Context: an optimization exercise on an open-source flow, tuned for small area and a short achievable clock period. The choices shown serve that exercise and are no tape-out recipe. Where RTL was checked, it was by simulation tests only, not by an equivalence proof against the original. Some runs may be left out. An edit can pass the tests and still lose a function that they never use. No functional check of the RTL was part of runs 1 to 6, 18 and 19. The clock port is modelled as an ideal driver; clocking choices that lean on that would not hold on a real chip. Power and IR drop assume default switching activity.

==> flow/design.v <==
module SCPU(clk, rst_n, in_valid, instruction, MEM_out, busy, out_valid, out0, out1, out2, out3, out4, out5, out6, out7, out8, out9, out10, out11, out12, out13, out14, out15, WEN, ADDR, MEM_in);
input clk, rst_n, in_valid;
input [18:0] instruction;
input [15:0] MEM_out;
output busy, out_valid, WEN;
output [12:0] ADDR;
output [15:0] MEM_in;
output reg [15:0] out0, out1, out2, out3, out4, out5, out6, out7, out8, out9, out10, out11, out12, out13, out14, out15;
assign busy = 1'b0;
wire [15:0] rdA, rdB;
wire [7:0] alo_n;
wire ac8_n;
wire [4:0] ahp1_n;
scpu_s1 u_s1(.r({out15, out14, out13, out12, out11, out10, out9, out8, out7, out6, out5, out4, out3, out2, out1, out0}), .ins(instruction), .rda(rdA), .rdb(rdB), .alo(alo_n), .ac8(ac8_n), .ahp1(ahp1_n));
reg v1, wen_r;
reg [2:0] op1;
reg [11:0] f1;
reg [15:0] A, B;
reg [7:0] alo_r;
reg ac8_r;
reg [4:0] ahp1_r;
always @(posedge clk or negedge rst_n)
  if (!rst_n) begin v1 <= 1'b0; wen_r <= 1'b1; end
  else begin v1 <= in_valid; wen_r <= ~(in_valid & (instruction[18:16] == 3'd5)); end
always @(posedge clk) begin
  op1 <= instruction[18:16];
  f1 <= instruction[11:0];
  A <= rdA;
  B <= rdB;
  alo_r <= alo_n;
  ac8_r <= ac8_n;
  ahp1_r <= ahp1_n;
end
assign WEN = wen_r;
assign ADDR = {ac8_r ? ahp1_r : A[12:8], alo_r};
assign MEM_in = B;
wire [61:0] mrow;
wire [15:0] r1_n;
wire r2b_n;
scpu_s2 u_s2(.a(A), .b(B), .op(op1), .f(f1[7:0]), .m(mrow), .r1(r1_n), .r2b(r2b_n));
reg v2, we1, we2, ld2, mul2, ov, r2b_r;
reg [3:0] d1, d2;
reg [15:0] r1_r;
reg q0_0, q0_1, q1_0, q2_0, q2_1, q3_0, q3_1, q4_0, q4_1, q5_0, q5_1, q6_0, q6_1, q7_0, q7_1, q8_0, q8_1, q9_0, q9_1, q10_0, q10_1, q11_0, q11_1, q12_0, q12_1, q13_0, q13_1, q14_0, q14_1, q15_0, q15_1, q16_0, q16_1, q17_0, q17_1, q18_0, q18_1, q19_0, q19_1, q20_0, q20_1, q21_0, q21_1, q22_0, q22_1, q23_0, q23_1, q24_0, q24_1, q25_0, q25_1, q26_0, q26_1, q27_0, q27_1, q28_0, q28_1, q29_0, q29_1, q30_0, q30_1, q31_0;
always @(posedge clk or negedge rst_n)
  if (!rst_n) begin v2 <= 1'b0; we1 <= 1'b0; we2 <= 1'b0; end
  else begin
    v2 <= v1;
    we1 <= v1 & (op1 != 3'd5);
    we2 <= v1 & ((op1 == 3'd1) | (op1 == 3'd2) | (op1 == 3'd7));
  end
always @(posedge clk) begin
  ld2 <= (op1 == 3'd6);
  mul2 <= (op1 == 3'd1);
  d1 <= ((op1 == 3'd3) | (op1 == 3'd4) | (op1 == 3'd6)) ? f1[11:8] : f1[7:4];
  d2 <= f1[3:0];
  r1_r <= r1_n;
  r2b_r <= r2b_n;
  q0_0 <= mrow[0];
  q0_1 <= mrow[1];
  q1_0 <= mrow[2];
  q2_0 <= mrow[3];
  q2_1 <= mrow[4];
  q3_0 <= mrow[5];
  q3_1 <= mrow[6];
  q4_0 <= mrow[7];
  q4_1 <= mrow[8];
  q5_0 <= mrow[9];
  q5_1 <= mrow[10];
  q6_0 <= mrow[11];
  q6_1 <= mrow[12];
  q7_0 <= mrow[13];
  q7_1 <= mrow[14];
  q8_0 <= mrow[15];
  q8_1 <= mrow[16];
  q9_0 <= mrow[17];
  q9_1 <= mrow[18];
  q10_0 <= mrow[19];
  q10_1 <= mrow[20];
  q11_0 <= mrow[21];
  q11_1 <= mrow[22];
  q12_0 <= mrow[23];
  q12_1 <= mrow[24];
  q13_0 <= mrow[25];
  q13_1 <= mrow[26];
  q14_0 <= mrow[27];
  q14_1 <= mrow[28];
  q15_0 <= mrow[29];
  q15_1 <= mrow[30];
  q16_0 <= mrow[31];
  q16_1 <= mrow[32];
  q17_0 <= mrow[33];
  q17_1 <= mrow[34];
  q18_0 <= mrow[35];
  q18_1 <= mrow[36];
  q19_0 <= mrow[37];
  q19_1 <= mrow[38];
  q20_0 <= mrow[39];
  q20_1 <= mrow[40];
  q21_0 <= mrow[41];
  q21_1 <= mrow[42];
  q22_0 <= mrow[43];
  q22_1 <= mrow[44];
  q23_0 <= mrow[45];
  q23_1 <= mrow[46];
  q24_0 <= mrow[47];
  q24_1 <= mrow[48];
  q25_0 <= mrow[49];
  q25_1 <= mrow[50];
  q26_0 <= mrow[51];
  q26_1 <= mrow[52];
  q27_0 <= mrow[53];
  q27_1 <= mrow[54];
  q28_0 <= mrow[55];
  q28_1 <= mrow[56];
  q29_0 <= mrow[57];
  q29_1 <= mrow[58];
  q30_0 <= mrow[59];
  q30_1 <= mrow[60];
  q31_0 <= mrow[61];
end
wire [255:0] nrf;
scpu_s3 u_s3(.q({q31_0, q30_1, q30_0, q29_1, q29_0, q28_1, q28_0, q27_1, q27_0, q26_1, q26_0, q25_1, q25_0, q24_1, q24_0, q23_1, q23_0, q22_1, q22_0, q21_1, q21_0, q20_1, q20_0, q19_1, q19_0, q18_1, q18_0, q17_1, q17_0, q16_1, q16_0, q15_1, q15_0, q14_1, q14_0, q13_1, q13_0, q12_1, q12_0, q11_1, q11_0, q10_1, q10_0, q9_1, q9_0, q8_1, q8_0, q7_1, q7_0, q6_1, q6_0, q5_1, q5_0, q4_1, q4_0, q3_1, q3_0, q2_1, q2_0, q1_0, q0_1, q0_0}), .r1(r1_r), .r2b(r2b_r), .mul(mul2), .ld(ld2), .we1(we1), .we2(we2), .d1(d1), .d2(d2), .mo(MEM_out), .r({out15, out14, out13, out12, out11, out10, out9, out8, out7, out6, out5, out4, out3, out2, out1, out0}), .nr(nrf));
assign out_valid = ov;
always @(posedge clk or negedge rst_n)
  if (!rst_n) begin
    ov <= 1'b0;
    out0 <= 16'd0;
    out1 <= 16'd0;
    out2 <= 16'd0;
    out3 <= 16'd0;
    out4 <= 16'd0;
    out5 <= 16'd0;
    out6 <= 16'd0;
    out7 <= 16'd0;
    out8 <= 16'd0;
    out9 <= 16'd0;
    out10 <= 16'd0;
    out11 <= 16'd0;
    out12 <= 16'd0;
    out13 <= 16'd0;
    out14 <= 16'd0;
    out15 <= 16'd0;
  end else begin
    ov <= v2;
    out0 <= nrf[15:0];
    out1 <= nrf[31:16];
    out2 <= nrf[47:32];
    out3 <= nrf[63:48];
    out4 <= nrf[79:64];
    out5 <= nrf[95:80];
    out6 <= nrf[111:96];
    out7 <= nrf[127:112];
    out8 <= nrf[143:128];
    out9 <= nrf[159:144];
    out10 <= nrf[175:160];
    out11 <= nrf[191:176];
    out12 <= nrf[207:192];
    out13 <= nrf[223:208];
    out14 <= nrf[239:224];
    out15 <= nrf[255:240];
  end
endmodule
module scpu_s1(r, ins, rda, rdb, alo, ac8, ahp1);
input [255:0] r;
input [18:0] ins;
output [15:0] rda, rdb;
output [7:0] alo;
output ac8;
output [4:0] ahp1;
wire [15:0] sa = 16'd1 << ins[15:12];
wire [15:0] sb = 16'd1 << ins[11:8];
reg [15:0] ta, tb;
integer i;
always @(*) begin
  ta = 16'd0; tb = 16'd0;
  for (i = 0; i < 16; i = i + 1) begin
    ta = ta | (r[16*i +: 16] & {16{sa[i]}});
    tb = tb | (r[16*i +: 16] & {16{sb[i]}});
  end
end
assign rda = ta;
assign rdb = tb;
assign {ac8, alo} = {1'b0, ta[7:0]} + {1'b0, ins[7:0]};
assign ahp1 = ta[12:8] + 5'd1;
endmodule
module scpu_s2(a, b, op, f, m, r1, r2b);
input [15:0] a, b;
input [2:0] op;
input [7:0] f;
output [61:0] m;
output [15:0] r1;
output r2b;
wire [16:0] bx = {b, 1'b0};
wire [16:0] ax = {a[15], a};
wire [7:0] one, two, ng, nsx;
assign one[0] = bx[1] ^ bx[0];
assign two[0] = (bx[2] & ~bx[1] & ~bx[0]) | (~bx[2] & bx[1] & bx[0]);
assign ng[0] = bx[2];
assign one[1] = bx[3] ^ bx[2];
assign two[1] = (bx[4] & ~bx[3] & ~bx[2]) | (~bx[4] & bx[3] & bx[2]);
assign ng[1] = bx[4];
assign one[2] = bx[5] ^ bx[4];
assign two[2] = (bx[6] & ~bx[5] & ~bx[4]) | (~bx[6] & bx[5] & bx[4]);
assign ng[2] = bx[6];
assign one[3] = bx[7] ^ bx[6];
assign two[3] = (bx[8] & ~bx[7] & ~bx[6]) | (~bx[8] & bx[7] & bx[6]);
assign ng[3] = bx[8];
assign one[4] = bx[9] ^ bx[8];
assign two[4] = (bx[10] & ~bx[9] & ~bx[8]) | (~bx[10] & bx[9] & bx[8]);
assign ng[4] = bx[10];
assign one[5] = bx[11] ^ bx[10];
assign two[5] = (bx[12] & ~bx[11] & ~bx[10]) | (~bx[12] & bx[11] & bx[10]);
assign ng[5] = bx[12];
assign one[6] = bx[13] ^ bx[12];
assign two[6] = (bx[14] & ~bx[13] & ~bx[12]) | (~bx[14] & bx[13] & bx[12]);
assign ng[6] = bx[14];
assign one[7] = bx[15] ^ bx[14];
assign two[7] = (bx[16] & ~bx[15] & ~bx[14]) | (~bx[16] & bx[15] & bx[14]);
assign ng[7] = bx[16];
wire [16:0] pp0 = (({17{one[0]}} & ax) | ({17{two[0]}} & {ax[15:0], 1'b0})) ^ {17{ng[0]}};
assign nsx[0] = ~pp0[16];
wire [16:0] pp1 = (({17{one[1]}} & ax) | ({17{two[1]}} & {ax[15:0], 1'b0})) ^ {17{ng[1]}};
assign nsx[1] = ~pp1[16];
wire [16:0] pp2 = (({17{one[2]}} & ax) | ({17{two[2]}} & {ax[15:0], 1'b0})) ^ {17{ng[2]}};
assign nsx[2] = ~pp2[16];
wire [16:0] pp3 = (({17{one[3]}} & ax) | ({17{two[3]}} & {ax[15:0], 1'b0})) ^ {17{ng[3]}};
assign nsx[3] = ~pp3[16];
wire [16:0] pp4 = (({17{one[4]}} & ax) | ({17{two[4]}} & {ax[15:0], 1'b0})) ^ {17{ng[4]}};
assign nsx[4] = ~pp4[16];
wire [16:0] pp5 = (({17{one[5]}} & ax) | ({17{two[5]}} & {ax[15:0], 1'b0})) ^ {17{ng[5]}};
assign nsx[5] = ~pp5[16];
wire [16:0] pp6 = (({17{one[6]}} & ax) | ({17{two[6]}} & {ax[15:0], 1'b0})) ^ {17{ng[6]}};
assign nsx[6] = ~pp6[16];
wire [16:0] pp7 = (({17{one[7]}} & ax) | ({17{two[7]}} & {ax[15:0], 1'b0})) ^ {17{ng[7]}};
assign nsx[7] = ~pp7[16];
wire mhs0, mhc0, mhs1, mhc1, mfs0, mfc0, mhs2, mhc2, mfs1, mfc1, mhs3, mhc3, mfs2, mfc2, mfs3, mfc3, mhs4, mhc4, mfs4, mfc4, mfs5, mfc5, mhs5, mhc5, mfs6, mfc6, mfs7, mfc7, mhs6, mhc6, mfs8, mfc8, mfs9, mfc9, mhs7, mhc7, mfs10, mfc10, mfs11, mfc11, mhs8, mhc8, mfs12, mfc12, mfs13, mfc13, mfs14, mfc14, mhs9, mhc9, mhs10, mhc10, mhs11, mhc11, mfs15, mfc15, mhs12, mhc12, mfs16, mfc16, mhs13, mhc13, mfs17, mfc17, mfs18, mfc18, mfs19, mfc19, mfs20, mfc20, mfs21, mfc21, mfs22, mfc22, mfs23, mfc23, mfs24, mfc24, mfs25, mfc25, mfs26, mfc26, mfs27, mfc27, mfs28, mfc28, mfs29, mfc29, mfs30, mfc30, mfs31, mfc31, mfs32, mfc32, mfs33, mfc33, mfs34, mfc34, mfs35, mfc35, mfs36, mfc36, mfs37, mfc37, mfs38, mfc38, mfs39, mfc39, mfs40, mfc40, mfs41, mfc41, mfs42, mfc42, mfs43, mfc43, mhs14, mhc14, mfs44, mfc44, mhs15, mhc15, mhs16, mhc16, mhs17, mhc17, mfs45, mfc45, mfs46, mfc46, mfs47, mfc47, mfs48, mfc48, mfs49, mfc49, mfs50, mfc50, mfs51, mfc51, mfs52, mfc52, mfs53, mfc53, mfs54, mfc54, mfs55, mfc55, mfs56, mfc56, mfs57, mfc57, mfs58, mfc58, mfs59, mfc59, mfs60, mfc60, mfs61, mfc61, mfs62, mfc62, mfs63, mfc63, mfs64, mfc64, mfs65, mfc65, mhs18, mhc18, mhs19, mhc19, mhs20, mhc20, mfs66, mfc66, mfs67, mfc67, mfs68, mfc68, mfs69, mfc69, mfs70, mfc70, mfs71, mfc71, mfs72, mfc72, mfs73, mfc73, mfs74, mfc74, mfs75, mfc75, mfs76, mfc76, mfs77, mfc77, mfs78, mfc78, mfs79, mfc79, mfs80, mfc80, mfs81, mfc81, mfs82, mfc82, mfs83, mfc83, mfs84, mfc84, mfs85, mfc85, mfs86, mfc86, mfs87, mfc87, mfs88, mfc88, mfs89, mfc89, mfs90, mfc90, mhs21, mhc21;
assign mhs0 = pp0[10] ^ pp1[8];
assign mhc0 = pp0[10] & pp1[8];
assign mhs1 = pp0[11] ^ pp1[9];
assign mhc1 = pp0[11] & pp1[9];
assign mfs0 = pp0[12] ^ pp1[10] ^ pp2[8];
assign mfc0 = (pp0[12] & pp1[10]) | (pp0[12] & pp2[8]) | (pp1[10] & pp2[8]);
assign mhs2 = pp3[6] ^ pp4[4];
assign mhc2 = pp3[6] & pp4[4];
assign mfs1 = pp0[13] ^ pp1[11] ^ pp2[9];
assign mfc1 = (pp0[13] & pp1[11]) | (pp0[13] & pp2[9]) | (pp1[11] & pp2[9]);
assign mhs3 = pp3[7] ^ pp4[5];
assign mhc3 = pp3[7] & pp4[5];
assign mfs2 = pp0[14] ^ pp1[12] ^ pp2[10];
assign mfc2 = (pp0[14] & pp1[12]) | (pp0[14] & pp2[10]) | (pp1[12] & pp2[10]);
assign mfs3 = pp3[8] ^ pp4[6] ^ pp5[4];
assign mfc3 = (pp3[8] & pp4[6]) | (pp3[8] & pp5[4]) | (pp4[6] & pp5[4]);
assign mhs4 = pp6[2] ^ pp7[0];
assign mhc4 = pp6[2] & pp7[0];
assign mfs4 = pp0[15] ^ pp1[13] ^ pp2[11];
assign mfc4 = (pp0[15] & pp1[13]) | (pp0[15] & pp2[11]) | (pp1[13] & pp2[11]);
assign mfs5 = pp3[9] ^ pp4[7] ^ pp5[5];
assign mfc5 = (pp3[9] & pp4[7]) | (pp3[9] & pp5[5]) | (pp4[7] & pp5[5]);
assign mhs5 = pp6[3] ^ pp7[1];
assign mhc5 = pp6[3] & pp7[1];
assign mfs6 = pp0[16] ^ pp1[14] ^ pp2[12];
assign mfc6 = (pp0[16] & pp1[14]) | (pp0[16] & pp2[12]) | (pp1[14] & pp2[12]);
assign mfs7 = pp3[10] ^ pp4[8] ^ pp5[6];
assign mfc7 = (pp3[10] & pp4[8]) | (pp3[10] & pp5[6]) | (pp4[8] & pp5[6]);
assign mhs6 = pp6[4] ^ pp7[2];
assign mhc6 = pp6[4] & pp7[2];
assign mfs8 = pp0[16] ^ pp1[15] ^ pp2[13];
assign mfc8 = (pp0[16] & pp1[15]) | (pp0[16] & pp2[13]) | (pp1[15] & pp2[13]);
assign mfs9 = pp3[11] ^ pp4[9] ^ pp5[7];
assign mfc9 = (pp3[11] & pp4[9]) | (pp3[11] & pp5[7]) | (pp4[9] & pp5[7]);
assign mhs7 = pp6[5] ^ pp7[3];
assign mhc7 = pp6[5] & pp7[3];
assign mfs10 = nsx[0] ^ nsx[1] ^ pp2[14];
assign mfc10 = (nsx[0] & nsx[1]) | (nsx[0] & pp2[14]) | (nsx[1] & pp2[14]);
assign mfs11 = pp3[12] ^ pp4[10] ^ pp5[8];
assign mfc11 = (pp3[12] & pp4[10]) | (pp3[12] & pp5[8]) | (pp4[10] & pp5[8]);
assign mhs8 = pp6[6] ^ pp7[4];
assign mhc8 = pp6[6] & pp7[4];
assign mfs12 = 1'b1 ^ pp2[15] ^ pp3[13];
assign mfc12 = (1'b1 & pp2[15]) | (1'b1 & pp3[13]) | (pp2[15] & pp3[13]);
assign mfs13 = pp4[11] ^ pp5[9] ^ pp6[7];
assign mfc13 = (pp4[11] & pp5[9]) | (pp4[11] & pp6[7]) | (pp5[9] & pp6[7]);
assign mfs14 = nsx[2] ^ pp3[14] ^ pp4[12];
assign mfc14 = (nsx[2] & pp3[14]) | (nsx[2] & pp4[12]) | (pp3[14] & pp4[12]);
assign mhs9 = 1'b1 ^ pp3[15];
assign mhc9 = 1'b1 & pp3[15];
assign mhs10 = pp0[6] ^ pp1[4];
assign mhc10 = pp0[6] & pp1[4];
assign mhs11 = pp0[7] ^ pp1[5];
assign mhc11 = pp0[7] & pp1[5];
assign mfs15 = pp0[8] ^ pp1[6] ^ pp2[4];
assign mfc15 = (pp0[8] & pp1[6]) | (pp0[8] & pp2[4]) | (pp1[6] & pp2[4]);
assign mhs12 = pp3[2] ^ pp4[0];
assign mhc12 = pp3[2] & pp4[0];
assign mfs16 = pp0[9] ^ pp1[7] ^ pp2[5];
assign mfc16 = (pp0[9] & pp1[7]) | (pp0[9] & pp2[5]) | (pp1[7] & pp2[5]);
assign mhs13 = pp3[3] ^ pp4[1];
assign mhc13 = pp3[3] & pp4[1];
assign mfs17 = pp2[6] ^ pp3[4] ^ pp4[2];
assign mfc17 = (pp2[6] & pp3[4]) | (pp2[6] & pp4[2]) | (pp3[4] & pp4[2]);
assign mfs18 = pp5[0] ^ ng[5] ^ mhs0;
assign mfc18 = (pp5[0] & ng[5]) | (pp5[0] & mhs0) | (ng[5] & mhs0);
assign mfs19 = pp2[7] ^ pp3[5] ^ pp4[3];
assign mfc19 = (pp2[7] & pp3[5]) | (pp2[7] & pp4[3]) | (pp3[5] & pp4[3]);
assign mfs20 = pp5[1] ^ mhc0 ^ mhs1;
assign mfc20 = (pp5[1] & mhc0) | (pp5[1] & mhs1) | (mhc0 & mhs1);
assign mfs21 = pp5[2] ^ pp6[0] ^ ng[6];
assign mfc21 = (pp5[2] & pp6[0]) | (pp5[2] & ng[6]) | (pp6[0] & ng[6]);
assign mfs22 = mhc1 ^ mfs0 ^ mhs2;
assign mfc22 = (mhc1 & mfs0) | (mhc1 & mhs2) | (mfs0 & mhs2);
assign mfs23 = pp5[3] ^ pp6[1] ^ mfc0;
assign mfc23 = (pp5[3] & pp6[1]) | (pp5[3] & mfc0) | (pp6[1] & mfc0);
assign mfs24 = mhc2 ^ mfs1 ^ mhs3;
assign mfc24 = (mhc2 & mfs1) | (mhc2 & mhs3) | (mfs1 & mhs3);
assign mfs25 = ng[7] ^ mfc1 ^ mhc3;
assign mfc25 = (ng[7] & mfc1) | (ng[7] & mhc3) | (mfc1 & mhc3);
assign mfs26 = mfs2 ^ mfs3 ^ mhs4;
assign mfc26 = (mfs2 & mfs3) | (mfs2 & mhs4) | (mfs3 & mhs4);
assign mfs27 = mfc2 ^ mfc3 ^ mhc4;
assign mfc27 = (mfc2 & mfc3) | (mfc2 & mhc4) | (mfc3 & mhc4);
assign mfs28 = mfs4 ^ mfs5 ^ mhs5;
assign mfc28 = (mfs4 & mfs5) | (mfs4 & mhs5) | (mfs5 & mhs5);
assign mfs29 = mfc4 ^ mfc5 ^ mhc5;
assign mfc29 = (mfc4 & mfc5) | (mfc4 & mhc5) | (mfc5 & mhc5);
assign mfs30 = mfs6 ^ mfs7 ^ mhs6;
assign mfc30 = (mfs6 & mfs7) | (mfs6 & mhs6) | (mfs7 & mhs6);
assign mfs31 = mfc6 ^ mfc7 ^ mhc6;
assign mfc31 = (mfc6 & mfc7) | (mfc6 & mhc6) | (mfc7 & mhc6);
assign mfs32 = mfs8 ^ mfs9 ^ mhs7;
assign mfc32 = (mfs8 & mfs9) | (mfs8 & mhs7) | (mfs9 & mhs7);
assign mfs33 = mfc8 ^ mfc9 ^ mhc7;
assign mfc33 = (mfc8 & mfc9) | (mfc8 & mhc7) | (mfc9 & mhc7);
assign mfs34 = mfs10 ^ mfs11 ^ mhs8;
assign mfc34 = (mfs10 & mfs11) | (mfs10 & mhs8) | (mfs11 & mhs8);
assign mfs35 = pp7[5] ^ mfc10 ^ mfc11;
assign mfc35 = (pp7[5] & mfc10) | (pp7[5] & mfc11) | (mfc10 & mfc11);
assign mfs36 = mhc8 ^ mfs12 ^ mfs13;
assign mfc36 = (mhc8 & mfs12) | (mhc8 & mfs13) | (mfs12 & mfs13);
assign mfs37 = pp5[10] ^ pp6[8] ^ pp7[6];
assign mfc37 = (pp5[10] & pp6[8]) | (pp5[10] & pp7[6]) | (pp6[8] & pp7[6]);
assign mfs38 = mfc12 ^ mfc13 ^ mfs14;
assign mfc38 = (mfc12 & mfc13) | (mfc12 & mfs14) | (mfc13 & mfs14);
assign mfs39 = pp4[13] ^ pp5[11] ^ pp6[9];
assign mfc39 = (pp4[13] & pp5[11]) | (pp4[13] & pp6[9]) | (pp5[11] & pp6[9]);
assign mfs40 = pp7[7] ^ mfc14 ^ mhs9;
assign mfc40 = (pp7[7] & mfc14) | (pp7[7] & mhs9) | (mfc14 & mhs9);
assign mfs41 = nsx[3] ^ pp4[14] ^ pp5[12];
assign mfc41 = (nsx[3] & pp4[14]) | (nsx[3] & pp5[12]) | (pp4[14] & pp5[12]);
assign mfs42 = pp6[10] ^ pp7[8] ^ mhc9;
assign mfc42 = (pp6[10] & pp7[8]) | (pp6[10] & mhc9) | (pp7[8] & mhc9);
assign mfs43 = 1'b1 ^ pp4[15] ^ pp5[13];
assign mfc43 = (1'b1 & pp4[15]) | (1'b1 & pp5[13]) | (pp4[15] & pp5[13]);
assign mhs14 = pp6[11] ^ pp7[9];
assign mhc14 = pp6[11] & pp7[9];
assign mfs44 = nsx[4] ^ pp5[14] ^ pp6[12];
assign mfc44 = (nsx[4] & pp5[14]) | (nsx[4] & pp6[12]) | (pp5[14] & pp6[12]);
assign mhs15 = 1'b1 ^ pp5[15];
assign mhc15 = 1'b1 & pp5[15];
assign mhs16 = pp0[4] ^ pp1[2];
assign mhc16 = pp0[4] & pp1[2];
assign mhs17 = pp0[5] ^ pp1[3];
assign mhc17 = pp0[5] & pp1[3];
assign mfs45 = pp2[2] ^ pp3[0] ^ ng[3];
assign mfc45 = (pp2[2] & pp3[0]) | (pp2[2] & ng[3]) | (pp3[0] & ng[3]);
assign mfs46 = pp2[3] ^ pp3[1] ^ mhc10;
assign mfc46 = (pp2[3] & pp3[1]) | (pp2[3] & mhc10) | (pp3[1] & mhc10);
assign mfs47 = ng[4] ^ mhc11 ^ mfs15;
assign mfc47 = (ng[4] & mhc11) | (ng[4] & mfs15) | (mhc11 & mfs15);
assign mfs48 = mfc15 ^ mhc12 ^ mfs16;
assign mfc48 = (mfc15 & mhc12) | (mfc15 & mfs16) | (mhc12 & mfs16);
assign mfs49 = mfc16 ^ mhc13 ^ mfs17;
assign mfc49 = (mfc16 & mhc13) | (mfc16 & mfs17) | (mhc13 & mfs17);
assign mfs50 = mfc17 ^ mfc18 ^ mfs19;
assign mfc50 = (mfc17 & mfc18) | (mfc17 & mfs19) | (mfc18 & mfs19);
assign mfs51 = mfc19 ^ mfc20 ^ mfs21;
assign mfc51 = (mfc19 & mfc20) | (mfc19 & mfs21) | (mfc20 & mfs21);
assign mfs52 = mfc21 ^ mfc22 ^ mfs23;
assign mfc52 = (mfc21 & mfc22) | (mfc21 & mfs23) | (mfc22 & mfs23);
assign mfs53 = mfc23 ^ mfc24 ^ mfs25;
assign mfc53 = (mfc23 & mfc24) | (mfc23 & mfs25) | (mfc24 & mfs25);
assign mfs54 = mfc25 ^ mfc26 ^ mfs27;
assign mfc54 = (mfc25 & mfc26) | (mfc25 & mfs27) | (mfc26 & mfs27);
assign mfs55 = mfc27 ^ mfc28 ^ mfs29;
assign mfc55 = (mfc27 & mfc28) | (mfc27 & mfs29) | (mfc28 & mfs29);
assign mfs56 = mfc29 ^ mfc30 ^ mfs31;
assign mfc56 = (mfc29 & mfc30) | (mfc29 & mfs31) | (mfc30 & mfs31);
assign mfs57 = mfc31 ^ mfc32 ^ mfs33;
assign mfc57 = (mfc31 & mfc32) | (mfc31 & mfs33) | (mfc32 & mfs33);
assign mfs58 = mfc33 ^ mfc34 ^ mfs35;
assign mfc58 = (mfc33 & mfc34) | (mfc33 & mfs35) | (mfc34 & mfs35);
assign mfs59 = mfc35 ^ mfc36 ^ mfs37;
assign mfc59 = (mfc35 & mfc36) | (mfc35 & mfs37) | (mfc36 & mfs37);
assign mfs60 = mfc37 ^ mfc38 ^ mfs39;
assign mfc60 = (mfc37 & mfc38) | (mfc37 & mfs39) | (mfc38 & mfs39);
assign mfs61 = mfc39 ^ mfc40 ^ mfs41;
assign mfc61 = (mfc39 & mfc40) | (mfc39 & mfs41) | (mfc40 & mfs41);
assign mfs62 = mfc41 ^ mfc42 ^ mfs43;
assign mfc62 = (mfc41 & mfc42) | (mfc41 & mfs43) | (mfc42 & mfs43);
assign mfs63 = pp7[10] ^ mfc43 ^ mhc14;
assign mfc63 = (pp7[10] & mfc43) | (pp7[10] & mhc14) | (mfc43 & mhc14);
assign mfs64 = pp6[13] ^ pp7[11] ^ mfc44;
assign mfc64 = (pp6[13] & pp7[11]) | (pp6[13] & mfc44) | (pp7[11] & mfc44);
assign mfs65 = nsx[5] ^ pp6[14] ^ pp7[12];
assign mfc65 = (nsx[5] & pp6[14]) | (nsx[5] & pp7[12]) | (pp6[14] & pp7[12]);
assign mhs18 = 1'b1 ^ pp6[15];
assign mhc18 = 1'b1 & pp6[15];
assign mhs19 = pp0[2] ^ pp1[0];
assign mhc19 = pp0[2] & pp1[0];
assign mhs20 = pp0[3] ^ pp1[1];
assign mhc20 = pp0[3] & pp1[1];
assign mfs66 = pp2[0] ^ ng[2] ^ mhs16;
assign mfc66 = (pp2[0] & ng[2]) | (pp2[0] & mhs16) | (ng[2] & mhs16);
assign mfs67 = pp2[1] ^ mhc16 ^ mhs17;
assign mfc67 = (pp2[1] & mhc16) | (pp2[1] & mhs17) | (mhc16 & mhs17);
assign mfs68 = mhs10 ^ mhc17 ^ mfs45;
assign mfc68 = (mhs10 & mhc17) | (mhs10 & mfs45) | (mhc17 & mfs45);
assign mfs69 = mhs11 ^ mfc45 ^ mfs46;
assign mfc69 = (mhs11 & mfc45) | (mhs11 & mfs46) | (mfc45 & mfs46);
assign mfs70 = mhs12 ^ mfc46 ^ mfs47;
assign mfc70 = (mhs12 & mfc46) | (mhs12 & mfs47) | (mfc46 & mfs47);
assign mfs71 = mhs13 ^ mfc47 ^ mfs48;
assign mfc71 = (mhs13 & mfc47) | (mhs13 & mfs48) | (mfc47 & mfs48);
assign mfs72 = mfs18 ^ mfc48 ^ mfs49;
assign mfc72 = (mfs18 & mfc48) | (mfs18 & mfs49) | (mfc48 & mfs49);
assign mfs73 = mfs20 ^ mfc49 ^ mfs50;
assign mfc73 = (mfs20 & mfc49) | (mfs20 & mfs50) | (mfc49 & mfs50);
assign mfs74 = mfs22 ^ mfc50 ^ mfs51;
assign mfc74 = (mfs22 & mfc50) | (mfs22 & mfs51) | (mfc50 & mfs51);
assign mfs75 = mfs24 ^ mfc51 ^ mfs52;
assign mfc75 = (mfs24 & mfc51) | (mfs24 & mfs52) | (mfc51 & mfs52);
assign mfs76 = mfs26 ^ mfc52 ^ mfs53;
assign mfc76 = (mfs26 & mfc52) | (mfs26 & mfs53) | (mfc52 & mfs53);
assign mfs77 = mfs28 ^ mfc53 ^ mfs54;
assign mfc77 = (mfs28 & mfc53) | (mfs28 & mfs54) | (mfc53 & mfs54);
assign mfs78 = mfs30 ^ mfc54 ^ mfs55;
assign mfc78 = (mfs30 & mfc54) | (mfs30 & mfs55) | (mfc54 & mfs55);
assign mfs79 = mfs32 ^ mfc55 ^ mfs56;
assign mfc79 = (mfs32 & mfc55) | (mfs32 & mfs56) | (mfc55 & mfs56);
assign mfs80 = mfs34 ^ mfc56 ^ mfs57;
assign mfc80 = (mfs34 & mfc56) | (mfs34 & mfs57) | (mfc56 & mfs57);
assign mfs81 = mfs36 ^ mfc57 ^ mfs58;
assign mfc81 = (mfs36 & mfc57) | (mfs36 & mfs58) | (mfc57 & mfs58);
assign mfs82 = mfs38 ^ mfc58 ^ mfs59;
assign mfc82 = (mfs38 & mfc58) | (mfs38 & mfs59) | (mfc58 & mfs59);
assign mfs83 = mfs40 ^ mfc59 ^ mfs60;
assign mfc83 = (mfs40 & mfc59) | (mfs40 & mfs60) | (mfc59 & mfs60);
assign mfs84 = mfs42 ^ mfc60 ^ mfs61;
assign mfc84 = (mfs42 & mfc60) | (mfs42 & mfs61) | (mfc60 & mfs61);
assign mfs85 = mhs14 ^ mfc61 ^ mfs62;
assign mfc85 = (mhs14 & mfc61) | (mhs14 & mfs62) | (mfc61 & mfs62);
assign mfs86 = mfs44 ^ mfc62 ^ mfs63;
assign mfc86 = (mfs44 & mfc62) | (mfs44 & mfs63) | (mfc62 & mfs63);
assign mfs87 = mhs15 ^ mfc63 ^ mfs64;
assign mfc87 = (mhs15 & mfc63) | (mhs15 & mfs64) | (mfc63 & mfs64);
assign mfs88 = mhc15 ^ mfc64 ^ mfs65;
assign mfc88 = (mhc15 & mfc64) | (mhc15 & mfs65) | (mfc64 & mfs65);
assign mfs89 = pp7[13] ^ mfc65 ^ mhs18;
assign mfc89 = (pp7[13] & mfc65) | (pp7[13] & mhs18) | (mfc65 & mhs18);
assign mfs90 = nsx[6] ^ pp7[14] ^ mhc18;
assign mfc90 = (nsx[6] & pp7[14]) | (nsx[6] & mhc18) | (pp7[14] & mhc18);
assign mhs21 = 1'b1 ^ pp7[15];
assign mhc21 = 1'b1 & pp7[15];
assign m = {1'b1, mhc21, nsx[7], mhs21, mfc90, mfs90, mfc89, mfs89, mfc88, mfs88, mfc87, mfs87, mfc86, mfs86, mfc85, mfs85, mfc84, mfs84, mfc83, mfs83, mfc82, mfs82, mfc81, mfs81, mfc80, mfs80, mfc79, mfs79, mfc78, mfs78, mfc77, mfs77, mfc76, mfs76, mfc75, mfs75, mfc74, mfs74, mfc73, mfs73, mfc72, mfs72, mfc71, mfs71, mfc70, mfs70, mfc69, mfs69, mfc68, mfs68, mfc67, mfs67, mfc66, mfs66, mhc20, mhs20, mhc19, mhs19, ng[1], pp0[1], ng[0], pp0[0]};
wire [3:0] func = f[3:0];
wire sub = ((op == 3'd0) & (func == 4'd4)) | (op == 3'd4);
wire [15:0] y0 = (op == 3'd0) ? b : {{8{f[7]}}, f};
wire [15:0] sum = a + (y0 ^ {16{sub}}) + {15'd0, sub};
wire eq = (a == b);
wire lt = ($signed(a) < $signed(b));
wire cmp = (op == 3'd2) ? eq : lt;
reg [15:0] t;
always @(*) begin
  t = 16'd0;
  case (op)
    3'd0: case (func)
            4'd0: t = a & b;
            4'd1: t = a | b;
            4'd2: t = a ^ b;
            4'd3, 4'd4: t = sum;
            default: t = 16'd0;
          endcase
    3'd3, 3'd4: t = sum;
    default: t = {15'd0, cmp};
  endcase
end
assign r1 = t;
assign r2b = ~cmp;
endmodule
module scpu_s3(q, r1, r2b, mul, ld, we1, we2, d1, d2, mo, r, nr);
input [61:0] q;
input [15:0] r1, mo;
input r2b, mul, ld, we1, we2;
input [3:0] d1, d2;
input [255:0] r;
output [255:0] nr;
wire q0_0 = q[0];
wire q0_1 = q[1];
wire q1_0 = q[2];
wire q2_0 = q[3];
wire q2_1 = q[4];
wire q3_0 = q[5];
wire q3_1 = q[6];
wire q4_0 = q[7];
wire q4_1 = q[8];
wire q5_0 = q[9];
wire q5_1 = q[10];
wire q6_0 = q[11];
wire q6_1 = q[12];
wire q7_0 = q[13];
wire q7_1 = q[14];
wire q8_0 = q[15];
wire q8_1 = q[16];
wire q9_0 = q[17];
wire q9_1 = q[18];
wire q10_0 = q[19];
wire q10_1 = q[20];
wire q11_0 = q[21];
wire q11_1 = q[22];
wire q12_0 = q[23];
wire q12_1 = q[24];
wire q13_0 = q[25];
wire q13_1 = q[26];
wire q14_0 = q[27];
wire q14_1 = q[28];
wire q15_0 = q[29];
wire q15_1 = q[30];
wire q16_0 = q[31];
wire q16_1 = q[32];
wire q17_0 = q[33];
wire q17_1 = q[34];
wire q18_0 = q[35];
wire q18_1 = q[36];
wire q19_0 = q[37];
wire q19_1 = q[38];
wire q20_0 = q[39];
wire q20_1 = q[40];
wire q21_0 = q[41];
wire q21_1 = q[42];
wire q22_0 = q[43];
wire q22_1 = q[44];
wire q23_0 = q[45];
wire q23_1 = q[46];
wire q24_0 = q[47];
wire q24_1 = q[48];
wire q25_0 = q[49];
wire q25_1 = q[50];
wire q26_0 = q[51];
wire q26_1 = q[52];
wire q27_0 = q[53];
wire q27_1 = q[54];
wire q28_0 = q[55];
wire q28_1 = q[56];
wire q29_0 = q[57];
wire q29_1 = q[58];
wire q30_0 = q[59];
wire q30_1 = q[60];
wire q31_0 = q[61];
wire [31:0] fs = {q31_0, q30_0, q29_0, q28_0, q27_0, q26_0, q25_0, q24_0, q23_0, q22_0, q21_0, q20_0, q19_0, q18_0, q17_0, q16_0, q15_0, q14_0, q13_0, q12_0, q11_0, q10_0, q9_0, q8_0, q7_0, q6_0, q5_0, q4_0, q3_0, q2_0, q1_0, q0_0};
wire [31:0] fc = {1'b0, q30_1, q29_1, q28_1, q27_1, q26_1, q25_1, q24_1, q23_1, q22_1, q21_1, q20_1, q19_1, q18_1, q17_1, q16_1, q15_1, q14_1, q13_1, q12_1, q11_1, q10_1, q9_1, q8_1, q7_1, q6_1, q5_1, q4_1, q3_1, q2_1, 1'b0, q0_1};
wire [31:0] p = fs + fc;
wire [15:0] x1 = ld ? mo : r1;
wire [15:0] w1 = mul ? p[31:16] : x1;
wire [15:0] w2 = mul ? p[15:0] : {15'd0, r2b};
genvar g;
generate for (g = 0; g < 16; g = g + 1) begin : wb
  assign nr[16*g +: 16] = (we2 && d2 == g) ? w2 : (we1 && d1 == g) ? w1 : r[16*g +: 16];
end endgenerate
endmodule
==> flow/flow/run.sh <==
#!/bin/bash
set -euo pipefail
bash standard.sh "BUFFER_PORTS_ARGS=-buffer_cell sky130_fd_sc_hd__buf_1" finish > standard.log 2>&1
==> flow/standard.sh <==
#!/bin/bash
# synth_recipe.tcl (not shown) runs the flow's synth.tcl, then flattens the netlist and writes it again
# the make line also repeats each setting of config.mk as NAME=value (left out here)
make -C /OpenROAD-flow-scripts/flow DESIGN_CONFIG=/design/flow/config.mk WORK_HOME=/design/flow/orfs CLKGATE_MAP_FILE= SYNTH_SCRIPT=/design/flow/synth_recipe.tcl "${@:-finish}"
==> flow/config.mk <==
export PLATFORM = sky130hd
export DESIGN_NAME = SCPU
export DESIGN_NICKNAME = SCPU
export VERILOG_FILES = /design/flow/design.v
export SDC_FILE = /design/flow/constraint.sdc
export NUM_CORES = 8
export LEC_CHECK = 0
export ABC_AREA = 1
export CAP_MARGIN = 20
export CORE_MARGIN = 2
export CORE_UTILIZATION = 40
export SETUP_SLACK_MARGIN = 5
export SLEW_MARGIN = 20
export SYNTH_HIERARCHICAL = 1
export SYNTH_MINIMUM_KEEP_SIZE = 0
==> flow/constraint.sdc <==
create_clock -name core_clock -period 8.0 [get_ports {clk}]
set_input_delay 1.6000 -clock core_clock [delete_from_list [all_inputs] [get_ports {clk}]]
set_output_delay 1.6000 -clock core_clock [all_outputs]
set_load 0.01 [all_outputs]
run_1/power_grid.png
The bar under the picture is 100 microns long. Pins as bars on the die edge. Tap cells in grey.
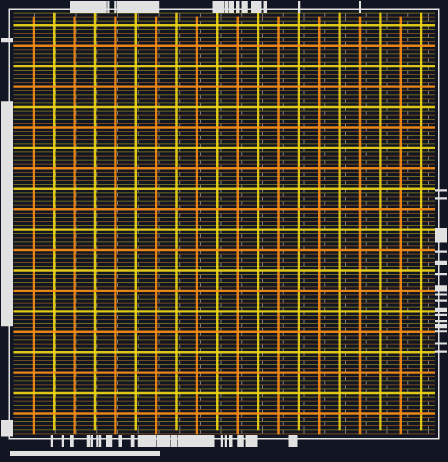
Key: yellow = VDD; orange = VSS
104 met1 rails follow the rows. 1050 tap cells. 20 straps on met4. The core has 103 rows.

run_1/placement_by_type.png
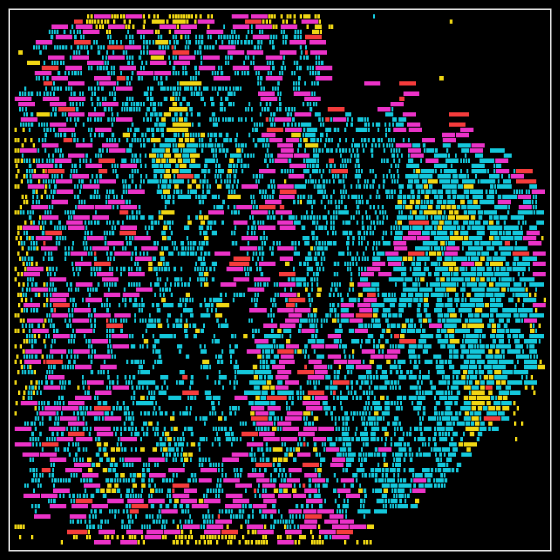
Key: red = clock drivers and dummy loads [cells 91, share of their area 4.6%]; yellow = other buffers and delay cells [cells 575, share of their area 9.9%]; cyan = combinational and other logic [cells 3936, share of their area 60%]; magenta = flops [cells 412, share of their area 26%]

run_1/clk_routes.png
The bar under the picture is 100 microns long.
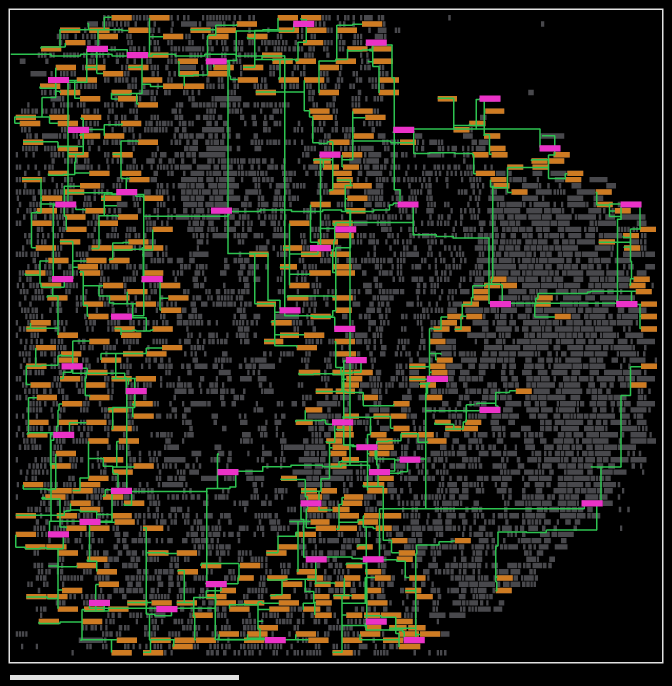
Key: green = clock wires [length 6550 microns]; magenta = clock drivers [count 49]; orange = flip-flops [count 412]
Position of the flops: spread over the die. There are 50 routed clock nets.

==> results.yml, run 1 <==
timing:
  grt_setup_unrepaired: "yes"
  finalCriticalPeriod_ns: 3.36
  finClkSkew_ns: 0.0219
  fin_crit_sh: 0.420
  tns_ns: 0
  finalSetupViolCount: 0
route:
  viasPerCell: 5.71
  drt-pass1-iter-count: 6
  highest_layer: "met5"
  post_drt_wl_per_cell_microns: 24.5
  drtIter0Drc: 4042
  wirelength_microns: 148000
global_route:
  grt_overflow_total: 0
  grt_max_degree: 115
setup_path:
  critical_path_class: "reg2reg"
  arrival_ns: 3.90
  path_buf_inv: 5
  cp_top_family: "adder cells"
  cp-start-kind: "flip-flop"
cts:
  cts_hold_buf: 0
  htreeDepth: 2
  clk_path_buf_depth: 3
  postCtsSetupRepairBufs: 145
  cts_root_buf: "clkbuf_16"
  clk_pin_slew_ns: 0.06
power_and_ir_drop:
  internal_power_w: 0.00971
  p_comb_frac: 0.639
  powerDensity_nw_per_um2: 529
  p_sw_frac: 0.524
  p_comb_w: 0.0130
  switching_power_w: 0.0107
layout:
  nets: 5224
place:
  place_ws_ns: 2.59
  io_buffers: 324
  dp_hpwl_microns: 108000
logic_synthesis:
  synth.distinct_cells: 60
  synth_seq_cells: 412
  synthMostInstantiatedCell: "nand2_1"
  synth_top_area_frac: 0.207
  synth-compound-area-share: 0.0994
  synthFlopType: "dfrtp_1"
  synth_area_leaders: "dfrtp_1 (21%), nand2_1 (17%), dfxtp_1 (9.5%), nor2_1 (8.0%), fa_1 (5.5%)"
outcome:
  status: "finished clean"
run:
  drv_cap: 0
floorplanning:
  die_w_microns: 285
  io_pins: 326
  die_area_sq_um: 81200
hold_path:
  min_path_type: "reg2reg"
==> run 1: per-module statistics from Yosys, one instance, submodules excluded <==
module / flops+latches / area, sq um / times used
SCPU: 412 / 9780 / 1
scpu_s1: 0 / 4270 / 1
scpu_s3: 0 / 9680 / 1
scpu_s2: 0 / 7840 / 1
==> run 1: final timing paths <==
kind                        from         to  slack (ns)  cells after the start
max                         B[5]      q17_1        4.64                     12
min                           v2         ov        0.35                      0
max reg2reg                 B[5]      q17_1        4.64                     12
min reg2reg                   v2         ov        0.35                      0
max in group asynchronous  rst_n    out3[0]        5.80                      2
min in group asynchronous  rst_n  out11[11]        1.02                      1
==> run 1: cell usage in the layout (no fill, tap or decap), types with 16 or more instances in the layout <==
cell and n:
nand3_1 324, buf_6 35, inv_1 342, nor2_4 18
nor2_1 632, fa_2 43, o22ai_2 36, dfxtp_2 16
o22ai_1 99, nand2_1 1358, buf_4 194, clkbuf_16 51
nor3_1 27, xnor2_1 18, inv_2 45, buf_12 20
xor2_2 21, dfxtp_1 112, dfrtp_1 257, xor2_1 117
o21ai_0 96, o2111ai_1 16, ha_1 118, dfxtp_4 22
nor2_2 39, nand2_2 41, fa_1 44, nand2_4 18
nand3_2 32, nand4_1 77, a21oi_1 98, buf_1 302
o21ai_1 51
==> run 1: final cells by class <==
cell class | instances | area, sq um | area share
Clock inverter | 20 | 280 | 0.00726
Sequential cell | 412 | 9670 | 0.251
Clock buffer | 71 | 1430 | 0.0371
Multi-Input combinational cell | 3495 | 20300 | 0.525
Inverter | 439 | 1910 | 0.0494
Timing Repair Buffer | 575 | 3710 | 0.0961
Timing Repair inverter | 2 | 13.8 | 0.000357
Tap cell | 1050 | 1310 | 0.0340
Antenna cell | 1 | 2.50 | 0.0000649
==> run 1: routing by layer <==
metal / track usage / up-vias
met5: 0 / -
met4: 0.169 / 4
met3: 0.0688 / 478
met2: 0.556 / 2222
met1: 0.462 / 16476
li1: - / 15465
==> run 1: metrics by stage <==
step,std cells,power [W],util,area (sq um)
2_1_floorplan,4648,0.0152,-,32200
3_3_place_gp,5784,0.0163,0.426,33500
3_5_place_dp,5784,0.0164,0.426,33500
4_1_cts,6027,0.0197,0.479,37700
5_1_grt,6064,0.0222,0.491,38600
6_report,6065,0.0204,0.491,38600
run_1/wires.png
The bar under the picture is 100 microns long.
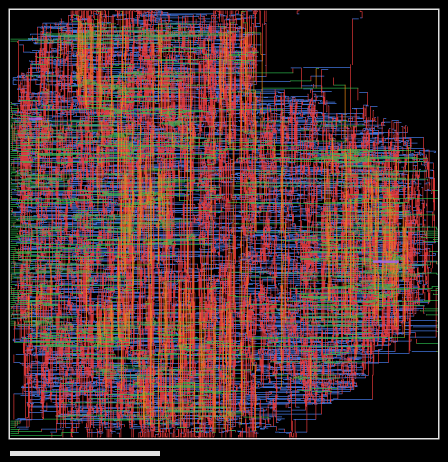

--- run 2 (diff from run 1) ---
--- a/flow/design.v
+++ b/flow/design.v
@@ -8,16 +8,16 @@
 output reg [15:0] out0, out1, out2, out3, out4, out5, out6, out7, out8, out9, out10, out11, out12, out13, out14, out15;
 assign busy = 1'b0;
 wire [15:0] rdA, rdB;
-wire [7:0] alo_n;
-wire ac8_n;
+wire [3:0] s0_n, s10_n, s11_n;
+wire c4_n, c80_n, c81_n;
 wire [4:0] ahp1_n;
-scpu_s1 u_s1(.r({out15, out14, out13, out12, out11, out10, out9, out8, out7, out6, out5, out4, out3, out2, out1, out0}), .ins(instruction), .rda(rdA), .rdb(rdB), .alo(alo_n), .ac8(ac8_n), .ahp1(ahp1_n));
+scpu_s1 u_s1(.r({out15, out14, out13, out12, out11, out10, out9, out8, out7, out6, out5, out4, out3, out2, out1, out0}), .ins(instruction), .rda(rdA), .rdb(rdB), .s0(s0_n), .c4(c4_n), .s10(s10_n), .c80(c80_n), .s11(s11_n), .c81(c81_n), .ahp1(ahp1_n));
 reg v1, wen_r;
 reg [2:0] op1;
 reg [11:0] f1;
 reg [15:0] A, B;
-reg [7:0] alo_r;
-reg ac8_r;
+reg [3:0] s0_r, s10_r, s11_r;
+reg c4_r, c80_r, c81_r;
 reg [4:0] ahp1_r;
 always @(posedge clk or negedge rst_n)
   if (!rst_n) begin v1 <= 1'b0; wen_r <= 1'b1; end
@@ -27,12 +27,13 @@
   f1 <= instruction[11:0];
   A <= rdA;
   B <= rdB;
-  alo_r <= alo_n;
-  ac8_r <= ac8_n;
+  s0_r <= s0_n; s10_r <= s10_n; s11_r <= s11_n;
+  c4_r <= c4_n; c80_r <= c80_n; c81_r <= c81_n;
   ahp1_r <= ahp1_n;
 end
 assign WEN = wen_r;
-assign ADDR = {ac8_r ? ahp1_r : A[12:8], alo_r};
+wire c8 = c80_r | (c4_r & c81_r);
+assign ADDR = {c8 ? ahp1_r : A[12:8], c4_r ? s11_r : s10_r, s0_r};
 assign MEM_in = B;
 wire [61:0] mrow;
 wire [15:0] r1_n;
@@ -161,12 +162,12 @@
     out15 <= nrf[255:240];
   end
 endmodule
-module scpu_s1(r, ins, rda, rdb, alo, ac8, ahp1);
+module scpu_s1(r, ins, rda, rdb, s0, c4, s10, c80, s11, c81, ahp1);
 input [255:0] r;
 input [18:0] ins;
 output [15:0] rda, rdb;
-output [7:0] alo;
-output ac8;
+output [3:0] s0, s10, s11;
+output c4, c80, c81;
 output [4:0] ahp1;
 wire [15:0] sa = 16'd1 << ins[15:12];
 wire [15:0] sb = 16'd1 << ins[11:8];
@@ -181,7 +182,9 @@
 end
 assign rda = ta;
 assign rdb = tb;
-assign {ac8, alo} = {1'b0, ta[7:0]} + {1'b0, ins[7:0]};
+assign {c4, s0} = {1'b0, ta[3:0]} + {1'b0, ins[3:0]};
+assign {c80, s10} = {1'b0, ta[7:4]} + {1'b0, ins[7:4]};
+assign {c81, s11} = {1'b0, ta[7:4]} + {1'b0, ins[7:4]} + 5'd1;
 assign ahp1 = ta[12:8] + 5'd1;
 endmodule
 module scpu_s2(a, b, op, f, m, r1, r2b);
--- a/flow/config.mk
+++ b/flow/config.mk
@@ -11,5 +11,3 @@
 export CORE_UTILIZATION = 40
 export SETUP_SLACK_MARGIN = 5
 export SLEW_MARGIN = 20
-export SYNTH_HIERARCHICAL = 1
-export SYNTH_MINIMUM_KEEP_SIZE = 0
run_2/wires.png
The bar under the picture is 100 microns long.
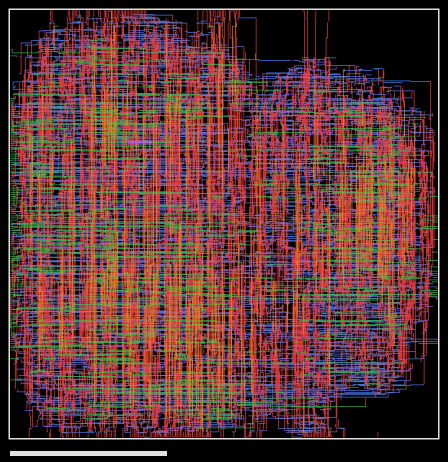
Key: purple = metal 5 [wire length 13.8 microns]; green = metal 3 [wire length 15000 microns]; blue = metal 1 [wire length 56.7 mm]; orange = metal 4 [wire length 11600 microns]; red = metal 2 [wire length 68.2 mm]

run_2/power_grid.png
The bar under the picture is 100 microns long. Pins as bars on the die edge. Tap cells in grey.
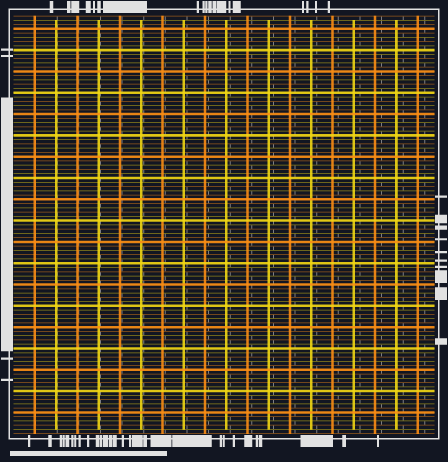
Key: yellow = VDD; orange = VSS
19 straps on met5. The core has 98 rows. 99 met1 rails follow the rows.

run_2/placement_by_type.png
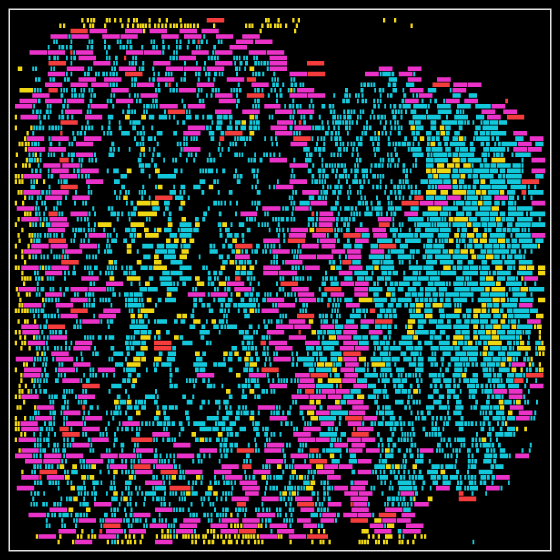
Key: yellow = other buffers and delay cells [cells 561, share of their area 10%]; red = clock drivers and dummy loads [cells 90, share of their area 4.7%]; cyan = combinational and other logic [cells 3435, share of their area 58%]; magenta = flops [cells 417, share of their area 27%]

run_2/layout.png
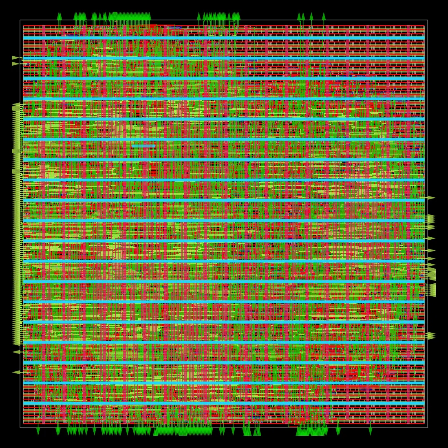
Die Area: 74600 sq um
Final Util: 0.516
Total Wirelength: 152000 microns
top-level port count: 326

==> results.yml, run 2 <==
outcome:
  status: "finished clean"
route:
  dr_wl_met2_microns: 68200
  viasPerCell: 5.88
  drt-pass1-iter-count: 6
  highest_layer: "met5"
  drtIter0Drc: 3752
  post_drt_wl_per_cell_microns: 27.8
run:
  drv_cap: 0
layout:
  final_common_cell: "nand2_1"
  final_cell_mix: "nand2_1 (973), inv_1 (490), nor2_1 (414), buf_1 (301), dfrtp_1 (254)"
  nets: 4713
cts:
  clk_pin_slew_ns: 0.06
  htreeDepth: 2
  cts_hold_buf: 0
  cts.sinks: 417
  clk_path_buf_depth: 3
  cts_root_buf: "clkbuf_16"
timing:
  finClkSkew_ns: 0.0409
  fin_crit_sh: 0.428
  tns_ns: 0
  finalCriticalPeriod_ns: 3.42
  finalSetupViolCount: 0
  grt_setup_unrepaired: "yes"
  fmax_mhz: 292
logic_synthesis:
  synth.distinct_cells: 59
  synth_top_cell_by_area: "dfrtp_1"
  synth_area_leaders: "dfrtp_1 (23%), nand2_1 (13%), dfxtp_1 (11%), inv_1 (7.1%), o22ai_1 (6.1%)"
  synthMostInstantiatedCell: "nand2_1"
  synthFlopType: "dfrtp_1"
  synth_top_area_frac: 0.225
setup_path:
  r2r_slack_ns: 4.60
  critPathMaxFanout: 10
  reg2reg_depth: 12
  path_buf_inv: 6
  cp-start-kind: "primary input"
  cp_top_family: "adder cells"
  critical_path_class: "in2reg"
  arrival_ns: 3.92
place:
  dp_hpwl_microns: 113000
  io_buffers: 324
global_route:
  top_usage_layer: "met2"
  grt_max_degree: 146
  grt_use_met1: 0.488
  grtUsageMet3: 0.0764
  grt_overflow_total: 0
  grt_use_met2: 0.633
power_and_ir_drop:
  switching_power_w: 0.0114
  p_sw_frac: 0.528
  powerDensity_nw_per_um2: 583
  p_comb_frac: 0.658
  internal_power_w: 0.0102
floorplanning:
  die_w_microns: 273
  initial_core_util: 0.405
hold_path:
  worstHoldStart: "v2"
  hold_depth: 0
  min_path_type: "reg2reg"
## run 2: changes by cell type after synthesis, moves of 36 or more
cell      before   now
o21ai_1       59    19
o21ai_0      105   145
nor2_1       674   428
o22ai_1      147   283
inv_1        393   547
nand3_1      341   110
clkbuf_1     108    70
buf_4         83    20
nand4_1       77    28
buf_2         85    49
nand2_1     1390  1011
a21oi_1      103   179
## run 2: layout make-up
type                    instances  area, sq um
repair inverters                1         5.00
diodes                          1         2.50
repair buffers                561         3580
inverters                     599         2550
multi-input cells            2835        18200
flip-flops and latches        417         9760
clock buffers                  74         1480
well taps                     950         1190
clock inverters                16          185
fillers                      7117        34700
## run 2: how the worst max path moves through the flow
| stage | start | endpoint | slack, ns | cells after the start |
|---|---|---|---|---|
| 2_1_floorplan | instruction[14] | s11_r[3] | 4.31 | 16 |
| 3_3_place_gp | instruction[15] | c81_r | 2.73 | 13 |
| 3_5_place_dp | instruction[15] | c81_r | 2.65 | 13 |
| 4_1_cts | instruction[12] | c81_r | 4.68 | 16 |
| 5_1_grt | instruction[12] | c81_r | 4.55 | 15 |
| 6_report | instruction[12] | c81_r | 4.58 | 15 |
## run 2: power groups by stage
stage | Clock [W] | Combinational (W) | Sequential, W
after floorplan | 0 | 0.00800 | 0.00429
after global placement | 0 | 0.0121 | 0.00492
after detailed placement | 0 | 0.0122 | 0.00488
after CTS | 0.00238 | 0.0134 | 0.00485
after global routing | 0.00247 | 0.0156 | 0.00496
final | 0.00238 | 0.0142 | 0.00498
## run 2: repair_timing
item / in CTS / in global routing
setup buffers: 139 / 55
cloned: 3 / 0
resized for setup: 326 / 201
pin swaps: 102 / 66
setup endpoints to repair: 187 / 196
## run 2: metrics by stage
stage	setup slack [ns]	total power (W)	instance area [sq um]	std cells	hold slack, ns
after floorplan	4.31	0.0123	29700	4006	0.331
after global placement	2.73	0.0171	31600	5166	0.337
after detailed placement	2.65	0.0171	31600	5166	0.350
after CTS	4.68	0.0206	35700	5398	0.363
after global routing	4.55	0.0230	36900	5453	0.377
final	4.58	0.0215	36900	5454	0.361
## run 2: kinds of logic after synthesis
group	count (synthesis)	share of synthesized area
xor gates and xnor gates	151	0.0456
muxes	7	0.00263
AOI/OAI and AO/OA	765	0.162
buffers and inverters	756	0.103
adders and majority gates	211	0.114
DFF	417	0.333
other	1	0.000129
and+or+nand+nor	1698	0.239
run_2/clk_routes.png
The bar under the picture is 100 microns long.
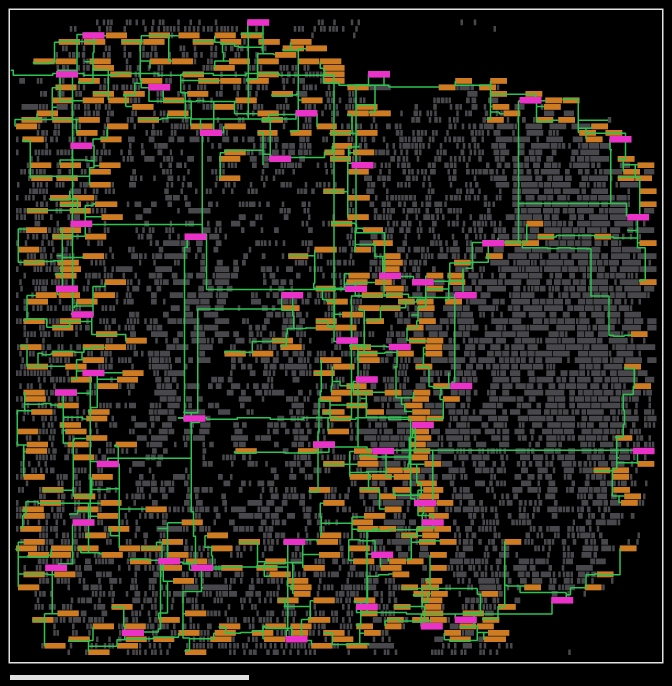

--- run 3 (diff from run 2) ---
--- a/flow/design.v
+++ b/flow/design.v
@@ -182,9 +182,15 @@
 end
 assign rda = ta;
 assign rdb = tb;
-assign {c4, s0} = {1'b0, ta[3:0]} + {1'b0, ins[3:0]};
-assign {c80, s10} = {1'b0, ta[7:4]} + {1'b0, ins[7:4]};
-assign {c81, s11} = {1'b0, ta[7:4]} + {1'b0, ins[7:4]} + 5'd1;
+wire [7:0] ag = ta[7:0] & ins[7:0];
+wire [7:0] at = ta[7:0] | ins[7:0];
+wire [7:0] ap = ta[7:0] ^ ins[7:0];
+assign s0 = ap[3:0] ^ {(ag[0] & at[1] & at[2]) | (ag[1] & at[2]) | (ag[2]), (ag[0] & at[1]) | (ag[1]), (ag[0]), 1'b0};
+assign c4 = (ag[0] & at[1] & at[2] & at[3]) | (ag[1] & at[2] & at[3]) | (ag[2] & at[3]) | (ag[3]);
+assign s10 = ap[7:4] ^ {(ag[4] & at[5] & at[6]) | (ag[5] & at[6]) | (ag[6]), (ag[4] & at[5]) | (ag[5]), (ag[4]), 1'b0};
+assign c80 = (ag[4] & at[5] & at[6] & at[7]) | (ag[5] & at[6] & at[7]) | (ag[6] & at[7]) | (ag[7]);
+assign s11 = ap[7:4] ^ {(at[4] & at[5] & at[6]) | (ag[4] & at[5] & at[6]) | (ag[5] & at[6]) | (ag[6]), (at[4] & at[5]) | (ag[4] & at[5]) | (ag[5]), (at[4]) | (ag[4]), (1'b1)};
+assign c81 = (at[4] & at[5] & at[6] & at[7]) | (ag[4] & at[5] & at[6] & at[7]) | (ag[5] & at[6] & at[7]) | (ag[6] & at[7]) | (ag[7]);
 assign ahp1 = ta[12:8] + 5'd1;
 endmodule
 module scpu_s2(a, b, op, f, m, r1, r2b);
@@ -470,7 +476,8 @@
 wire [15:0] y0 = (op == 3'd0) ? b : {{8{f[7]}}, f};
 wire [15:0] sum = a + (y0 ^ {16{sub}}) + {15'd0, sub};
 wire eq = (a == b);
-wire lt = ($signed(a) < $signed(b));
+wire signed [15:0] sa = a, sb = b;
+wire lt = (sa < sb);
 wire cmp = (op == 3'd2) ? eq : lt;
 reg [15:0] t;
 always @(*) begin
run_3/clk_routes.png
The bar under the picture is 100 microns long.
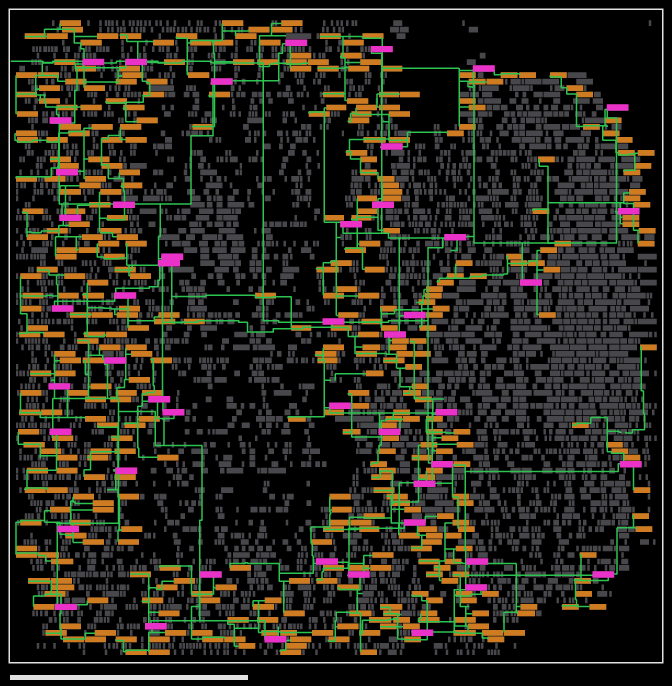
Key: green = clock wires [length 6420 microns]; orange = flip-flops [count 417]; magenta = clock drivers [count 48]
Position of the flops: spread over the die.

run_3/power_grid.png
The bar under the picture is 100 microns long. Pins as bars on the die edge. Tap cells in grey.
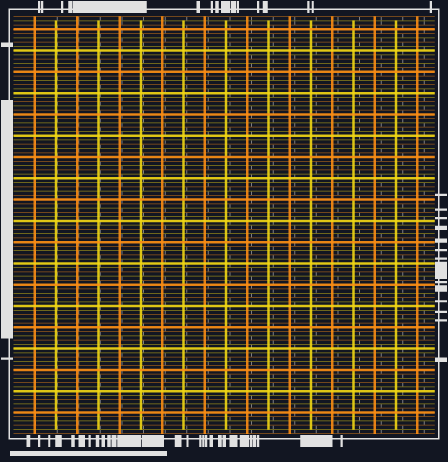
Key: yellow = VDD; orange = VSS
950 tap cells. 326 signal pins sit on the boundary.

==> results.yml, run 3 <==
floorplanning:
  die_w_microns: 273
global_route:
  grt_overflow_total: 0
  grt_max_degree: 158
cts:
  clk_pin_slew_ns: 0.06
  cts.sinks: 417
  htreeDepth: 2
setup_path:
  critPathMaxFanout: 5
  crit_cells: 12
  r2r_slack_ns: 4.59
  critical_path_class: "reg2reg"
  arrival_ns: 3.89
  reg2reg_depth: 12
  path_buf_inv: 5
  reg2reg_to: "q15_1"
  r2r-start: "B[7]"
outcome:
  status: "finished clean"
hold_path:
  min_path_type: "reg2reg"
layout:
  final_cell_mix: "nand2_1 (970), inv_1 (485), nor2_1 (381), buf_1 (304), dfrtp_1 (251)"
  fillers: 7109
  multi_input_area_sq_um: 17900
logic_synthesis:
  synth_area_leaders: "dfrtp_1 (22%), nand2_1 (13%), dfxtp_1 (11%), inv_1 (6.9%), fa_1 (6.1%)"
  synthMostInstantiatedCell: "nand2_1"
  synth.distinct_cells: 65
timing:
  grt_setup_unrepaired: "yes"
  finClkSkew_ns: 0.0196
  fin_crit_sh: 0.427
  final.setup.worst_slack_ns: 4.59
  tns_ns: 0
power_and_ir_drop:
  powerDensity_nw_per_um2: 549
  power.total_w: 0.0201
route:
  post_drt_wl_per_cell_microns: 29.4
  viasPerCell: 5.99
run_3/layout.png
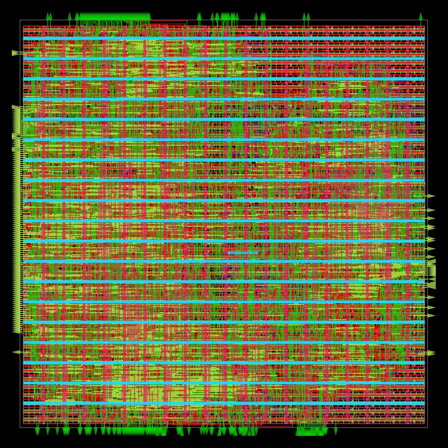
Final Util: 0.511
fin area: 36600 sq um
Die Area: 74800 sq um
Die Y: 273 microns
row count: 98

run_3/placement_by_type.png
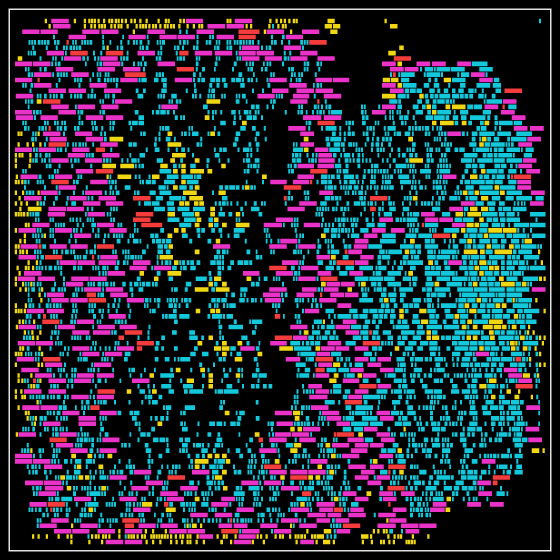
Key: magenta = flops [cells 417, share of their area 28%]; red = clock drivers and dummy loads [cells 90, share of their area 4.5%]; yellow = other buffers and delay cells [cells 568, share of their area 10%]; cyan = combinational and other logic [cells 3414, share of their area 58%]

==> run 3: what timing repair did <==
item | 4_1_cts | 5_1_grt
endpoints found under the setup margin | 142 | 151
endpoints found under the hold margin | 0 | 0
buffers inserted | 126 | 67
cloned | 4 | 3
pin swaps | 60 | 63
hold buffers | 0 | 0
resized for setup | 258 | 192
==> run 3: per-stage QoR <==
| step | cells | cell area [sq um] |
|---|---|---|
| after floorplan | 3992 | 29800 |
| after global placement | 5147 | 31700 |
| after detailed placement | 5148 | 31700 |
| after CTS | 5368 | 35300 |
| after global routing | 5439 | 36600 |
| final | 5440 | 36600 |
==> run 3: cell type report <==
| class | instances | share of cell area |
|---|---|---|
| Antenna cell | 1 | 0.0000683 |
| Clock buffer | 69 | 0.0377 |
| Clock inverter | 21 | 0.00553 |
| Sequential cell | 417 | 0.267 |
| Timing Repair inverter | 1 | 0.000137 |
| Tap cell | 950 | 0.0324 |
| Inverter | 580 | 0.0685 |
| Multi-Input combinational cell | 2833 | 0.489 |
| Timing Repair Buffer | 568 | 0.100 |
==> run 3: worst min-delay path by stage <==
stage               to  cells past startpoint
global route        ov                      0
floorplan           ov                      0
detailed placement  ov                      0
finish              ov                      0
CTS                 ov                      0
global placement    ov                      0
==> run 3: logic make-up after synthesis <==
group / count (synthesis) / synth area share
buf+inv: 747 / 0.103
xor+xnor: 152 / 0.0458
fa+ha+maj: 217 / 0.116
flops: 417 / 0.333
mux: 7 / 0.00263
compound gates: 789 / 0.165
other cells: 1 / 0.000129
simple gates: 1662 / 0.234
==> run 3: power breakdown <==
| part | leakage [nW] | total (W) | internal (W) | switching, W |
|---|---|---|---|---|
| clock | 0.772 | 0.00229 | 0.00130 | 0.000986 |
| sequential | 4.59 | 0.00495 | 0.00325 | 0.00169 |
| combinational | 11.4 | 0.0129 | 0.00493 | 0.00794 |
| total | 16.8 | 0.0201 | 0.00948 | 0.0106 |
==> run 3: per-layer routing <==
layer	vias to the layer above	wire length [microns]	track usage
met4	2	12700	0.265
met3	626	19000	0.109
met2	2443	68700	0.629
met1	15623	59700	0.523
met5	-	18	0
li1	13909	-	-
run_3/wires.png
The bar under the picture is 100 microns long.
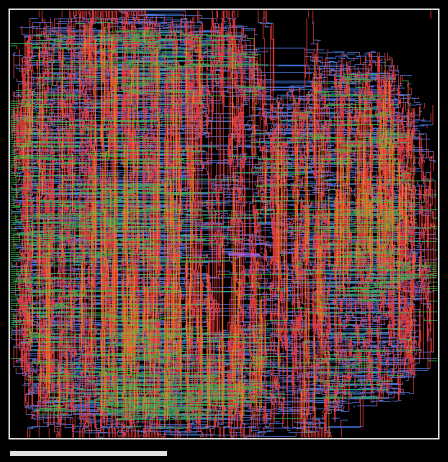

--- run 4 (diff from run 3) ---
--- a/flow/design.v
+++ b/flow/design.v
@@ -574,6 +574,17 @@
 wire [15:0] w2 = mul ? p[15:0] : {15'd0, r2b};
 genvar g;
 generate for (g = 0; g < 16; g = g + 1) begin : wb
-  assign nr[16*g +: 16] = (we2 && d2 == g) ? w2 : (we1 && d1 == g) ? w1 : r[16*g +: 16];
+  wire s2 = we2 && d2 == g;
+  wire s1 = we1 && d1 == g && !s2;
+  wire h = !(s1 | s2);
+  genvar k;
+  for (k = 0; k < 16; k = k + 1) begin : bt
+    scpu_wbit u(.s2(s2), .w2(w2[k]), .s1(s1), .w1(w1[k]), .h(h), .q(r[16*g+k]), .d(nr[16*g+k]));
+  end
 end endgenerate
 endmodule
+module scpu_wbit(s2, w2, s1, w1, h, q, d);
+input s2, w2, s1, w1, h, q;
+output d;
+assign d = (s2 & w2) | (s1 & w1) | (h & q);
+endmodule
--- a/flow/config.mk
+++ b/flow/config.mk
@@ -9,5 +9,9 @@
 export CAP_MARGIN = 20
 export CORE_MARGIN = 2
 export CORE_UTILIZATION = 40
+export CTS_CLUSTER_DIAMETER = 100
+export CTS_CLUSTER_SIZE = 25
 export SETUP_SLACK_MARGIN = 5
 export SLEW_MARGIN = 20
+export SYNTH_HIERARCHICAL = 1
+export SYNTH_MINIMUM_KEEP_SIZE = 0
run_4/wires.png
The bar under the picture is 100 microns long.
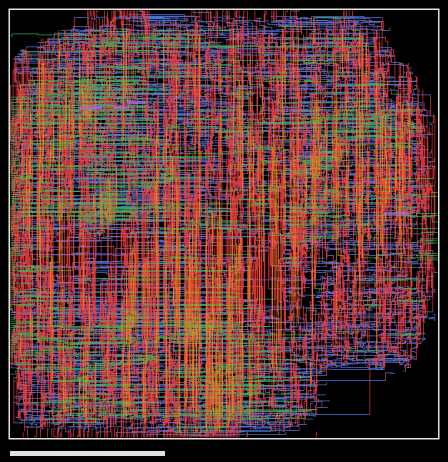
Key: blue = metal 1 [wire length 60.0 mm]; green = metal 3 [wire length 16900 microns]; orange = metal 4 [wire length 12800 microns]; purple = metal 5 [wire length 46.0 microns]; red = metal 2 [wire length 72.3 mm]

run_4/layout.png
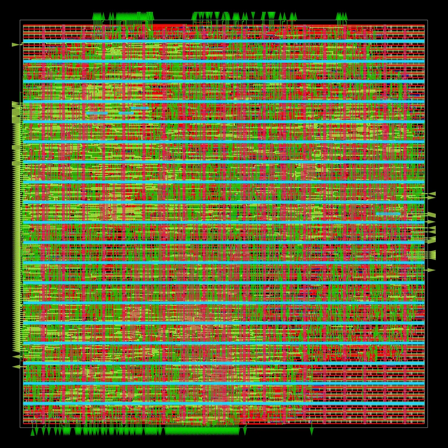
Final Util: 0.498
Die Y: 275 microns
Total Wirelength: 162000 microns
Die Area: 75900 sq um

==> results.yml, run 4 <==
timing:
  finalCriticalPeriod_ns: 3.37
  fmax_mhz: 297
  grt_setup_unrepaired: "yes"
  finalSetupViolCount: 0
  tns_ns: 0
place:
  place_ws_ns: 3.19
  dp_hpwl_microns: 119000
power_and_ir_drop:
  p_seq_frac: 0.270
  clkPwrFrac: 0.080
  switching_power_w: 0.0102
  p_sw_frac: 0.548
  p_comb_frac: 0.650
setup_path:
  endpoint: "q15_1"
  arrival_ns: 3.92
  cp_top_family: "adder cells"
  crit_path_start: "B[3]"
  crit_cells: 11
  path_buf_inv: 3
  r2r-start: "B[3]"
  reg2reg_to: "q15_1"
  cp-start-kind: "flip-flop"
global_route:
  grt_use_met2: 0.662
  grtUsageMet3: 0.0950
  grt_use_met1: 0.518
  top_usage_layer: "met2"
route:
  met1_length_microns: 60000
  drt-pass1-iter-count: 7
  post_drt_wl_per_cell_microns: 29.0
  drtIter0Drc: 4246
  viasPerCell: 5.95
  dr_wl_met3_microns: 16900
  dr_wl_met2_microns: 72300
cts:
  cts_hold_buf: 0
  clk_pin_slew_ns: 0.11
  htreeDepth: 1
  cts.sinks: 418
layout:
  seq_area_sq_um: 9830
floorplanning:
  rows: 99
  initial_core_util: 0.404
outcome:
  status: "finished clean"
run:
  drv_cap: 0
hold_path:
  worstHoldStart: "v2"
logic_synthesis:
  synthMostInstantiatedCell: "nand2_1"
run_4/clk_routes.png
The bar under the picture is 100 microns long.
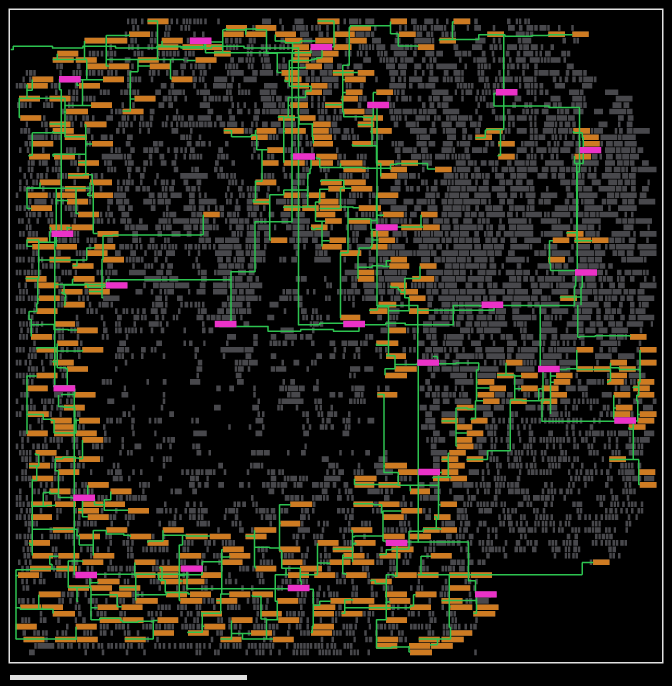
Key: magenta = clock drivers [count 25]; orange = flip-flops [count 418]; green = clock wires [length 5570 microns]
There are 26 routed clock nets.

run_4/placement_by_type.png
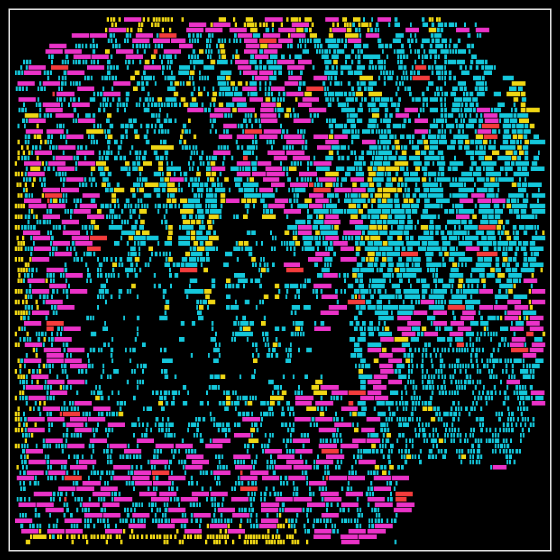
Key: yellow = other buffers and delay cells [cells 589, share of their area 11%]; magenta = flops [cells 418, share of their area 28%]; cyan = combinational and other logic [cells 3567, share of their area 59%]; red = clock drivers and dummy loads [cells 45, share of their area 2.3%]

run 4: cell types whose count changed after synthesis, moves of 38 or more:
cell | before | now
nand2_1 | 1009 | 1490
buf_4 | 19 | 71
nand4_1 | 33 | 87
o22ai_1 | 267 | 152
a21oi_1 | 207 | 90
nor2_1 | 402 | 236
o21ai_0 | 153 | 102
inv_1 | 537 | 387
a221oi_1 | 50 | 12
nand3_1 | 110 | 384
run 4: worst min-delay path by stage:
| stage | depth (start not counted) | slack (ns) | to |
|---|---|---|---|
| 3_3_place_gp | 0 | 0.35 | ov |
| 5_1_grt | 0 | 0.37 | ov |
| 4_1_cts | 0 | 0.35 | ov |
| 6_report | 0 | 0.36 | ov |
| 2_1_floorplan | 0 | 0.33 | ov |
| 3_5_place_dp | 0 | 0.34 | ov |
run 4: logic make-up after synthesis:
family,Yosys count,share of synthesized area
DFF,418,0.328
adders and majority gates,220,0.116
buffers and inverters,599,0.0875
xor gates and xnor gates,155,0.0461
AOI/OAI and AO/OA,465,0.0965
other,2,0.000255
muxes,1,0.000340
and+or+nand+nor,2287,0.325
run 4: power groups by stage:
stage / registers, W / clock network, W / logic [W]
floorplan: 0.00417 / 0 / 0.00960
global placement: 0.00496 / 0 / 0.0106
detailed placement: 0.00492 / 0 / 0.0108
CTS: 0.00487 / 0.00150 / 0.0115
global route: 0.00497 / 0.00157 / 0.0134
finish: 0.00503 / 0.00150 / 0.0121
run 4: metrics by stage:
step	instances	utilization
floorplan	4147	-
global placement	5324	0.440
detailed placement	5325	0.440
CTS	5540	0.485
global route	5578	0.498
finish	5579	0.498
run 4: timing repair:
item,4_1_cts,5_1_grt
pin swaps,74,77
cloned,5,0
setup buffers,165,38
resized for setup,292,185
endpoints found under the setup margin,212,160
run 4: cell type report:
class,count,share of cell area
diodes,1,0.0000688
clock buffers,33,0.0180
clock inverters,12,0.00454
inverters,434,0.0519
multi-input cells,3131,0.517
flip-flops and latches,418,0.270
well taps,959,0.0330
repair buffers,589,0.105
repair inverters,2,0.000379
run 4: Yosys stat by module, one instance, submodules excluded:
module     flip-flops and latches  copies in the design  cells  cell area [sq um]
scpu_s1                         0                     1    930               4550
scpu_wbit                       0                   256      4               16.3
SCPU                          418                     1    480               9970
scpu_s3                         0                     1    674               3080
scpu_s2                         0                     1   1039               7710
run_4/power_grid.png
The bar under the picture is 100 microns long. Pins as bars on the die edge. Tap cells in grey.
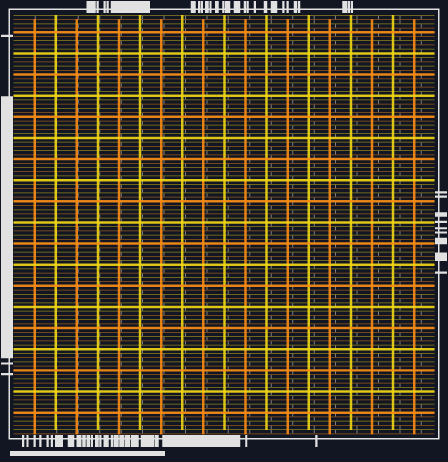

## Run 5: files that changed since run 4, shown whole
==> flow/design.v <==
module SCPU(clk, rst_n, in_valid, instruction, MEM_out, busy, out_valid, out0, out1, out2, out3, out4, out5, out6, out7, out8, out9, out10, out11, out12, out13, out14, out15, WEN, ADDR, MEM_in);
input clk, rst_n, in_valid;
input [18:0] instruction;
input [15:0] MEM_out;
output busy, out_valid, WEN;
output [12:0] ADDR;
output [15:0] MEM_in;
output reg [15:0] out0, out1, out2, out3, out4, out5, out6, out7, out8, out9, out10, out11, out12, out13, out14, out15;
assign busy = 1'b0;
wire [15:0] rdA, rdB;
wire [3:0] s0_n, s10_n, s11_n;
wire c4_n, c80_n, c81_n;
wire [4:0] ahp1_n;
scpu_s1 u_s1(.r({out15, out14, out13, out12, out11, out10, out9, out8, out7, out6, out5, out4, out3, out2, out1, out0}), .ins(instruction), .rda(rdA), .rdb(rdB), .s0(s0_n), .c4(c4_n), .s10(s10_n), .c80(c80_n), .s11(s11_n), .c81(c81_n), .ahp1(ahp1_n));
reg v1, wen_r;
reg [2:0] op1;
reg [11:0] f1;
reg [15:0] A, B;
reg [3:0] s0_r, s10_r, s11_r;
reg c4_r, c80_r, c81_r;
reg [4:0] ahp1_r;
always @(posedge clk or negedge rst_n)
  if (!rst_n) begin v1 <= 1'b0; wen_r <= 1'b1; end
  else begin v1 <= in_valid; wen_r <= ~(in_valid & (instruction[18:16] == 3'd5)); end
always @(posedge clk) begin
  op1 <= instruction[18:16];
  f1 <= instruction[11:0];
  A <= rdA;
  B <= rdB;
  s0_r <= s0_n; s10_r <= s10_n; s11_r <= s11_n;
  c4_r <= c4_n; c80_r <= c80_n; c81_r <= c81_n;
  ahp1_r <= ahp1_n;
end
assign WEN = wen_r;
wire c8 = c80_r | (c4_r & c81_r);
assign ADDR = {c8 ? ahp1_r : A[12:8], c4_r ? s11_r : s10_r, s0_r};
assign MEM_in = B;
wire [86:0] mrow;
wire [15:0] r1_n;
wire r2b_n;
scpu_s2 u_s2(.a(A), .b(B), .op(op1), .f(f1[7:0]), .m(mrow), .r1(r1_n), .r2b(r2b_n));
reg v2, we1, we2, ld2, mul2, ov, r2b_r;
reg [3:0] d1, d2;
reg [15:0] r1_r;
reg q0_0, q0_1, q1_0, q2_0, q2_1, q2_2, q3_0, q3_1, q4_0, q4_1, q4_2, q5_0, q5_1, q5_2, q6_0, q6_1, q6_2, q7_0, q7_1, q7_2, q8_0, q8_1, q8_2, q9_0, q9_1, q9_2, q10_0, q10_1, q10_2, q11_0, q11_1, q11_2, q12_0, q12_1, q12_2, q13_0, q13_1, q13_2, q14_0, q14_1, q14_2, q15_0, q15_1, q15_2, q16_0, q16_1, q16_2, q17_0, q17_1, q17_2, q18_0, q18_1, q18_2, q19_0, q19_1, q19_2, q20_0, q20_1, q20_2, q21_0, q21_1, q21_2, q22_0, q22_1, q22_2, q23_0, q23_1, q23_2, q24_0, q24_1, q24_2, q25_0, q25_1, q25_2, q26_0, q26_1, q26_2, q27_0, q27_1, q27_2, q28_0, q28_1, q28_2, q29_0, q29_1, q30_0, q31_0;
always @(posedge clk or negedge rst_n)
  if (!rst_n) begin v2 <= 1'b0; we1 <= 1'b0; we2 <= 1'b0; end
  else begin
    v2 <= v1;
    we1 <= v1 & (op1 != 3'd5);
    we2 <= v1 & ((op1 == 3'd1) | (op1 == 3'd2) | (op1 == 3'd7));
  end
always @(posedge clk) begin
  ld2 <= (op1 == 3'd6);
  mul2 <= (op1 == 3'd1);
  d1 <= ((op1 == 3'd3) | (op1 == 3'd4) | (op1 == 3'd6)) ? f1[11:8] : f1[7:4];
  d2 <= f1[3:0];
  r1_r <= r1_n;
  r2b_r <= r2b_n;
  q0_0 <= mrow[0];
  q0_1 <= mrow[1];
  q1_0 <= mrow[2];
  q2_0 <= mrow[3];
  q2_1 <= mrow[4];
  q2_2 <= mrow[5];
  q3_0 <= mrow[6];
  q3_1 <= mrow[7];
  q4_0 <= mrow[8];
  q4_1 <= mrow[9];
  q4_2 <= mrow[10];
  q5_0 <= mrow[11];
  q5_1 <= mrow[12];
  q5_2 <= mrow[13];
  q6_0 <= mrow[14];
  q6_1 <= mrow[15];
  q6_2 <= mrow[16];
  q7_0 <= mrow[17];
  q7_1 <= mrow[18];
  q7_2 <= mrow[19];
  q8_0 <= mrow[20];
  q8_1 <= mrow[21];
  q8_2 <= mrow[22];
  q9_0 <= mrow[23];
  q9_1 <= mrow[24];
  q9_2 <= mrow[25];
  q10_0 <= mrow[26];
  q10_1 <= mrow[27];
  q10_2 <= mrow[28];
  q11_0 <= mrow[29];
  q11_1 <= mrow[30];
  q11_2 <= mrow[31];
  q12_0 <= mrow[32];
  q12_1 <= mrow[33];
  q12_2 <= mrow[34];
  q13_0 <= mrow[35];
  q13_1 <= mrow[36];
  q13_2 <= mrow[37];
  q14_0 <= mrow[38];
  q14_1 <= mrow[39];
  q14_2 <= mrow[40];
  q15_0 <= mrow[41];
  q15_1 <= mrow[42];
  q15_2 <= mrow[43];
  q16_0 <= mrow[44];
  q16_1 <= mrow[45];
  q16_2 <= mrow[46];
  q17_0 <= mrow[47];
  q17_1 <= mrow[48];
  q17_2 <= mrow[49];
  q18_0 <= mrow[50];
  q18_1 <= mrow[51];
  q18_2 <= mrow[52];
  q19_0 <= mrow[53];
  q19_1 <= mrow[54];
  q19_2 <= mrow[55];
  q20_0 <= mrow[56];
  q20_1 <= mrow[57];
  q20_2 <= mrow[58];
  q21_0 <= mrow[59];
  q21_1 <= mrow[60];
  q21_2 <= mrow[61];
  q22_0 <= mrow[62];
  q22_1 <= mrow[63];
  q22_2 <= mrow[64];
  q23_0 <= mrow[65];
  q23_1 <= mrow[66];
  q23_2 <= mrow[67];
  q24_0 <= mrow[68];
  q24_1 <= mrow[69];
  q24_2 <= mrow[70];
  q25_0 <= mrow[71];
  q25_1 <= mrow[72];
  q25_2 <= mrow[73];
  q26_0 <= mrow[74];
  q26_1 <= mrow[75];
  q26_2 <= mrow[76];
  q27_0 <= mrow[77];
  q27_1 <= mrow[78];
  q27_2 <= mrow[79];
  q28_0 <= mrow[80];
  q28_1 <= mrow[81];
  q28_2 <= mrow[82];
  q29_0 <= mrow[83];
  q29_1 <= mrow[84];
  q30_0 <= mrow[85];
  q31_0 <= mrow[86];
end
wire [255:0] nrf;
scpu_s3 u_s3(.q({q31_0, q30_0, q29_1, q29_0, q28_2, q28_1, q28_0, q27_2, q27_1, q27_0, q26_2, q26_1, q26_0, q25_2, q25_1, q25_0, q24_2, q24_1, q24_0, q23_2, q23_1, q23_0, q22_2, q22_1, q22_0, q21_2, q21_1, q21_0, q20_2, q20_1, q20_0, q19_2, q19_1, q19_0, q18_2, q18_1, q18_0, q17_2, q17_1, q17_0, q16_2, q16_1, q16_0, q15_2, q15_1, q15_0, q14_2, q14_1, q14_0, q13_2, q13_1, q13_0, q12_2, q12_1, q12_0, q11_2, q11_1, q11_0, q10_2, q10_1, q10_0, q9_2, q9_1, q9_0, q8_2, q8_1, q8_0, q7_2, q7_1, q7_0, q6_2, q6_1, q6_0, q5_2, q5_1, q5_0, q4_2, q4_1, q4_0, q3_1, q3_0, q2_2, q2_1, q2_0, q1_0, q0_1, q0_0}), .r1(r1_r), .r2b(r2b_r), .mul(mul2), .ld(ld2), .we1(we1), .we2(we2), .d1(d1), .d2(d2), .mo(MEM_out), .r({out15, out14, out13, out12, out11, out10, out9, out8, out7, out6, out5, out4, out3, out2, out1, out0}), .nr(nrf));
assign out_valid = ov;
always @(posedge clk or negedge rst_n)
  if (!rst_n) begin
    ov <= 1'b0;
    out0 <= 16'd0;
    out1 <= 16'd0;
    out2 <= 16'd0;
    out3 <= 16'd0;
    out4 <= 16'd0;
    out5 <= 16'd0;
    out6 <= 16'd0;
    out7 <= 16'd0;
    out8 <= 16'd0;
    out9 <= 16'd0;
    out10 <= 16'd0;
    out11 <= 16'd0;
    out12 <= 16'd0;
    out13 <= 16'd0;
    out14 <= 16'd0;
    out15 <= 16'd0;
  end else begin
    ov <= v2;
    out0 <= nrf[15:0];
    out1 <= nrf[31:16];
    out2 <= nrf[47:32];
    out3 <= nrf[63:48];
    out4 <= nrf[79:64];
    out5 <= nrf[95:80];
    out6 <= nrf[111:96];
    out7 <= nrf[127:112];
    out8 <= nrf[143:128];
    out9 <= nrf[159:144];
    out10 <= nrf[175:160];
    out11 <= nrf[191:176];
    out12 <= nrf[207:192];
    out13 <= nrf[223:208];
    out14 <= nrf[239:224];
    out15 <= nrf[255:240];
  end
endmodule
module scpu_s1(r, ins, rda, rdb, s0, c4, s10, c80, s11, c81, ahp1);
input [255:0] r;
input [18:0] ins;
output [15:0] rda, rdb;
output [3:0] s0, s10, s11;
output c4, c80, c81;
output [4:0] ahp1;
wire [15:0] sa = 16'd1 << ins[15:12];
wire [15:0] sb = 16'd1 << ins[11:8];
reg [15:0] ta, tb;
integer i;
always @(*) begin
  ta = 16'd0; tb = 16'd0;
  for (i = 0; i < 16; i = i + 1) begin
    ta = ta | (r[16*i +: 16] & {16{sa[i]}});
    tb = tb | (r[16*i +: 16] & {16{sb[i]}});
  end
end
assign rda = ta;
assign rdb = tb;
assign {c4, s0} = {1'b0, ta[3:0]} + {1'b0, ins[3:0]};
assign {c80, s10} = {1'b0, ta[7:4]} + {1'b0, ins[7:4]};
assign {c81, s11} = {1'b0, ta[7:4]} + {1'b0, ins[7:4]} + 5'd1;
assign ahp1 = ta[12:8] + 5'd1;
endmodule
module scpu_s2(a, b, op, f, m, r1, r2b);
input [15:0] a, b;
input [2:0] op;
input [7:0] f;
output [86:0] m;
output [15:0] r1;
output r2b;
wire [16:0] bx = {b, 1'b0};
wire [16:0] ax = {a[15], a};
wire [7:0] one, two, ng, nsx;
assign one[0] = bx[1] ^ bx[0];
assign two[0] = (bx[2] & ~bx[1] & ~bx[0]) | (~bx[2] & bx[1] & bx[0]);
assign ng[0] = bx[2];
assign one[1] = bx[3] ^ bx[2];
assign two[1] = (bx[4] & ~bx[3] & ~bx[2]) | (~bx[4] & bx[3] & bx[2]);
assign ng[1] = bx[4];
assign one[2] = bx[5] ^ bx[4];
assign two[2] = (bx[6] & ~bx[5] & ~bx[4]) | (~bx[6] & bx[5] & bx[4]);
assign ng[2] = bx[6];
assign one[3] = bx[7] ^ bx[6];
assign two[3] = (bx[8] & ~bx[7] & ~bx[6]) | (~bx[8] & bx[7] & bx[6]);
assign ng[3] = bx[8];
assign one[4] = bx[9] ^ bx[8];
assign two[4] = (bx[10] & ~bx[9] & ~bx[8]) | (~bx[10] & bx[9] & bx[8]);
assign ng[4] = bx[10];
assign one[5] = bx[11] ^ bx[10];
assign two[5] = (bx[12] & ~bx[11] & ~bx[10]) | (~bx[12] & bx[11] & bx[10]);
assign ng[5] = bx[12];
assign one[6] = bx[13] ^ bx[12];
assign two[6] = (bx[14] & ~bx[13] & ~bx[12]) | (~bx[14] & bx[13] & bx[12]);
assign ng[6] = bx[14];
assign one[7] = bx[15] ^ bx[14];
assign two[7] = (bx[16] & ~bx[15] & ~bx[14]) | (~bx[16] & bx[15] & bx[14]);
assign ng[7] = bx[16];
wire [16:0] pp0 = (({17{one[0]}} & ax) | ({17{two[0]}} & {ax[15:0], 1'b0})) ^ {17{ng[0]}};
assign nsx[0] = ~pp0[16];
wire [16:0] pp1 = (({17{one[1]}} & ax) | ({17{two[1]}} & {ax[15:0], 1'b0})) ^ {17{ng[1]}};
assign nsx[1] = ~pp1[16];
wire [16:0] pp2 = (({17{one[2]}} & ax) | ({17{two[2]}} & {ax[15:0], 1'b0})) ^ {17{ng[2]}};
assign nsx[2] = ~pp2[16];
wire [16:0] pp3 = (({17{one[3]}} & ax) | ({17{two[3]}} & {ax[15:0], 1'b0})) ^ {17{ng[3]}};
assign nsx[3] = ~pp3[16];
wire [16:0] pp4 = (({17{one[4]}} & ax) | ({17{two[4]}} & {ax[15:0], 1'b0})) ^ {17{ng[4]}};
assign nsx[4] = ~pp4[16];
wire [16:0] pp5 = (({17{one[5]}} & ax) | ({17{two[5]}} & {ax[15:0], 1'b0})) ^ {17{ng[5]}};
assign nsx[5] = ~pp5[16];
wire [16:0] pp6 = (({17{one[6]}} & ax) | ({17{two[6]}} & {ax[15:0], 1'b0})) ^ {17{ng[6]}};
assign nsx[6] = ~pp6[16];
wire [16:0] pp7 = (({17{one[7]}} & ax) | ({17{two[7]}} & {ax[15:0], 1'b0})) ^ {17{ng[7]}};
assign nsx[7] = ~pp7[16];
wire mhs0, mhc0, mhs1, mhc1, mfs0, mfc0, mhs2, mhc2, mfs1, mfc1, mhs3, mhc3, mfs2, mfc2, mfs3, mfc3, mhs4, mhc4, mfs4, mfc4, mfs5, mfc5, mhs5, mhc5, mfs6, mfc6, mfs7, mfc7, mhs6, mhc6, mfs8, mfc8, mfs9, mfc9, mhs7, mhc7, mfs10, mfc10, mfs11, mfc11, mhs8, mhc8, mfs12, mfc12, mfs13, mfc13, mfs14, mfc14, mhs9, mhc9, mhs10, mhc10, mhs11, mhc11, mfs15, mfc15, mhs12, mhc12, mfs16, mfc16, mhs13, mhc13, mfs17, mfc17, mfs18, mfc18, mfs19, mfc19, mfs20, mfc20, mfs21, mfc21, mfs22, mfc22, mfs23, mfc23, mfs24, mfc24, mfs25, mfc25, mfs26, mfc26, mfs27, mfc27, mfs28, mfc28, mfs29, mfc29, mfs30, mfc30, mfs31, mfc31, mfs32, mfc32, mfs33, mfc33, mfs34, mfc34, mfs35, mfc35, mfs36, mfc36, mfs37, mfc37, mfs38, mfc38, mfs39, mfc39, mfs40, mfc40, mfs41, mfc41, mfs42, mfc42, mfs43, mfc43, mhs14, mhc14, mfs44, mfc44, mhs15, mhc15, mhs16, mhc16, mhs17, mhc17, mfs45, mfc45, mfs46, mfc46, mfs47, mfc47, mfs48, mfc48, mfs49, mfc49, mfs50, mfc50, mfs51, mfc51, mfs52, mfc52, mfs53, mfc53, mfs54, mfc54, mfs55, mfc55, mfs56, mfc56, mfs57, mfc57, mfs58, mfc58, mfs59, mfc59, mfs60, mfc60, mfs61, mfc61, mfs62, mfc62, mfs63, mfc63, mfs64, mfc64, mfs65, mfc65, mhs18, mhc18;
assign mhs0 = pp0[10] ^ pp1[8];
assign mhc0 = pp0[10] & pp1[8];
assign mhs1 = pp0[11] ^ pp1[9];
assign mhc1 = pp0[11] & pp1[9];
assign mfs0 = pp0[12] ^ pp1[10] ^ pp2[8];
assign mfc0 = (pp0[12] & pp1[10]) | (pp0[12] & pp2[8]) | (pp1[10] & pp2[8]);
assign mhs2 = pp3[6] ^ pp4[4];
assign mhc2 = pp3[6] & pp4[4];
assign mfs1 = pp0[13] ^ pp1[11] ^ pp2[9];
assign mfc1 = (pp0[13] & pp1[11]) | (pp0[13] & pp2[9]) | (pp1[11] & pp2[9]);
assign mhs3 = pp3[7] ^ pp4[5];
assign mhc3 = pp3[7] & pp4[5];
assign mfs2 = pp0[14] ^ pp1[12] ^ pp2[10];
assign mfc2 = (pp0[14] & pp1[12]) | (pp0[14] & pp2[10]) | (pp1[12] & pp2[10]);
assign mfs3 = pp3[8] ^ pp4[6] ^ pp5[4];
assign mfc3 = (pp3[8] & pp4[6]) | (pp3[8] & pp5[4]) | (pp4[6] & pp5[4]);
assign mhs4 = pp6[2] ^ pp7[0];
assign mhc4 = pp6[2] & pp7[0];
assign mfs4 = pp0[15] ^ pp1[13] ^ pp2[11];
assign mfc4 = (pp0[15] & pp1[13]) | (pp0[15] & pp2[11]) | (pp1[13] & pp2[11]);
assign mfs5 = pp3[9] ^ pp4[7] ^ pp5[5];
assign mfc5 = (pp3[9] & pp4[7]) | (pp3[9] & pp5[5]) | (pp4[7] & pp5[5]);
assign mhs5 = pp6[3] ^ pp7[1];
assign mhc5 = pp6[3] & pp7[1];
assign mfs6 = pp0[16] ^ pp1[14] ^ pp2[12];
assign mfc6 = (pp0[16] & pp1[14]) | (pp0[16] & pp2[12]) | (pp1[14] & pp2[12]);
assign mfs7 = pp3[10] ^ pp4[8] ^ pp5[6];
assign mfc7 = (pp3[10] & pp4[8]) | (pp3[10] & pp5[6]) | (pp4[8] & pp5[6]);
assign mhs6 = pp6[4] ^ pp7[2];
assign mhc6 = pp6[4] & pp7[2];
assign mfs8 = pp0[16] ^ pp1[15] ^ pp2[13];
assign mfc8 = (pp0[16] & pp1[15]) | (pp0[16] & pp2[13]) | (pp1[15] & pp2[13]);
assign mfs9 = pp3[11] ^ pp4[9] ^ pp5[7];
assign mfc9 = (pp3[11] & pp4[9]) | (pp3[11] & pp5[7]) | (pp4[9] & pp5[7]);
assign mhs7 = pp6[5] ^ pp7[3];
assign mhc7 = pp6[5] & pp7[3];
assign mfs10 = nsx[0] ^ nsx[1] ^ pp2[14];
assign mfc10 = (nsx[0] & nsx[1]) | (nsx[0] & pp2[14]) | (nsx[1] & pp2[14]);
assign mfs11 = pp3[12] ^ pp4[10] ^ pp5[8];
assign mfc11 = (pp3[12] & pp4[10]) | (pp3[12] & pp5[8]) | (pp4[10] & pp5[8]);
assign mhs8 = pp6[6] ^ pp7[4];
assign mhc8 = pp6[6] & pp7[4];
assign mfs12 = 1'b1 ^ pp2[15] ^ pp3[13];
assign mfc12 = (1'b1 & pp2[15]) | (1'b1 & pp3[13]) | (pp2[15] & pp3[13]);
assign mfs13 = pp4[11] ^ pp5[9] ^ pp6[7];
assign mfc13 = (pp4[11] & pp5[9]) | (pp4[11] & pp6[7]) | (pp5[9] & pp6[7]);
assign mfs14 = nsx[2] ^ pp3[14] ^ pp4[12];
assign mfc14 = (nsx[2] & pp3[14]) | (nsx[2] & pp4[12]) | (pp3[14] & pp4[12]);
assign mhs9 = 1'b1 ^ pp3[15];
assign mhc9 = 1'b1 & pp3[15];
assign mhs10 = pp0[6] ^ pp1[4];
assign mhc10 = pp0[6] & pp1[4];
assign mhs11 = pp0[7] ^ pp1[5];
assign mhc11 = pp0[7] & pp1[5];
assign mfs15 = pp0[8] ^ pp1[6] ^ pp2[4];
assign mfc15 = (pp0[8] & pp1[6]) | (pp0[8] & pp2[4]) | (pp1[6] & pp2[4]);
assign mhs12 = pp3[2] ^ pp4[0];
assign mhc12 = pp3[2] & pp4[0];
assign mfs16 = pp0[9] ^ pp1[7] ^ pp2[5];
assign mfc16 = (pp0[9] & pp1[7]) | (pp0[9] & pp2[5]) | (pp1[7] & pp2[5]);
assign mhs13 = pp3[3] ^ pp4[1];
assign mhc13 = pp3[3] & pp4[1];
assign mfs17 = pp2[6] ^ pp3[4] ^ pp4[2];
assign mfc17 = (pp2[6] & pp3[4]) | (pp2[6] & pp4[2]) | (pp3[4] & pp4[2]);
assign mfs18 = pp5[0] ^ ng[5] ^ mhs0;
assign mfc18 = (pp5[0] & ng[5]) | (pp5[0] & mhs0) | (ng[5] & mhs0);
assign mfs19 = pp2[7] ^ pp3[5] ^ pp4[3];
assign mfc19 = (pp2[7] & pp3[5]) | (pp2[7] & pp4[3]) | (pp3[5] & pp4[3]);
assign mfs20 = pp5[1] ^ mhc0 ^ mhs1;
assign mfc20 = (pp5[1] & mhc0) | (pp5[1] & mhs1) | (mhc0 & mhs1);
assign mfs21 = pp5[2] ^ pp6[0] ^ ng[6];
assign mfc21 = (pp5[2] & pp6[0]) | (pp5[2] & ng[6]) | (pp6[0] & ng[6]);
assign mfs22 = mhc1 ^ mfs0 ^ mhs2;
assign mfc22 = (mhc1 & mfs0) | (mhc1 & mhs2) | (mfs0 & mhs2);
assign mfs23 = pp5[3] ^ pp6[1] ^ mfc0;
assign mfc23 = (pp5[3] & pp6[1]) | (pp5[3] & mfc0) | (pp6[1] & mfc0);
assign mfs24 = mhc2 ^ mfs1 ^ mhs3;
assign mfc24 = (mhc2 & mfs1) | (mhc2 & mhs3) | (mfs1 & mhs3);
assign mfs25 = ng[7] ^ mfc1 ^ mhc3;
assign mfc25 = (ng[7] & mfc1) | (ng[7] & mhc3) | (mfc1 & mhc3);
assign mfs26 = mfs2 ^ mfs3 ^ mhs4;
assign mfc26 = (mfs2 & mfs3) | (mfs2 & mhs4) | (mfs3 & mhs4);
assign mfs27 = mfc2 ^ mfc3 ^ mhc4;
assign mfc27 = (mfc2 & mfc3) | (mfc2 & mhc4) | (mfc3 & mhc4);
assign mfs28 = mfs4 ^ mfs5 ^ mhs5;
assign mfc28 = (mfs4 & mfs5) | (mfs4 & mhs5) | (mfs5 & mhs5);
assign mfs29 = mfc4 ^ mfc5 ^ mhc5;
assign mfc29 = (mfc4 & mfc5) | (mfc4 & mhc5) | (mfc5 & mhc5);
assign mfs30 = mfs6 ^ mfs7 ^ mhs6;
assign mfc30 = (mfs6 & mfs7) | (mfs6 & mhs6) | (mfs7 & mhs6);
assign mfs31 = mfc6 ^ mfc7 ^ mhc6;
assign mfc31 = (mfc6 & mfc7) | (mfc6 & mhc6) | (mfc7 & mhc6);
assign mfs32 = mfs8 ^ mfs9 ^ mhs7;
assign mfc32 = (mfs8 & mfs9) | (mfs8 & mhs7) | (mfs9 & mhs7);
assign mfs33 = mfc8 ^ mfc9 ^ mhc7;
assign mfc33 = (mfc8 & mfc9) | (mfc8 & mhc7) | (mfc9 & mhc7);
assign mfs34 = mfs10 ^ mfs11 ^ mhs8;
assign mfc34 = (mfs10 & mfs11) | (mfs10 & mhs8) | (mfs11 & mhs8);
assign mfs35 = pp7[5] ^ mfc10 ^ mfc11;
assign mfc35 = (pp7[5] & mfc10) | (pp7[5] & mfc11) | (mfc10 & mfc11);
assign mfs36 = mhc8 ^ mfs12 ^ mfs13;
assign mfc36 = (mhc8 & mfs12) | (mhc8 & mfs13) | (mfs12 & mfs13);
assign mfs37 = pp5[10] ^ pp6[8] ^ pp7[6];
assign mfc37 = (pp5[10] & pp6[8]) | (pp5[10] & pp7[6]) | (pp6[8] & pp7[6]);
assign mfs38 = mfc12 ^ mfc13 ^ mfs14;
assign mfc38 = (mfc12 & mfc13) | (mfc12 & mfs14) | (mfc13 & mfs14);
assign mfs39 = pp4[13] ^ pp5[11] ^ pp6[9];
assign mfc39 = (pp4[13] & pp5[11]) | (pp4[13] & pp6[9]) | (pp5[11] & pp6[9]);
assign mfs40 = pp7[7] ^ mfc14 ^ mhs9;
assign mfc40 = (pp7[7] & mfc14) | (pp7[7] & mhs9) | (mfc14 & mhs9);
assign mfs41 = nsx[3] ^ pp4[14] ^ pp5[12];
assign mfc41 = (nsx[3] & pp4[14]) | (nsx[3] & pp5[12]) | (pp4[14] & pp5[12]);
assign mfs42 = pp6[10] ^ pp7[8] ^ mhc9;
assign mfc42 = (pp6[10] & pp7[8]) | (pp6[10] & mhc9) | (pp7[8] & mhc9);
assign mfs43 = 1'b1 ^ pp4[15] ^ pp5[13];
assign mfc43 = (1'b1 & pp4[15]) | (1'b1 & pp5[13]) | (pp4[15] & pp5[13]);
assign mhs14 = pp6[11] ^ pp7[9];
assign mhc14 = pp6[11] & pp7[9];
assign mfs44 = nsx[4] ^ pp5[14] ^ pp6[12];
assign mfc44 = (nsx[4] & pp5[14]) | (nsx[4] & pp6[12]) | (pp5[14] & pp6[12]);
assign mhs15 = 1'b1 ^ pp5[15];
assign mhc15 = 1'b1 & pp5[15];
assign mhs16 = pp0[4] ^ pp1[2];
assign mhc16 = pp0[4] & pp1[2];
assign mhs17 = pp0[5] ^ pp1[3];
assign mhc17 = pp0[5] & pp1[3];
assign mfs45 = pp2[2] ^ pp3[0] ^ ng[3];
assign mfc45 = (pp2[2] & pp3[0]) | (pp2[2] & ng[3]) | (pp3[0] & ng[3]);
assign mfs46 = pp2[3] ^ pp3[1] ^ mhc10;
assign mfc46 = (pp2[3] & pp3[1]) | (pp2[3] & mhc10) | (pp3[1] & mhc10);
assign mfs47 = ng[4] ^ mhc11 ^ mfs15;
assign mfc47 = (ng[4] & mhc11) | (ng[4] & mfs15) | (mhc11 & mfs15);
assign mfs48 = mfc15 ^ mhc12 ^ mfs16;
assign mfc48 = (mfc15 & mhc12) | (mfc15 & mfs16) | (mhc12 & mfs16);
assign mfs49 = mfc16 ^ mhc13 ^ mfs17;
assign mfc49 = (mfc16 & mhc13) | (mfc16 & mfs17) | (mhc13 & mfs17);
assign mfs50 = mfc17 ^ mfc18 ^ mfs19;
assign mfc50 = (mfc17 & mfc18) | (mfc17 & mfs19) | (mfc18 & mfs19);
assign mfs51 = mfc19 ^ mfc20 ^ mfs21;
assign mfc51 = (mfc19 & mfc20) | (mfc19 & mfs21) | (mfc20 & mfs21);
assign mfs52 = mfc21 ^ mfc22 ^ mfs23;
assign mfc52 = (mfc21 & mfc22) | (mfc21 & mfs23) | (mfc22 & mfs23);
assign mfs53 = mfc23 ^ mfc24 ^ mfs25;
assign mfc53 = (mfc23 & mfc24) | (mfc23 & mfs25) | (mfc24 & mfs25);
assign mfs54 = mfc25 ^ mfc26 ^ mfs27;
assign mfc54 = (mfc25 & mfc26) | (mfc25 & mfs27) | (mfc26 & mfs27);
assign mfs55 = mfc27 ^ mfc28 ^ mfs29;
assign mfc55 = (mfc27 & mfc28) | (mfc27 & mfs29) | (mfc28 & mfs29);
assign mfs56 = mfc29 ^ mfc30 ^ mfs31;
assign mfc56 = (mfc29 & mfc30) | (mfc29 & mfs31) | (mfc30 & mfs31);
assign mfs57 = mfc31 ^ mfc32 ^ mfs33;
assign mfc57 = (mfc31 & mfc32) | (mfc31 & mfs33) | (mfc32 & mfs33);
assign mfs58 = mfc33 ^ mfc34 ^ mfs35;
assign mfc58 = (mfc33 & mfc34) | (mfc33 & mfs35) | (mfc34 & mfs35);
assign mfs59 = mfc35 ^ mfc36 ^ mfs37;
assign mfc59 = (mfc35 & mfc36) | (mfc35 & mfs37) | (mfc36 & mfs37);
assign mfs60 = mfc37 ^ mfc38 ^ mfs39;
assign mfc60 = (mfc37 & mfc38) | (mfc37 & mfs39) | (mfc38 & mfs39);
assign mfs61 = mfc39 ^ mfc40 ^ mfs41;
assign mfc61 = (mfc39 & mfc40) | (mfc39 & mfs41) | (mfc40 & mfs41);
assign mfs62 = mfc41 ^ mfc42 ^ mfs43;
assign mfc62 = (mfc41 & mfc42) | (mfc41 & mfs43) | (mfc42 & mfs43);
assign mfs63 = pp7[10] ^ mfc43 ^ mhc14;
assign mfc63 = (pp7[10] & mfc43) | (pp7[10] & mhc14) | (mfc43 & mhc14);
assign mfs64 = pp6[13] ^ pp7[11] ^ mfc44;
assign mfc64 = (pp6[13] & pp7[11]) | (pp6[13] & mfc44) | (pp7[11] & mfc44);
assign mfs65 = nsx[5] ^ pp6[14] ^ pp7[12];
assign mfc65 = (nsx[5] & pp6[14]) | (nsx[5] & pp7[12]) | (pp6[14] & pp7[12]);
assign mhs18 = 1'b1 ^ pp6[15];
assign mhc18 = 1'b1 & pp6[15];
assign m = {1'b1, nsx[7], pp7[15], 1'b1, mhc18, pp7[14], nsx[6], mhs18, mfc65, pp7[13], mfs65, mfc64, mhc15, mfs64, mfc63, mhs15, mfs63, mfc62, mfs44, mfs62, mfc61, mhs14, mfs61, mfc60, mfs42, mfs60, mfc59, mfs40, mfs59, mfc58, mfs38, mfs58, mfc57, mfs36, mfs57, mfc56, mfs34, mfs56, mfc55, mfs32, mfs55, mfc54, mfs30, mfs54, mfc53, mfs28, mfs53, mfc52, mfs26, mfs52, mfc51, mfs24, mfs51, mfc50, mfs22, mfs50, mfc49, mfs20, mfs49, mfc48, mfs18, mfs48, mfc47, mhs13, mfs47, mfc46, mhs12, mfs46, mfc45, mhs11, mfs45, mhc17, mhs10, mhs17, mhc16, pp2[1], mhs16, ng[2], pp2[0], pp1[1], pp0[3], ng[1], pp1[0], pp0[2], pp0[1], ng[0], pp0[0]};
wire [3:0] func = f[3:0];
wire sub = ((op == 3'd0) & (func == 4'd4)) | (op == 3'd4);
wire [15:0] y0 = (op == 3'd0) ? b : {{8{f[7]}}, f};
wire [15:0] sum = a + (y0 ^ {16{sub}}) + {15'd0, sub};
wire eq = (a == b);
wire lt = ($signed(a) < $signed(b));
wire cmp = (op == 3'd2) ? eq : lt;
reg [15:0] t;
always @(*) begin
  t = 16'd0;
  case (op)
    3'd0: case (func)
            4'd0: t = a & b;
            4'd1: t = a | b;
            4'd2: t = a ^ b;
            4'd3, 4'd4: t = sum;
            default: t = 16'd0;
          endcase
    3'd3, 3'd4: t = sum;
    default: t = {15'd0, cmp};
  endcase
end
assign r1 = t;
assign r2b = ~cmp;
endmodule
module scpu_s3(q, r1, r2b, mul, ld, we1, we2, d1, d2, mo, r, nr);
input [86:0] q;
input [15:0] r1, mo;
input r2b, mul, ld, we1, we2;
input [3:0] d1, d2;
input [255:0] r;
output [255:0] nr;
wire q0_0 = q[0];
wire q0_1 = q[1];
wire q1_0 = q[2];
wire q2_0 = q[3];
wire q2_1 = q[4];
wire q2_2 = q[5];
wire q3_0 = q[6];
wire q3_1 = q[7];
wire q4_0 = q[8];
wire q4_1 = q[9];
wire q4_2 = q[10];
wire q5_0 = q[11];
wire q5_1 = q[12];
wire q5_2 = q[13];
wire q6_0 = q[14];
wire q6_1 = q[15];
wire q6_2 = q[16];
wire q7_0 = q[17];
wire q7_1 = q[18];
wire q7_2 = q[19];
wire q8_0 = q[20];
wire q8_1 = q[21];
wire q8_2 = q[22];
wire q9_0 = q[23];
wire q9_1 = q[24];
wire q9_2 = q[25];
wire q10_0 = q[26];
wire q10_1 = q[27];
wire q10_2 = q[28];
wire q11_0 = q[29];
wire q11_1 = q[30];
wire q11_2 = q[31];
wire q12_0 = q[32];
wire q12_1 = q[33];
wire q12_2 = q[34];
wire q13_0 = q[35];
wire q13_1 = q[36];
wire q13_2 = q[37];
wire q14_0 = q[38];
wire q14_1 = q[39];
wire q14_2 = q[40];
wire q15_0 = q[41];
wire q15_1 = q[42];
wire q15_2 = q[43];
wire q16_0 = q[44];
wire q16_1 = q[45];
wire q16_2 = q[46];
wire q17_0 = q[47];
wire q17_1 = q[48];
wire q17_2 = q[49];
wire q18_0 = q[50];
wire q18_1 = q[51];
wire q18_2 = q[52];
wire q19_0 = q[53];
wire q19_1 = q[54];
wire q19_2 = q[55];
wire q20_0 = q[56];
wire q20_1 = q[57];
wire q20_2 = q[58];
wire q21_0 = q[59];
wire q21_1 = q[60];
wire q21_2 = q[61];
wire q22_0 = q[62];
wire q22_1 = q[63];
wire q22_2 = q[64];
wire q23_0 = q[65];
wire q23_1 = q[66];
wire q23_2 = q[67];
wire q24_0 = q[68];
wire q24_1 = q[69];
wire q24_2 = q[70];
wire q25_0 = q[71];
wire q25_1 = q[72];
wire q25_2 = q[73];
wire q26_0 = q[74];
wire q26_1 = q[75];
wire q26_2 = q[76];
wire q27_0 = q[77];
wire q27_1 = q[78];
wire q27_2 = q[79];
wire q28_0 = q[80];
wire q28_1 = q[81];
wire q28_2 = q[82];
wire q29_0 = q[83];
wire q29_1 = q[84];
wire q30_0 = q[85];
wire q31_0 = q[86];
wire fhs0, fhc0, fhs1, fhc1, ffs0, ffc0, ffs1, ffc1, ffs2, ffc2, ffs3, ffc3, ffs4, ffc4, ffs5, ffc5, ffs6, ffc6, ffs7, ffc7, ffs8, ffc8, ffs9, ffc9, ffs10, ffc10, ffs11, ffc11, ffs12, ffc12, ffs13, ffc13, ffs14, ffc14, ffs15, ffc15, ffs16, ffc16, ffs17, ffc17, ffs18, ffc18, ffs19, ffc19, ffs20, ffc20, ffs21, ffc21, ffs22, ffc22, ffs23, ffc23, ffs24, ffc24, fhs2, fhc2;
assign fhs0 = q2_0 ^ q2_1;
assign fhc0 = q2_0 & q2_1;
assign fhs1 = q3_0 ^ q3_1;
assign fhc1 = q3_0 & q3_1;
assign ffs0 = q4_0 ^ q4_1 ^ q4_2;
assign ffc0 = (q4_0 & q4_1) | (q4_0 & q4_2) | (q4_1 & q4_2);
assign ffs1 = q5_0 ^ q5_1 ^ q5_2;
assign ffc1 = (q5_0 & q5_1) | (q5_0 & q5_2) | (q5_1 & q5_2);
assign ffs2 = q6_0 ^ q6_1 ^ q6_2;
assign ffc2 = (q6_0 & q6_1) | (q6_0 & q6_2) | (q6_1 & q6_2);
assign ffs3 = q7_0 ^ q7_1 ^ q7_2;
assign ffc3 = (q7_0 & q7_1) | (q7_0 & q7_2) | (q7_1 & q7_2);
assign ffs4 = q8_0 ^ q8_1 ^ q8_2;
assign ffc4 = (q8_0 & q8_1) | (q8_0 & q8_2) | (q8_1 & q8_2);
assign ffs5 = q9_0 ^ q9_1 ^ q9_2;
assign ffc5 = (q9_0 & q9_1) | (q9_0 & q9_2) | (q9_1 & q9_2);
assign ffs6 = q10_0 ^ q10_1 ^ q10_2;
assign ffc6 = (q10_0 & q10_1) | (q10_0 & q10_2) | (q10_1 & q10_2);
assign ffs7 = q11_0 ^ q11_1 ^ q11_2;
assign ffc7 = (q11_0 & q11_1) | (q11_0 & q11_2) | (q11_1 & q11_2);
assign ffs8 = q12_0 ^ q12_1 ^ q12_2;
assign ffc8 = (q12_0 & q12_1) | (q12_0 & q12_2) | (q12_1 & q12_2);
assign ffs9 = q13_0 ^ q13_1 ^ q13_2;
assign ffc9 = (q13_0 & q13_1) | (q13_0 & q13_2) | (q13_1 & q13_2);
assign ffs10 = q14_0 ^ q14_1 ^ q14_2;
assign ffc10 = (q14_0 & q14_1) | (q14_0 & q14_2) | (q14_1 & q14_2);
assign ffs11 = q15_0 ^ q15_1 ^ q15_2;
assign ffc11 = (q15_0 & q15_1) | (q15_0 & q15_2) | (q15_1 & q15_2);
assign ffs12 = q16_0 ^ q16_1 ^ q16_2;
assign ffc12 = (q16_0 & q16_1) | (q16_0 & q16_2) | (q16_1 & q16_2);
assign ffs13 = q17_0 ^ q17_1 ^ q17_2;
assign ffc13 = (q17_0 & q17_1) | (q17_0 & q17_2) | (q17_1 & q17_2);
assign ffs14 = q18_0 ^ q18_1 ^ q18_2;
assign ffc14 = (q18_0 & q18_1) | (q18_0 & q18_2) | (q18_1 & q18_2);
assign ffs15 = q19_0 ^ q19_1 ^ q19_2;
assign ffc15 = (q19_0 & q19_1) | (q19_0 & q19_2) | (q19_1 & q19_2);
assign ffs16 = q20_0 ^ q20_1 ^ q20_2;
assign ffc16 = (q20_0 & q20_1) | (q20_0 & q20_2) | (q20_1 & q20_2);
assign ffs17 = q21_0 ^ q21_1 ^ q21_2;
assign ffc17 = (q21_0 & q21_1) | (q21_0 & q21_2) | (q21_1 & q21_2);
assign ffs18 = q22_0 ^ q22_1 ^ q22_2;
assign ffc18 = (q22_0 & q22_1) | (q22_0 & q22_2) | (q22_1 & q22_2);
assign ffs19 = q23_0 ^ q23_1 ^ q23_2;
assign ffc19 = (q23_0 & q23_1) | (q23_0 & q23_2) | (q23_1 & q23_2);
assign ffs20 = q24_0 ^ q24_1 ^ q24_2;
assign ffc20 = (q24_0 & q24_1) | (q24_0 & q24_2) | (q24_1 & q24_2);
assign ffs21 = q25_0 ^ q25_1 ^ q25_2;
assign ffc21 = (q25_0 & q25_1) | (q25_0 & q25_2) | (q25_1 & q25_2);
assign ffs22 = q26_0 ^ q26_1 ^ q26_2;
assign ffc22 = (q26_0 & q26_1) | (q26_0 & q26_2) | (q26_1 & q26_2);
assign ffs23 = q27_0 ^ q27_1 ^ q27_2;
assign ffc23 = (q27_0 & q27_1) | (q27_0 & q27_2) | (q27_1 & q27_2);
assign ffs24 = q28_0 ^ q28_1 ^ q28_2;
assign ffc24 = (q28_0 & q28_1) | (q28_0 & q28_2) | (q28_1 & q28_2);
assign fhs2 = q29_0 ^ q29_1;
assign fhc2 = q29_0 & q29_1;
wire [31:0] fs = {q31_0, q30_0, ffc24, ffc23, ffc22, ffc21, ffc20, ffc19, ffc18, ffc17, ffc16, ffc15, ffc14, ffc13, ffc12, ffc11, ffc10, ffc9, ffc8, ffc7, ffc6, ffc5, ffc4, ffc3, ffc2, ffc1, ffc0, fhc1, fhc0, q2_2, q1_0, q0_0};
wire [31:0] fc = {1'b0, fhc2, fhs2, ffs24, ffs23, ffs22, ffs21, ffs20, ffs19, ffs18, ffs17, ffs16, ffs15, ffs14, ffs13, ffs12, ffs11, ffs10, ffs9, ffs8, ffs7, ffs6, ffs5, ffs4, ffs3, ffs2, ffs1, ffs0, fhs1, fhs0, 1'b0, q0_1};
wire [31:0] p = fs + fc;
wire [15:0] x1 = ld ? mo : r1;
wire [15:0] w1 = mul ? p[31:16] : x1;
wire [15:0] w2 = mul ? p[15:0] : {15'd0, r2b};
genvar g;
generate for (g = 0; g < 16; g = g + 1) begin : wb
  assign nr[16*g +: 16] = (we2 && d2 == g) ? w2 : (we1 && d1 == g) ? w1 : r[16*g +: 16];
end endgenerate
endmodule
==> flow/config.mk <==
export PLATFORM = sky130hd
export DESIGN_NAME = SCPU
export DESIGN_NICKNAME = SCPU
export VERILOG_FILES = /design/flow/design.v
export SDC_FILE = /design/flow/constraint.sdc
export NUM_CORES = 8
export LEC_CHECK = 0
export ABC_AREA = 1
export CAP_MARGIN = 20
export CORE_MARGIN = 2
export CORE_UTILIZATION = 40
export SETUP_SLACK_MARGIN = 5
export SLEW_MARGIN = 20
run_5/power_grid.png
The bar under the picture is 100 microns long. Pins as bars on the die edge. Tap cells in grey.
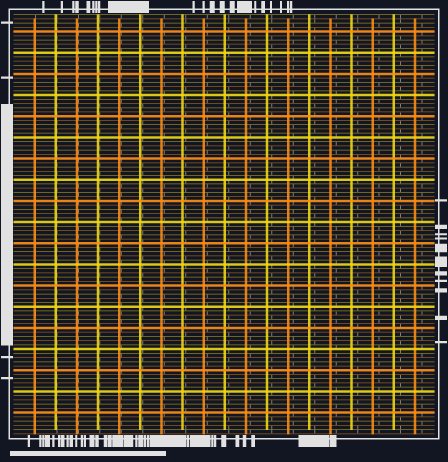
Key: orange = VSS; yellow = VDD
959 tap cells. The core has 99 rows. 100 met1 rails follow the rows. 19 straps on met5. 19 straps on met4.

run_5/placement_by_type.png
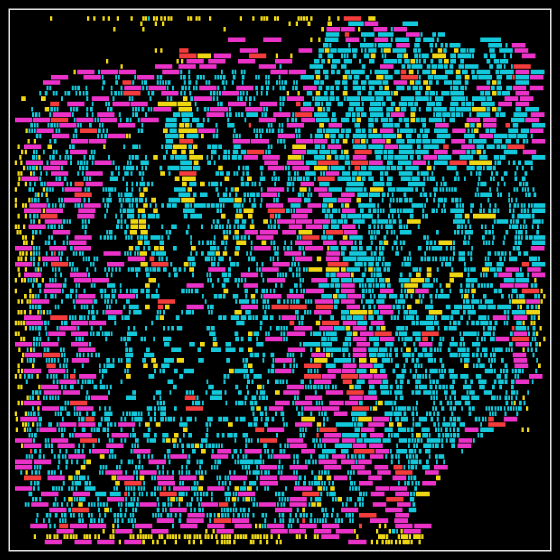
Key: cyan = combinational and other logic [cells 3414, share of their area 57%]; red = clock drivers and dummy loads [cells 96, share of their area 5.0%]; yellow = other buffers and delay cells [cells 558, share of their area 10%]; magenta = flops [cells 441, share of their area 28%]

run_5/clk_routes.png
The bar under the picture is 100 microns long.
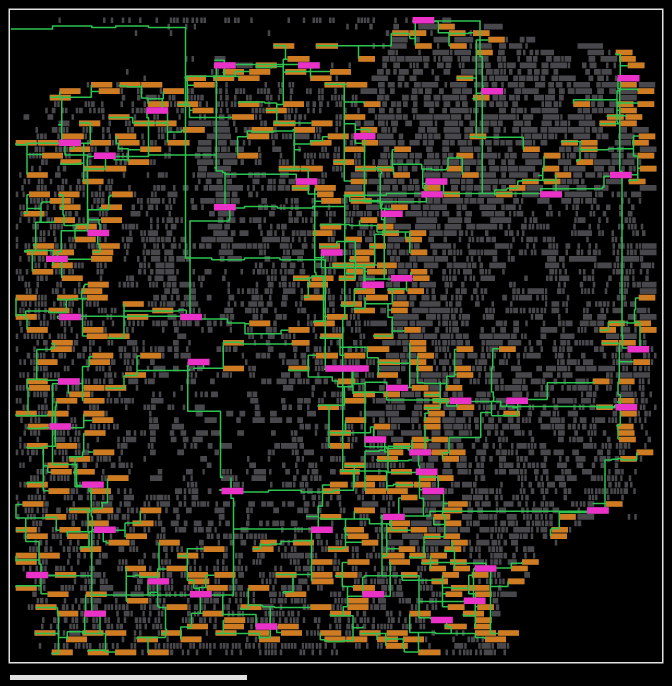
Key: magenta = clock drivers [count 52]; green = clock wires [length 6700 microns]; orange = flip-flops [count 441]
There are 53 routed clock nets. Position of the flops: spread over the die.

run_5/wires.png
The bar under the picture is 100 microns long.
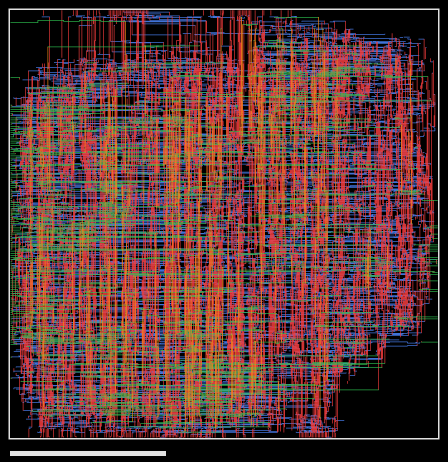
Key: green = metal 3 [wire length 17500 microns]; red = metal 2 [wire length 69.4 mm]; orange = metal 4 [wire length 10900 microns]; blue = metal 1 [wire length 58.1 mm]

==> results.yml, run 5 <==
floorplanning:
  io_pins: 326
  rows: 99
  die-height_microns: 275
  initial_core_util: 0.403
  die_w_microns: 275
hold_path:
  min_to: "ov"
  min_path_type: "reg2reg"
  hold_depth: 0
outcome:
  status: "finished clean"
setup_path:
  reg2reg_depth: 11
  critical_path_class: "in2reg"
  r2r_slack_ns: 5.03
  critPathMaxFanout: 7
  arrival_ns: 3.97
  reg2reg_to: "q15_2"
  r2r-start: "B[7]"
  cp_top_family: "adder cells"
  path_buf_inv: 5
cts:
  cts.sinks: 441
  clk_path_buf_depth: 3
  htreeDepth: 2
  clk_pin_slew_ns: 0.06
  cts_root_buf: "clkbuf_16"
place:
  place_area_sq_um: 31700
  dp_hpwl_microns: 113000
power_and_ir_drop:
  p_comb_frac: 0.639
  power.group.top: "combinational logic"
  internal_power_w: 0.00958
  p_sw_frac: 0.544
  switching_power_w: 0.0115
  powerDensity_nw_per_um2: 565
  clkPwrFrac: 0.121
  p_comb_w: 0.0134
timing:
  tns_ns: 0
  fmax_mhz: 291
  fin_crit_sh: 0.430
  finClkSkew_ns: 0.0156
  finalSetupViolCount: 0
layout:
  nets: 4717
  fillers: 7235
  final_cell_mix: "nand2_1 (1013), inv_1 (471), nor2_1 (410), buf_1 (304), o22ai_1 (237)"
run:
  drv_cap: 0
logic_synthesis:
  synth_seq_cells: 441
  synth_area_leaders: "dfrtp_1 (22%), nand2_1 (13%), dfxtp_1 (12%), inv_1 (6.4%), fa_1 (6.1%)"
  synthFlopType: "dfrtp_1"
route:
  viasPerCell: 5.87
  drt-pass1-iter-count: 5
  wirelength_microns: 156000
  drtIter0Drc: 3920
  post_drt_wl_per_cell_microns: 28.5
global_route:
  grt_overflow_total: 0
  grt_max_degree: 73
[run 5: routing by layer]
| metal | vias to the layer above | share of wire | GRT usage |
|---|---|---|---|
| li1 | 13962 | - | - |
| met2 | 2166 | 0.45 | 0.627 |
| met5 | - | 0 | 0 |
| met4 | 0 | 0.070 | 0.219 |
| met1 | 15444 | 0.37 | 0.488 |
| met3 | 554 | 0.11 | 0.0916 |
[run 5: layout make-up]
cell class / instances / area [sq um] / area share
Multi-Input combinational cell: 2880 / 18200 / 0.488
Sequential cell: 441 / 10200 / 0.275
Timing Repair Buffer: 558 / 3600 / 0.0966
Inverter: 533 / 2230 / 0.0599
Clock buffer: 71 / 1530 / 0.0410
Tap cell: 959 / 1200 / 0.0322
Clock inverter: 25 / 278 / 0.00746
Timing Repair inverter: 1 / 7.51 / 0.000202
Antenna cell: 1 / 2.50 / 0.0000672
[run 5: worst max path at each step]
stage / start / end / depth (start not counted)
after floorplan: instruction[14] / s11_r[3] / 16
after global placement: instruction[15] / c81_r / 13
after detailed placement: instruction[15] / c81_r / 13
after CTS: instruction[13] / c81_r / 15
after global routing: instruction[13] / c81_r / 15
final: instruction[13] / c81_r / 15
[run 5: kinds of logic after synthesis]
logic type | share of synthesized area
compound gates | 0.152
xor+xnor | 0.0450
fa+ha+maj | 0.113
buf+inv | 0.0979
flops | 0.345
mux | 0.00260
other cells | 0.000128
simple gates | 0.244
[run 5: repair_timing]
| action | in CTS | in global routing |
|---|---|---|
| gates resized for setup | 323 | 221 |
| pin swaps | 58 | 85 |
| buffers inserted | 108 | 56 |
| hold buffers | 0 | 0 |
| setup endpoints to repair | 409 | 290 |
| hold endpoints to repair | 0 | 0 |
| gates cloned | 6 | 9 |
[run 5: metrics by stage]
| stage | hold WS [ns] | total power (W) | utilization | instances |
|---|---|---|---|---|
| floorplan | 0.331 | 0.0115 | - | 4017 |
| global placement | 0.342 | 0.0160 | 0.435 | 5193 |
| detailed placement | 0.343 | 0.0160 | 0.435 | 5193 |
| CTS | 0.352 | 0.0195 | 0.491 | 5403 |
| global route | 0.353 | 0.0223 | 0.511 | 5468 |
| finish | 0.346 | 0.0210 | 0.511 | 5469 |
run_5/layout.png
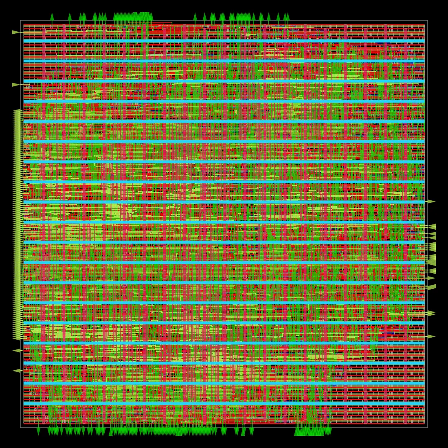

--- run 6 (diff from run 5) ---
--- a/flow/design.v
+++ b/flow/design.v
@@ -207,9 +207,15 @@
 end
 assign rda = ta;
 assign rdb = tb;
-assign {c4, s0} = {1'b0, ta[3:0]} + {1'b0, ins[3:0]};
-assign {c80, s10} = {1'b0, ta[7:4]} + {1'b0, ins[7:4]};
-assign {c81, s11} = {1'b0, ta[7:4]} + {1'b0, ins[7:4]} + 5'd1;
+wire [7:0] ag = ta[7:0] & ins[7:0];
+wire [7:0] at = ta[7:0] | ins[7:0];
+wire [7:0] ap = ta[7:0] ^ ins[7:0];
+assign s0 = ap[3:0] ^ {(ag[0] & at[1] & at[2]) | (ag[1] & at[2]) | (ag[2]), (ag[0] & at[1]) | (ag[1]), (ag[0]), 1'b0};
+assign c4 = (ag[0] & at[1] & at[2] & at[3]) | (ag[1] & at[2] & at[3]) | (ag[2] & at[3]) | (ag[3]);
+assign s10 = ap[7:4] ^ {(ag[4] & at[5] & at[6]) | (ag[5] & at[6]) | (ag[6]), (ag[4] & at[5]) | (ag[5]), (ag[4]), 1'b0};
+assign c80 = (ag[4] & at[5] & at[6] & at[7]) | (ag[5] & at[6] & at[7]) | (ag[6] & at[7]) | (ag[7]);
+assign s11 = ap[7:4] ^ {(at[4] & at[5] & at[6]) | (ag[4] & at[5] & at[6]) | (ag[5] & at[6]) | (ag[6]), (at[4] & at[5]) | (ag[4] & at[5]) | (ag[5]), (at[4]) | (ag[4]), (1'b1)};
+assign c81 = (at[4] & at[5] & at[6] & at[7]) | (ag[4] & at[5] & at[6] & at[7]) | (ag[5] & at[6] & at[7]) | (ag[6] & at[7]) | (ag[7]);
 assign ahp1 = ta[12:8] + 5'd1;
 endmodule
 module scpu_s2(a, b, op, f, m, r1, r2b);
@@ -439,7 +445,8 @@
 wire [15:0] y0 = (op == 3'd0) ? b : {{8{f[7]}}, f};
 wire [15:0] sum = a + (y0 ^ {16{sub}}) + {15'd0, sub};
 wire eq = (a == b);
-wire lt = ($signed(a) < $signed(b));
+wire signed [15:0] sa = a, sb = b;
+wire lt = (sa < sb);
 wire cmp = (op == 3'd2) ? eq : lt;
 reg [15:0] t;
 always @(*) begin
@@ -621,3 +628,8 @@
   assign nr[16*g +: 16] = (we2 && d2 == g) ? w2 : (we1 && d1 == g) ? w1 : r[16*g +: 16];
 end endgenerate
 endmodule
+module scpu_wbit(s2, w2, s1, w1, h, q, d);
+input s2, w2, s1, w1, h, q;
+output d;
+assign d = (s2 & w2) | (s1 & w1) | (h & q);
+endmodule
--- a/flow/config.mk
+++ b/flow/config.mk
@@ -9,5 +9,7 @@
 export CAP_MARGIN = 20
 export CORE_MARGIN = 2
 export CORE_UTILIZATION = 40
+export CTS_CLUSTER_DIAMETER = 100
+export CTS_CLUSTER_SIZE = 25
 export SETUP_SLACK_MARGIN = 5
 export SLEW_MARGIN = 20
run_6/layout.png
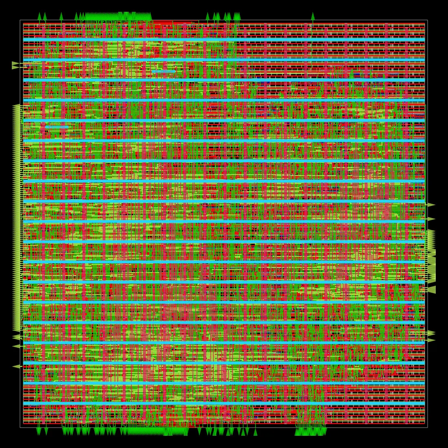
Die Y: 274 microns
row count: 99
Final Util: 0.499
Total Wirelength: 155000 microns
Die Area: 75300 sq um

run_6/wires.png
The bar under the picture is 100 microns long.
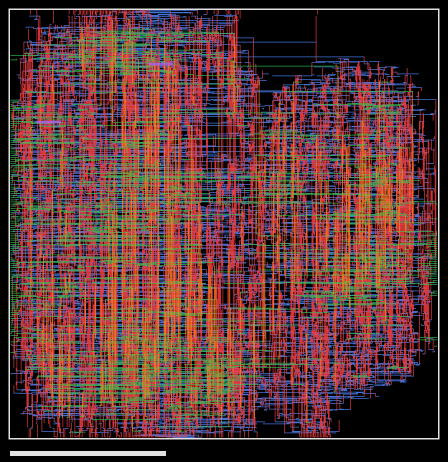
Key: purple = metal 5 [wire length 27.6 microns]; green = metal 3 [wire length 16700 microns]; blue = metal 1 [wire length 58.3 mm]; red = metal 2 [wire length 68.5 mm]; orange = metal 4 [wire length 11200 microns]

==> results.yml, run 6 <==
outcome:
  status: "finished clean"
setup_path:
  cp-start-kind: "flip-flop"
  arrival_ns: 1.64
  reg2reg_depth: 10
  critPathMaxFanout: 5
route:
  drt-pass1-iter-count: 7
  post_drt_wl_per_cell_microns: 28.7
  viasPerCell: 5.96
logic_synthesis:
  synth_top_area_frac: 0.223
  synth_top_family_by_area: "simple AND/OR/NAND/NOR gates"
  synth.distinct_cells: 62
  muxShareOfSynthArea: 0.00261
  synth_seq_cells: 441
  synth_top_cell_by_area: "dfrtp_1"
  synthFlopType: "dfrtp_1"
timing:
  tns_ns: 0
  hold_ws_ns: 0.371
  fin_crit_sh: 0.405
  finalSetupViolCount: 0
  finClkSkew_ns: 0.0486
cts:
  cts_hold_buf: 0
  clk_pin_slew_ns: 0.10
  cts.sinks: 441
  htreeDepth: 1
  clk_path_buf_depth: 3
place:
  place_area_sq_um: 31500
  dp.cells: 5144
  io_buffers: 324
global_route:
  grt_overflow_total: 0
  grt_max_degree: 149
power_and_ir_drop:
  clkPwrFrac: 0.079
  powerDensity_nw_per_um2: 552
  p_seq_frac: 0.252
layout:
  final_common_cell: "nand2_1"
  nets: 4663
  finalNonFillerCells: 5382
floorplanning:
  initial_core_util: 0.402
hold_path:
  worstHoldStart: "v2"
run_6/power_grid.png
The bar under the picture is 100 microns long. Pins as bars on the die edge. Tap cells in grey.
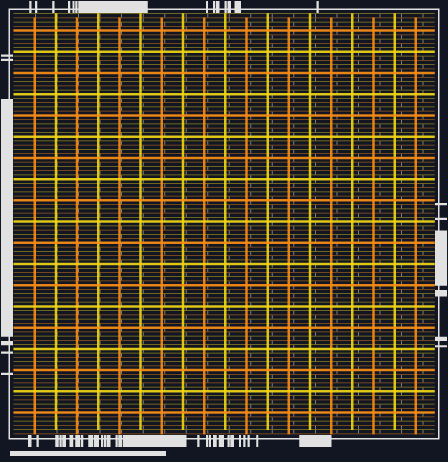
Key: yellow = VDD; orange = VSS
959 tap cells. 19 straps on met5. 19 straps on met4. The core has 99 rows. 100 met1 rails follow the rows.

run_6/clk_routes.png
The bar under the picture is 100 microns long.
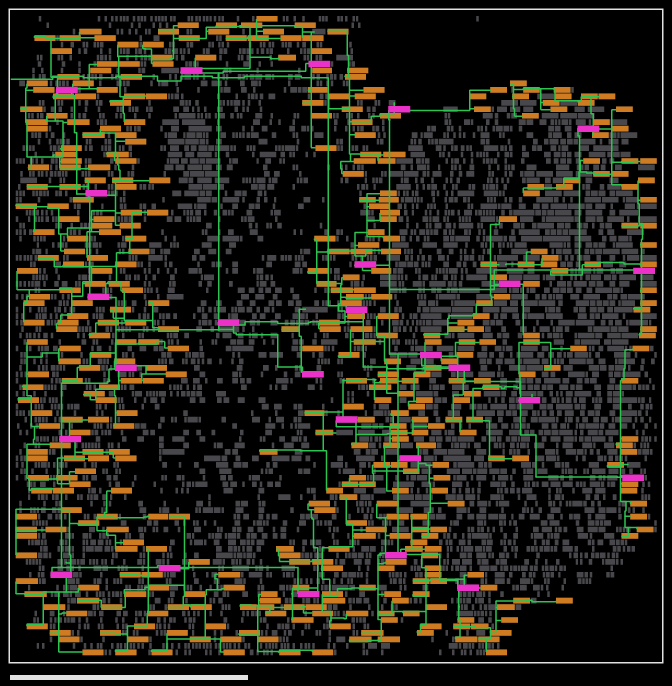
Key: orange = flip-flops [count 441]; magenta = clock drivers [count 26]; green = clock wires [length 6000 microns]
There are 27 routed clock nets. Position of the flops: spread over the die.

==> run 6: final timing paths <==
path                             to  slack (ns)
max reg2reg                   q15_2        4.95
min                              ov        0.37
max in group asynchronous  out14[2]        5.40
max                         ADDR[9]        4.76
min in group asynchronous   out8[6]        1.09
min reg2reg                      ov        0.37
==> run 6: kinds of logic (layout without fill, tap and decap cells) <==
family,Yosys count,count (layout)
flip-flops,441,441
buffers and inverters,692,1127
XOR/XNOR,153,153
AND/OR/NAND/NOR,1712,1722
other,1,2
AO/OA/AOI/OAI,751,753
multiplexers,7,7
adder cells (fa/ha/maj),218,218
==> run 6: metal layers <==
| layer | global-route usage | up-vias | wire (microns) |
|---|---|---|---|
| met4 | 0.221 | 4 | 11200 |
| met1 | 0.491 | 15507 | 58300 |
| met5 | 0 | - | 27 |
| met3 | 0.0831 | 556 | 16700 |
| met2 | 0.620 | 2183 | 68500 |
| li1 | - | 13828 | - |
==> run 6: power by group through the flow <==
| stage | combinational, W | clock [W] | sequential (W) |
|---|---|---|---|
| 3_5_place_dp | 0.0110 | 0 | 0.00485 |
| 5_1_grt | 0.0145 | 0.00165 | 0.00504 |
| 3_3_place_gp | 0.0109 | 0 | 0.00490 |
| 6_report | 0.0134 | 0.00158 | 0.00505 |
| 2_1_floorplan | 0.00715 | 0 | 0.00432 |
| 4_1_cts | 0.0117 | 0.00158 | 0.00491 |
==> run 6: repair_timing <==
item,4_1_cts,5_1_grt
cloned,6,10
pin swaps,34,84
endpoints found under the setup margin,367,335
setup buffers,91,86
resized for setup,301,239
==> run 6: stage by stage <==
step	worst slack [ns]	total power [W]	utilization
floorplan	4.63	0.0115	-
global placement	3.26	0.0158	0.434
detailed placement	3.25	0.0159	0.434
CTS	4.78	0.0182	0.472
global route	4.74	0.0212	0.498
finish	4.76	0.0200	0.499
==> run 6: layout make-up <==
| type | count | area (sq um) |
|---|---|---|
| Tap cell | 959 | 1200 |
| Antenna cell | 1 | 2.50 |
| Clock inverter | 12 | 170 |
| Fill cell | 7167 | 36500 |
| Timing Repair Buffer | 561 | 3600 |
| Inverter | 523 | 2250 |
| Clock buffer | 31 | 691 |
| Multi-Input combinational cell | 2854 | 18100 |
| Sequential cell | 441 | 10200 |
==> run 6: critical path, stage by stage, from the launching register on <==
cell	delay (ns)
dfxtp_1	0.48
a21o_4	0.22
nand2_4	0.10
o21ai_2	0.07
buf_2	0.15
run_6/placement_by_type.png
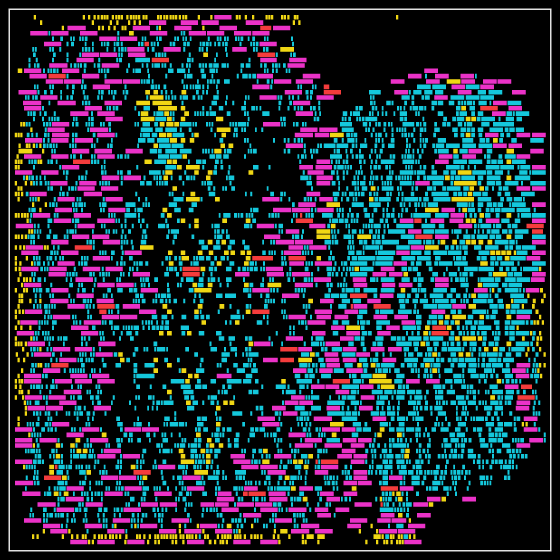

--- run 7 (diff from run 6) ---
--- a/flow/design.v
+++ b/flow/design.v
@@ -625,7 +625,13 @@
 wire [15:0] w2 = mul ? p[15:0] : {15'd0, r2b};
 genvar g;
 generate for (g = 0; g < 16; g = g + 1) begin : wb
-  assign nr[16*g +: 16] = (we2 && d2 == g) ? w2 : (we1 && d1 == g) ? w1 : r[16*g +: 16];
+  wire s2 = we2 && d2 == g;
+  wire s1 = we1 && d1 == g && !s2;
+  wire h = !(s1 | s2);
+  genvar k;
+  for (k = 0; k < 16; k = k + 1) begin : bt
+    scpu_wbit u(.s2(s2), .w2(w2[k]), .s1(s1), .w1(w1[k]), .h(h), .q(r[16*g+k]), .d(nr[16*g+k]));
+  end
 end endgenerate
 endmodule
 module scpu_wbit(s2, w2, s1, w1, h, q, d);
--- a/flow/config.mk
+++ b/flow/config.mk
@@ -11,5 +11,7 @@
 export CORE_UTILIZATION = 40
 export CTS_CLUSTER_DIAMETER = 100
 export CTS_CLUSTER_SIZE = 25
-export SETUP_SLACK_MARGIN = 5
+export SETUP_SLACK_MARGIN = 4.8
 export SLEW_MARGIN = 20
+export SYNTH_HIERARCHICAL = 1
+export SYNTH_MINIMUM_KEEP_SIZE = 0
run_7/placement_by_type.png
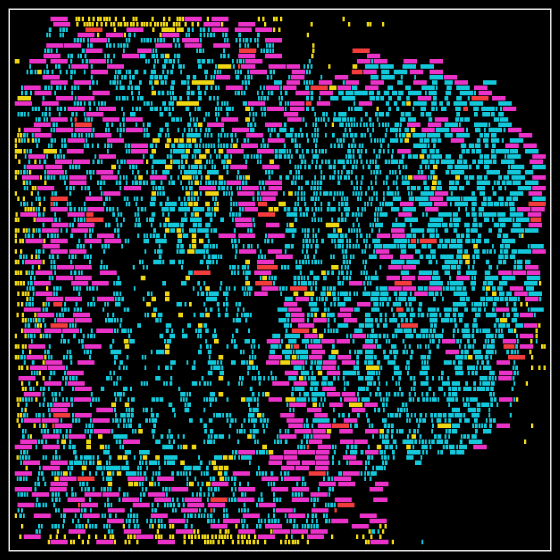
Key: yellow = other buffers and delay cells [cells 494, share of their area 8.2%]; red = clock drivers and dummy loads [cells 45, share of their area 2.4%]; cyan = combinational and other logic [cells 3544, share of their area 59%]; magenta = flops [cells 443, share of their area 31%]

run_7/clk_routes.png
The bar under the picture is 100 microns long.
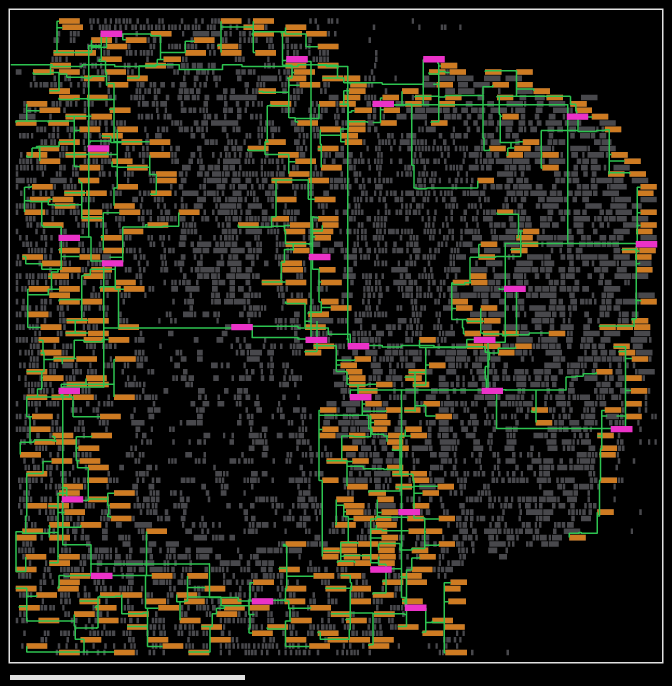
Key: orange = flip-flops [count 443]; magenta = clock drivers [count 25]; green = clock wires [length 5850 microns]
Position of the flops: spread over the die. There are 26 routed clock nets.

==> results.yml, run 7 <==
power_and_ir_drop:
  seq_power_w: 0.00510
  power.group.top: "combinational logic"
  powerDensity_nw_per_um2: 518
  switching_power_w: 0.0102
  p_comb_frac: 0.632
  p_clk_w: 0.00151
  p_sw_frac: 0.569
  internal_power_w: 0.00774
  p_seq_frac: 0.284
  p_comb_w: 0.0113
  power.total_w: 0.0179
logic_synthesis:
  synth_seq_cells: 443
  synth_top_area_frac: 0.217
  synthMostInstantiatedCell: "nand2_1"
route:
  drt-pass1-iter-count: 7
  viasPerCell: 5.86
setup_path:
  critPathMaxFanout: 17
  reg2reg_depth: 5
  r2r_slack_ns: 4.70
  r2r-start: "ld2"
  arrival_ns: 3.79
  critical_path_class: "reg2reg"
  reg2reg_to: "out13[1]"
cts:
  cts_root_buf: "clkbuf_16"
  clk_pin_slew_ns: 0.10
  cts_hold_buf: 0
  clk_path_buf_depth: 3
hold_path:
  min_to: "ov"
  hold_depth: 0
  min_path_type: "reg2reg"
timing:
  fin_crit_sh: 0.412
  finClkSkew_ns: 0.0493
  tns_ns: 0
  finalSetupViolCount: 0
  final.setup.worst_slack_ns: 4.70
  grt_setup_unrepaired: "yes"
  fmax_mhz: 303
run:
  drv_cap: 0
floorplanning:
  die-height_microns: 278
  io_pins: 326
  die_area_sq_um: 77300
  initial_core_util: 0.403
  die_w_microns: 278
layout:
  multi_input_area_sq_um: 18000
  final_cell_mix: "nand2_1 (1465), nand3_1 (377), inv_1 (339), buf_1 (318), dfrtp_1 (261)"
  final_common_cell: "nand2_1"
outcome:
  status: "finished clean"
place:
  dp_hpwl_microns: 113000
global_route:
  grt_overflow_total: 0
  grt_max_degree: 113
run_7/power_grid.png
The bar under the picture is 100 microns long. Pins as bars on the die edge. Tap cells in grey.
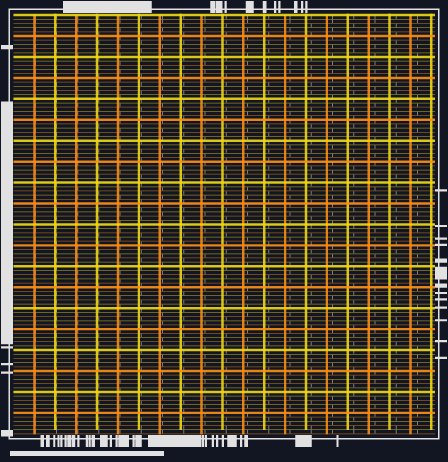
Key: yellow = VDD; orange = VSS
20 straps on met5. 326 signal pins sit on the boundary. 969 tap cells. The core has 100 rows. 20 straps on met4.

run_7/wires.png
The bar under the picture is 100 microns long.
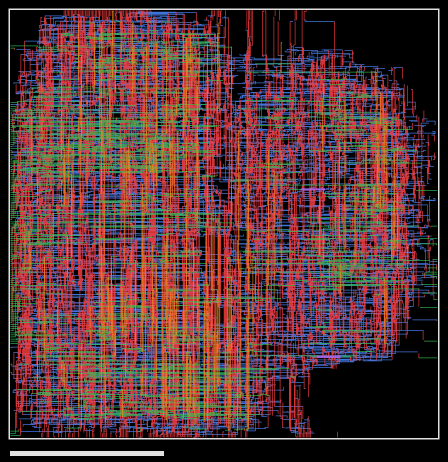
Key: red = metal 2 [wire length 65.7 mm]; orange = metal 4 [wire length 9280 microns]; blue = metal 1 [wire length 58.2 mm]; green = metal 3 [wire length 15500 microns]; purple = metal 5 [wire length 27.6 microns]

## run 7: cell types whose count changed after synthesis, sizes merged, moves of 15 or more
cell    previous run  this run
a21oi            198        91
a221oi            38        12
nand4             33        90
nor2             409       244
o21a              15         0
clkbuf            91        34
nand2           1059      1517
o22ai            252       152
buf               78       146
nand3            130       401
inv              499       385
o21ai            154       123
a22oi             25         4
## run 7: how the worst max path moves through the flow
stage / from / endpoint / slack, ns / cells past startpoint
3_5_place_dp: instruction[15] / c4_r / 3.41 / 13
5_1_grt: ld2 / out6[1] / 4.62 / 5
6_report: ld2 / out13[1] / 4.70 / 5
2_1_floorplan: instruction[12] / c81_r / 4.66 / 17
3_3_place_gp: instruction[15] / s11_r[3] / 3.43 / 16
4_1_cts: instruction[9] / B[4] / 4.80 / 8
## run 7: kinds of logic (layout without fill, tap and decap cells)
family	after synthesis	count (layout)	share of synthesized area
other	2	5	0.000250
AOI/OAI and AO/OA	459	459	0.0927
DFF	443	443	0.339
muxes	1	1	0.000333
xor gates and xnor gates	154	154	0.0449
and+or+nand+nor	2300	2301	0.322
adders and majority gates	222	222	0.115
buffers and inverters	583	943	0.0860
## run 7: area by class of cell
cell class,count,area share
inverters,403,0.0481
multi-input cells,3140,0.519
flip-flops and latches,443,0.295
repair buffers,494,0.0793
diodes,2,0.000144
well taps,969,0.0350
repair inverters,1,0.000253
clock buffers,35,0.0197
clock inverters,10,0.00390
## run 7: worst max-delay path: stages (launching register included)
cell and delay, ns:
dfxtp_1 0.82, inv_1 0.62, o21ai_1 1.25, nand2_8 0.25, nand2_1 0.16, nand3_1 0.08
## run 7: timing repair
action                     CTS  global route
setup endpoints to repair  188           277
gates resized for setup    106           113
gates cloned                 3             2
buffers inserted            36            53
pin swaps                   14            28
## run 7: metal layers
layer  track usage  share of wire  vias to the layer above
met5             0        0.00018                        -
met4         0.181          0.062                        4
met3        0.0747           0.10                      484
met2         0.583           0.44                     2089
met1         0.486           0.39                    15427
li1              -              -                    14191
## run 7: metrics by stage
stage | cells | util | hold WS, ns | area (sq um)
after floorplan | 4165 | - | 0.331 | 30200
after global placement | 5356 | 0.433 | 0.335 | 32200
after detailed placement | 5356 | 0.433 | 0.339 | 32300
after CTS | 5440 | 0.454 | 0.363 | 33800
after global routing | 5497 | 0.465 | 0.370 | 34600
final | 5497 | 0.465 | 0.360 | 34600
run_7/layout.png
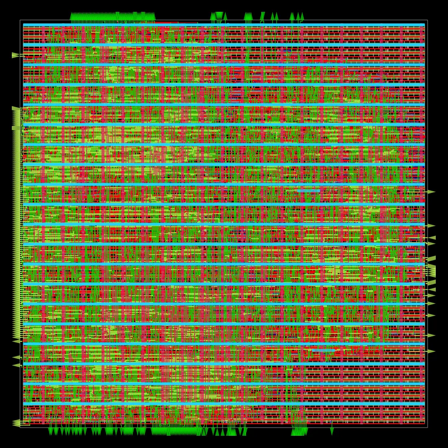

--- run 8 (diff from run 7) ---
--- a/flow/config.mk
+++ b/flow/config.mk
@@ -11,7 +11,7 @@
 export CORE_UTILIZATION = 40
 export CTS_CLUSTER_DIAMETER = 100
 export CTS_CLUSTER_SIZE = 25
-export SETUP_SLACK_MARGIN = 4.8
+export SETUP_SLACK_MARGIN = 5
 export SLEW_MARGIN = 20
 export SYNTH_HIERARCHICAL = 1
 export SYNTH_MINIMUM_KEEP_SIZE = 0
run_8/layout.png
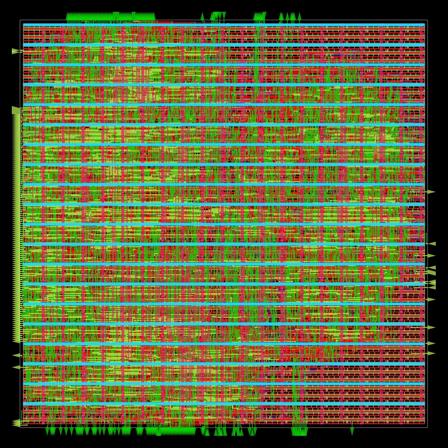
row count: 100
Total Wirelength: 153000 microns
Non-Filler Instances: 5583
Die Area: 77300 sq um

run_8/power_grid.png
The bar under the picture is 100 microns long. Pins as bars on the die edge. Tap cells in grey.
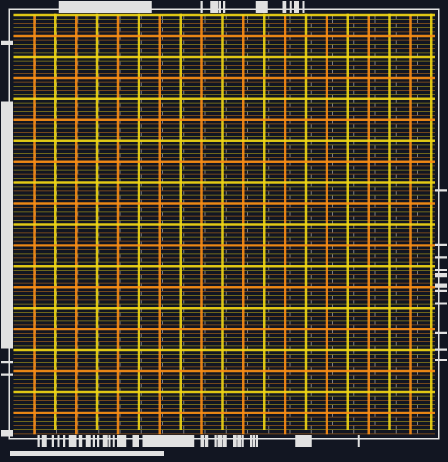
Key: yellow = VDD; orange = VSS
101 met1 rails follow the rows. 20 straps on met5.

==> results.yml, run 8 <==
outcome:
  status: "finished clean"
timing:
  fmax_mhz: 320
  finalSetupViolCount: 0
  hold_ws_ns: 0.356
  fin_crit_sh: 0.390
  tns_ns: 0
  final.setup.worst_slack_ns: 4.88
  grt_setup_unrepaired: "yes"
  finalCriticalPeriod_ns: 3.12
logic_synthesis:
  synth_seq_cells: 443
  synth.distinct_cells: 56
  synth_top_cell_by_area: "dfrtp_1"
  synthMostInstantiatedCell: "nand2_1"
  synth_area_leaders: "dfrtp_1 (22%), nand2_1 (19%), dfxtp_1 (12%), nand3_1 (6.5%), fa_1 (5.9%)"
  synth_top_area_frac: 0.217
setup_path:
  arrival_ns: 1.52
  path_buf_inv: 2
  cp_top_family: "flip-flops"
  reg2reg_depth: 11
  r2r_slack_ns: 5.02
  crit_cells: 3
  critPathSlowestCell: "dfxtp_4"
  max_stage_delay_ns: 0.41
  cp-start-kind: "flip-flop"
  path_cells: "buf_4 > o21ai_4 > buf_2"
layout:
  final_cell_mix: "nand2_1 (1435), nand3_1 (371), inv_1 (332), buf_1 (300)"
  nets: 4857
  design_area_sq_um: 36700
hold_path:
  hold_depth: 0
  min_path_type: "reg2reg"
place:
  place_ws_ns: 3.43
  dp_hpwl_microns: 113000
  dp.cells: 5355
  place_area_sq_um: 32300
floorplanning:
  initial_core_util: 0.403
  die-height_microns: 278
  die_w_microns: 278
power_and_ir_drop:
  power.group.top: "combinational logic"
  p_sw_frac: 0.557
  switching_power_w: 0.0109
  p_clk_w: 0.00164
  power.total_w: 0.0196
  p_comb_frac: 0.652
  seq_power_w: 0.00519
  powerDensity_nw_per_um2: 535
global_route:
  grt_overflow_total: 0
  grt_max_degree: 157
run:
  drv_cap: 0
route:
  drt-pass1-iter-count: 6
  viasPerCell: 5.89
cts:
  cts.sinks: 443
  htreeDepth: 1
  clk_pin_slew_ns: 0.10
  cts_root_buf: "clkbuf_16"
run_8/wires.png
The bar under the picture is 100 microns long.
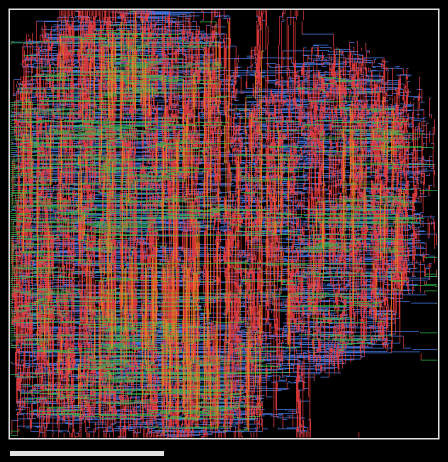
Key: green = metal 3 [wire length 17300 microns]; orange = metal 4 [wire length 9650 microns]; blue = metal 1 [wire length 58.1 mm]; red = metal 2 [wire length 68.0 mm]

run_8/clk_routes.png
The bar under the picture is 100 microns long.
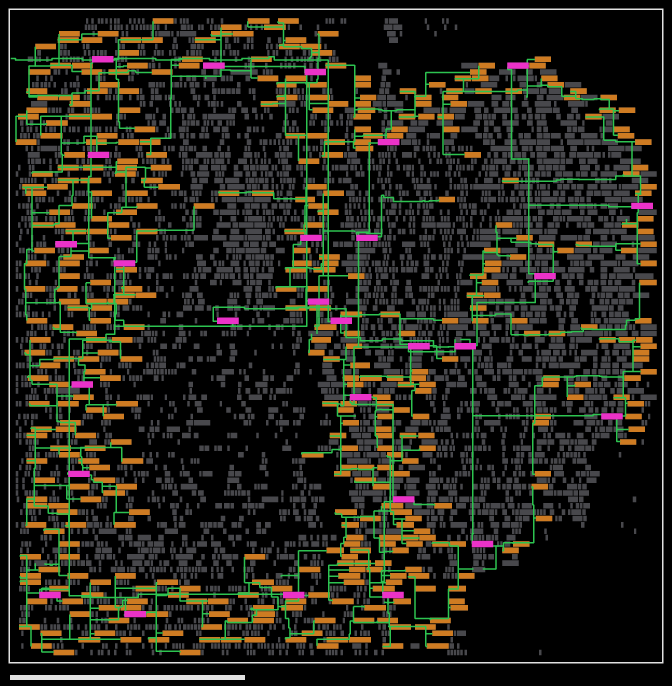
Key: green = clock wires [length 6100 microns]; orange = flip-flops [count 443]; magenta = clock drivers [count 27]
Position of the flops: spread over the die. There are 28 routed clock nets.

==> run 8: cell types whose count changed in the layout (fill, tap and decap cells not counted), sizes merged, moves of 2 or more <==
cell / before / now
clkinvlp: 15 / 17
buf: 489 / 566
diode: 2 / 0
inv: 377 / 383
clkbuf: 38 / 34
bufbuf: 2 / 5
==> run 8: cell type report <==
type                            count  area (sq um)  area share
Multi-Input combinational cell   3142         18700       0.510
Sequential cell                   443         10300       0.281
Timing Repair Buffer              576          3780       0.103
Inverter                          403          1730      0.0471
Tap cell                          969          1210      0.0331
Clock buffer                       29           683      0.0186
Clock inverter                     17           240     0.00655
Timing Repair inverter              4          30.0    0.000819
==> run 8: path summary, 6_finish.rpt <==
kind	endpoint	start
min reg2reg	ov	v2
min	ov	v2
min in group asynchronous	out0[9]	rst_n
max reg2reg	q17_2	B[9]
max	ADDR[5]	c4_r
max in group asynchronous	out11[1]	rst_n
==> run 8: kinds of logic after synthesis <==
family / after synthesis / synth area share
and+or+nand+nor: 2300 / 0.322
buffers and inverters: 583 / 0.0860
AOI/OAI and AO/OA: 459 / 0.0927
DFF: 443 / 0.339
adders and majority gates: 222 / 0.115
xor gates and xnor gates: 154 / 0.0449
other: 2 / 0.000250
muxes: 1 / 0.000333
==> run 8: Yosys stat by module (local to each module, per instance) <==
module     cells  copies in the design  area, sq um
scpu_s1      930                     1         4550
scpu_wbit      4                   256         16.3
scpu_s2      997                     1         7190
scpu_s3      708                     1         3660
SCPU         505                     1        10500
==> run 8: worst register-to-register path, delay by kind of cell, from the launching register on <==
kind                     cells  cell delay, ns
AO/OA/AOI/OAI                1            0.25
XOR/XNOR                     1            0.12
adder cells (fa/ha/maj)      3            1.41
buffers and inverters        4            0.51
flip-flops                   1            0.34
AND/OR/NAND/NOR              2            0.21
==> run 8: timing repair <==
item,in CTS,in global routing
setup buffers,85,82
gates resized for setup,245,284
setup endpoints to repair,360,351
cloned,9,6
pin swaps,37,81
==> run 8: per-layer routing <==
metal	vias to the layer above	wire, microns	part of all wire	global-route usage
met2	2278	68000	0.44	0.599
li1	14380	-	-	-
met4	0	9650	0.063	0.190
met5	-	0	0	0
met1	15695	58100	0.38	0.492
met3	508	17300	0.11	0.0703
run_8/placement_by_type.png
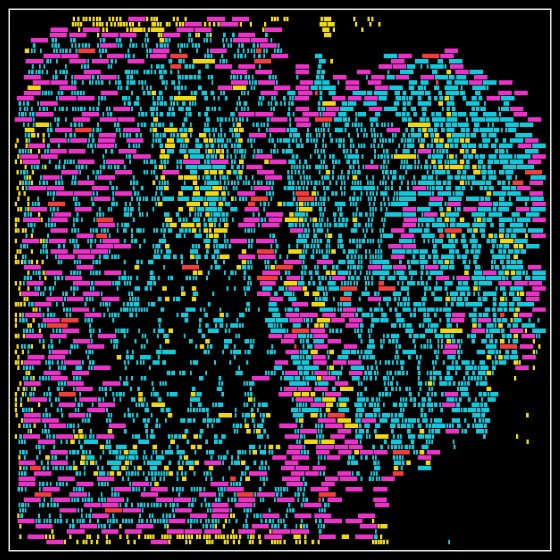

--- run 9 (diff from run 8) ---
--- a/flow/config.mk
+++ b/flow/config.mk
@@ -15,3 +15,4 @@
 export SLEW_MARGIN = 20
 export SYNTH_HIERARCHICAL = 1
 export SYNTH_MINIMUM_KEEP_SIZE = 0
+export TNS_END_PERCENT = 5
run_9/placement_by_type.png
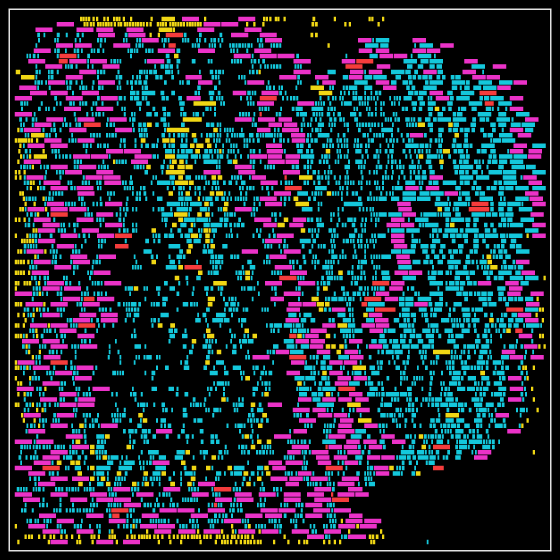
Key: yellow = other buffers and delay cells [cells 492, share of their area 8.6%]; cyan = combinational and other logic [cells 3551, share of their area 59%]; magenta = flops [cells 443, share of their area 30%]; red = clock drivers and dummy loads [cells 43, share of their area 2.6%]

run_9/layout.png
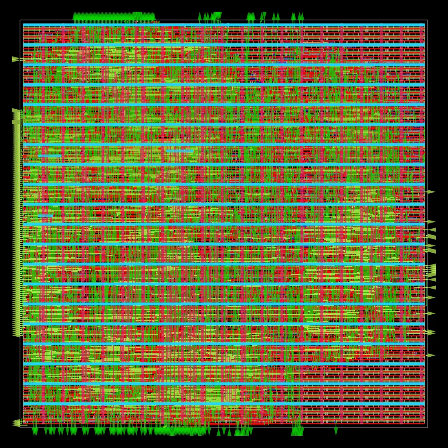
Total Wirelength: 154000 microns
Final Util: 0.471

==> results.yml, run 9 <==
cts:
  cts_hold_buf: 0
  clk_pin_slew_ns: 0.10
  clk_path_buf_depth: 3
  htreeDepth: 1
  cts.sinks: 443
route:
  drt-pass1-iter-count: 6
  post_drt_wl_per_cell_microns: 28.0
  drtIter0Drc: 4063
  viasPerCell: 5.91
setup_path:
  crit_path_start: "instruction[8]"
  cp-start-kind: "primary input"
  arrival_ns: 3.63
  r2r-start: "ld2"
  critPathMaxFanout: 13
timing:
  finalSetupViolCount: 0
  fmax_mhz: 313
  grt_setup_unrepaired: "yes"
  fin_crit_sh: 0.400
outcome:
  status: "finished clean"
power_and_ir_drop:
  powerDensity_nw_per_um2: 529
floorplanning:
  die_area_sq_um: 77300
  die-height_microns: 278
  initial_core_util: 0.403
  rows: 100
hold_path:
  min_path_type: "reg2reg"
logic_synthesis:
  synth_area_leaders: "dfrtp_1 (22%), nand2_1 (19%), dfxtp_1 (12%), nand3_1 (6.5%), fa_1 (5.9%)"
  synth_top_cell_by_area: "dfrtp_1"
  synth_top_area_frac: 0.217
  synthMostInstantiatedCell: "nand2_1"
layout:
  final_cell_mix: "nand2_1 (1462), nand3_1 (375), inv_1 (344), buf_1 (309), dfrtp_1 (261)"
run_9/clk_routes.png
The bar under the picture is 100 microns long.
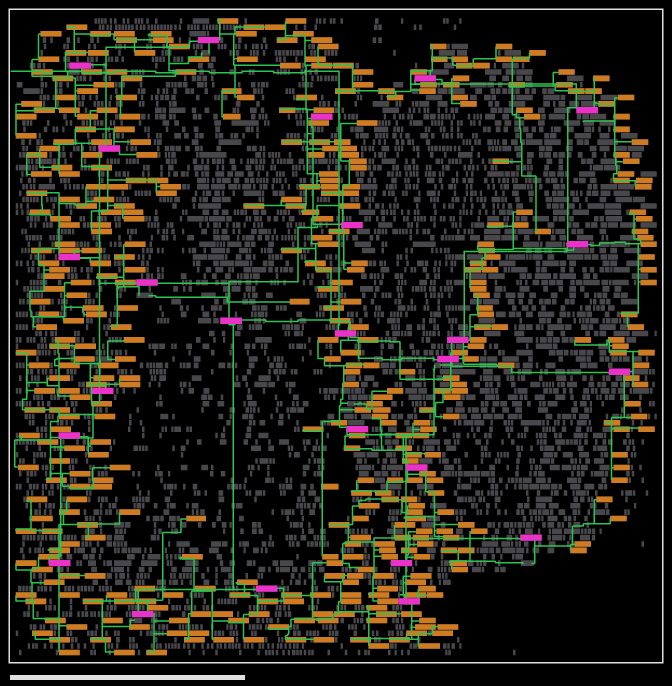
Key: orange = flip-flops [count 443]; magenta = clock drivers [count 25]; green = clock wires [length 5870 microns]
Position of the flops: spread over the die. There are 26 routed clock nets.

run_9/power_grid.png
The bar under the picture is 100 microns long. Pins as bars on the die edge. Tap cells in grey.
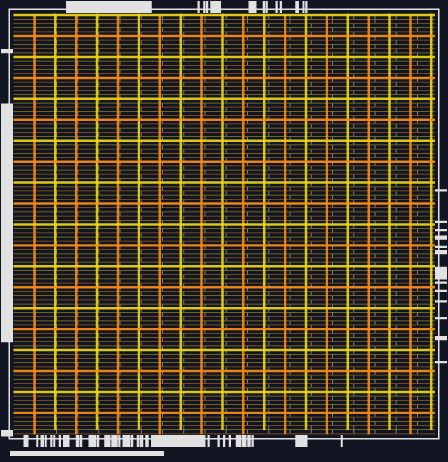
Key: orange = VSS; yellow = VDD
20 straps on met5. 101 met1 rails follow the rows. 969 tap cells.

## run 9: path summary, 6_finish.rpt
| path | end | slack (ns) | depth (start not counted) |
|---|---|---|---|
| max in group asynchronous | out12[7] | 5.71 | 2 |
| setup / recovery | B[7] | 4.80 | 8 |
| setup reg to reg | out14[11] | 4.89 | 5 |
| hold / removal | ov | 0.37 | 0 |
| min in group asynchronous | out6[12] | 0.98 | 1 |
| hold reg to reg | ov | 0.37 | 0 |
## run 9: repair_timing
action,4_1_cts,5_1_grt
endpoints found under the setup margin,360,373
buffers inserted,64,17
gates cloned,7,7
resized for setup,185,94
pin swaps,34,14
## run 9: final cells by class
cell class	instances	area (sq um)	share of cell area
clock inverter	13	179	0.00511
clock buffer	30	686	0.0196
timing repair inverter	3	26.3	0.000750
antenna	4	10.0	0.000286
sequential	443	10200	0.292
multi-input combinational	3145	18100	0.518
inverter	403	1660	0.0474
timing repair buffer	492	2890	0.0825
tap	969	1210	0.0346
## run 9: kinds of logic after synthesis
logic type	count (synthesis)	synth area share
XOR/XNOR	154	0.0449
adder cells (fa/ha/maj)	222	0.115
AND/OR/NAND/NOR	2300	0.322
flip-flops	443	0.339
AO/OA/AOI/OAI	459	0.0927
buffers and inverters	583	0.0860
other	2	0.000250
multiplexers	1	0.000333
## run 9: stage by stage
stage	power [W]	instance area [sq um]	hold slack, ns	std cells	setup slack, ns
finish	0.0185	35000	0.370	5502	4.80
global route	0.0199	35000	0.386	5498	4.82
CTS	0.0177	34400	0.373	5474	4.77
detailed placement	0.0158	32300	0.342	5360	3.45
global placement	0.0158	32300	0.347	5360	3.51
floorplan	0.0130	30200	0.331	4165	4.65
## run 9: where the power goes
part / internal (W) / switching [W]
registers: 0.00334 / 0.00182
clock network: 0.000706 / 0.000889
logic: 0.00390 / 0.00788
total: 0.00795 / 0.0106
## run 9: layer usage
metal | up-vias | global-route usage | routed length [microns] | part of all wire
met5 | - | 0 | 38 | 0.00025
met4 | 6 | 0.179 | 9130 | 0.059
met3 | 495 | 0.0729 | 16500 | 0.11
met2 | 2142 | 0.598 | 67800 | 0.44
met1 | 15665 | 0.509 | 60600 | 0.39
li1 | 14207 | - | - | -
## run 9: critical path, cell delays in order
cell and delay, ns:
buf_1 0.23, nor2_1 0.16, nand3_1 0.32, inv_1 0.41, nand2_1 0.14, nand4_1 0.12
nor3_1 0.34, nand3_1 0.28
run_9/wires.png
The bar under the picture is 100 microns long.
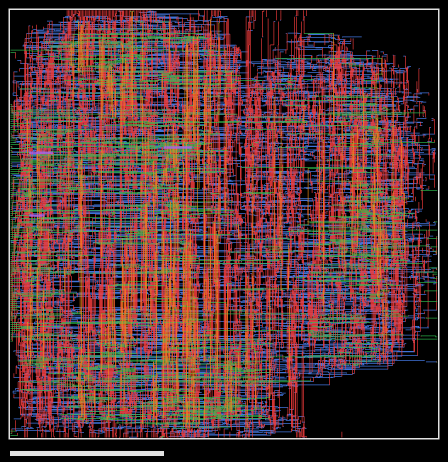

--- run 10 (diff from run 9) ---
--- a/flow/config.mk
+++ b/flow/config.mk
@@ -8,11 +8,10 @@
 export ABC_AREA = 1
 export CAP_MARGIN = 20
 export CORE_MARGIN = 2
-export CORE_UTILIZATION = 40
+export CORE_UTILIZATION = 45
 export CTS_CLUSTER_DIAMETER = 100
 export CTS_CLUSTER_SIZE = 25
 export SETUP_SLACK_MARGIN = 5
 export SLEW_MARGIN = 20
 export SYNTH_HIERARCHICAL = 1
 export SYNTH_MINIMUM_KEEP_SIZE = 0
-export TNS_END_PERCENT = 5
run_10/wires.png
The bar under the picture is 100 microns long.
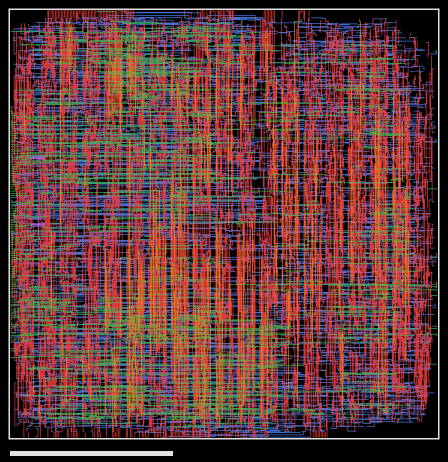
Key: blue = metal 1 [wire length 58.2 mm]; red = metal 2 [wire length 69.6 mm]; green = metal 3 [wire length 15900 microns]; purple = metal 5 [wire length 14.7 microns]; orange = metal 4 [wire length 10500 microns]

run_10/power_grid.png
The bar under the picture is 100 microns long. Pins as bars on the die edge. Tap cells in grey.
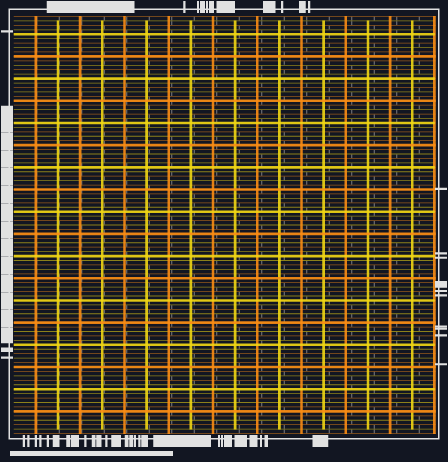
Key: yellow = VDD; orange = VSS
95 met1 rails follow the rows. 18 straps on met5. The core has 94 rows. 19 straps on met4.

==> results.yml, run 10 <==
outcome:
  status: "finished clean"
logic_synthesis:
  yosys.area_share.xor_xnor: 0.0449
  synthMostInstantiatedCell: "nand2_1"
  synth_seq_cells: 443
  synth_top_family_by_area: "simple AND/OR/NAND/NOR gates"
  synth-compound-area-share: 0.0927
  synth_fa_ha_area_frac: 0.115
  synth.distinct_cells: 56
  yosys.area_share.simple: 0.322
cts:
  cts_hold_buf: 0
  cts_root_buf: "clkbuf_16"
  htreeDepth: 1
  clk_pin_slew_ns: 0.10
layout:
  final_cell_mix: "nand2_1 (1449), nand3_1 (369), inv_1 (334), buf_1 (305), dfrtp_1 (215)"
  final_common_cell: "nand2_1"
  finalNonFillerCells: 5443
place:
  dp_hpwl_microns: 115000
  place_ws_ns: 3.39
  io_buffers: 324
route:
  drtIter0Drc: 4230
  viasPerCell: 6.00
  drt-pass1-iter-count: 6
  post_drt_wl_per_cell_microns: 28.3
setup_path:
  reg2reg_to: "q20_2"
  arrival_ns: 1.56
  critical_path_class: "reg2out"
  reg2reg_depth: 12
  cp-start-kind: "flip-flop"
  r2r-start: "B[9]"
timing:
  finalCriticalPeriod_ns: 3.16
  fmax_mhz: 317
  finalSetupViolCount: 0
  final.setup.worst_slack_ns: 4.84
  fin_crit_sh: 0.395
floorplanning:
  initial_core_util: 0.455
  rows: 94
  die_w_microns: 262
global_route:
  grt_overflow_total: 0
hold_path:
  hold_depth: 0
run_10/placement_by_type.png
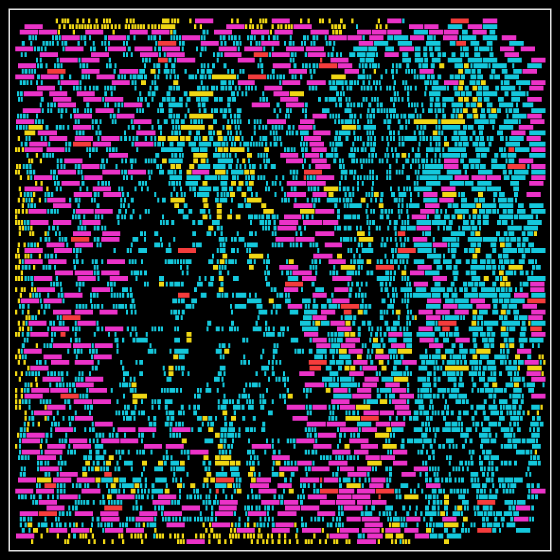
Key: magenta = flops [cells 443, share of their area 29%]; cyan = combinational and other logic [cells 3550, share of their area 58%]; yellow = other buffers and delay cells [cells 540, share of their area 10%]; red = clock drivers and dummy loads [cells 45, share of their area 2.5%]

run_10/layout.png
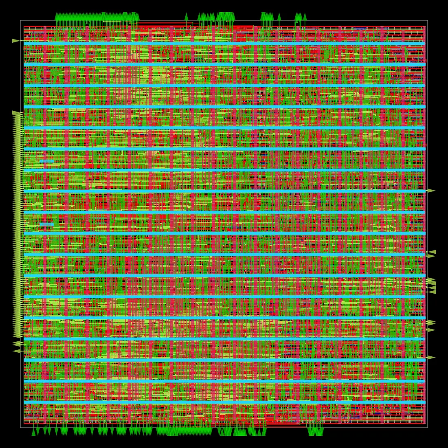
Die Area: 68800 sq um
fin area: 36100 sq um
Die Y: 262 microns

## run 10: cell counts after synthesis
No cell type changed its count.
## run 10: layout make-up
type / instances / area, sq um
Timing Repair Buffer: 540 / 3520
Fill cell: 6482 / 29900
Clock buffer: 32 / 693
Antenna cell: 1 / 2.50
Tap cell: 864 / 1080
Clock inverter: 13 / 171
Sequential cell: 443 / 10300
Multi-Input combinational cell: 3146 / 18600
Timing Repair inverter: 1 / 11.3
Inverter: 403 / 1700
## run 10: kinds of logic after synthesis
kind of cell | after synthesis
flops | 443
other cells | 2
simple gates | 2300
fa+ha+maj | 222
buf+inv | 583
compound gates | 459
mux | 1
xor+xnor | 154
## run 10: metrics by stage
step                      power (W)  hold slack [ns]   util  area, sq um
after floorplan              0.0131            0.331      -        30200
after CTS                    0.0180            0.374  0.527        34700
after global routing         0.0205            0.402  0.547        36100
after detailed placement     0.0158            0.342  0.486        32100
final                        0.0193            0.373  0.547        36100
after global placement       0.0158            0.337  0.486        32100
## run 10: worst max-delay path, cell delays in order, from the launching register on
cell,delay (ns)
dfxtp_4,0.39
buf_6,0.12
buf_6,0.11
o21ai_4,0.18
buf_6,0.13
## run 10: power by group
| group | switching (W) | leakage, nW | internal, W |
|---|---|---|---|
| Clock | 0.000913 | 0.419 | 0.000659 |
| Combinational | 0.00806 | 11.6 | 0.00445 |
| Sequential | 0.00186 | 4.81 | 0.00338 |
## run 10: worst min-delay path by stage
stage / end / slack, ns
after floorplan: ov / 0.33
after global placement: ov / 0.34
after detailed placement: ov / 0.34
after CTS: ov / 0.37
after global routing: ov / 0.40
final: ov / 0.37
## run 10: Yosys stat by module, one instance, submodules excluded
module	flops+latches	cell area (sq um)	cells inside	copies in the design
scpu_s3	0	3660	708	1
scpu_wbit	0	16.3	4	256
scpu_s1	0	4550	930	1
scpu_s2	0	7190	997	1
SCPU	443	10500	505	1
## run 10: what timing repair did
item / CTS / global route
hold endpoints to repair: 0 / 0
endpoints found under the setup margin: 356 / 333
gates resized for setup: 249 / 204
gates cloned: 8 / 9
setup buffers: 83 / 53
pin swaps: 35 / 55
## run 10: routing by layer
metal	track usage	share of wire	up-vias
met2	0.687	0.45	2159
met4	0.228	0.068	4
met5	0	0.000091	-
met3	0.0764	0.10	497
met1	0.549	0.38	15725
li1	-	-	14294
run_10/clk_routes.png
The bar under the picture is 100 microns long.
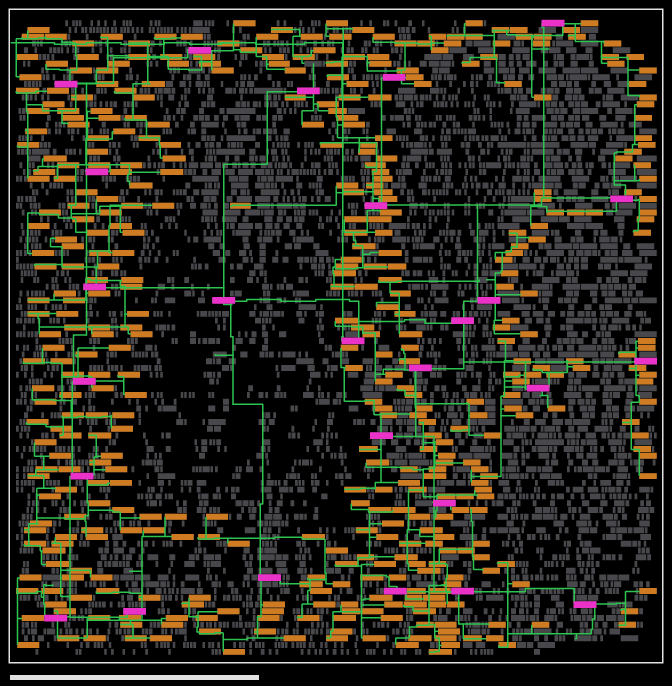

--- run 11 (diff from run 10) ---
--- a/flow/config.mk
+++ b/flow/config.mk
@@ -6,12 +6,14 @@
 export NUM_CORES = 8
 export LEC_CHECK = 0
 export ABC_AREA = 1
-export CAP_MARGIN = 20
+export CAP_MARGIN = 0
 export CORE_MARGIN = 2
-export CORE_UTILIZATION = 45
+export CORE_UTILIZATION = 40
 export CTS_CLUSTER_DIAMETER = 100
 export CTS_CLUSTER_SIZE = 25
+export PLACE_DENSITY = 0.75
 export SETUP_SLACK_MARGIN = 5
-export SLEW_MARGIN = 20
+export SLEW_MARGIN = 0
 export SYNTH_HIERARCHICAL = 1
 export SYNTH_MINIMUM_KEEP_SIZE = 0
+export TNS_END_PERCENT = 5
run_11/clk_routes.png
The bar under the picture is 100 microns long.
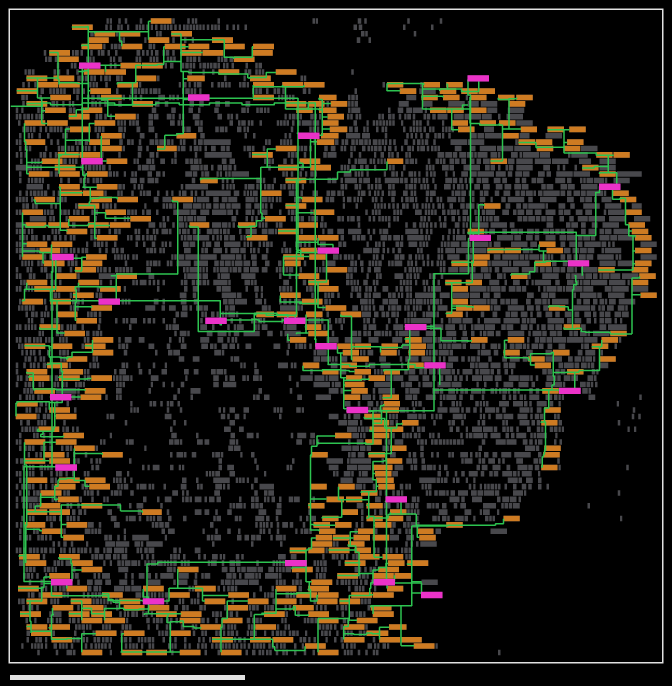
Key: green = clock wires [length 5650 microns]; magenta = clock drivers [count 26]; orange = flip-flops [count 443]
There are 27 routed clock nets.

run_11/power_grid.png
The bar under the picture is 100 microns long. Pins as bars on the die edge. Tap cells in grey.
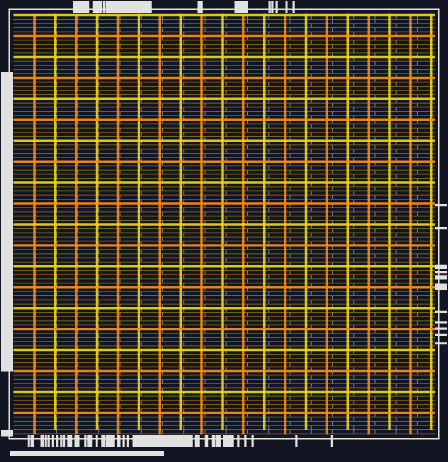
Key: yellow = VDD; orange = VSS
326 signal pins sit on the boundary. 101 met1 rails follow the rows. The core has 100 rows.

run_11/layout.png
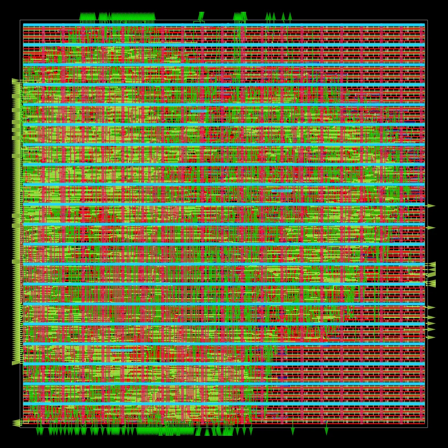
Total Wirelength: 151000 microns
Die Span X: 278 microns

run_11/wires.png
The bar under the picture is 100 microns long.
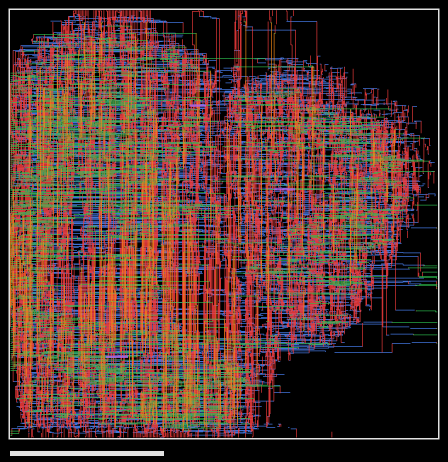
Key: green = metal 3 [wire length 19600 microns]; red = metal 2 [wire length 65.7 mm]; blue = metal 1 [wire length 53.7 mm]; orange = metal 4 [wire length 12000 microns]; purple = metal 5 [wire length 34.0 microns]

==> results.yml, run 11 <==
setup_path:
  critPathSlowestCell: "dfrtp_1"
  cp_top_family: "flip-flops"
  max_stage_delay_ns: 0.66
  path_cells: "buf_1"
  cp-start-kind: "flip-flop"
place:
  place_ws_ns: 3.48
  dp.cells: 5350
layout:
  fillers: 7437
  multi_input_area_sq_um: 18100
  nets: 4763
  final_common_cell: "nand2_1"
  seq_area_sq_um: 10200
  finalNonFillerCells: 5493
logic_synthesis:
  synth_top_cell_by_area: "dfrtp_1"
  synth.distinct_cells: 56
  synth_area_leaders: "dfrtp_1 (22%), nand2_1 (19%), dfxtp_1 (12%), nand3_1 (6.5%), fa_1 (5.9%)"
  synthFlopType: "dfrtp_1"
  synth_top_area_frac: 0.217
cts:
  clk_pin_slew_ns: 0.10
  cts_root_buf: "clkbuf_16"
  htreeDepth: 1
  clk_path_buf_depth: 3
timing:
  fin_crit_sh: 0.393
  finalCriticalPeriod_ns: 3.14
  fmax_mhz: 318
  tns_ns: 0
  finalSetupViolCount: 0
global_route:
  grt_max_degree: 144
floorplanning:
  io_pins: 326
  die_area_sq_um: 77300
  initial_core_util: 0.403
hold_path:
  min_path_type: "reg2reg"
power_and_ir_drop:
  powerDensity_nw_per_um2: 528
route:
  post_drt_wl_per_cell_microns: 27.5
outcome:
  status: "finished clean"
run:
  drv_cap: 0
## run 11: cell counts after synthesis
No cell type changed its count.
## run 11: cells by family after synthesis
kind of cell / after synthesis / synth area share
AO/OA/AOI/OAI: 459 / 0.0927
XOR/XNOR: 154 / 0.0449
adder cells (fa/ha/maj): 222 / 0.115
buffers and inverters: 583 / 0.0860
flip-flops: 443 / 0.339
multiplexers: 1 / 0.000333
other: 2 / 0.000250
AND/OR/NAND/NOR: 2300 / 0.322
## run 11: final timing paths
path                       startpoint         to  slack, ns  depth (start not counted)
max                         out11[13]  out11[13]       4.86                          1
min                                v2         ov       0.36                          0
max reg2reg                     B[11]      q20_2       4.93                         10
min reg2reg                        v2         ov       0.36                          0
max in group asynchronous       rst_n    out6[4]       5.45                          3
min in group asynchronous       rst_n    out0[7]       0.94                          1
## run 11: report_power, final
group          total, W  internal (W)  switching [W]  leakage, nW
Clock           0.00163      0.000707       0.000918        0.437
Sequential      0.00516       0.00334        0.00182         4.87
Combinational    0.0117       0.00386        0.00781         11.2
Total            0.0185       0.00791         0.0106         16.5
## run 11: metal layers
metal	part of all wire	up-vias	GRT usage
li1	-	14193	-
met1	0.36	15504	0.462
met2	0.44	2654	0.583
met3	0.13	699	0.104
met4	0.080	6	0.227
met5	0.00023	-	0
## run 11: layout make-up
type / count / share of cell area
Antenna cell: 1 / 0.0000716
Clock buffer: 36 / 0.0206
Clock inverter: 12 / 0.00544
Inverter: 403 / 0.0486
Multi-Input combinational cell: 3141 / 0.518
Sequential cell: 443 / 0.292
Tap cell: 969 / 0.0347
Timing Repair Buffer: 486 / 0.0796
Timing Repair inverter: 2 / 0.000573
## run 11: metrics by stage
| stage | cell area (sq um) | hold WS [ns] | utilization | total power (W) |
|---|---|---|---|---|
| 6_report | 35000 | 0.356 | 0.470 | 0.0185 |
| 5_1_grt | 35000 | 0.372 | 0.470 | 0.0196 |
| 4_1_cts | 34200 | 0.359 | 0.459 | 0.0177 |
| 3_5_place_dp | 32200 | 0.339 | 0.433 | 0.0158 |
| 3_3_place_gp | 32200 | 0.333 | 0.433 | 0.0156 |
| 2_1_floorplan | 30200 | 0.331 | - | 0.0130 |
## run 11: repair_timing
item                                    in CTS  in global routing
endpoints found under the setup margin     365                394
resized for setup                          171                108
hold endpoints to repair                     0                  0
pin swaps                                   29                 30
gates cloned                                 4                  3
buffers inserted                            50                 37
run_11/placement_by_type.png
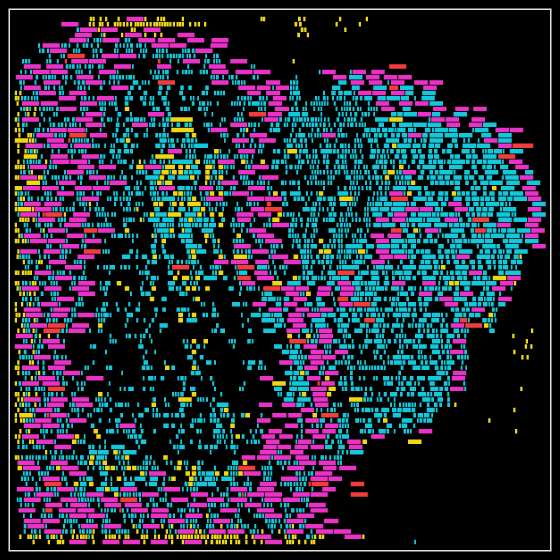

--- run 12 (diff from run 11) ---
--- a/flow/config.mk
+++ b/flow/config.mk
@@ -11,7 +11,6 @@
 export CORE_UTILIZATION = 40
 export CTS_CLUSTER_DIAMETER = 100
 export CTS_CLUSTER_SIZE = 25
-export PLACE_DENSITY = 0.75
 export SETUP_SLACK_MARGIN = 5
 export SLEW_MARGIN = 0
 export SYNTH_HIERARCHICAL = 1
run_12/placement_by_type.png
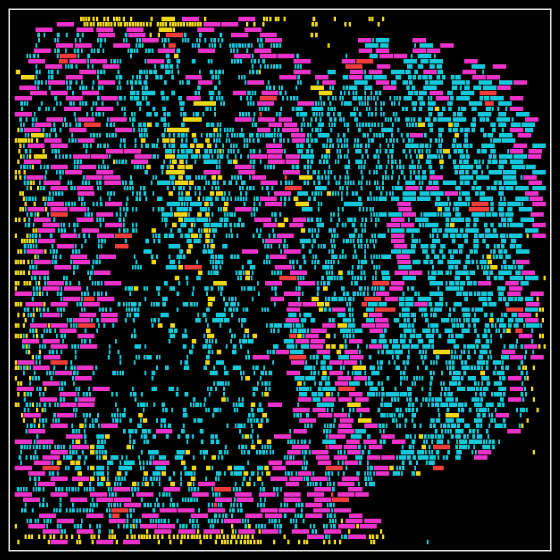
Key: cyan = combinational and other logic [cells 3551, share of their area 59%]; magenta = flops [cells 443, share of their area 30%]; red = clock drivers and dummy loads [cells 43, share of their area 2.6%]; yellow = other buffers and delay cells [cells 492, share of their area 8.6%]

run_12/wires.png
The bar under the picture is 100 microns long.
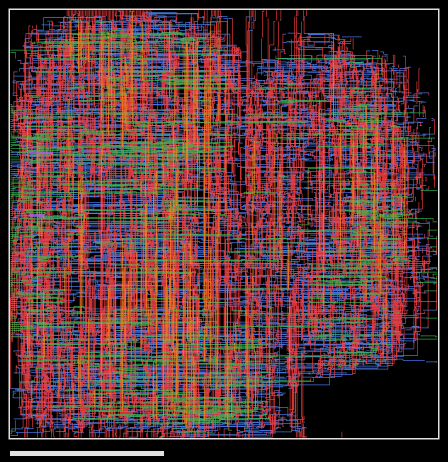
Key: red = metal 2 [wire length 67.8 mm]; orange = metal 4 [wire length 8830 microns]; green = metal 3 [wire length 16600 microns]; blue = metal 1 [wire length 60.8 mm]; purple = metal 5 [wire length 22.1 microns]

==> results.yml, run 12 <==
timing:
  fmax_mhz: 317
  finalCriticalPeriod_ns: 3.15
  fin_crit_sh: 0.394
  tns_ns: 0
  finalSetupViolCount: 0
logic_synthesis:
  yosys.area_share.xor_xnor: 0.0449
  yosys.area_share.simple: 0.322
  synth.distinct_cells: 56
  synth-compound-area-share: 0.0927
  synth_area_leaders: "dfrtp_1 (22%), nand2_1 (19%), dfxtp_1 (12%), nand3_1 (6.5%), fa_1 (5.9%)"
  muxShareOfSynthArea: 0.000333
  synthMostInstantiatedCell: "nand2_1"
  synth_fa_ha_area_frac: 0.115
global_route:
  grt_overflow_total: 0
  grt_max_degree: 133
floorplanning:
  rows: 100
  initial_core_util: 0.403
  tap_cells: 969
cts:
  cts_root_buf: "clkbuf_16"
  cts.sinks: 443
  clk_path_buf_depth: 3
layout:
  n_antenna_cell: 0
  nonClkBufAreaFrac: 0.0826
  buffers: 492
  final_common_cell: "nand2_1"
  largest_class: "multi-input combinational cells"
  multi_input_area_sq_um: 18100
  seq_area_sq_um: 10200
  seq_cells: 443
  inverters: 406
outcome:
  status: "finished clean"
route:
  drt-pass1-iter-count: 8
setup_path:
  arrival_ns: 1.55
  r2r_slack_ns: 4.89
  critPathMaxFanout: 4
hold_path:
  min_path_type: "reg2reg"
power_and_ir_drop:
  power.total_w: 0.0185
place:
  io_buffers: 324
run:
  drv_cap: 0
run_12/layout.png
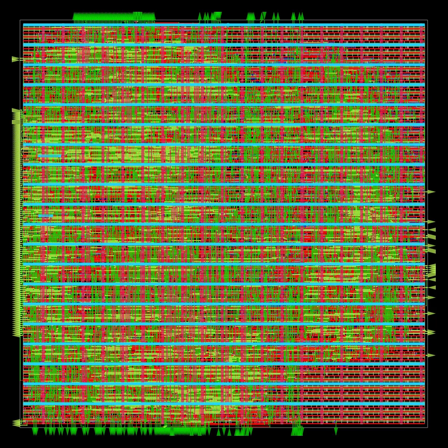
Non-Filler Instances: 5498
Die Area: 77300 sq um
fin area: 35000 sq um
Die Y: 278 microns
Total Wirelength: 154000 microns

run_12/clk_routes.png
The bar under the picture is 100 microns long.
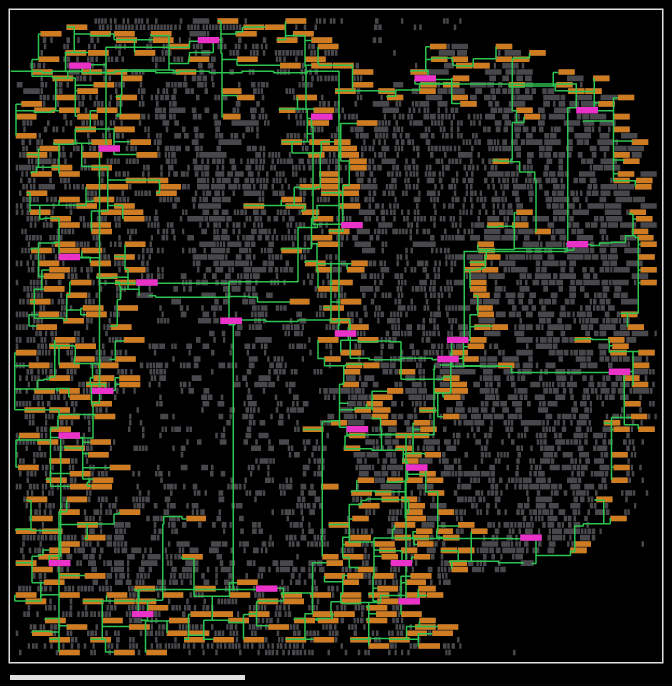
Key: orange = flip-flops [count 443]; green = clock wires [length 5910 microns]; magenta = clock drivers [count 25]
Position of the flops: spread over the die.

-- run 12: cell counts after synthesis --
No cell type changed its count.
-- run 12: metrics by stage --
stage	instances	hold WS (ns)	setup slack, ns	util	area [sq um]
CTS	5474	0.373	4.77	0.462	34400
detailed placement	5360	0.342	3.45	0.434	32300
finish	5498	0.368	4.85	0.470	35000
floorplan	4165	0.331	4.65	-	30200
global placement	5360	0.347	3.51	0.434	32300
global route	5498	0.386	4.82	0.470	35000
-- run 12: layer usage --
layer,routed length [microns],GRT usage,vias up,part of all wire
met5,22,0,-,0.00014
met1,60800,0.509,15678,0.39
met4,8830,0.179,4,0.057
li1,-,-,14212,-
met2,67800,0.598,2117,0.44
met3,16600,0.0729,466,0.11
-- run 12: power by group --
part	total [W]	internal, W	leakage [nW]	switching (W)
combinational	0.0118	0.00389	11.2	0.00787
clock	0.00159	0.000705	0.425	0.000889
sequential	0.00517	0.00334	4.87	0.00182
total	0.0185	0.00794	16.5	0.0106
-- run 12: path summary, 6_finish.rpt --
| path | startpoint | to | depth (start not counted) |
|---|---|---|---|
| min | v2 | ov | 0 |
| max reg2reg | ld2 | out14[11] | 5 |
| min reg2reg | v2 | ov | 0 |
| max in group asynchronous | rst_n | out11[7] | 2 |
| min in group asynchronous | rst_n | out7[12] | 1 |
| max | c4_r | ADDR[6] | 3 |
-- run 12: logic make-up (layout without fill, tap and decap cells) --
| family | Yosys count | after routing |
|---|---|---|
| AO/OA/AOI/OAI | 459 | 460 |
| XOR/XNOR | 154 | 154 |
| adder cells (fa/ha/maj) | 222 | 222 |
| buffers and inverters | 583 | 941 |
| flip-flops | 443 | 443 |
| multiplexers | 1 | 1 |
| other | 2 | 3 |
| AND/OR/NAND/NOR | 2300 | 2305 |
-- run 12: per-module statistics from Yosys, one instance, submodules excluded --
module	flops+latches	copies in the design	area, sq um
scpu_s1	0	1	4550
scpu_s2	0	1	7190
scpu_s3	0	1	3660
scpu_wbit	0	256	16.3
SCPU	443	1	10500
-- run 12: timing repair --
item	4_1_cts	5_1_grt
setup buffers	64	17
pin swaps	34	13
endpoints found under the setup margin	360	373
gates resized for setup	185	93
hold endpoints to repair	0	0
gates cloned	7	7
-- run 12: critical path: stages, from the launching register on --
cell	delay [ns]
dfxtp_4	0.37
clkbuf_4	0.20
o21ai_4	0.21
clkbuf_2	0.17
--- run 13 (diff from run 12) ---
--- a/flow/config.mk
+++ b/flow/config.mk
@@ -11,6 +11,7 @@
 export CORE_UTILIZATION = 40
 export CTS_CLUSTER_DIAMETER = 100
 export CTS_CLUSTER_SIZE = 25
+export PLACE_DENSITY = 0.5
 export SETUP_SLACK_MARGIN = 5
 export SLEW_MARGIN = 0
 export SYNTH_HIERARCHICAL = 1
run_13/clk_routes.png
The bar under the picture is 100 microns long.
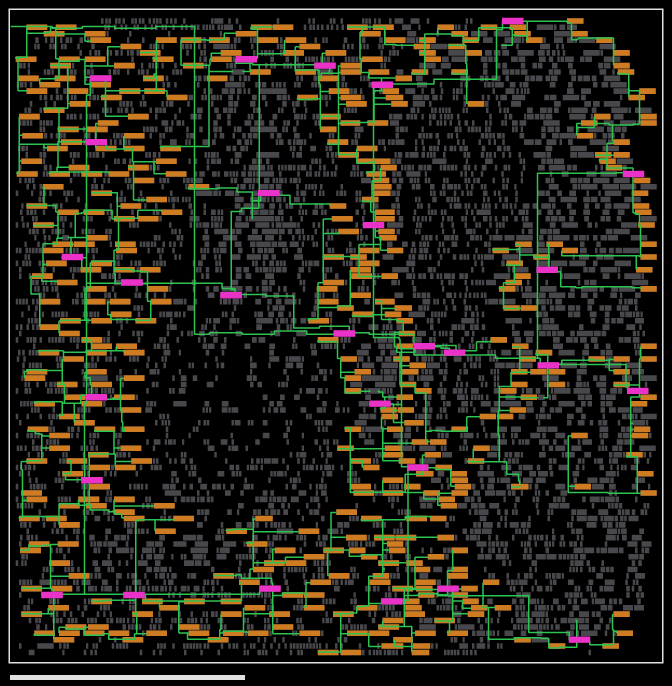
Key: green = clock wires [length 6200 microns]; orange = flip-flops [count 443]; magenta = clock drivers [count 28]
Position of the flops: spread over the die. There are 29 routed clock nets.

run_13/power_grid.png
The bar under the picture is 100 microns long. Pins as bars on the die edge. Tap cells in grey.
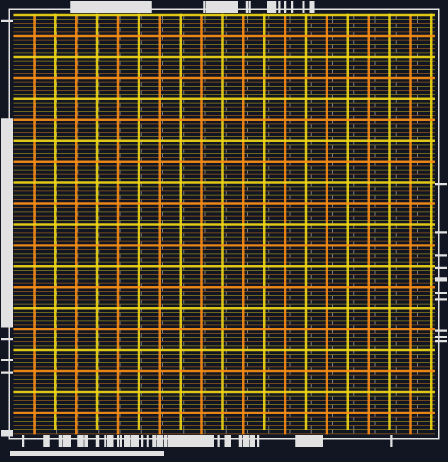
Key: yellow = VDD; orange = VSS
The core has 100 rows. 326 signal pins sit on the boundary. 969 tap cells.

==> results.yml, run 13 <==
setup_path:
  arrival_ns: 1.59
  cp-start-kind: "flip-flop"
  crit_cells: 1
  path_buf_inv: 1
  critical_path_class: "reg2out"
  critPathMaxFanout: 6
  cp_top_family: "flip-flops"
place:
  dp_hpwl_microns: 119000
  dp.cells: 5366
timing:
  finalCriticalPeriod_ns: 3.19
  tns_ns: 0
  fmax_mhz: 314
  grt_setup_unrepaired: "yes"
  hold_ws_ns: 0.366
  finalSetupViolCount: 0
logic_synthesis:
  synth_area_leaders: "dfrtp_1 (22%), nand2_1 (19%), dfxtp_1 (12%), nand3_1 (6.5%), fa_1 (5.9%)"
  synthMostInstantiatedCell: "nand2_1"
  synth_top_cell_by_area: "dfrtp_1"
  synthFlopType: "dfrtp_1"
  synth.distinct_cells: 56
  synth_seq_cells: 443
route:
  viasPerCell: 5.74
  drtIter0Drc: 3863
floorplanning:
  io_pins: 326
  die-height_microns: 278
cts:
  cts_hold_buf: 0
  cts.sinks: 443
  htreeDepth: 1
  clk_path_buf_depth: 3
global_route:
  grt_max_degree: 93
layout:
  nets: 4774
  final_cell_mix: "nand2_1 (1454), nand3_1 (376), inv_1 (339), buf_1 (309), dfrtp_1 (261)"
  finalNonFillerCells: 5508
  final_common_cell: "nand2_1"
outcome:
  status: "finished clean"
hold_path:
  min_path_type: "reg2reg"
  hold_depth: 0
run_13/wires.png
The bar under the picture is 100 microns long.
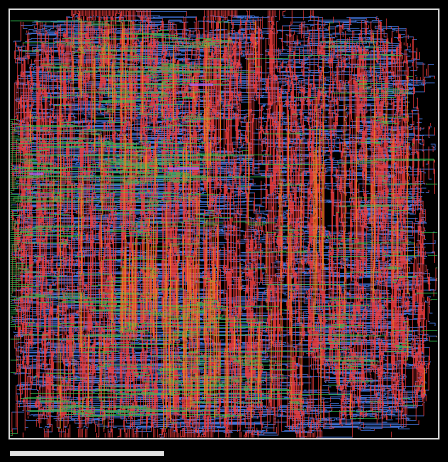
Key: red = metal 2 [wire length 72.2 mm]; orange = metal 4 [wire length 8200 microns]; green = metal 3 [wire length 12200 microns]; blue = metal 1 [wire length 62.5 mm]; purple = metal 5 [wire length 39.6 microns]

run_13/placement_by_type.png
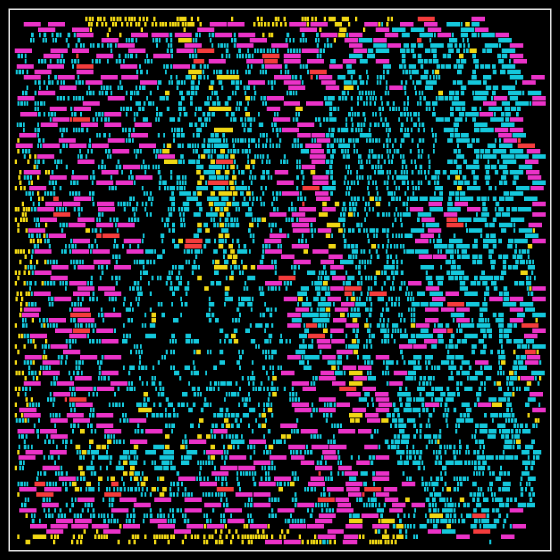
Key: cyan = combinational and other logic [cells 3547, share of their area 58%]; magenta = flops [cells 443, share of their area 30%]; yellow = other buffers and delay cells [cells 494, share of their area 8.5%]; red = clock drivers and dummy loads [cells 52, share of their area 2.9%]

run 13: cell counts after synthesis:
No cell type changed its count.
run 13: path summary, 6_finish.rpt:
path	start	end	slack (ns)
min in group asynchronous	rst_n	out0[1]	1.03
max	B[14]	MEM_in[14]	4.81
max in group asynchronous	rst_n	out13[11]	5.55
min reg2reg	v2	ov	0.37
max reg2reg	A[14]	q17_2	4.92
min	v2	ov	0.37
run 13: timing repair:
action | in CTS | in global routing
pin swaps | 31 | 21
setup buffers | 56 | 23
endpoints found under the setup margin | 379 | 374
gates cloned | 4 | 4
gates resized for setup | 179 | 104
run 13: Yosys stat by module (local to each module, per instance):
module     flops+latches  cells  area, sq um  times used
scpu_wbit              0      4         16.3         256
scpu_s1                0    930         4550           1
SCPU                 443    505        10500           1
scpu_s3                0    708         3660           1
scpu_s2                0    997         7190           1
run 13: layer usage:
metal / global-route usage / part of all wire / vias up
met4: 0.173 / 0.053 / 6
met3: 0.0590 / 0.078 / 369
met1: 0.509 / 0.40 / 15350
li1: - / - / 14232
met2: 0.639 / 0.47 / 1659
met5: 0 / 0.00025 / -
run 13: report_power, final:
group | internal (W) | switching (W) | leakage, nW
Combinational | 0.00383 | 0.00763 | 11.2
Clock | 0.000755 | 0.000965 | 0.476
Sequential | 0.00334 | 0.00182 | 4.87
Total | 0.00793 | 0.0104 | 16.5
run 13: layout make-up:
type,count,area (sq um)
Timing Repair Buffer,494,2870
Clock inverter,16,243
Fill cell,7644,39300
Timing Repair inverter,1,8.76
Antenna cell,3,7.51
Multi-Input combinational cell,3143,18100
Tap cell,969,1210
Clock buffer,36,752
Inverter,403,1680
Sequential cell,443,10200
run 13: logic make-up after synthesis:
| group | synth area share |
|---|---|
| compound gates | 0.0927 |
| simple gates | 0.322 |
| buf+inv | 0.0860 |
| mux | 0.000333 |
| fa+ha+maj | 0.115 |
| xor+xnor | 0.0449 |
| other cells | 0.000250 |
| flops | 0.339 |
run 13: through the flow:
step,power [W],instance area [sq um],util
floorplan,0.0130,30200,-
global placement,0.0159,32300,0.434
detailed placement,0.0158,32300,0.434
CTS,0.0179,34400,0.462
global route,0.0197,35100,0.471
finish,0.0183,35100,0.472
run_13/layout.png
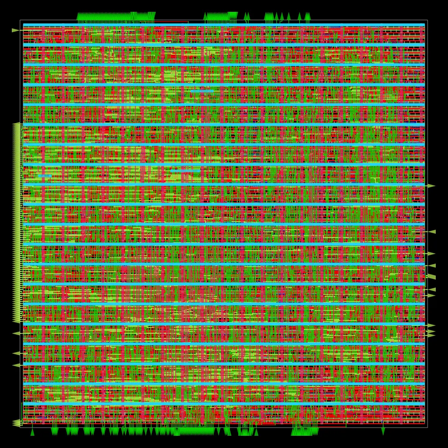

--- run 14 (diff from run 13) ---
==> flow/flow/run.sh (replaced) <==
#!/bin/bash
set -euo pipefail
MARGIN=5.3
bash standard.sh "BUFFER_PORTS_ARGS=-buffer_cell sky130_fd_sc_hd__buf_1" "SETUP_SLACK_MARGIN=$MARGIN" finish > standard.log 2>&1
==> flow/config.mk (replaced) <==
export PLATFORM = sky130hd
export DESIGN_NAME = SCPU
export DESIGN_NICKNAME = SCPU
export VERILOG_FILES = /design/flow/design.v
export SDC_FILE = /design/flow/constraint.sdc
export NUM_CORES = 8
export LEC_CHECK = 0
export ABC_AREA = 1
export CAP_MARGIN = 20
export CORE_MARGIN = 2
export CORE_UTILIZATION = 40
export CTS_CLUSTER_DIAMETER = 100
export CTS_CLUSTER_SIZE = 25
export SLEW_MARGIN = 20
export SYNTH_HIERARCHICAL = 1
export SYNTH_MINIMUM_KEEP_SIZE = 0
run_14/layout.png
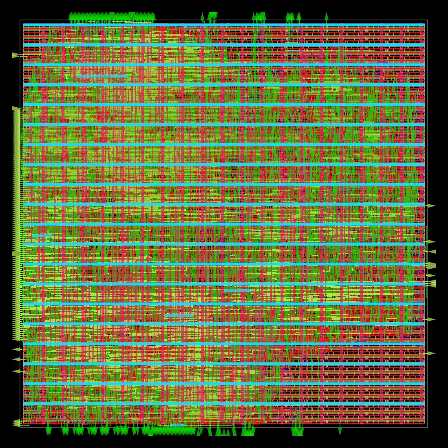
fin area: 46600 sq um
Non-Filler Instances: 5997
Final Util: 0.626
Total Wirelength: 177000 microns

run_14/clk_routes.png
The bar under the picture is 100 microns long.
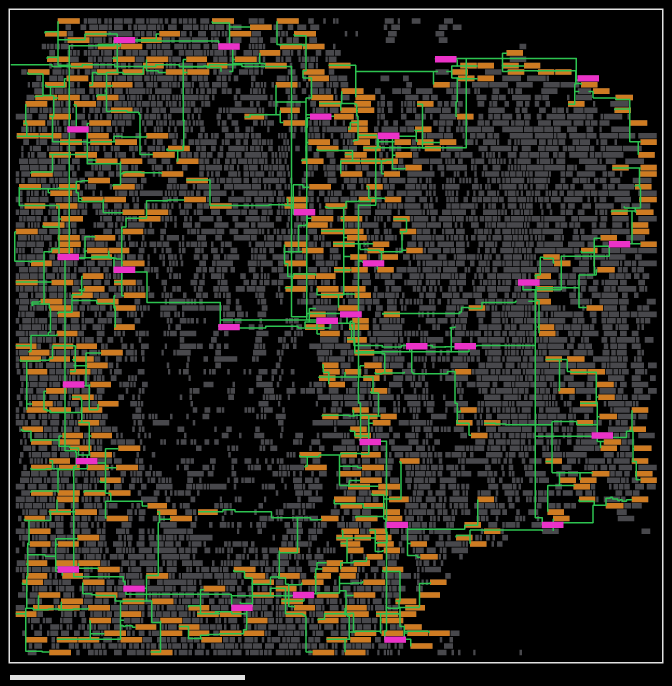
Key: magenta = clock drivers [count 29]; green = clock wires [length 6250 microns]; orange = flip-flops [count 443]
There are 30 routed clock nets. Position of the flops: spread over the die.

==> results.yml, run 14 <==
outcome:
  status: "finished clean"
route:
  post_drt_wl_per_cell_microns: 29.6
  viasPerCell: 6.15
  highest_layer: "met5"
  drtIter0Drc: 4863
layout:
  fillers: 6121
  final_cell_mix: "nand2_1 (1066), buf_4 (521), inv_1 (288), nand2_4 (227)"
floorplanning:
  initial_core_util: 0.403
power_and_ir_drop:
  power.total_w: 0.0260
setup_path:
  path_cells: "buf_8 > o21ai_4 > buf_6"
  reg2reg_depth: 10
  r2r-start: "B[7]"
  cp-start-kind: "flip-flop"
  cp_top_family: "flip-flops"
  critPathSlowestCell: "dfxtp_4"
cts:
  htreeDepth: 1
  cts_hold_buf: 0
  cts.sinks: 443
  clk_path_buf_depth: 3
hold_path:
  min_to: "ov"
  hold_depth: 0
logic_synthesis:
  synthMostInstantiatedCell: "nand2_1"
  synth_top_cell_by_area: "dfrtp_1"
  synth_area_leaders: "dfrtp_1 (22%), nand2_1 (19%), dfxtp_1 (12%), nand3_1 (6.5%), fa_1 (5.9%)"
timing:
  finalSetupViolCount: 0
  tns_ns: 0
  finalCriticalPeriod_ns: 3.12
  hold_ws_ns: 0.358
  fmax_mhz: 321
place:
  io_buffers: 324
  dp_hpwl_microns: 115000
global_route:
  grt_max_degree: 148
run:
  drv_cap: 0
run_14/placement_by_type.png
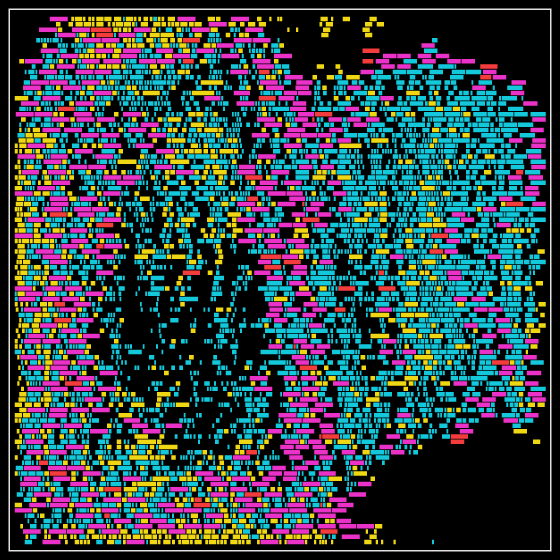
Key: yellow = other buffers and delay cells [cells 974, share of their area 19%]; magenta = flops [cells 443, share of their area 23%]; red = clock drivers and dummy loads [cells 53, share of their area 2.3%]; cyan = combinational and other logic [cells 3557, share of their area 55%]

run_14/wires.png
The bar under the picture is 100 microns long.
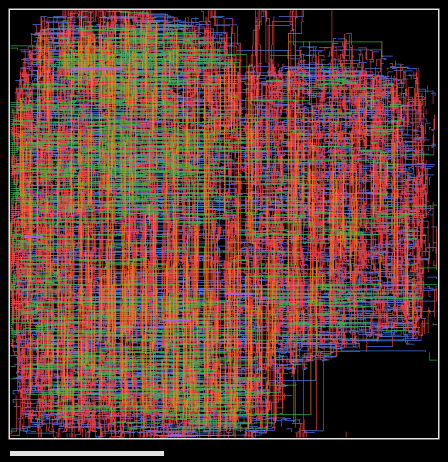
Key: red = metal 2 [wire length 75.9 mm]; purple = metal 5 [wire length 84.6 microns]; orange = metal 4 [wire length 15800 microns]; blue = metal 1 [wire length 61.8 mm]; green = metal 3 [wire length 23.8 mm]

-- run 14: cell counts after synthesis --
Identical to the previous run, type by type.
-- run 14: worst max path at each step --
stage / start / endpoint / slack [ns] / cells past startpoint
2_1_floorplan: instruction[12] / c81_r / 4.66 / 17
3_3_place_gp: instruction[15] / s0_r[3] / 3.50 / 13
3_5_place_dp: instruction[15] / s0_r[3] / 3.48 / 13
4_1_cts: c4_r / ADDR[4] / 4.87 / 3
5_1_grt: c4_r / ADDR[9] / 4.86 / 5
6_report: c4_r / ADDR[4] / 4.88 / 3
-- run 14: cell type report --
cell class	count	area, sq um	share of cell area
Sequential cell	443	10500	0.226
Antenna cell	1	2.50	0.0000537
Clock inverter	17	282	0.00604
Timing Repair inverter	3	23.8	0.000510
Clock buffer	36	762	0.0163
Inverter	403	1780	0.0382
Timing Repair Buffer	974	8730	0.187
Multi-Input combinational cell	3151	23300	0.500
Tap cell	969	1210	0.0260
-- run 14: metal layers --
layer	global-route usage	vias to the layer above
met4	0.255	10
met5	0	-
li1	-	15236
met3	0.125	917
met1	0.510	17726
met2	0.654	2998
-- run 14: modules after synthesis (local to each module, per instance) --
module     copies in the design  area, sq um
SCPU                          1        10500
scpu_wbit                   256         16.3
scpu_s1                       1         4550
scpu_s2                       1         7190
scpu_s3                       1         3660
-- run 14: logic make-up (layout without fill, tap and decap cells) --
family | count (synthesis) | count (layout) | synth area share
and+or+nand+nor | 2300 | 2310 | 0.322
buffers and inverters | 583 | 1433 | 0.0860
AOI/OAI and AO/OA | 459 | 461 | 0.0927
DFF | 443 | 443 | 0.339
adders and majority gates | 222 | 222 | 0.115
xor gates and xnor gates | 154 | 154 | 0.0449
other | 2 | 4 | 0.000250
muxes | 1 | 1 | 0.000333
-- run 14: worst register-to-register path: stages, from the launching register on --
cell and delay (ns):
dfxtp_4 0.48, buf_6 0.17, clkinvlp_4 0.15, buf_6 0.15, o21ai_4 0.21, o22ai_2 0.10, xor2_1 0.18, fa_2 0.54
inv_2 0.04, fa_2 0.36, fa_2 0.52
-- run 14: power by group --
part           internal (W)  switching, W  total [W]
Clock              0.000776       0.00102    0.00179
Combinational       0.00787        0.0117     0.0196
Sequential          0.00347       0.00121    0.00469
Total                0.0121        0.0139     0.0260
-- run 14: repair_timing --
item                       in CTS  in global routing
gates resized for setup      1004               1285
pin swaps                     160                407
buffers inserted              439                116
setup endpoints to repair     653                658
cloned                         22                 10
--- run 15 (diff from run 14) ---
==> flow/flow/run.sh (replaced) <==
#!/bin/bash
set -euo pipefail
bash standard.sh "BUFFER_PORTS_ARGS=-buffer_cell sky130_fd_sc_hd__buf_1" RECOVER_POWER=100 finish > standard.log 2>&1
--- a/flow/config.mk
+++ b/flow/config.mk
@@ -11,6 +11,8 @@
 export CORE_UTILIZATION = 40
 export CTS_CLUSTER_DIAMETER = 100
 export CTS_CLUSTER_SIZE = 25
+export SETUP_SLACK_MARGIN = 5
 export SLEW_MARGIN = 20
 export SYNTH_HIERARCHICAL = 1
 export SYNTH_MINIMUM_KEEP_SIZE = 0
+export TNS_END_PERCENT = 5
run_15/layout.png
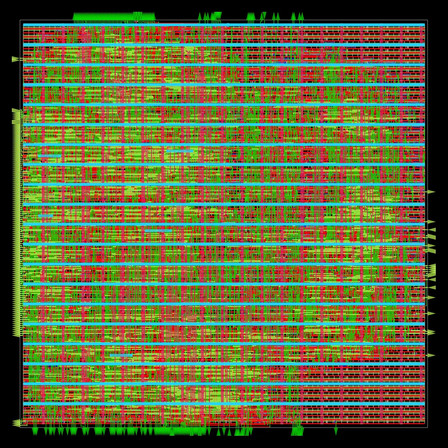
Non-Filler Instances: 5504
fin area: 34400 sq um
Final Util: 0.462
Total Wirelength: 154000 microns

run_15/placement_by_type.png
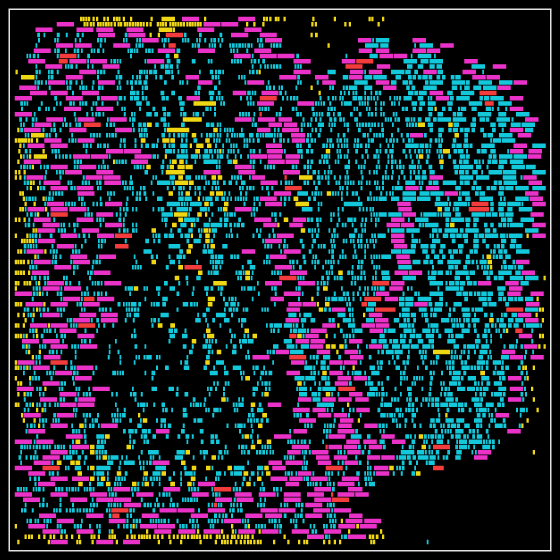
Key: yellow = other buffers and delay cells [cells 492, share of their area 8.1%]; magenta = flops [cells 443, share of their area 31%]; red = clock drivers and dummy loads [cells 43, share of their area 2.6%]; cyan = combinational and other logic [cells 3551, share of their area 58%]

run_15/wires.png
The bar under the picture is 100 microns long.
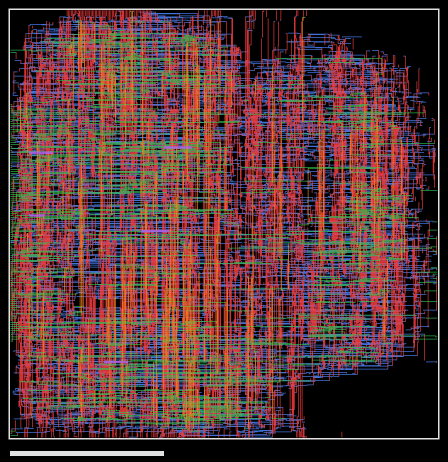
Key: red = metal 2 [wire length 67.7 mm]; purple = metal 5 [wire length 69.0 microns]; orange = metal 4 [wire length 9050 microns]; blue = metal 1 [wire length 59.9 mm]; green = metal 3 [wire length 17300 microns]

run_15/clk_routes.png
The bar under the picture is 100 microns long.
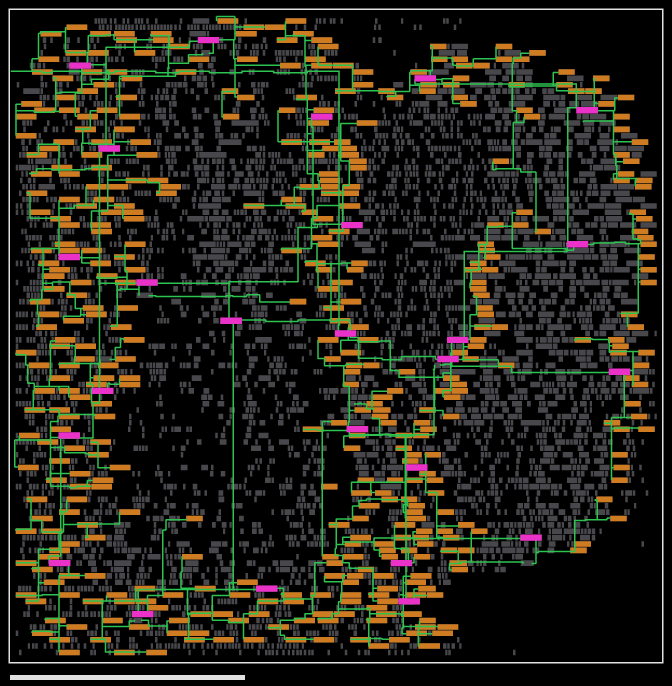
Key: green = clock wires [length 5880 microns]; orange = flip-flops [count 443]; magenta = clock drivers [count 25]
There are 26 routed clock nets.

==> results.yml, run 15 <==
outcome:
  status: "finished with violations"
  so_faults: "max-capacitance violations, max-slew violations"
floorplanning:
  io_pins: 326
  die_area_sq_um: 77300
timing:
  tns_ns: 0
  slew_viol_final: 154
  fmax_mhz: 187
  hold_ws_ns: 0.367
  fin_crit_sh: 0.667
  finalSetupViolCount: 0
  finalCriticalPeriod_ns: 5.33
cts:
  clk_path_buf_depth: 3
  cts_hold_buf: 0
  cts_root_buf: "clkbuf_16"
  htreeDepth: 1
logic_synthesis:
  synth_top_cell_by_area: "dfrtp_1"
  synth_seq_cells: 443
  synthMostInstantiatedCell: "nand2_1"
  yosys.area_share.xor_xnor: 0.0449
  synthFlopType: "dfrtp_1"
  synth_top_area_frac: 0.217
  synth_top_family_by_area: "simple AND/OR/NAND/NOR gates"
  synth-compound-area-share: 0.0927
  synth.distinct_cells: 56
setup_path:
  cp-start-kind: "flip-flop"
  path_cells: "clkbuf_1 > clkinvlp_2 > o21ai_0 > clkbuf_1 > o22ai_1 > xor2_1 > fa_1 > inv_1 > fa_1 > fa_1"
  arrival_ns: 5.90
  critPathMaxFanout: 19
  max_stage_delay_ns: 1.06
route:
  viasPerCell: 5.92
  drtIter0Drc: 4135
  drt-pass1-iter-count: 6
run:
  drv_cap: 9
layout:
  multi_input_area_sq_um: 17700
  seq_area_sq_um: 10200
  fillers: 7625
  final_common_cell: "nand2_1"
  nets: 4773
power_and_ir_drop:
  internal_power_w: 0.00773
  p_comb_frac: 0.628
  p_sw_frac: 0.573
global_route:
  grt_max_degree: 133
  grt_overflow_total: 0
hold_path:
  min_path_type: "reg2reg"
place:
  dp_hpwl_microns: 115000
  io_buffers: 324
  dp.cells: 5360
[run 15: cell counts after synthesis]
No cell type changed its count.
[run 15: per-module statistics from Yosys, one instance, submodules excluded]
module,flip-flops and latches,copies in the design
scpu_wbit,0,256
scpu_s1,0,1
scpu_s2,0,1
scpu_s3,0,1
SCPU,443,1
[run 15: cell type report]
type | count | share of cell area
diodes | 6 | 0.000437
clock buffers | 30 | 0.0199
clock inverters | 13 | 0.00520
inverters | 403 | 0.0480
multi-input cells | 3145 | 0.515
flip-flops and latches | 443 | 0.297
well taps | 969 | 0.0353
repair buffers | 492 | 0.0783
repair inverters | 3 | 0.000764
[run 15: what timing repair did]
action	CTS	global route
gates resized for setup	185	94
setup endpoints to repair	360	373
pin swaps	34	14
buffers inserted	64	17
hold endpoints to repair	0	0
cloned	7	7
[run 15: power groups by stage]
stage / sequential [W] / clock, W / combinational, W
finish: 0.00515 / 0.00159 / 0.0114
global placement: 0.00507 / 0 / 0.0107
global route: 0.00512 / 0.00168 / 0.0126
detailed placement: 0.00502 / 0 / 0.0108
floorplan: 0.00441 / 0 / 0.00862
CTS: 0.00502 / 0.00161 / 0.0111
[run 15: worst paths after layout]
kind | start | end | cells past startpoint
max | B[3] | q14_2 | 10
min | v2 | ov | 0
max reg2reg | B[3] | q14_2 | 10
min reg2reg | v2 | ov | 0
max in group asynchronous | rst_n | out11[1] | 2
min in group asynchronous | rst_n | out0[12] | 1
[run 15: per-layer routing]
metal	vias to the layer above	global-route usage	wire length [microns]
li1	14209	-	-
met1	15613	0.509	59900
met2	2266	0.598	67700
met3	490	0.0729	17300
met4	10	0.179	9050
met5	-	0	69
[run 15: stage by stage]
| step | area [sq um] | worst slack (ns) | total power, W |
|---|---|---|---|
| after global placement | 32300 | 3.51 | 0.0158 |
| after detailed placement | 32300 | 3.45 | 0.0158 |
| final | 34400 | 2.67 | 0.0181 |
| after floorplan | 30200 | 4.65 | 0.0130 |
| after global routing | 34400 | 2.46 | 0.0194 |
| after CTS | 34400 | 4.77 | 0.0177 |
[run 15: critical path: cells and delay by family (launching register included)]
| family | cells | cell delay, ns |
|---|---|---|
| adders and majority gates | 3 | 1.44 |
| xor gates and xnor gates | 1 | 0.21 |
| DFF | 1 | 0.33 |
| buffers and inverters | 4 | 2.77 |
| AOI/OAI and AO/OA | 2 | 0.52 |
--- run 16 (diff from run 15) ---
==> flow/flow/run.sh (replaced) <==
#!/bin/bash
set -euo pipefail
bash standard.sh "BUFFER_PORTS_ARGS=-buffer_cell sky130_fd_sc_hd__buf_1" "POST_CTS_TCL=$(pwd)/flow/post_cts.tcl" finish > standard.log 2>&1
==> flow/flow/post_cts.tcl (new file) <==
# After CTS and its timing repair: downsize cells that are off the paths
# that limit the period (keeping the setup slack margin), then legalize.
log_cmd repair_timing -recover_power 100 -setup_margin $::env(SETUP_SLACK_MARGIN) -match_cell_footprint -verbose
set result [catch { detailed_placement } msg]
if { $result != 0 } { error "Detailed placement failed after power recovery: $msg" }
log_cmd estimate_parasitics -placement
report_worst_slack
--- a/flow/config.mk
+++ b/flow/config.mk
@@ -6,13 +6,13 @@
 export NUM_CORES = 8
 export LEC_CHECK = 0
 export ABC_AREA = 1
-export CAP_MARGIN = 20
+export CAP_MARGIN = 0
 export CORE_MARGIN = 2
 export CORE_UTILIZATION = 40
 export CTS_CLUSTER_DIAMETER = 100
 export CTS_CLUSTER_SIZE = 25
 export SETUP_SLACK_MARGIN = 5
-export SLEW_MARGIN = 20
+export SLEW_MARGIN = 0
 export SYNTH_HIERARCHICAL = 1
 export SYNTH_MINIMUM_KEEP_SIZE = 0
 export TNS_END_PERCENT = 5
run_16/clk_routes.png
The bar under the picture is 100 microns long.
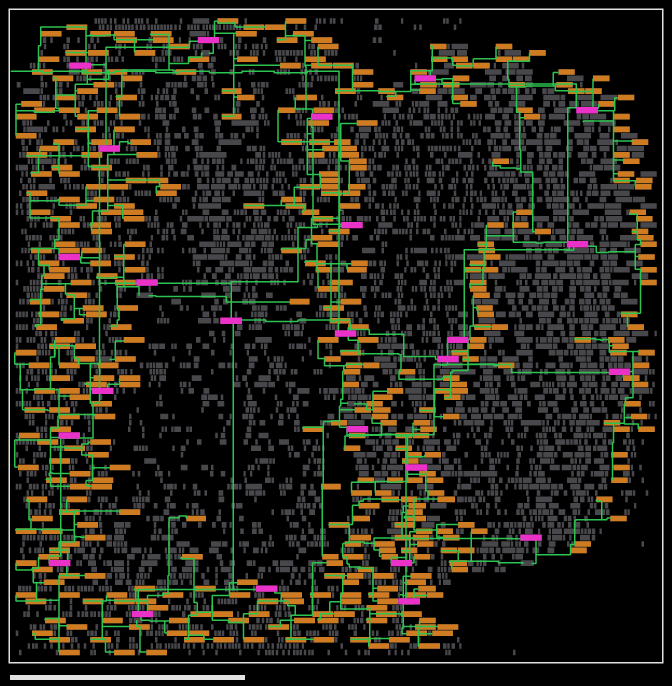
Key: green = clock wires [length 5910 microns]; orange = flip-flops [count 443]; magenta = clock drivers [count 25]
Position of the flops: spread over the die. There are 26 routed clock nets.

run_16/wires.png
The bar under the picture is 100 microns long.
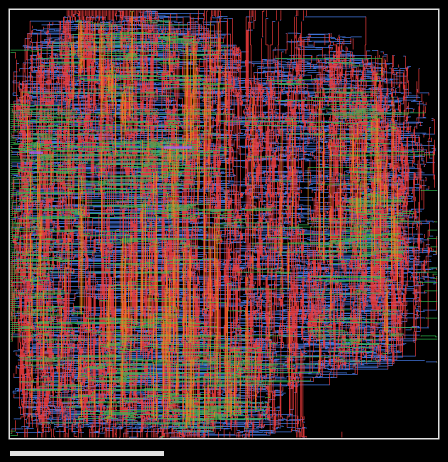
Key: purple = metal 5 [wire length 23.9 microns]; red = metal 2 [wire length 68.8 mm]; blue = metal 1 [wire length 61.1 mm]; orange = metal 4 [wire length 8950 microns]; green = metal 3 [wire length 16800 microns]

run_16/layout.png
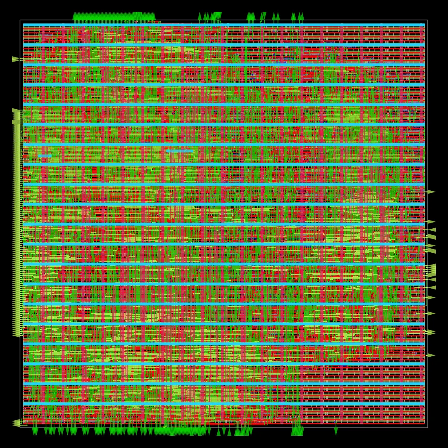
Final Util: 0.478
Total Wirelength: 156000 microns

run_16/placement_by_type.png
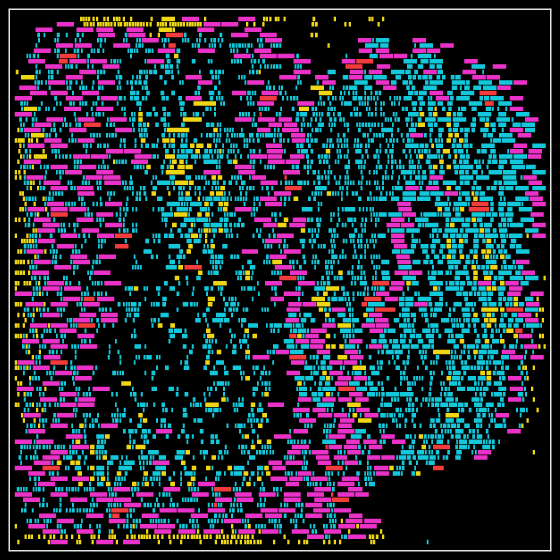
Key: red = clock drivers and dummy loads [cells 43, share of their area 2.5%]; yellow = other buffers and delay cells [cells 550, share of their area 9.9%]; magenta = flops [cells 443, share of their area 30%]; cyan = combinational and other logic [cells 3551, share of their area 58%]

==> results.yml, run 16 <==
floorplanning:
  io_pins: 326
  die-height_microns: 278
setup_path:
  critical_path_class: "in2reg"
  crit_path_frequent_cell: "nand3_1"
  critPathMaxFanout: 13
  path_cells: "buf_1 > nor2_1 > nand3_1 > inv_1 > nand2_1 > nand4_1 > nor3_1 > nand3_1"
  reg2reg_to: "out13[3]"
  crit_path_start: "instruction[8]"
  critPathSlowestCell: "inv_1"
  reg2reg_depth: 6
  max_stage_delay_ns: 0.42
  r2r_slack_ns: 4.94
  path_buf_inv: 2
  r2r-start: "ld2"
route:
  viasPerCell: 5.89
  drtIter0Drc: 4150
  drt-pass1-iter-count: 7
timing:
  fin_crit_sh: 0.400
  tns_ns: 0
  slew_viol_final: 0
  finalCriticalPeriod_ns: 3.20
  fmax_mhz: 312
  finalSetupViolCount: 0
outcome:
  status: "finished clean"
logic_synthesis:
  synth_seq_cells: 443
  synth.distinct_cells: 56
  synth_top_area_frac: 0.217
  synth_top_cell_by_area: "dfrtp_1"
run:
  drv_cap: 0
place:
  dp.cells: 5360
hold_path:
  min_to: "ov"
  hold_depth: 0
  worstHoldStart: "v2"
layout:
  finalNonFillerCells: 5557
cts:
  clk_pin_slew_ns: 0.10
global_route:
  grt_max_degree: 133
## run 16: cell families after synthesis
kind of cell	count (synthesis)	share of synthesized area
simple gates	2300	0.322
fa+ha+maj	222	0.115
xor+xnor	154	0.0449
other cells	2	0.000250
compound gates	459	0.0927
flops	443	0.339
mux	1	0.000333
buf+inv	583	0.0860
## run 16: how the worst max path moves through the flow
stage	cells after the start	to	slack [ns]
3_5_place_dp	16	s11_r[3]	3.45
6_report	8	B[7]	4.80
3_3_place_gp	13	s0_r[3]	3.51
2_1_floorplan	18	s11_r[3]	4.65
5_1_grt	15	out12[4]	4.80
## run 16: Yosys stat by module (local to each module, per instance)
module	area, sq um	flip-flops and latches
SCPU	10500	443
scpu_s2	7190	0
scpu_s1	4550	0
scpu_s3	3660	0
scpu_wbit	16.3	0
## run 16: metrics by stage
stage	area, sq um	setup slack (ns)	util	power (W)	hold slack, ns
global placement	32300	3.51	0.434	0.0158	0.347
global route	35600	4.80	0.478	0.0201	0.386
finish	35600	4.80	0.478	0.0188	0.367
detailed placement	32300	3.45	0.434	0.0158	0.342
floorplan	30200	4.65	-	0.0130	0.331
## run 16: cell type report
| type | instances | area [sq um] | area share |
|---|---|---|---|
| flip-flops and latches | 443 | 10200 | 0.287 |
| repair buffers | 550 | 3400 | 0.0954 |
| diodes | 1 | 2.50 | 0.0000703 |
| inverters | 403 | 1680 | 0.0473 |
| clock buffers | 30 | 686 | 0.0193 |
| multi-input cells | 3144 | 18200 | 0.511 |
| well taps | 969 | 1210 | 0.0340 |
| clock inverters | 13 | 179 | 0.00502 |
| repair inverters | 4 | 33.8 | 0.000949 |
## run 16: metal layers
metal / global-route usage / routed length (microns) / vias up
met5: 0 / 23 / -
met4: 0.178 / 8950 / 4
met3: 0.0712 / 16800 / 498
met2: 0.598 / 68800 / 2229
met1: 0.510 / 61100 / 15707
li1: - / - / 14306
## run 16: report_power, final
part	leakage (nW)	switching [W]	internal [W]
logic	11.5	0.00797	0.00409
clock network	0.425	0.000888	0.000706
registers	4.87	0.00183	0.00335
--- run 17 (diff from run 16) ---
==> flow/flow/run.sh (replaced) <==
#!/bin/bash
# The standard layout with two changes:
# 1. After the standard synthesis, the combinational logic between the
#    registers (and the full/half adder cells) is mapped again by abc with an
#    area-recovering &nf script (flow/remap.abc). Registers, adder cells,
#    their names and their connections are kept exactly as the standard
#    synthesis made them.
# 2. The port buffers are plain buf_1 cells (the resizer may still resize
#    them) instead of the default choice.
# Each tool's output goes to a log file of its own in this folder.
set -euo pipefail
HERE=$(pwd)
PORTS="BUFFER_PORTS_ARGS=-buffer_cell sky130_fd_sc_hd__buf_1"
RES=$HERE/orfs/results/$FLOW_PLATFORM/SCPU/base
LIB=$FLOW_HOME/platforms/$FLOW_PLATFORM/lib/sky130_fd_sc_hd__tt_025C_1v80.lib
YOSYS=$(command -v yosys || echo $FLOW_HOME/../tools/install/yosys/bin/yosys)

# 1. standard synthesis
bash standard.sh "$PORTS" $RES/1_2_yosys.v > standard_synth.log 2>&1
cp $RES/1_2_yosys.v $HERE/standard_1_2_yosys.v

# 2. remap the combinational logic
python3 flow/comb_lib.py $LIB $HERE/comb.lib fa_,ha_,fah,conb,lpflow,probe > comb_lib.log 2>&1
cat > $HERE/remap.ys <<EOY
read_liberty -lib $LIB
read_liberty -overwrite $HERE/comb.lib
read_verilog $HERE/standard_1_2_yosys.v
hierarchy -check -top $FLOW_TOP
flatten
opt_clean -purge
read_liberty -lib -overwrite $LIB
tee -o $HERE/remap_before.txt stat -liberty $LIB
abc -liberty $HERE/comb.lib -script $HERE/flow/remap.abc
opt_clean -purge
hilomap -singleton -hicell sky130_fd_sc_hd__conb_1 HI -locell sky130_fd_sc_hd__conb_1 LO
splitnets
opt_clean -purge
tee -o $HERE/remap_after.txt stat -liberty $LIB
check -assert
write_verilog -noattr -nohex -nodec $HERE/remapped_1_2_yosys.v
EOY
$YOSYS -l remap.log -q $HERE/remap.ys > /dev/null 2>&1
cp $HERE/remapped_1_2_yosys.v $RES/1_2_yosys.v
touch $RES/1_2_yosys.v

# 3. the rest of the standard layout
bash standard.sh "$PORTS" finish > standard.log 2>&1
==> flow/flow/comb_lib.py (new file) <==
#!/usr/bin/env python3
# write a liberty holding only the combinational cells (no ff/latch, no fa/ha) of the input liberty
import re, sys
src = open(sys.argv[1]).read()
skip = set(sys.argv[3].split(',')) if len(sys.argv) > 3 else set()
m = re.search(r'\n\s*cell\s*\(', src)
head = src[:m.start()]
parts = re.split(r'(\n\s*cell\s*\()', src[m.start():])
out = [head]
i = 1
body_end = None
cells = []
while i < len(parts):
    cells.append(parts[i] + parts[i+1]); i += 2
# the last cell chunk carries the library's closing brace
last = cells[-1]
close = last.rstrip()
assert close.endswith('}')
cells[-1] = close[:-1]
for c in cells:
    name = re.match(r'\s*cell\s*\(\s*"?(\w+)"?', c.strip()).group(1)
    if re.search(r'\b(ff|latch|statetable)\s*\(', c): continue
    short = name.replace('sky130_fd_sc_hd__', '')
    if any(short.startswith(s) for s in skip): continue
    out.append(c)
out.append('\n}\n')
open(sys.argv[2], 'w').write(''.join(out))
==> flow/flow/remap.abc (new file) <==
&get -n
&st
&dch
&nf -R 1000
&put
topo
--- a/flow/config.mk
+++ b/flow/config.mk
@@ -6,13 +6,12 @@
 export NUM_CORES = 8
 export LEC_CHECK = 0
 export ABC_AREA = 1
-export CAP_MARGIN = 0
+export CAP_MARGIN = 20
 export CORE_MARGIN = 2
 export CORE_UTILIZATION = 40
 export CTS_CLUSTER_DIAMETER = 100
 export CTS_CLUSTER_SIZE = 25
 export SETUP_SLACK_MARGIN = 5
-export SLEW_MARGIN = 0
+export SLEW_MARGIN = 20
 export SYNTH_HIERARCHICAL = 1
 export SYNTH_MINIMUM_KEEP_SIZE = 0
-export TNS_END_PERCENT = 5
removed: flow/flow/post_cts.tcl
run_17/layout.png
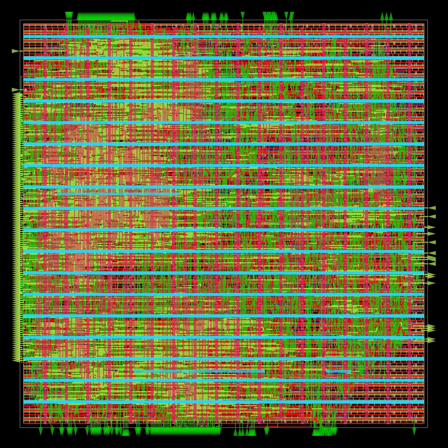
row count: 93
Non-Filler Instances: 4203
Die Area: 66600 sq um
fin area: 36200 sq um
Final Util: 0.564

run_17/clk_routes.png
The bar under the picture is 100 microns long.
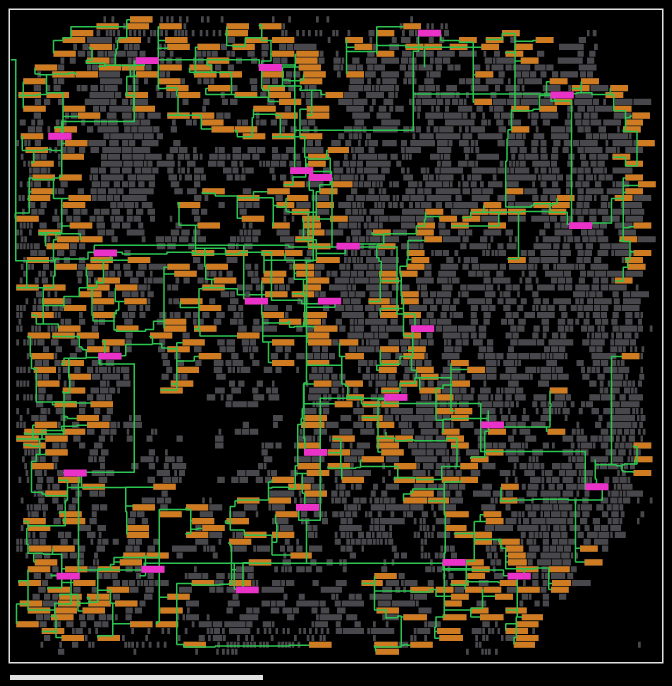
Key: magenta = clock drivers [count 25]; orange = flip-flops [count 443]; green = clock wires [length 5940 microns]
There are 26 routed clock nets. Position of the flops: spread over the die.

==> results.yml, run 17 <==
floorplanning:
  io_pins: 326
  die_w_microns: 258
route:
  post_drt_wl_per_cell_microns: 37.2
  drt-pass1-iter-count: 15
  wirelength_microns: 156000
outcome:
  status: "finished clean"
cts:
  cts_hold_buf: 0
  cts.sinks: 443
  clk_path_buf_depth: 3
  clk_pin_slew_ns: 0.09
  cts_root_buf: "clkbuf_16"
  htreeDepth: 1
setup_path:
  crit_path_frequent_cell: "clkinv_4"
  critPathSlowestCell: "or4_4"
  path_buf_inv: 4
  reg2reg_depth: 15
  path_cells: "buf_12 > buf_16 > and3_4 > a22oi_1 > nand2_1 > or4_4 > clkinv_4 > ha_4 > clkinv_4 > a21oi_4 > o21ai_4 > a21oi_2 > xnor2_1"
  arrival_ns: 3.94
  cp_top_family: "simple AND/OR/NAND/NOR gates"
  critical_path_class: "in2reg"
  crit_cells: 13
hold_path:
  min_path_type: "reg2reg"
  hold_depth: 0
layout:
  fillers: 5598
  nets: 3589
power_and_ir_drop:
  powerDensity_nw_per_um2: 602
timing:
  slew_viol_final: 0
  finalSetupViolCount: 0
  finClkSkew_ns: 0.0418
  hold_ws_ns: 0.367
  finalCriticalPeriod_ns: 3.40
place:
  dp_hpwl_microns: 99800
run:
  drv_cap: 0
global_route:
  grt_max_degree: 111
run_17/placement_by_type.png
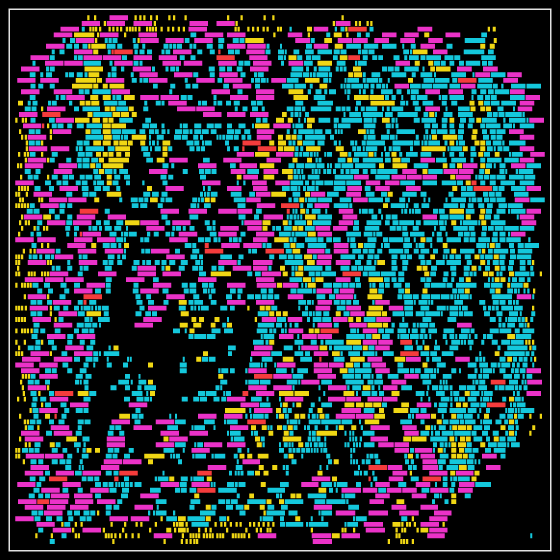
Key: yellow = other buffers and delay cells [cells 698, share of their area 15%]; cyan = combinational and other logic [cells 2161, share of their area 54%]; red = clock drivers and dummy loads [cells 44, share of their area 2.2%]; magenta = flops [cells 443, share of their area 29%]

run_17/wires.png
The bar under the picture is 100 microns long.
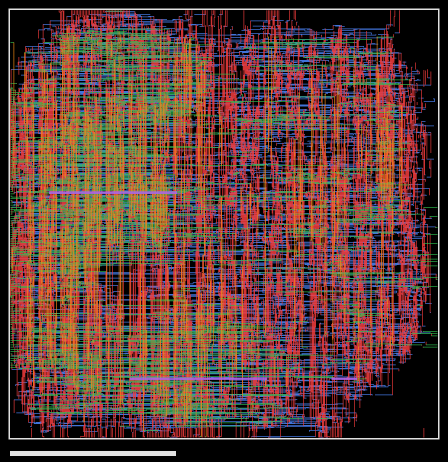
Key: green = metal 3 [wire length 21.4 mm]; red = metal 2 [wire length 65.4 mm]; purple = metal 5 [wire length 170 microns]; orange = metal 4 [wire length 13900 microns]; blue = metal 1 [wire length 55.6 mm]

[run 17: per-layer routing]
metal  GRT usage  share of wire  vias up
met3       0.169           0.14      833
li1            -              -    11568
met4       0.308          0.089        7
met1       0.542           0.36    14739
met5     0.00997         0.0011        -
met2       0.654           0.42     2675
[run 17: cell type report]
cell class                      count  area (sq um)  share of cell area
Clock buffer                       33           656              0.0181
Sequential cell                   443         10300               0.284
Tap cell                          855          1070              0.0296
Timing Repair Buffer              698          5210               0.144
Clock inverter                     11           128             0.00353
Antenna cell                        2          5.00            0.000138
Inverter                          119           508              0.0140
Multi-Input combinational cell   2042         18300               0.507
[run 17: per-stage QoR]
step / power [W] / cell area, sq um / util
4_1_cts: 0.0201 / 34300 / 0.535
3_3_place_gp: 0.0153 / 29600 / 0.462
2_1_floorplan: 0.0109 / 26400 / -
6_report: 0.0218 / 36200 / 0.564
3_5_place_dp: 0.0154 / 29600 / 0.462
5_1_grt: 0.0228 / 36200 / 0.564
[run 17: repair_timing]
| action | 4_1_cts | 5_1_grt |
|---|---|---|
| setup endpoints to repair | 382 | 372 |
| endpoints found under the hold margin | 0 | 0 |
| setup buffers | 165 | 86 |
| cloned | 14 | 4 |
| pin swaps | 201 | 144 |
| gates resized for setup | 633 | 297 |
[run 17: report_power, final]
group / total [W] / switching [W] / internal (W)
combinational: 0.0152 / 0.00887 / 0.00630
sequential: 0.00508 / 0.00173 / 0.00335
clock: 0.00152 / 0.000910 / 0.000613
total: 0.0218 / 0.0115 / 0.0103
[run 17: final timing paths]
kind / slack (ns) / end / from
setup / recovery: 4.60 / s11_r[3] / instruction[15]
hold / removal: 0.37 / ov / v2
setup reg to reg: 4.62 / out14[9] / q4_0
hold reg to reg: 0.37 / ov / v2
max in group asynchronous: 5.54 / out10[6] / rst_n
min in group asynchronous: 1.11 / out0[13] / rst_n
run_17/power_grid.png
The bar under the picture is 100 microns long. Pins as bars on the die edge. Tap cells in grey.
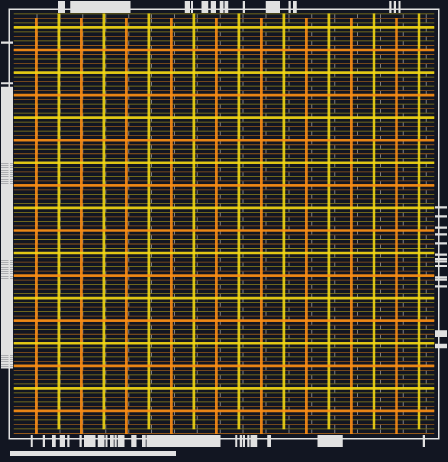

--- run 18: outline of the changes from run 17 ---
flow/design.v: 641 -> 706 lines; modules unchanged: 1
  SCPU: edited, 189 -> 701 lines
  removed: scpu_s1, scpu_s2, scpu_s3
==> flow/flow/remap.abc (replaced) <==
&get -n
&st
&dch
&nf
&put
topo
--- a/flow/config.mk
+++ b/flow/config.mk
@@ -7,5 +7,5 @@
 export LEC_CHECK = 0
 export ABC_AREA = 1
-export CAP_MARGIN = 20
+export CAP_MARGIN = 10
 export CORE_MARGIN = 2
 export CORE_UTILIZATION = 40
@@ -13,5 +13,6 @@
 export CTS_CLUSTER_SIZE = 25
 export SETUP_SLACK_MARGIN = 5
-export SLEW_MARGIN = 20
+export SLEW_MARGIN = 10
 export SYNTH_HIERARCHICAL = 1
 export SYNTH_MINIMUM_KEEP_SIZE = 0
+export TNS_END_PERCENT = 20
run_18/power_grid.png
The bar under the picture is 100 microns long. Pins as bars on the die edge. Tap cells in grey.
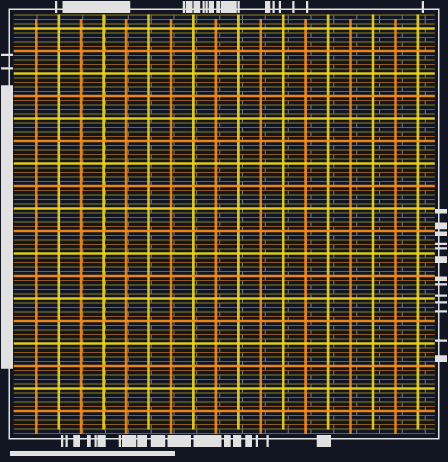
Key: yellow = VDD; orange = VSS
18 straps on met4. 18 straps on met5. 326 signal pins sit on the boundary. The core has 93 rows. 94 met1 rails follow the rows.

run_18/layout.png
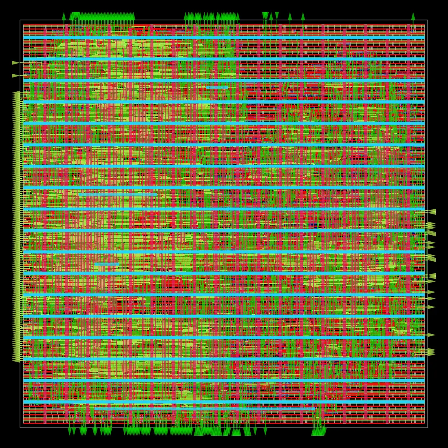
fin area: 34100 sq um
Total Wirelength: 147000 microns
Final Util: 0.530

==> results.yml, run 18 <==
layout:
  final_common_cell: "a22oi_1"
  multi_input_area_sq_um: 17400
  seq_area_sq_um: 10200
  final_cell_mix: "a22oi_1 (315), buf_1 (311), nand2_1 (282), dfrtp_1 (261), buf_4 (212)"
  fillers: 5817
global_route:
  grt_overflow_total: 0
setup_path:
  critical_path_class: "in2reg"
  arrival_ns: 3.95
  cp_top_family: "simple AND/OR/NAND/NOR gates"
  max_stage_delay_ns: 0.60
  critPathMaxFanout: 5
  cp-start-kind: "primary input"
  path_cells: "buf_12 > buf_12 > buf_6 > and4b_4 > a221o_1 > or4_4 > clkinv_4 > ha_4 > clkinv_4 > a21oi_4 > o21ai_2 > a21oi_2 > xnor2_1"
  critPathSlowestCell: "or4_4"
timing:
  final.setup.worst_slack_ns: 4.60
  fmax_mhz: 294
  finalCriticalPeriod_ns: 3.40
  finClkSkew_ns: 0.0594
  slew_viol_final: 0
  finalSetupViolCount: 0
route:
  drtIter0Drc: 4842
  viasPerCell: 7.00
  drt-pass1-iter-count: 14
cts:
  cts_hold_buf: 0
  htreeDepth: 1
  clk_path_buf_depth: 3
  cts.sinks: 441
  cts_root_buf: "clkbuf_16"
floorplanning:
  io_pins: 326
  die-height_microns: 259
  rows: 93
  die_area_sq_um: 66900
place:
  io_buffers: 324
  place_ws_ns: 3.16
  place_area_sq_um: 29500
power_and_ir_drop:
  powerDensity_nw_per_um2: 604
hold_path:
  min_path_type: "reg2reg"
outcome:
  status: "finished clean"
run_18/wires.png
The bar under the picture is 100 microns long.
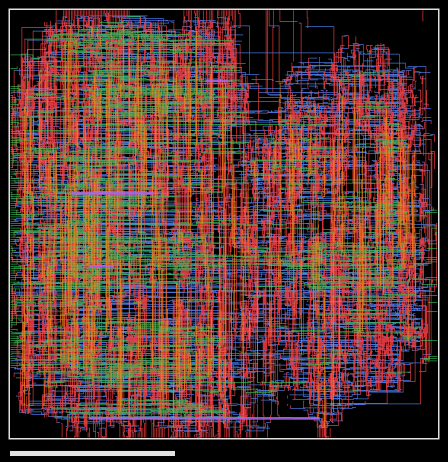
Key: blue = metal 1 [wire length 50.9 mm]; purple = metal 5 [wire length 212 microns]; orange = metal 4 [wire length 14300 microns]; red = metal 2 [wire length 62.1 mm]; green = metal 3 [wire length 19900 microns]

run_18/clk_routes.png
The bar under the picture is 100 microns long.
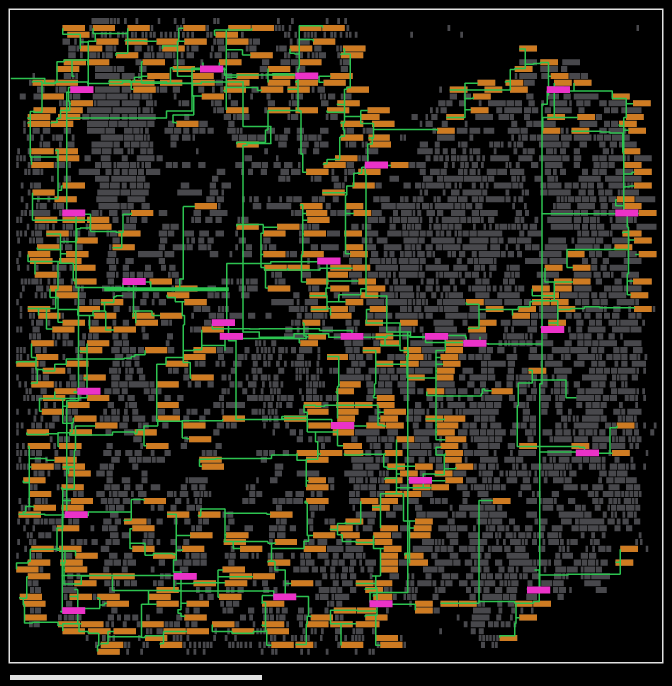
Key: magenta = clock drivers [count 25]; orange = flip-flops [count 441]; green = clock wires [length 5770 microns]
There are 26 routed clock nets.

-- run 18: worst paths after layout --
| check | slack [ns] | cells past startpoint | end | from |
|---|---|---|---|---|
| max | 4.60 | 13 | s11_r[3] | instruction[15] |
| min | 0.36 | 0 | ov | v2 |
| max reg2reg | 4.67 | 10 | out8[14] | q4_0 |
| min reg2reg | 0.36 | 0 | ov | v2 |
| max in group asynchronous | 5.41 | 2 | out14[10] | rst_n |
| min in group asynchronous | 1.06 | 1 | out7[7] | rst_n |
-- run 18: cell type report --
class	count	share of cell area
Sequential cell	441	0.299
Clock inverter	11	0.00418
Tap cell	855	0.0313
Clock buffer	34	0.0196
Inverter	126	0.0152
Timing Repair Buffer	611	0.120
Antenna cell	1	0.0000733
Multi-Input combinational cell	2062	0.510
-- run 18: what timing repair did --
action	4_1_cts	5_1_grt
resized for setup	332	149
pin swaps	99	49
endpoints found under the setup margin	392	337
buffers inserted	154	30
gates cloned	8	4
-- run 18: per-layer routing --
| layer | vias to the layer above | wire, microns | GRT usage |
|---|---|---|---|
| met1 | 14040 | 50900 | 0.505 |
| met4 | 8 | 14300 | 0.304 |
| met2 | 2601 | 62100 | 0.636 |
| li1 | 11570 | - | - |
| met3 | 779 | 19900 | 0.138 |
| met5 | - | 211 | 0.00712 |
-- run 18: power by group --
group / leakage [nW] / internal, W / switching, W
Clock: 0.397 / 0.000629 / 0.000901
Sequential: 4.84 / 0.00338 / 0.00177
Combinational: 7.79 / 0.00557 / 0.00836
Total: 13.0 / 0.00958 / 0.0110
-- run 18: per-stage QoR --
stage	instances	hold slack [ns]	util
detailed placement	3899	0.341	0.458
global placement	3899	0.342	0.458
CTS	4106	0.367	0.516
global route	4140	0.385	0.530
floorplan	2627	0.331	-
finish	4141	0.363	0.530
-- run 18: worst reg2reg max path, cell delays in order (launching register included) --
cell and delay (ns):
dfxtp_2 0.34, fa_1 0.52, ha_4 0.34, nand2_2 0.11, o31ai_4 0.37, a211o_1 0.26
nor4bb_1 0.36, o21ai_0 0.16, a31oi_1 0.24, buf_4 0.30, o21ai_0 0.16
run_18/placement_by_type.png
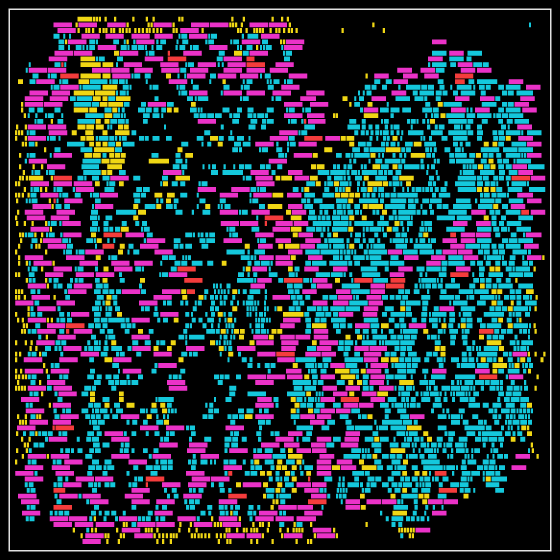

--- run 19 (diff from run 18) ---
==> flow/flow/run.sh (replaced) <==
#!/bin/bash
set -euo pipefail
bash standard.sh "BUFFER_PORTS_ARGS=-buffer_cell sky130_fd_sc_hd__buf_1" finish > standard.log 2>&1
removed: flow/flow/comb_lib.py
removed: flow/flow/remap.abc
run_19/placement_by_type.png
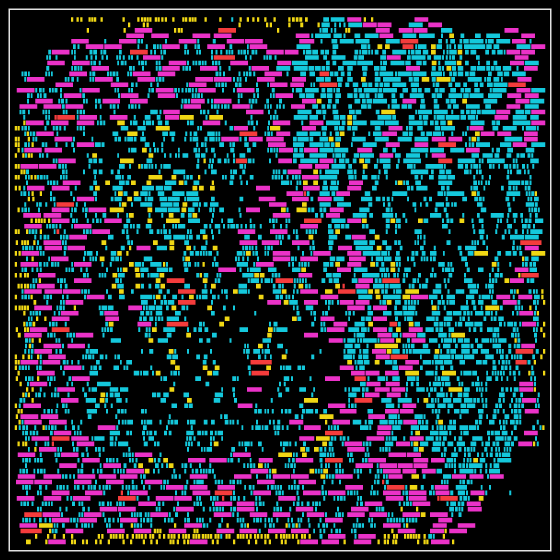
Key: magenta = flops [cells 441, share of their area 30%]; yellow = other buffers and delay cells [cells 515, share of their area 9.0%]; red = clock drivers and dummy loads [cells 51, share of their area 3.1%]; cyan = combinational and other logic [cells 3234, share of their area 58%]

run_19/wires.png
The bar under the picture is 100 microns long.
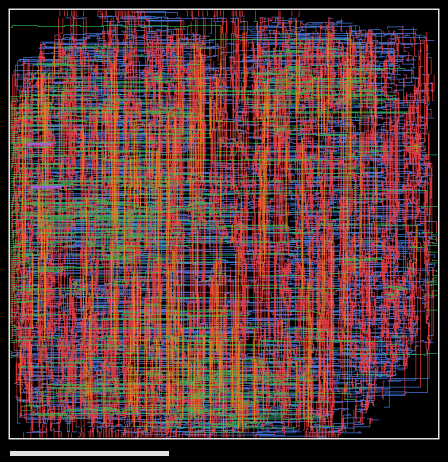
Key: blue = metal 1 [wire length 59.7 mm]; red = metal 2 [wire length 69.5 mm]; orange = metal 4 [wire length 10700 microns]; green = metal 3 [wire length 17300 microns]; purple = metal 5 [wire length 31.7 microns]

==> results.yml, run 19 <==
layout:
  fillers: 7022
  nets: 4476
  finalNonFillerCells: 5183
  seq_area_sq_um: 10200
  syn_to_final_growth_pct: 23.5
  multi_input_area_sq_um: 17800
  final_common_cell: "nand2_1"
place:
  dp_hpwl_microns: 117000
  place_ws_ns: 3.18
  io_buffers: 324
  dp.cells: 5021
  place.gp.congestion: 1.04
global_route:
  grt_max_degree: 148
  grt_overflow_total: 0
timing:
  finalCriticalPeriod_ns: 3.25
  fin_crit_sh: 0.406
  slew_viol_final: 0
  final.setup.worst_slack_ns: 4.75
  grt_setup_unrepaired: "yes"
  worst_pin_slew_ns: 1.31
  finClkSkew_ns: 0.0520
  fmax_mhz: 308
  tns_ns: 0
route:
  viasPerCell: 6.02
  drt-pass1-iter-count: 8
  drtIter0Drc: 3710
  post_drt_wl_per_cell_microns: 30.3
setup_path:
  reg2reg_depth: 13
  r2r_slack_ns: 4.96
  reg2reg_to: "out9[0]"
  path_cells: "a21o_4 > o21ai_4 > buf_2"
  critical_path_class: "reg2out"
  critPathSlowestCell: "dfxtp_4"
  r2r-start: "q9_0"
  arrival_ns: 1.65
  critPathMaxFanout: 6
  max_stage_delay_ns: 0.41
  cp-start-kind: "flip-flop"
hold_path:
  min_path_type: "reg2reg"
  worstHoldStart: "v2"
floorplanning:
  die_w_microns: 270
  io_pins: 326
run:
  drv_cap: 0
cts:
  htreeDepth: 1
  cts_root_buf: "clkbuf_16"
  clk_pin_slew_ns: 0.10
  clk_path_buf_depth: 3
power_and_ir_drop:
  powerDensity_nw_per_um2: 557
  power.total_w: 0.0195
logic_synthesis:
  synthMostInstantiatedCell: "nand2_1"
  synth.distinct_cells: 57
  synth_seq_cells: 441
  synth_top_cell_by_area: "dfrtp_1"
  synth_area_leaders: "dfrtp_1 (23%), nand2_1 (16%), dfxtp_1 (13%), fa_1 (6.3%), nand3_1 (6.2%)"
  synthFlopType: "dfrtp_1"
outcome:
  status: "finished clean"
run_19/layout.png
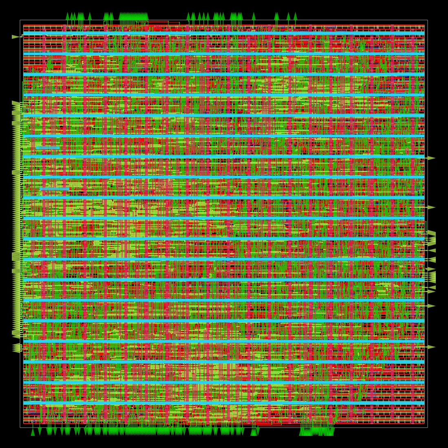
Die Y: 270 microns
fin area: 34900 sq um
Total Wirelength: 157000 microns
Final Util: 0.499
row count: 97

run_19/power_grid.png
The bar under the picture is 100 microns long. Pins as bars on the die edge. Tap cells in grey.
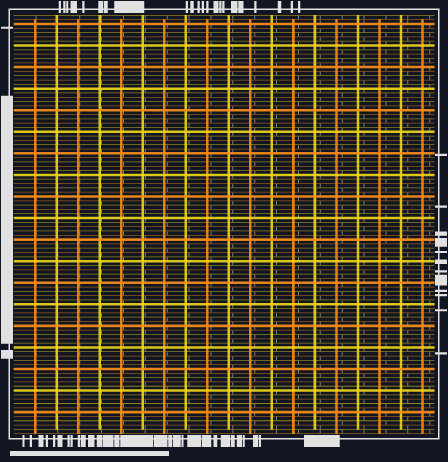
Key: orange = VSS; yellow = VDD
19 straps on met4. 98 met1 rails follow the rows. 19 straps on met5. 940 tap cells. The core has 97 rows.

-- run 19: worst max path at each step --
stage                    startpoint        to  slack (ns)
floorplan           instruction[15]  s11_r[3]        4.54
global placement    instruction[15]  s11_r[3]        3.14
detailed placement  instruction[15]  s11_r[3]        3.18
CTS                            c4_r   ADDR[9]        4.73
global route                   c4_r   ADDR[9]        4.73
finish                         c4_r   ADDR[9]        4.75
-- run 19: cells by family (layout without fill, tap and decap cells) --
group           count (synthesis)  after routing  synth area share
compound gates                606            607             0.132
xor+xnor                      155            155            0.0480
fa+ha+maj                     218            218             0.120
buf+inv                       485            961            0.0663
flops                         441            441             0.359
mux                             6              6           0.00234
other cells                     1              3          0.000133
simple gates                 1849           1852             0.273
-- run 19: metal layers --
metal	track usage	vias to the layer above	share of wire
li1	-	13450	-
met1	0.529	15123	0.38
met2	0.652	2092	0.44
met3	0.105	514	0.11
met4	0.226	4	0.068
met5	0	-	0.00020
-- run 19: where the power goes --
part / total [W] / switching (W) / internal [W]
Sequential: 0.00497 / 0.00162 / 0.00334
Combinational: 0.0127 / 0.00822 / 0.00453
Clock: 0.00175 / 0.000965 / 0.000784
-- run 19: critical path: cells and delay by family (launching register included) --
family,cells,cell delay [ns]
DFF,1,0.41
buffers and inverters,1,0.15
AOI/OAI and AO/OA,2,0.44
-- run 19: metrics by stage --
step	hold WS (ns)	area, sq um
final	0.359	34900
after global routing	0.378	34900
after CTS	0.364	34000
after detailed placement	0.340	31200
after global placement	0.347	31200
after floorplan	0.331	28400
-- run 19: repair_timing --
item                                    4_1_cts  5_1_grt
hold buffers                                  0        0
cloned                                        4        3
resized for setup                           300      165
setup buffers                                75       27
pin swaps                                    48       19
endpoints found under the setup margin      427      387
-- run 19: final cells by class --
cell class              count  share of cell area
diodes                      2            0.000143
clock buffers              39              0.0228
clock inverters            12             0.00720
inverters                 395              0.0492
multi-input cells        2839               0.509
flip-flops and latches    441               0.292
well taps                 940              0.0337
repair buffers            515              0.0866
-- run 19: Yosys stat by module, one instance, submodules excluded --
module | copies in the design | flip-flops and latches | cell area (sq um)
SCPU | 1 | 441 | 24100
scpu_wbit | 256 | 0 | 16.3

## separate check: timing with driven ports
The results above use ideal ports. As a check the final layouts listed here were re-extracted and re-timed, cells and wires unchanged. Step 1, drivers: a clkbuf_16 drives clk and a buf_2 each remaining input, both assumed. Step 2, shift: input delay + t, output delay - t, t = (earliest + latest rising clock arrival at the registers) / 2. This alone moves slack from input paths to output paths. Three values: ideal, step 1, step 2; two values: the first two.
| run | shift t [ns] | slack for setup (ns) | hold slack, ns | cell pins on the clock port's net |
|---|---|---|---|---|
| run 1 | 0.675 | 4.642 / 4.626 / 3.951 | 0.349 / 0.349 / 0.349 | 1 |
| run 2 | 0.685 | 4.577 / 4.524 / 3.839 | 0.361 / 0.361 / 0.361 | 1 |
| run 3 | 0.669 | 4.588 / 4.588 / 4.232 | 0.346 / 0.346 / 0.346 | 1 |
| run 4 | 0.688 | 4.633 / 4.633 / 4.128 | 0.363 / 0.363 / 0.363 | 1 |
| run 5 | 0.701 | 4.559 / 4.550 / 3.849 | 0.346 / 0.346 / 0.346 | 1 |
| run 6 | 0.701 | 4.757 / 4.688 / 4.257 | 0.371 / 0.371 / 0.371 | 1 |
| run 7 | 0.679 | 4.702 / 4.702 / 4.128 | 0.360 / 0.360 / 0.360 | 1 |
| run 8 | 0.709 | 4.876 / 4.805 / 4.253 | 0.356 / 0.356 / 0.356 | 1 |
| run 9 | 0.701 | 4.802 / 4.776 / 4.135 | 0.370 / 0.370 / 0.370 | 1 |
| run 10 | 0.703 | 4.842 / 4.770 / 4.171 | 0.373 / 0.373 / 0.373 | 1 |
| run 11 | 0.698 | 4.860 / 4.790 / 4.120 | 0.356 / 0.356 / 0.356 | 1 |
| run 12 | 0.700 | 4.849 / 4.775 / 4.185 | 0.368 / 0.368 / 0.368 | 1 |
| run 13 | 0.698 | 4.815 / 4.743 / 4.138 | 0.366 / 0.366 / 0.366 | 1 |
| run 14 | 0.724 | 4.882 / 4.811 / 4.215 | 0.358 / 0.358 / 0.358 | 1 |
| run 15 | 0.699 | 2.665 / 2.665 / 2.665 | 0.367 / 0.367 / 0.367 | 1 |
| run 16 | 0.697 | 4.799 / 4.785 / 4.131 | 0.367 / 0.367 / 0.367 | 1 |
| run 17 | 0.692 | 4.600 / 4.538 / 3.908 | 0.367 / 0.367 / 0.367 | 1 |
| run 18 | 0.702 | 4.599 / 4.531 / 3.845 | 0.363 / 0.363 / 0.363 | 1 |
| run 19 | 0.698 | 4.753 / 4.689 / 4.135 | 0.359 / 0.359 / 0.359 | 1 |
The setup slack of run 18, which loses most, moves by -0.068 ns with the drivers and by -0.754 ns with both steps.
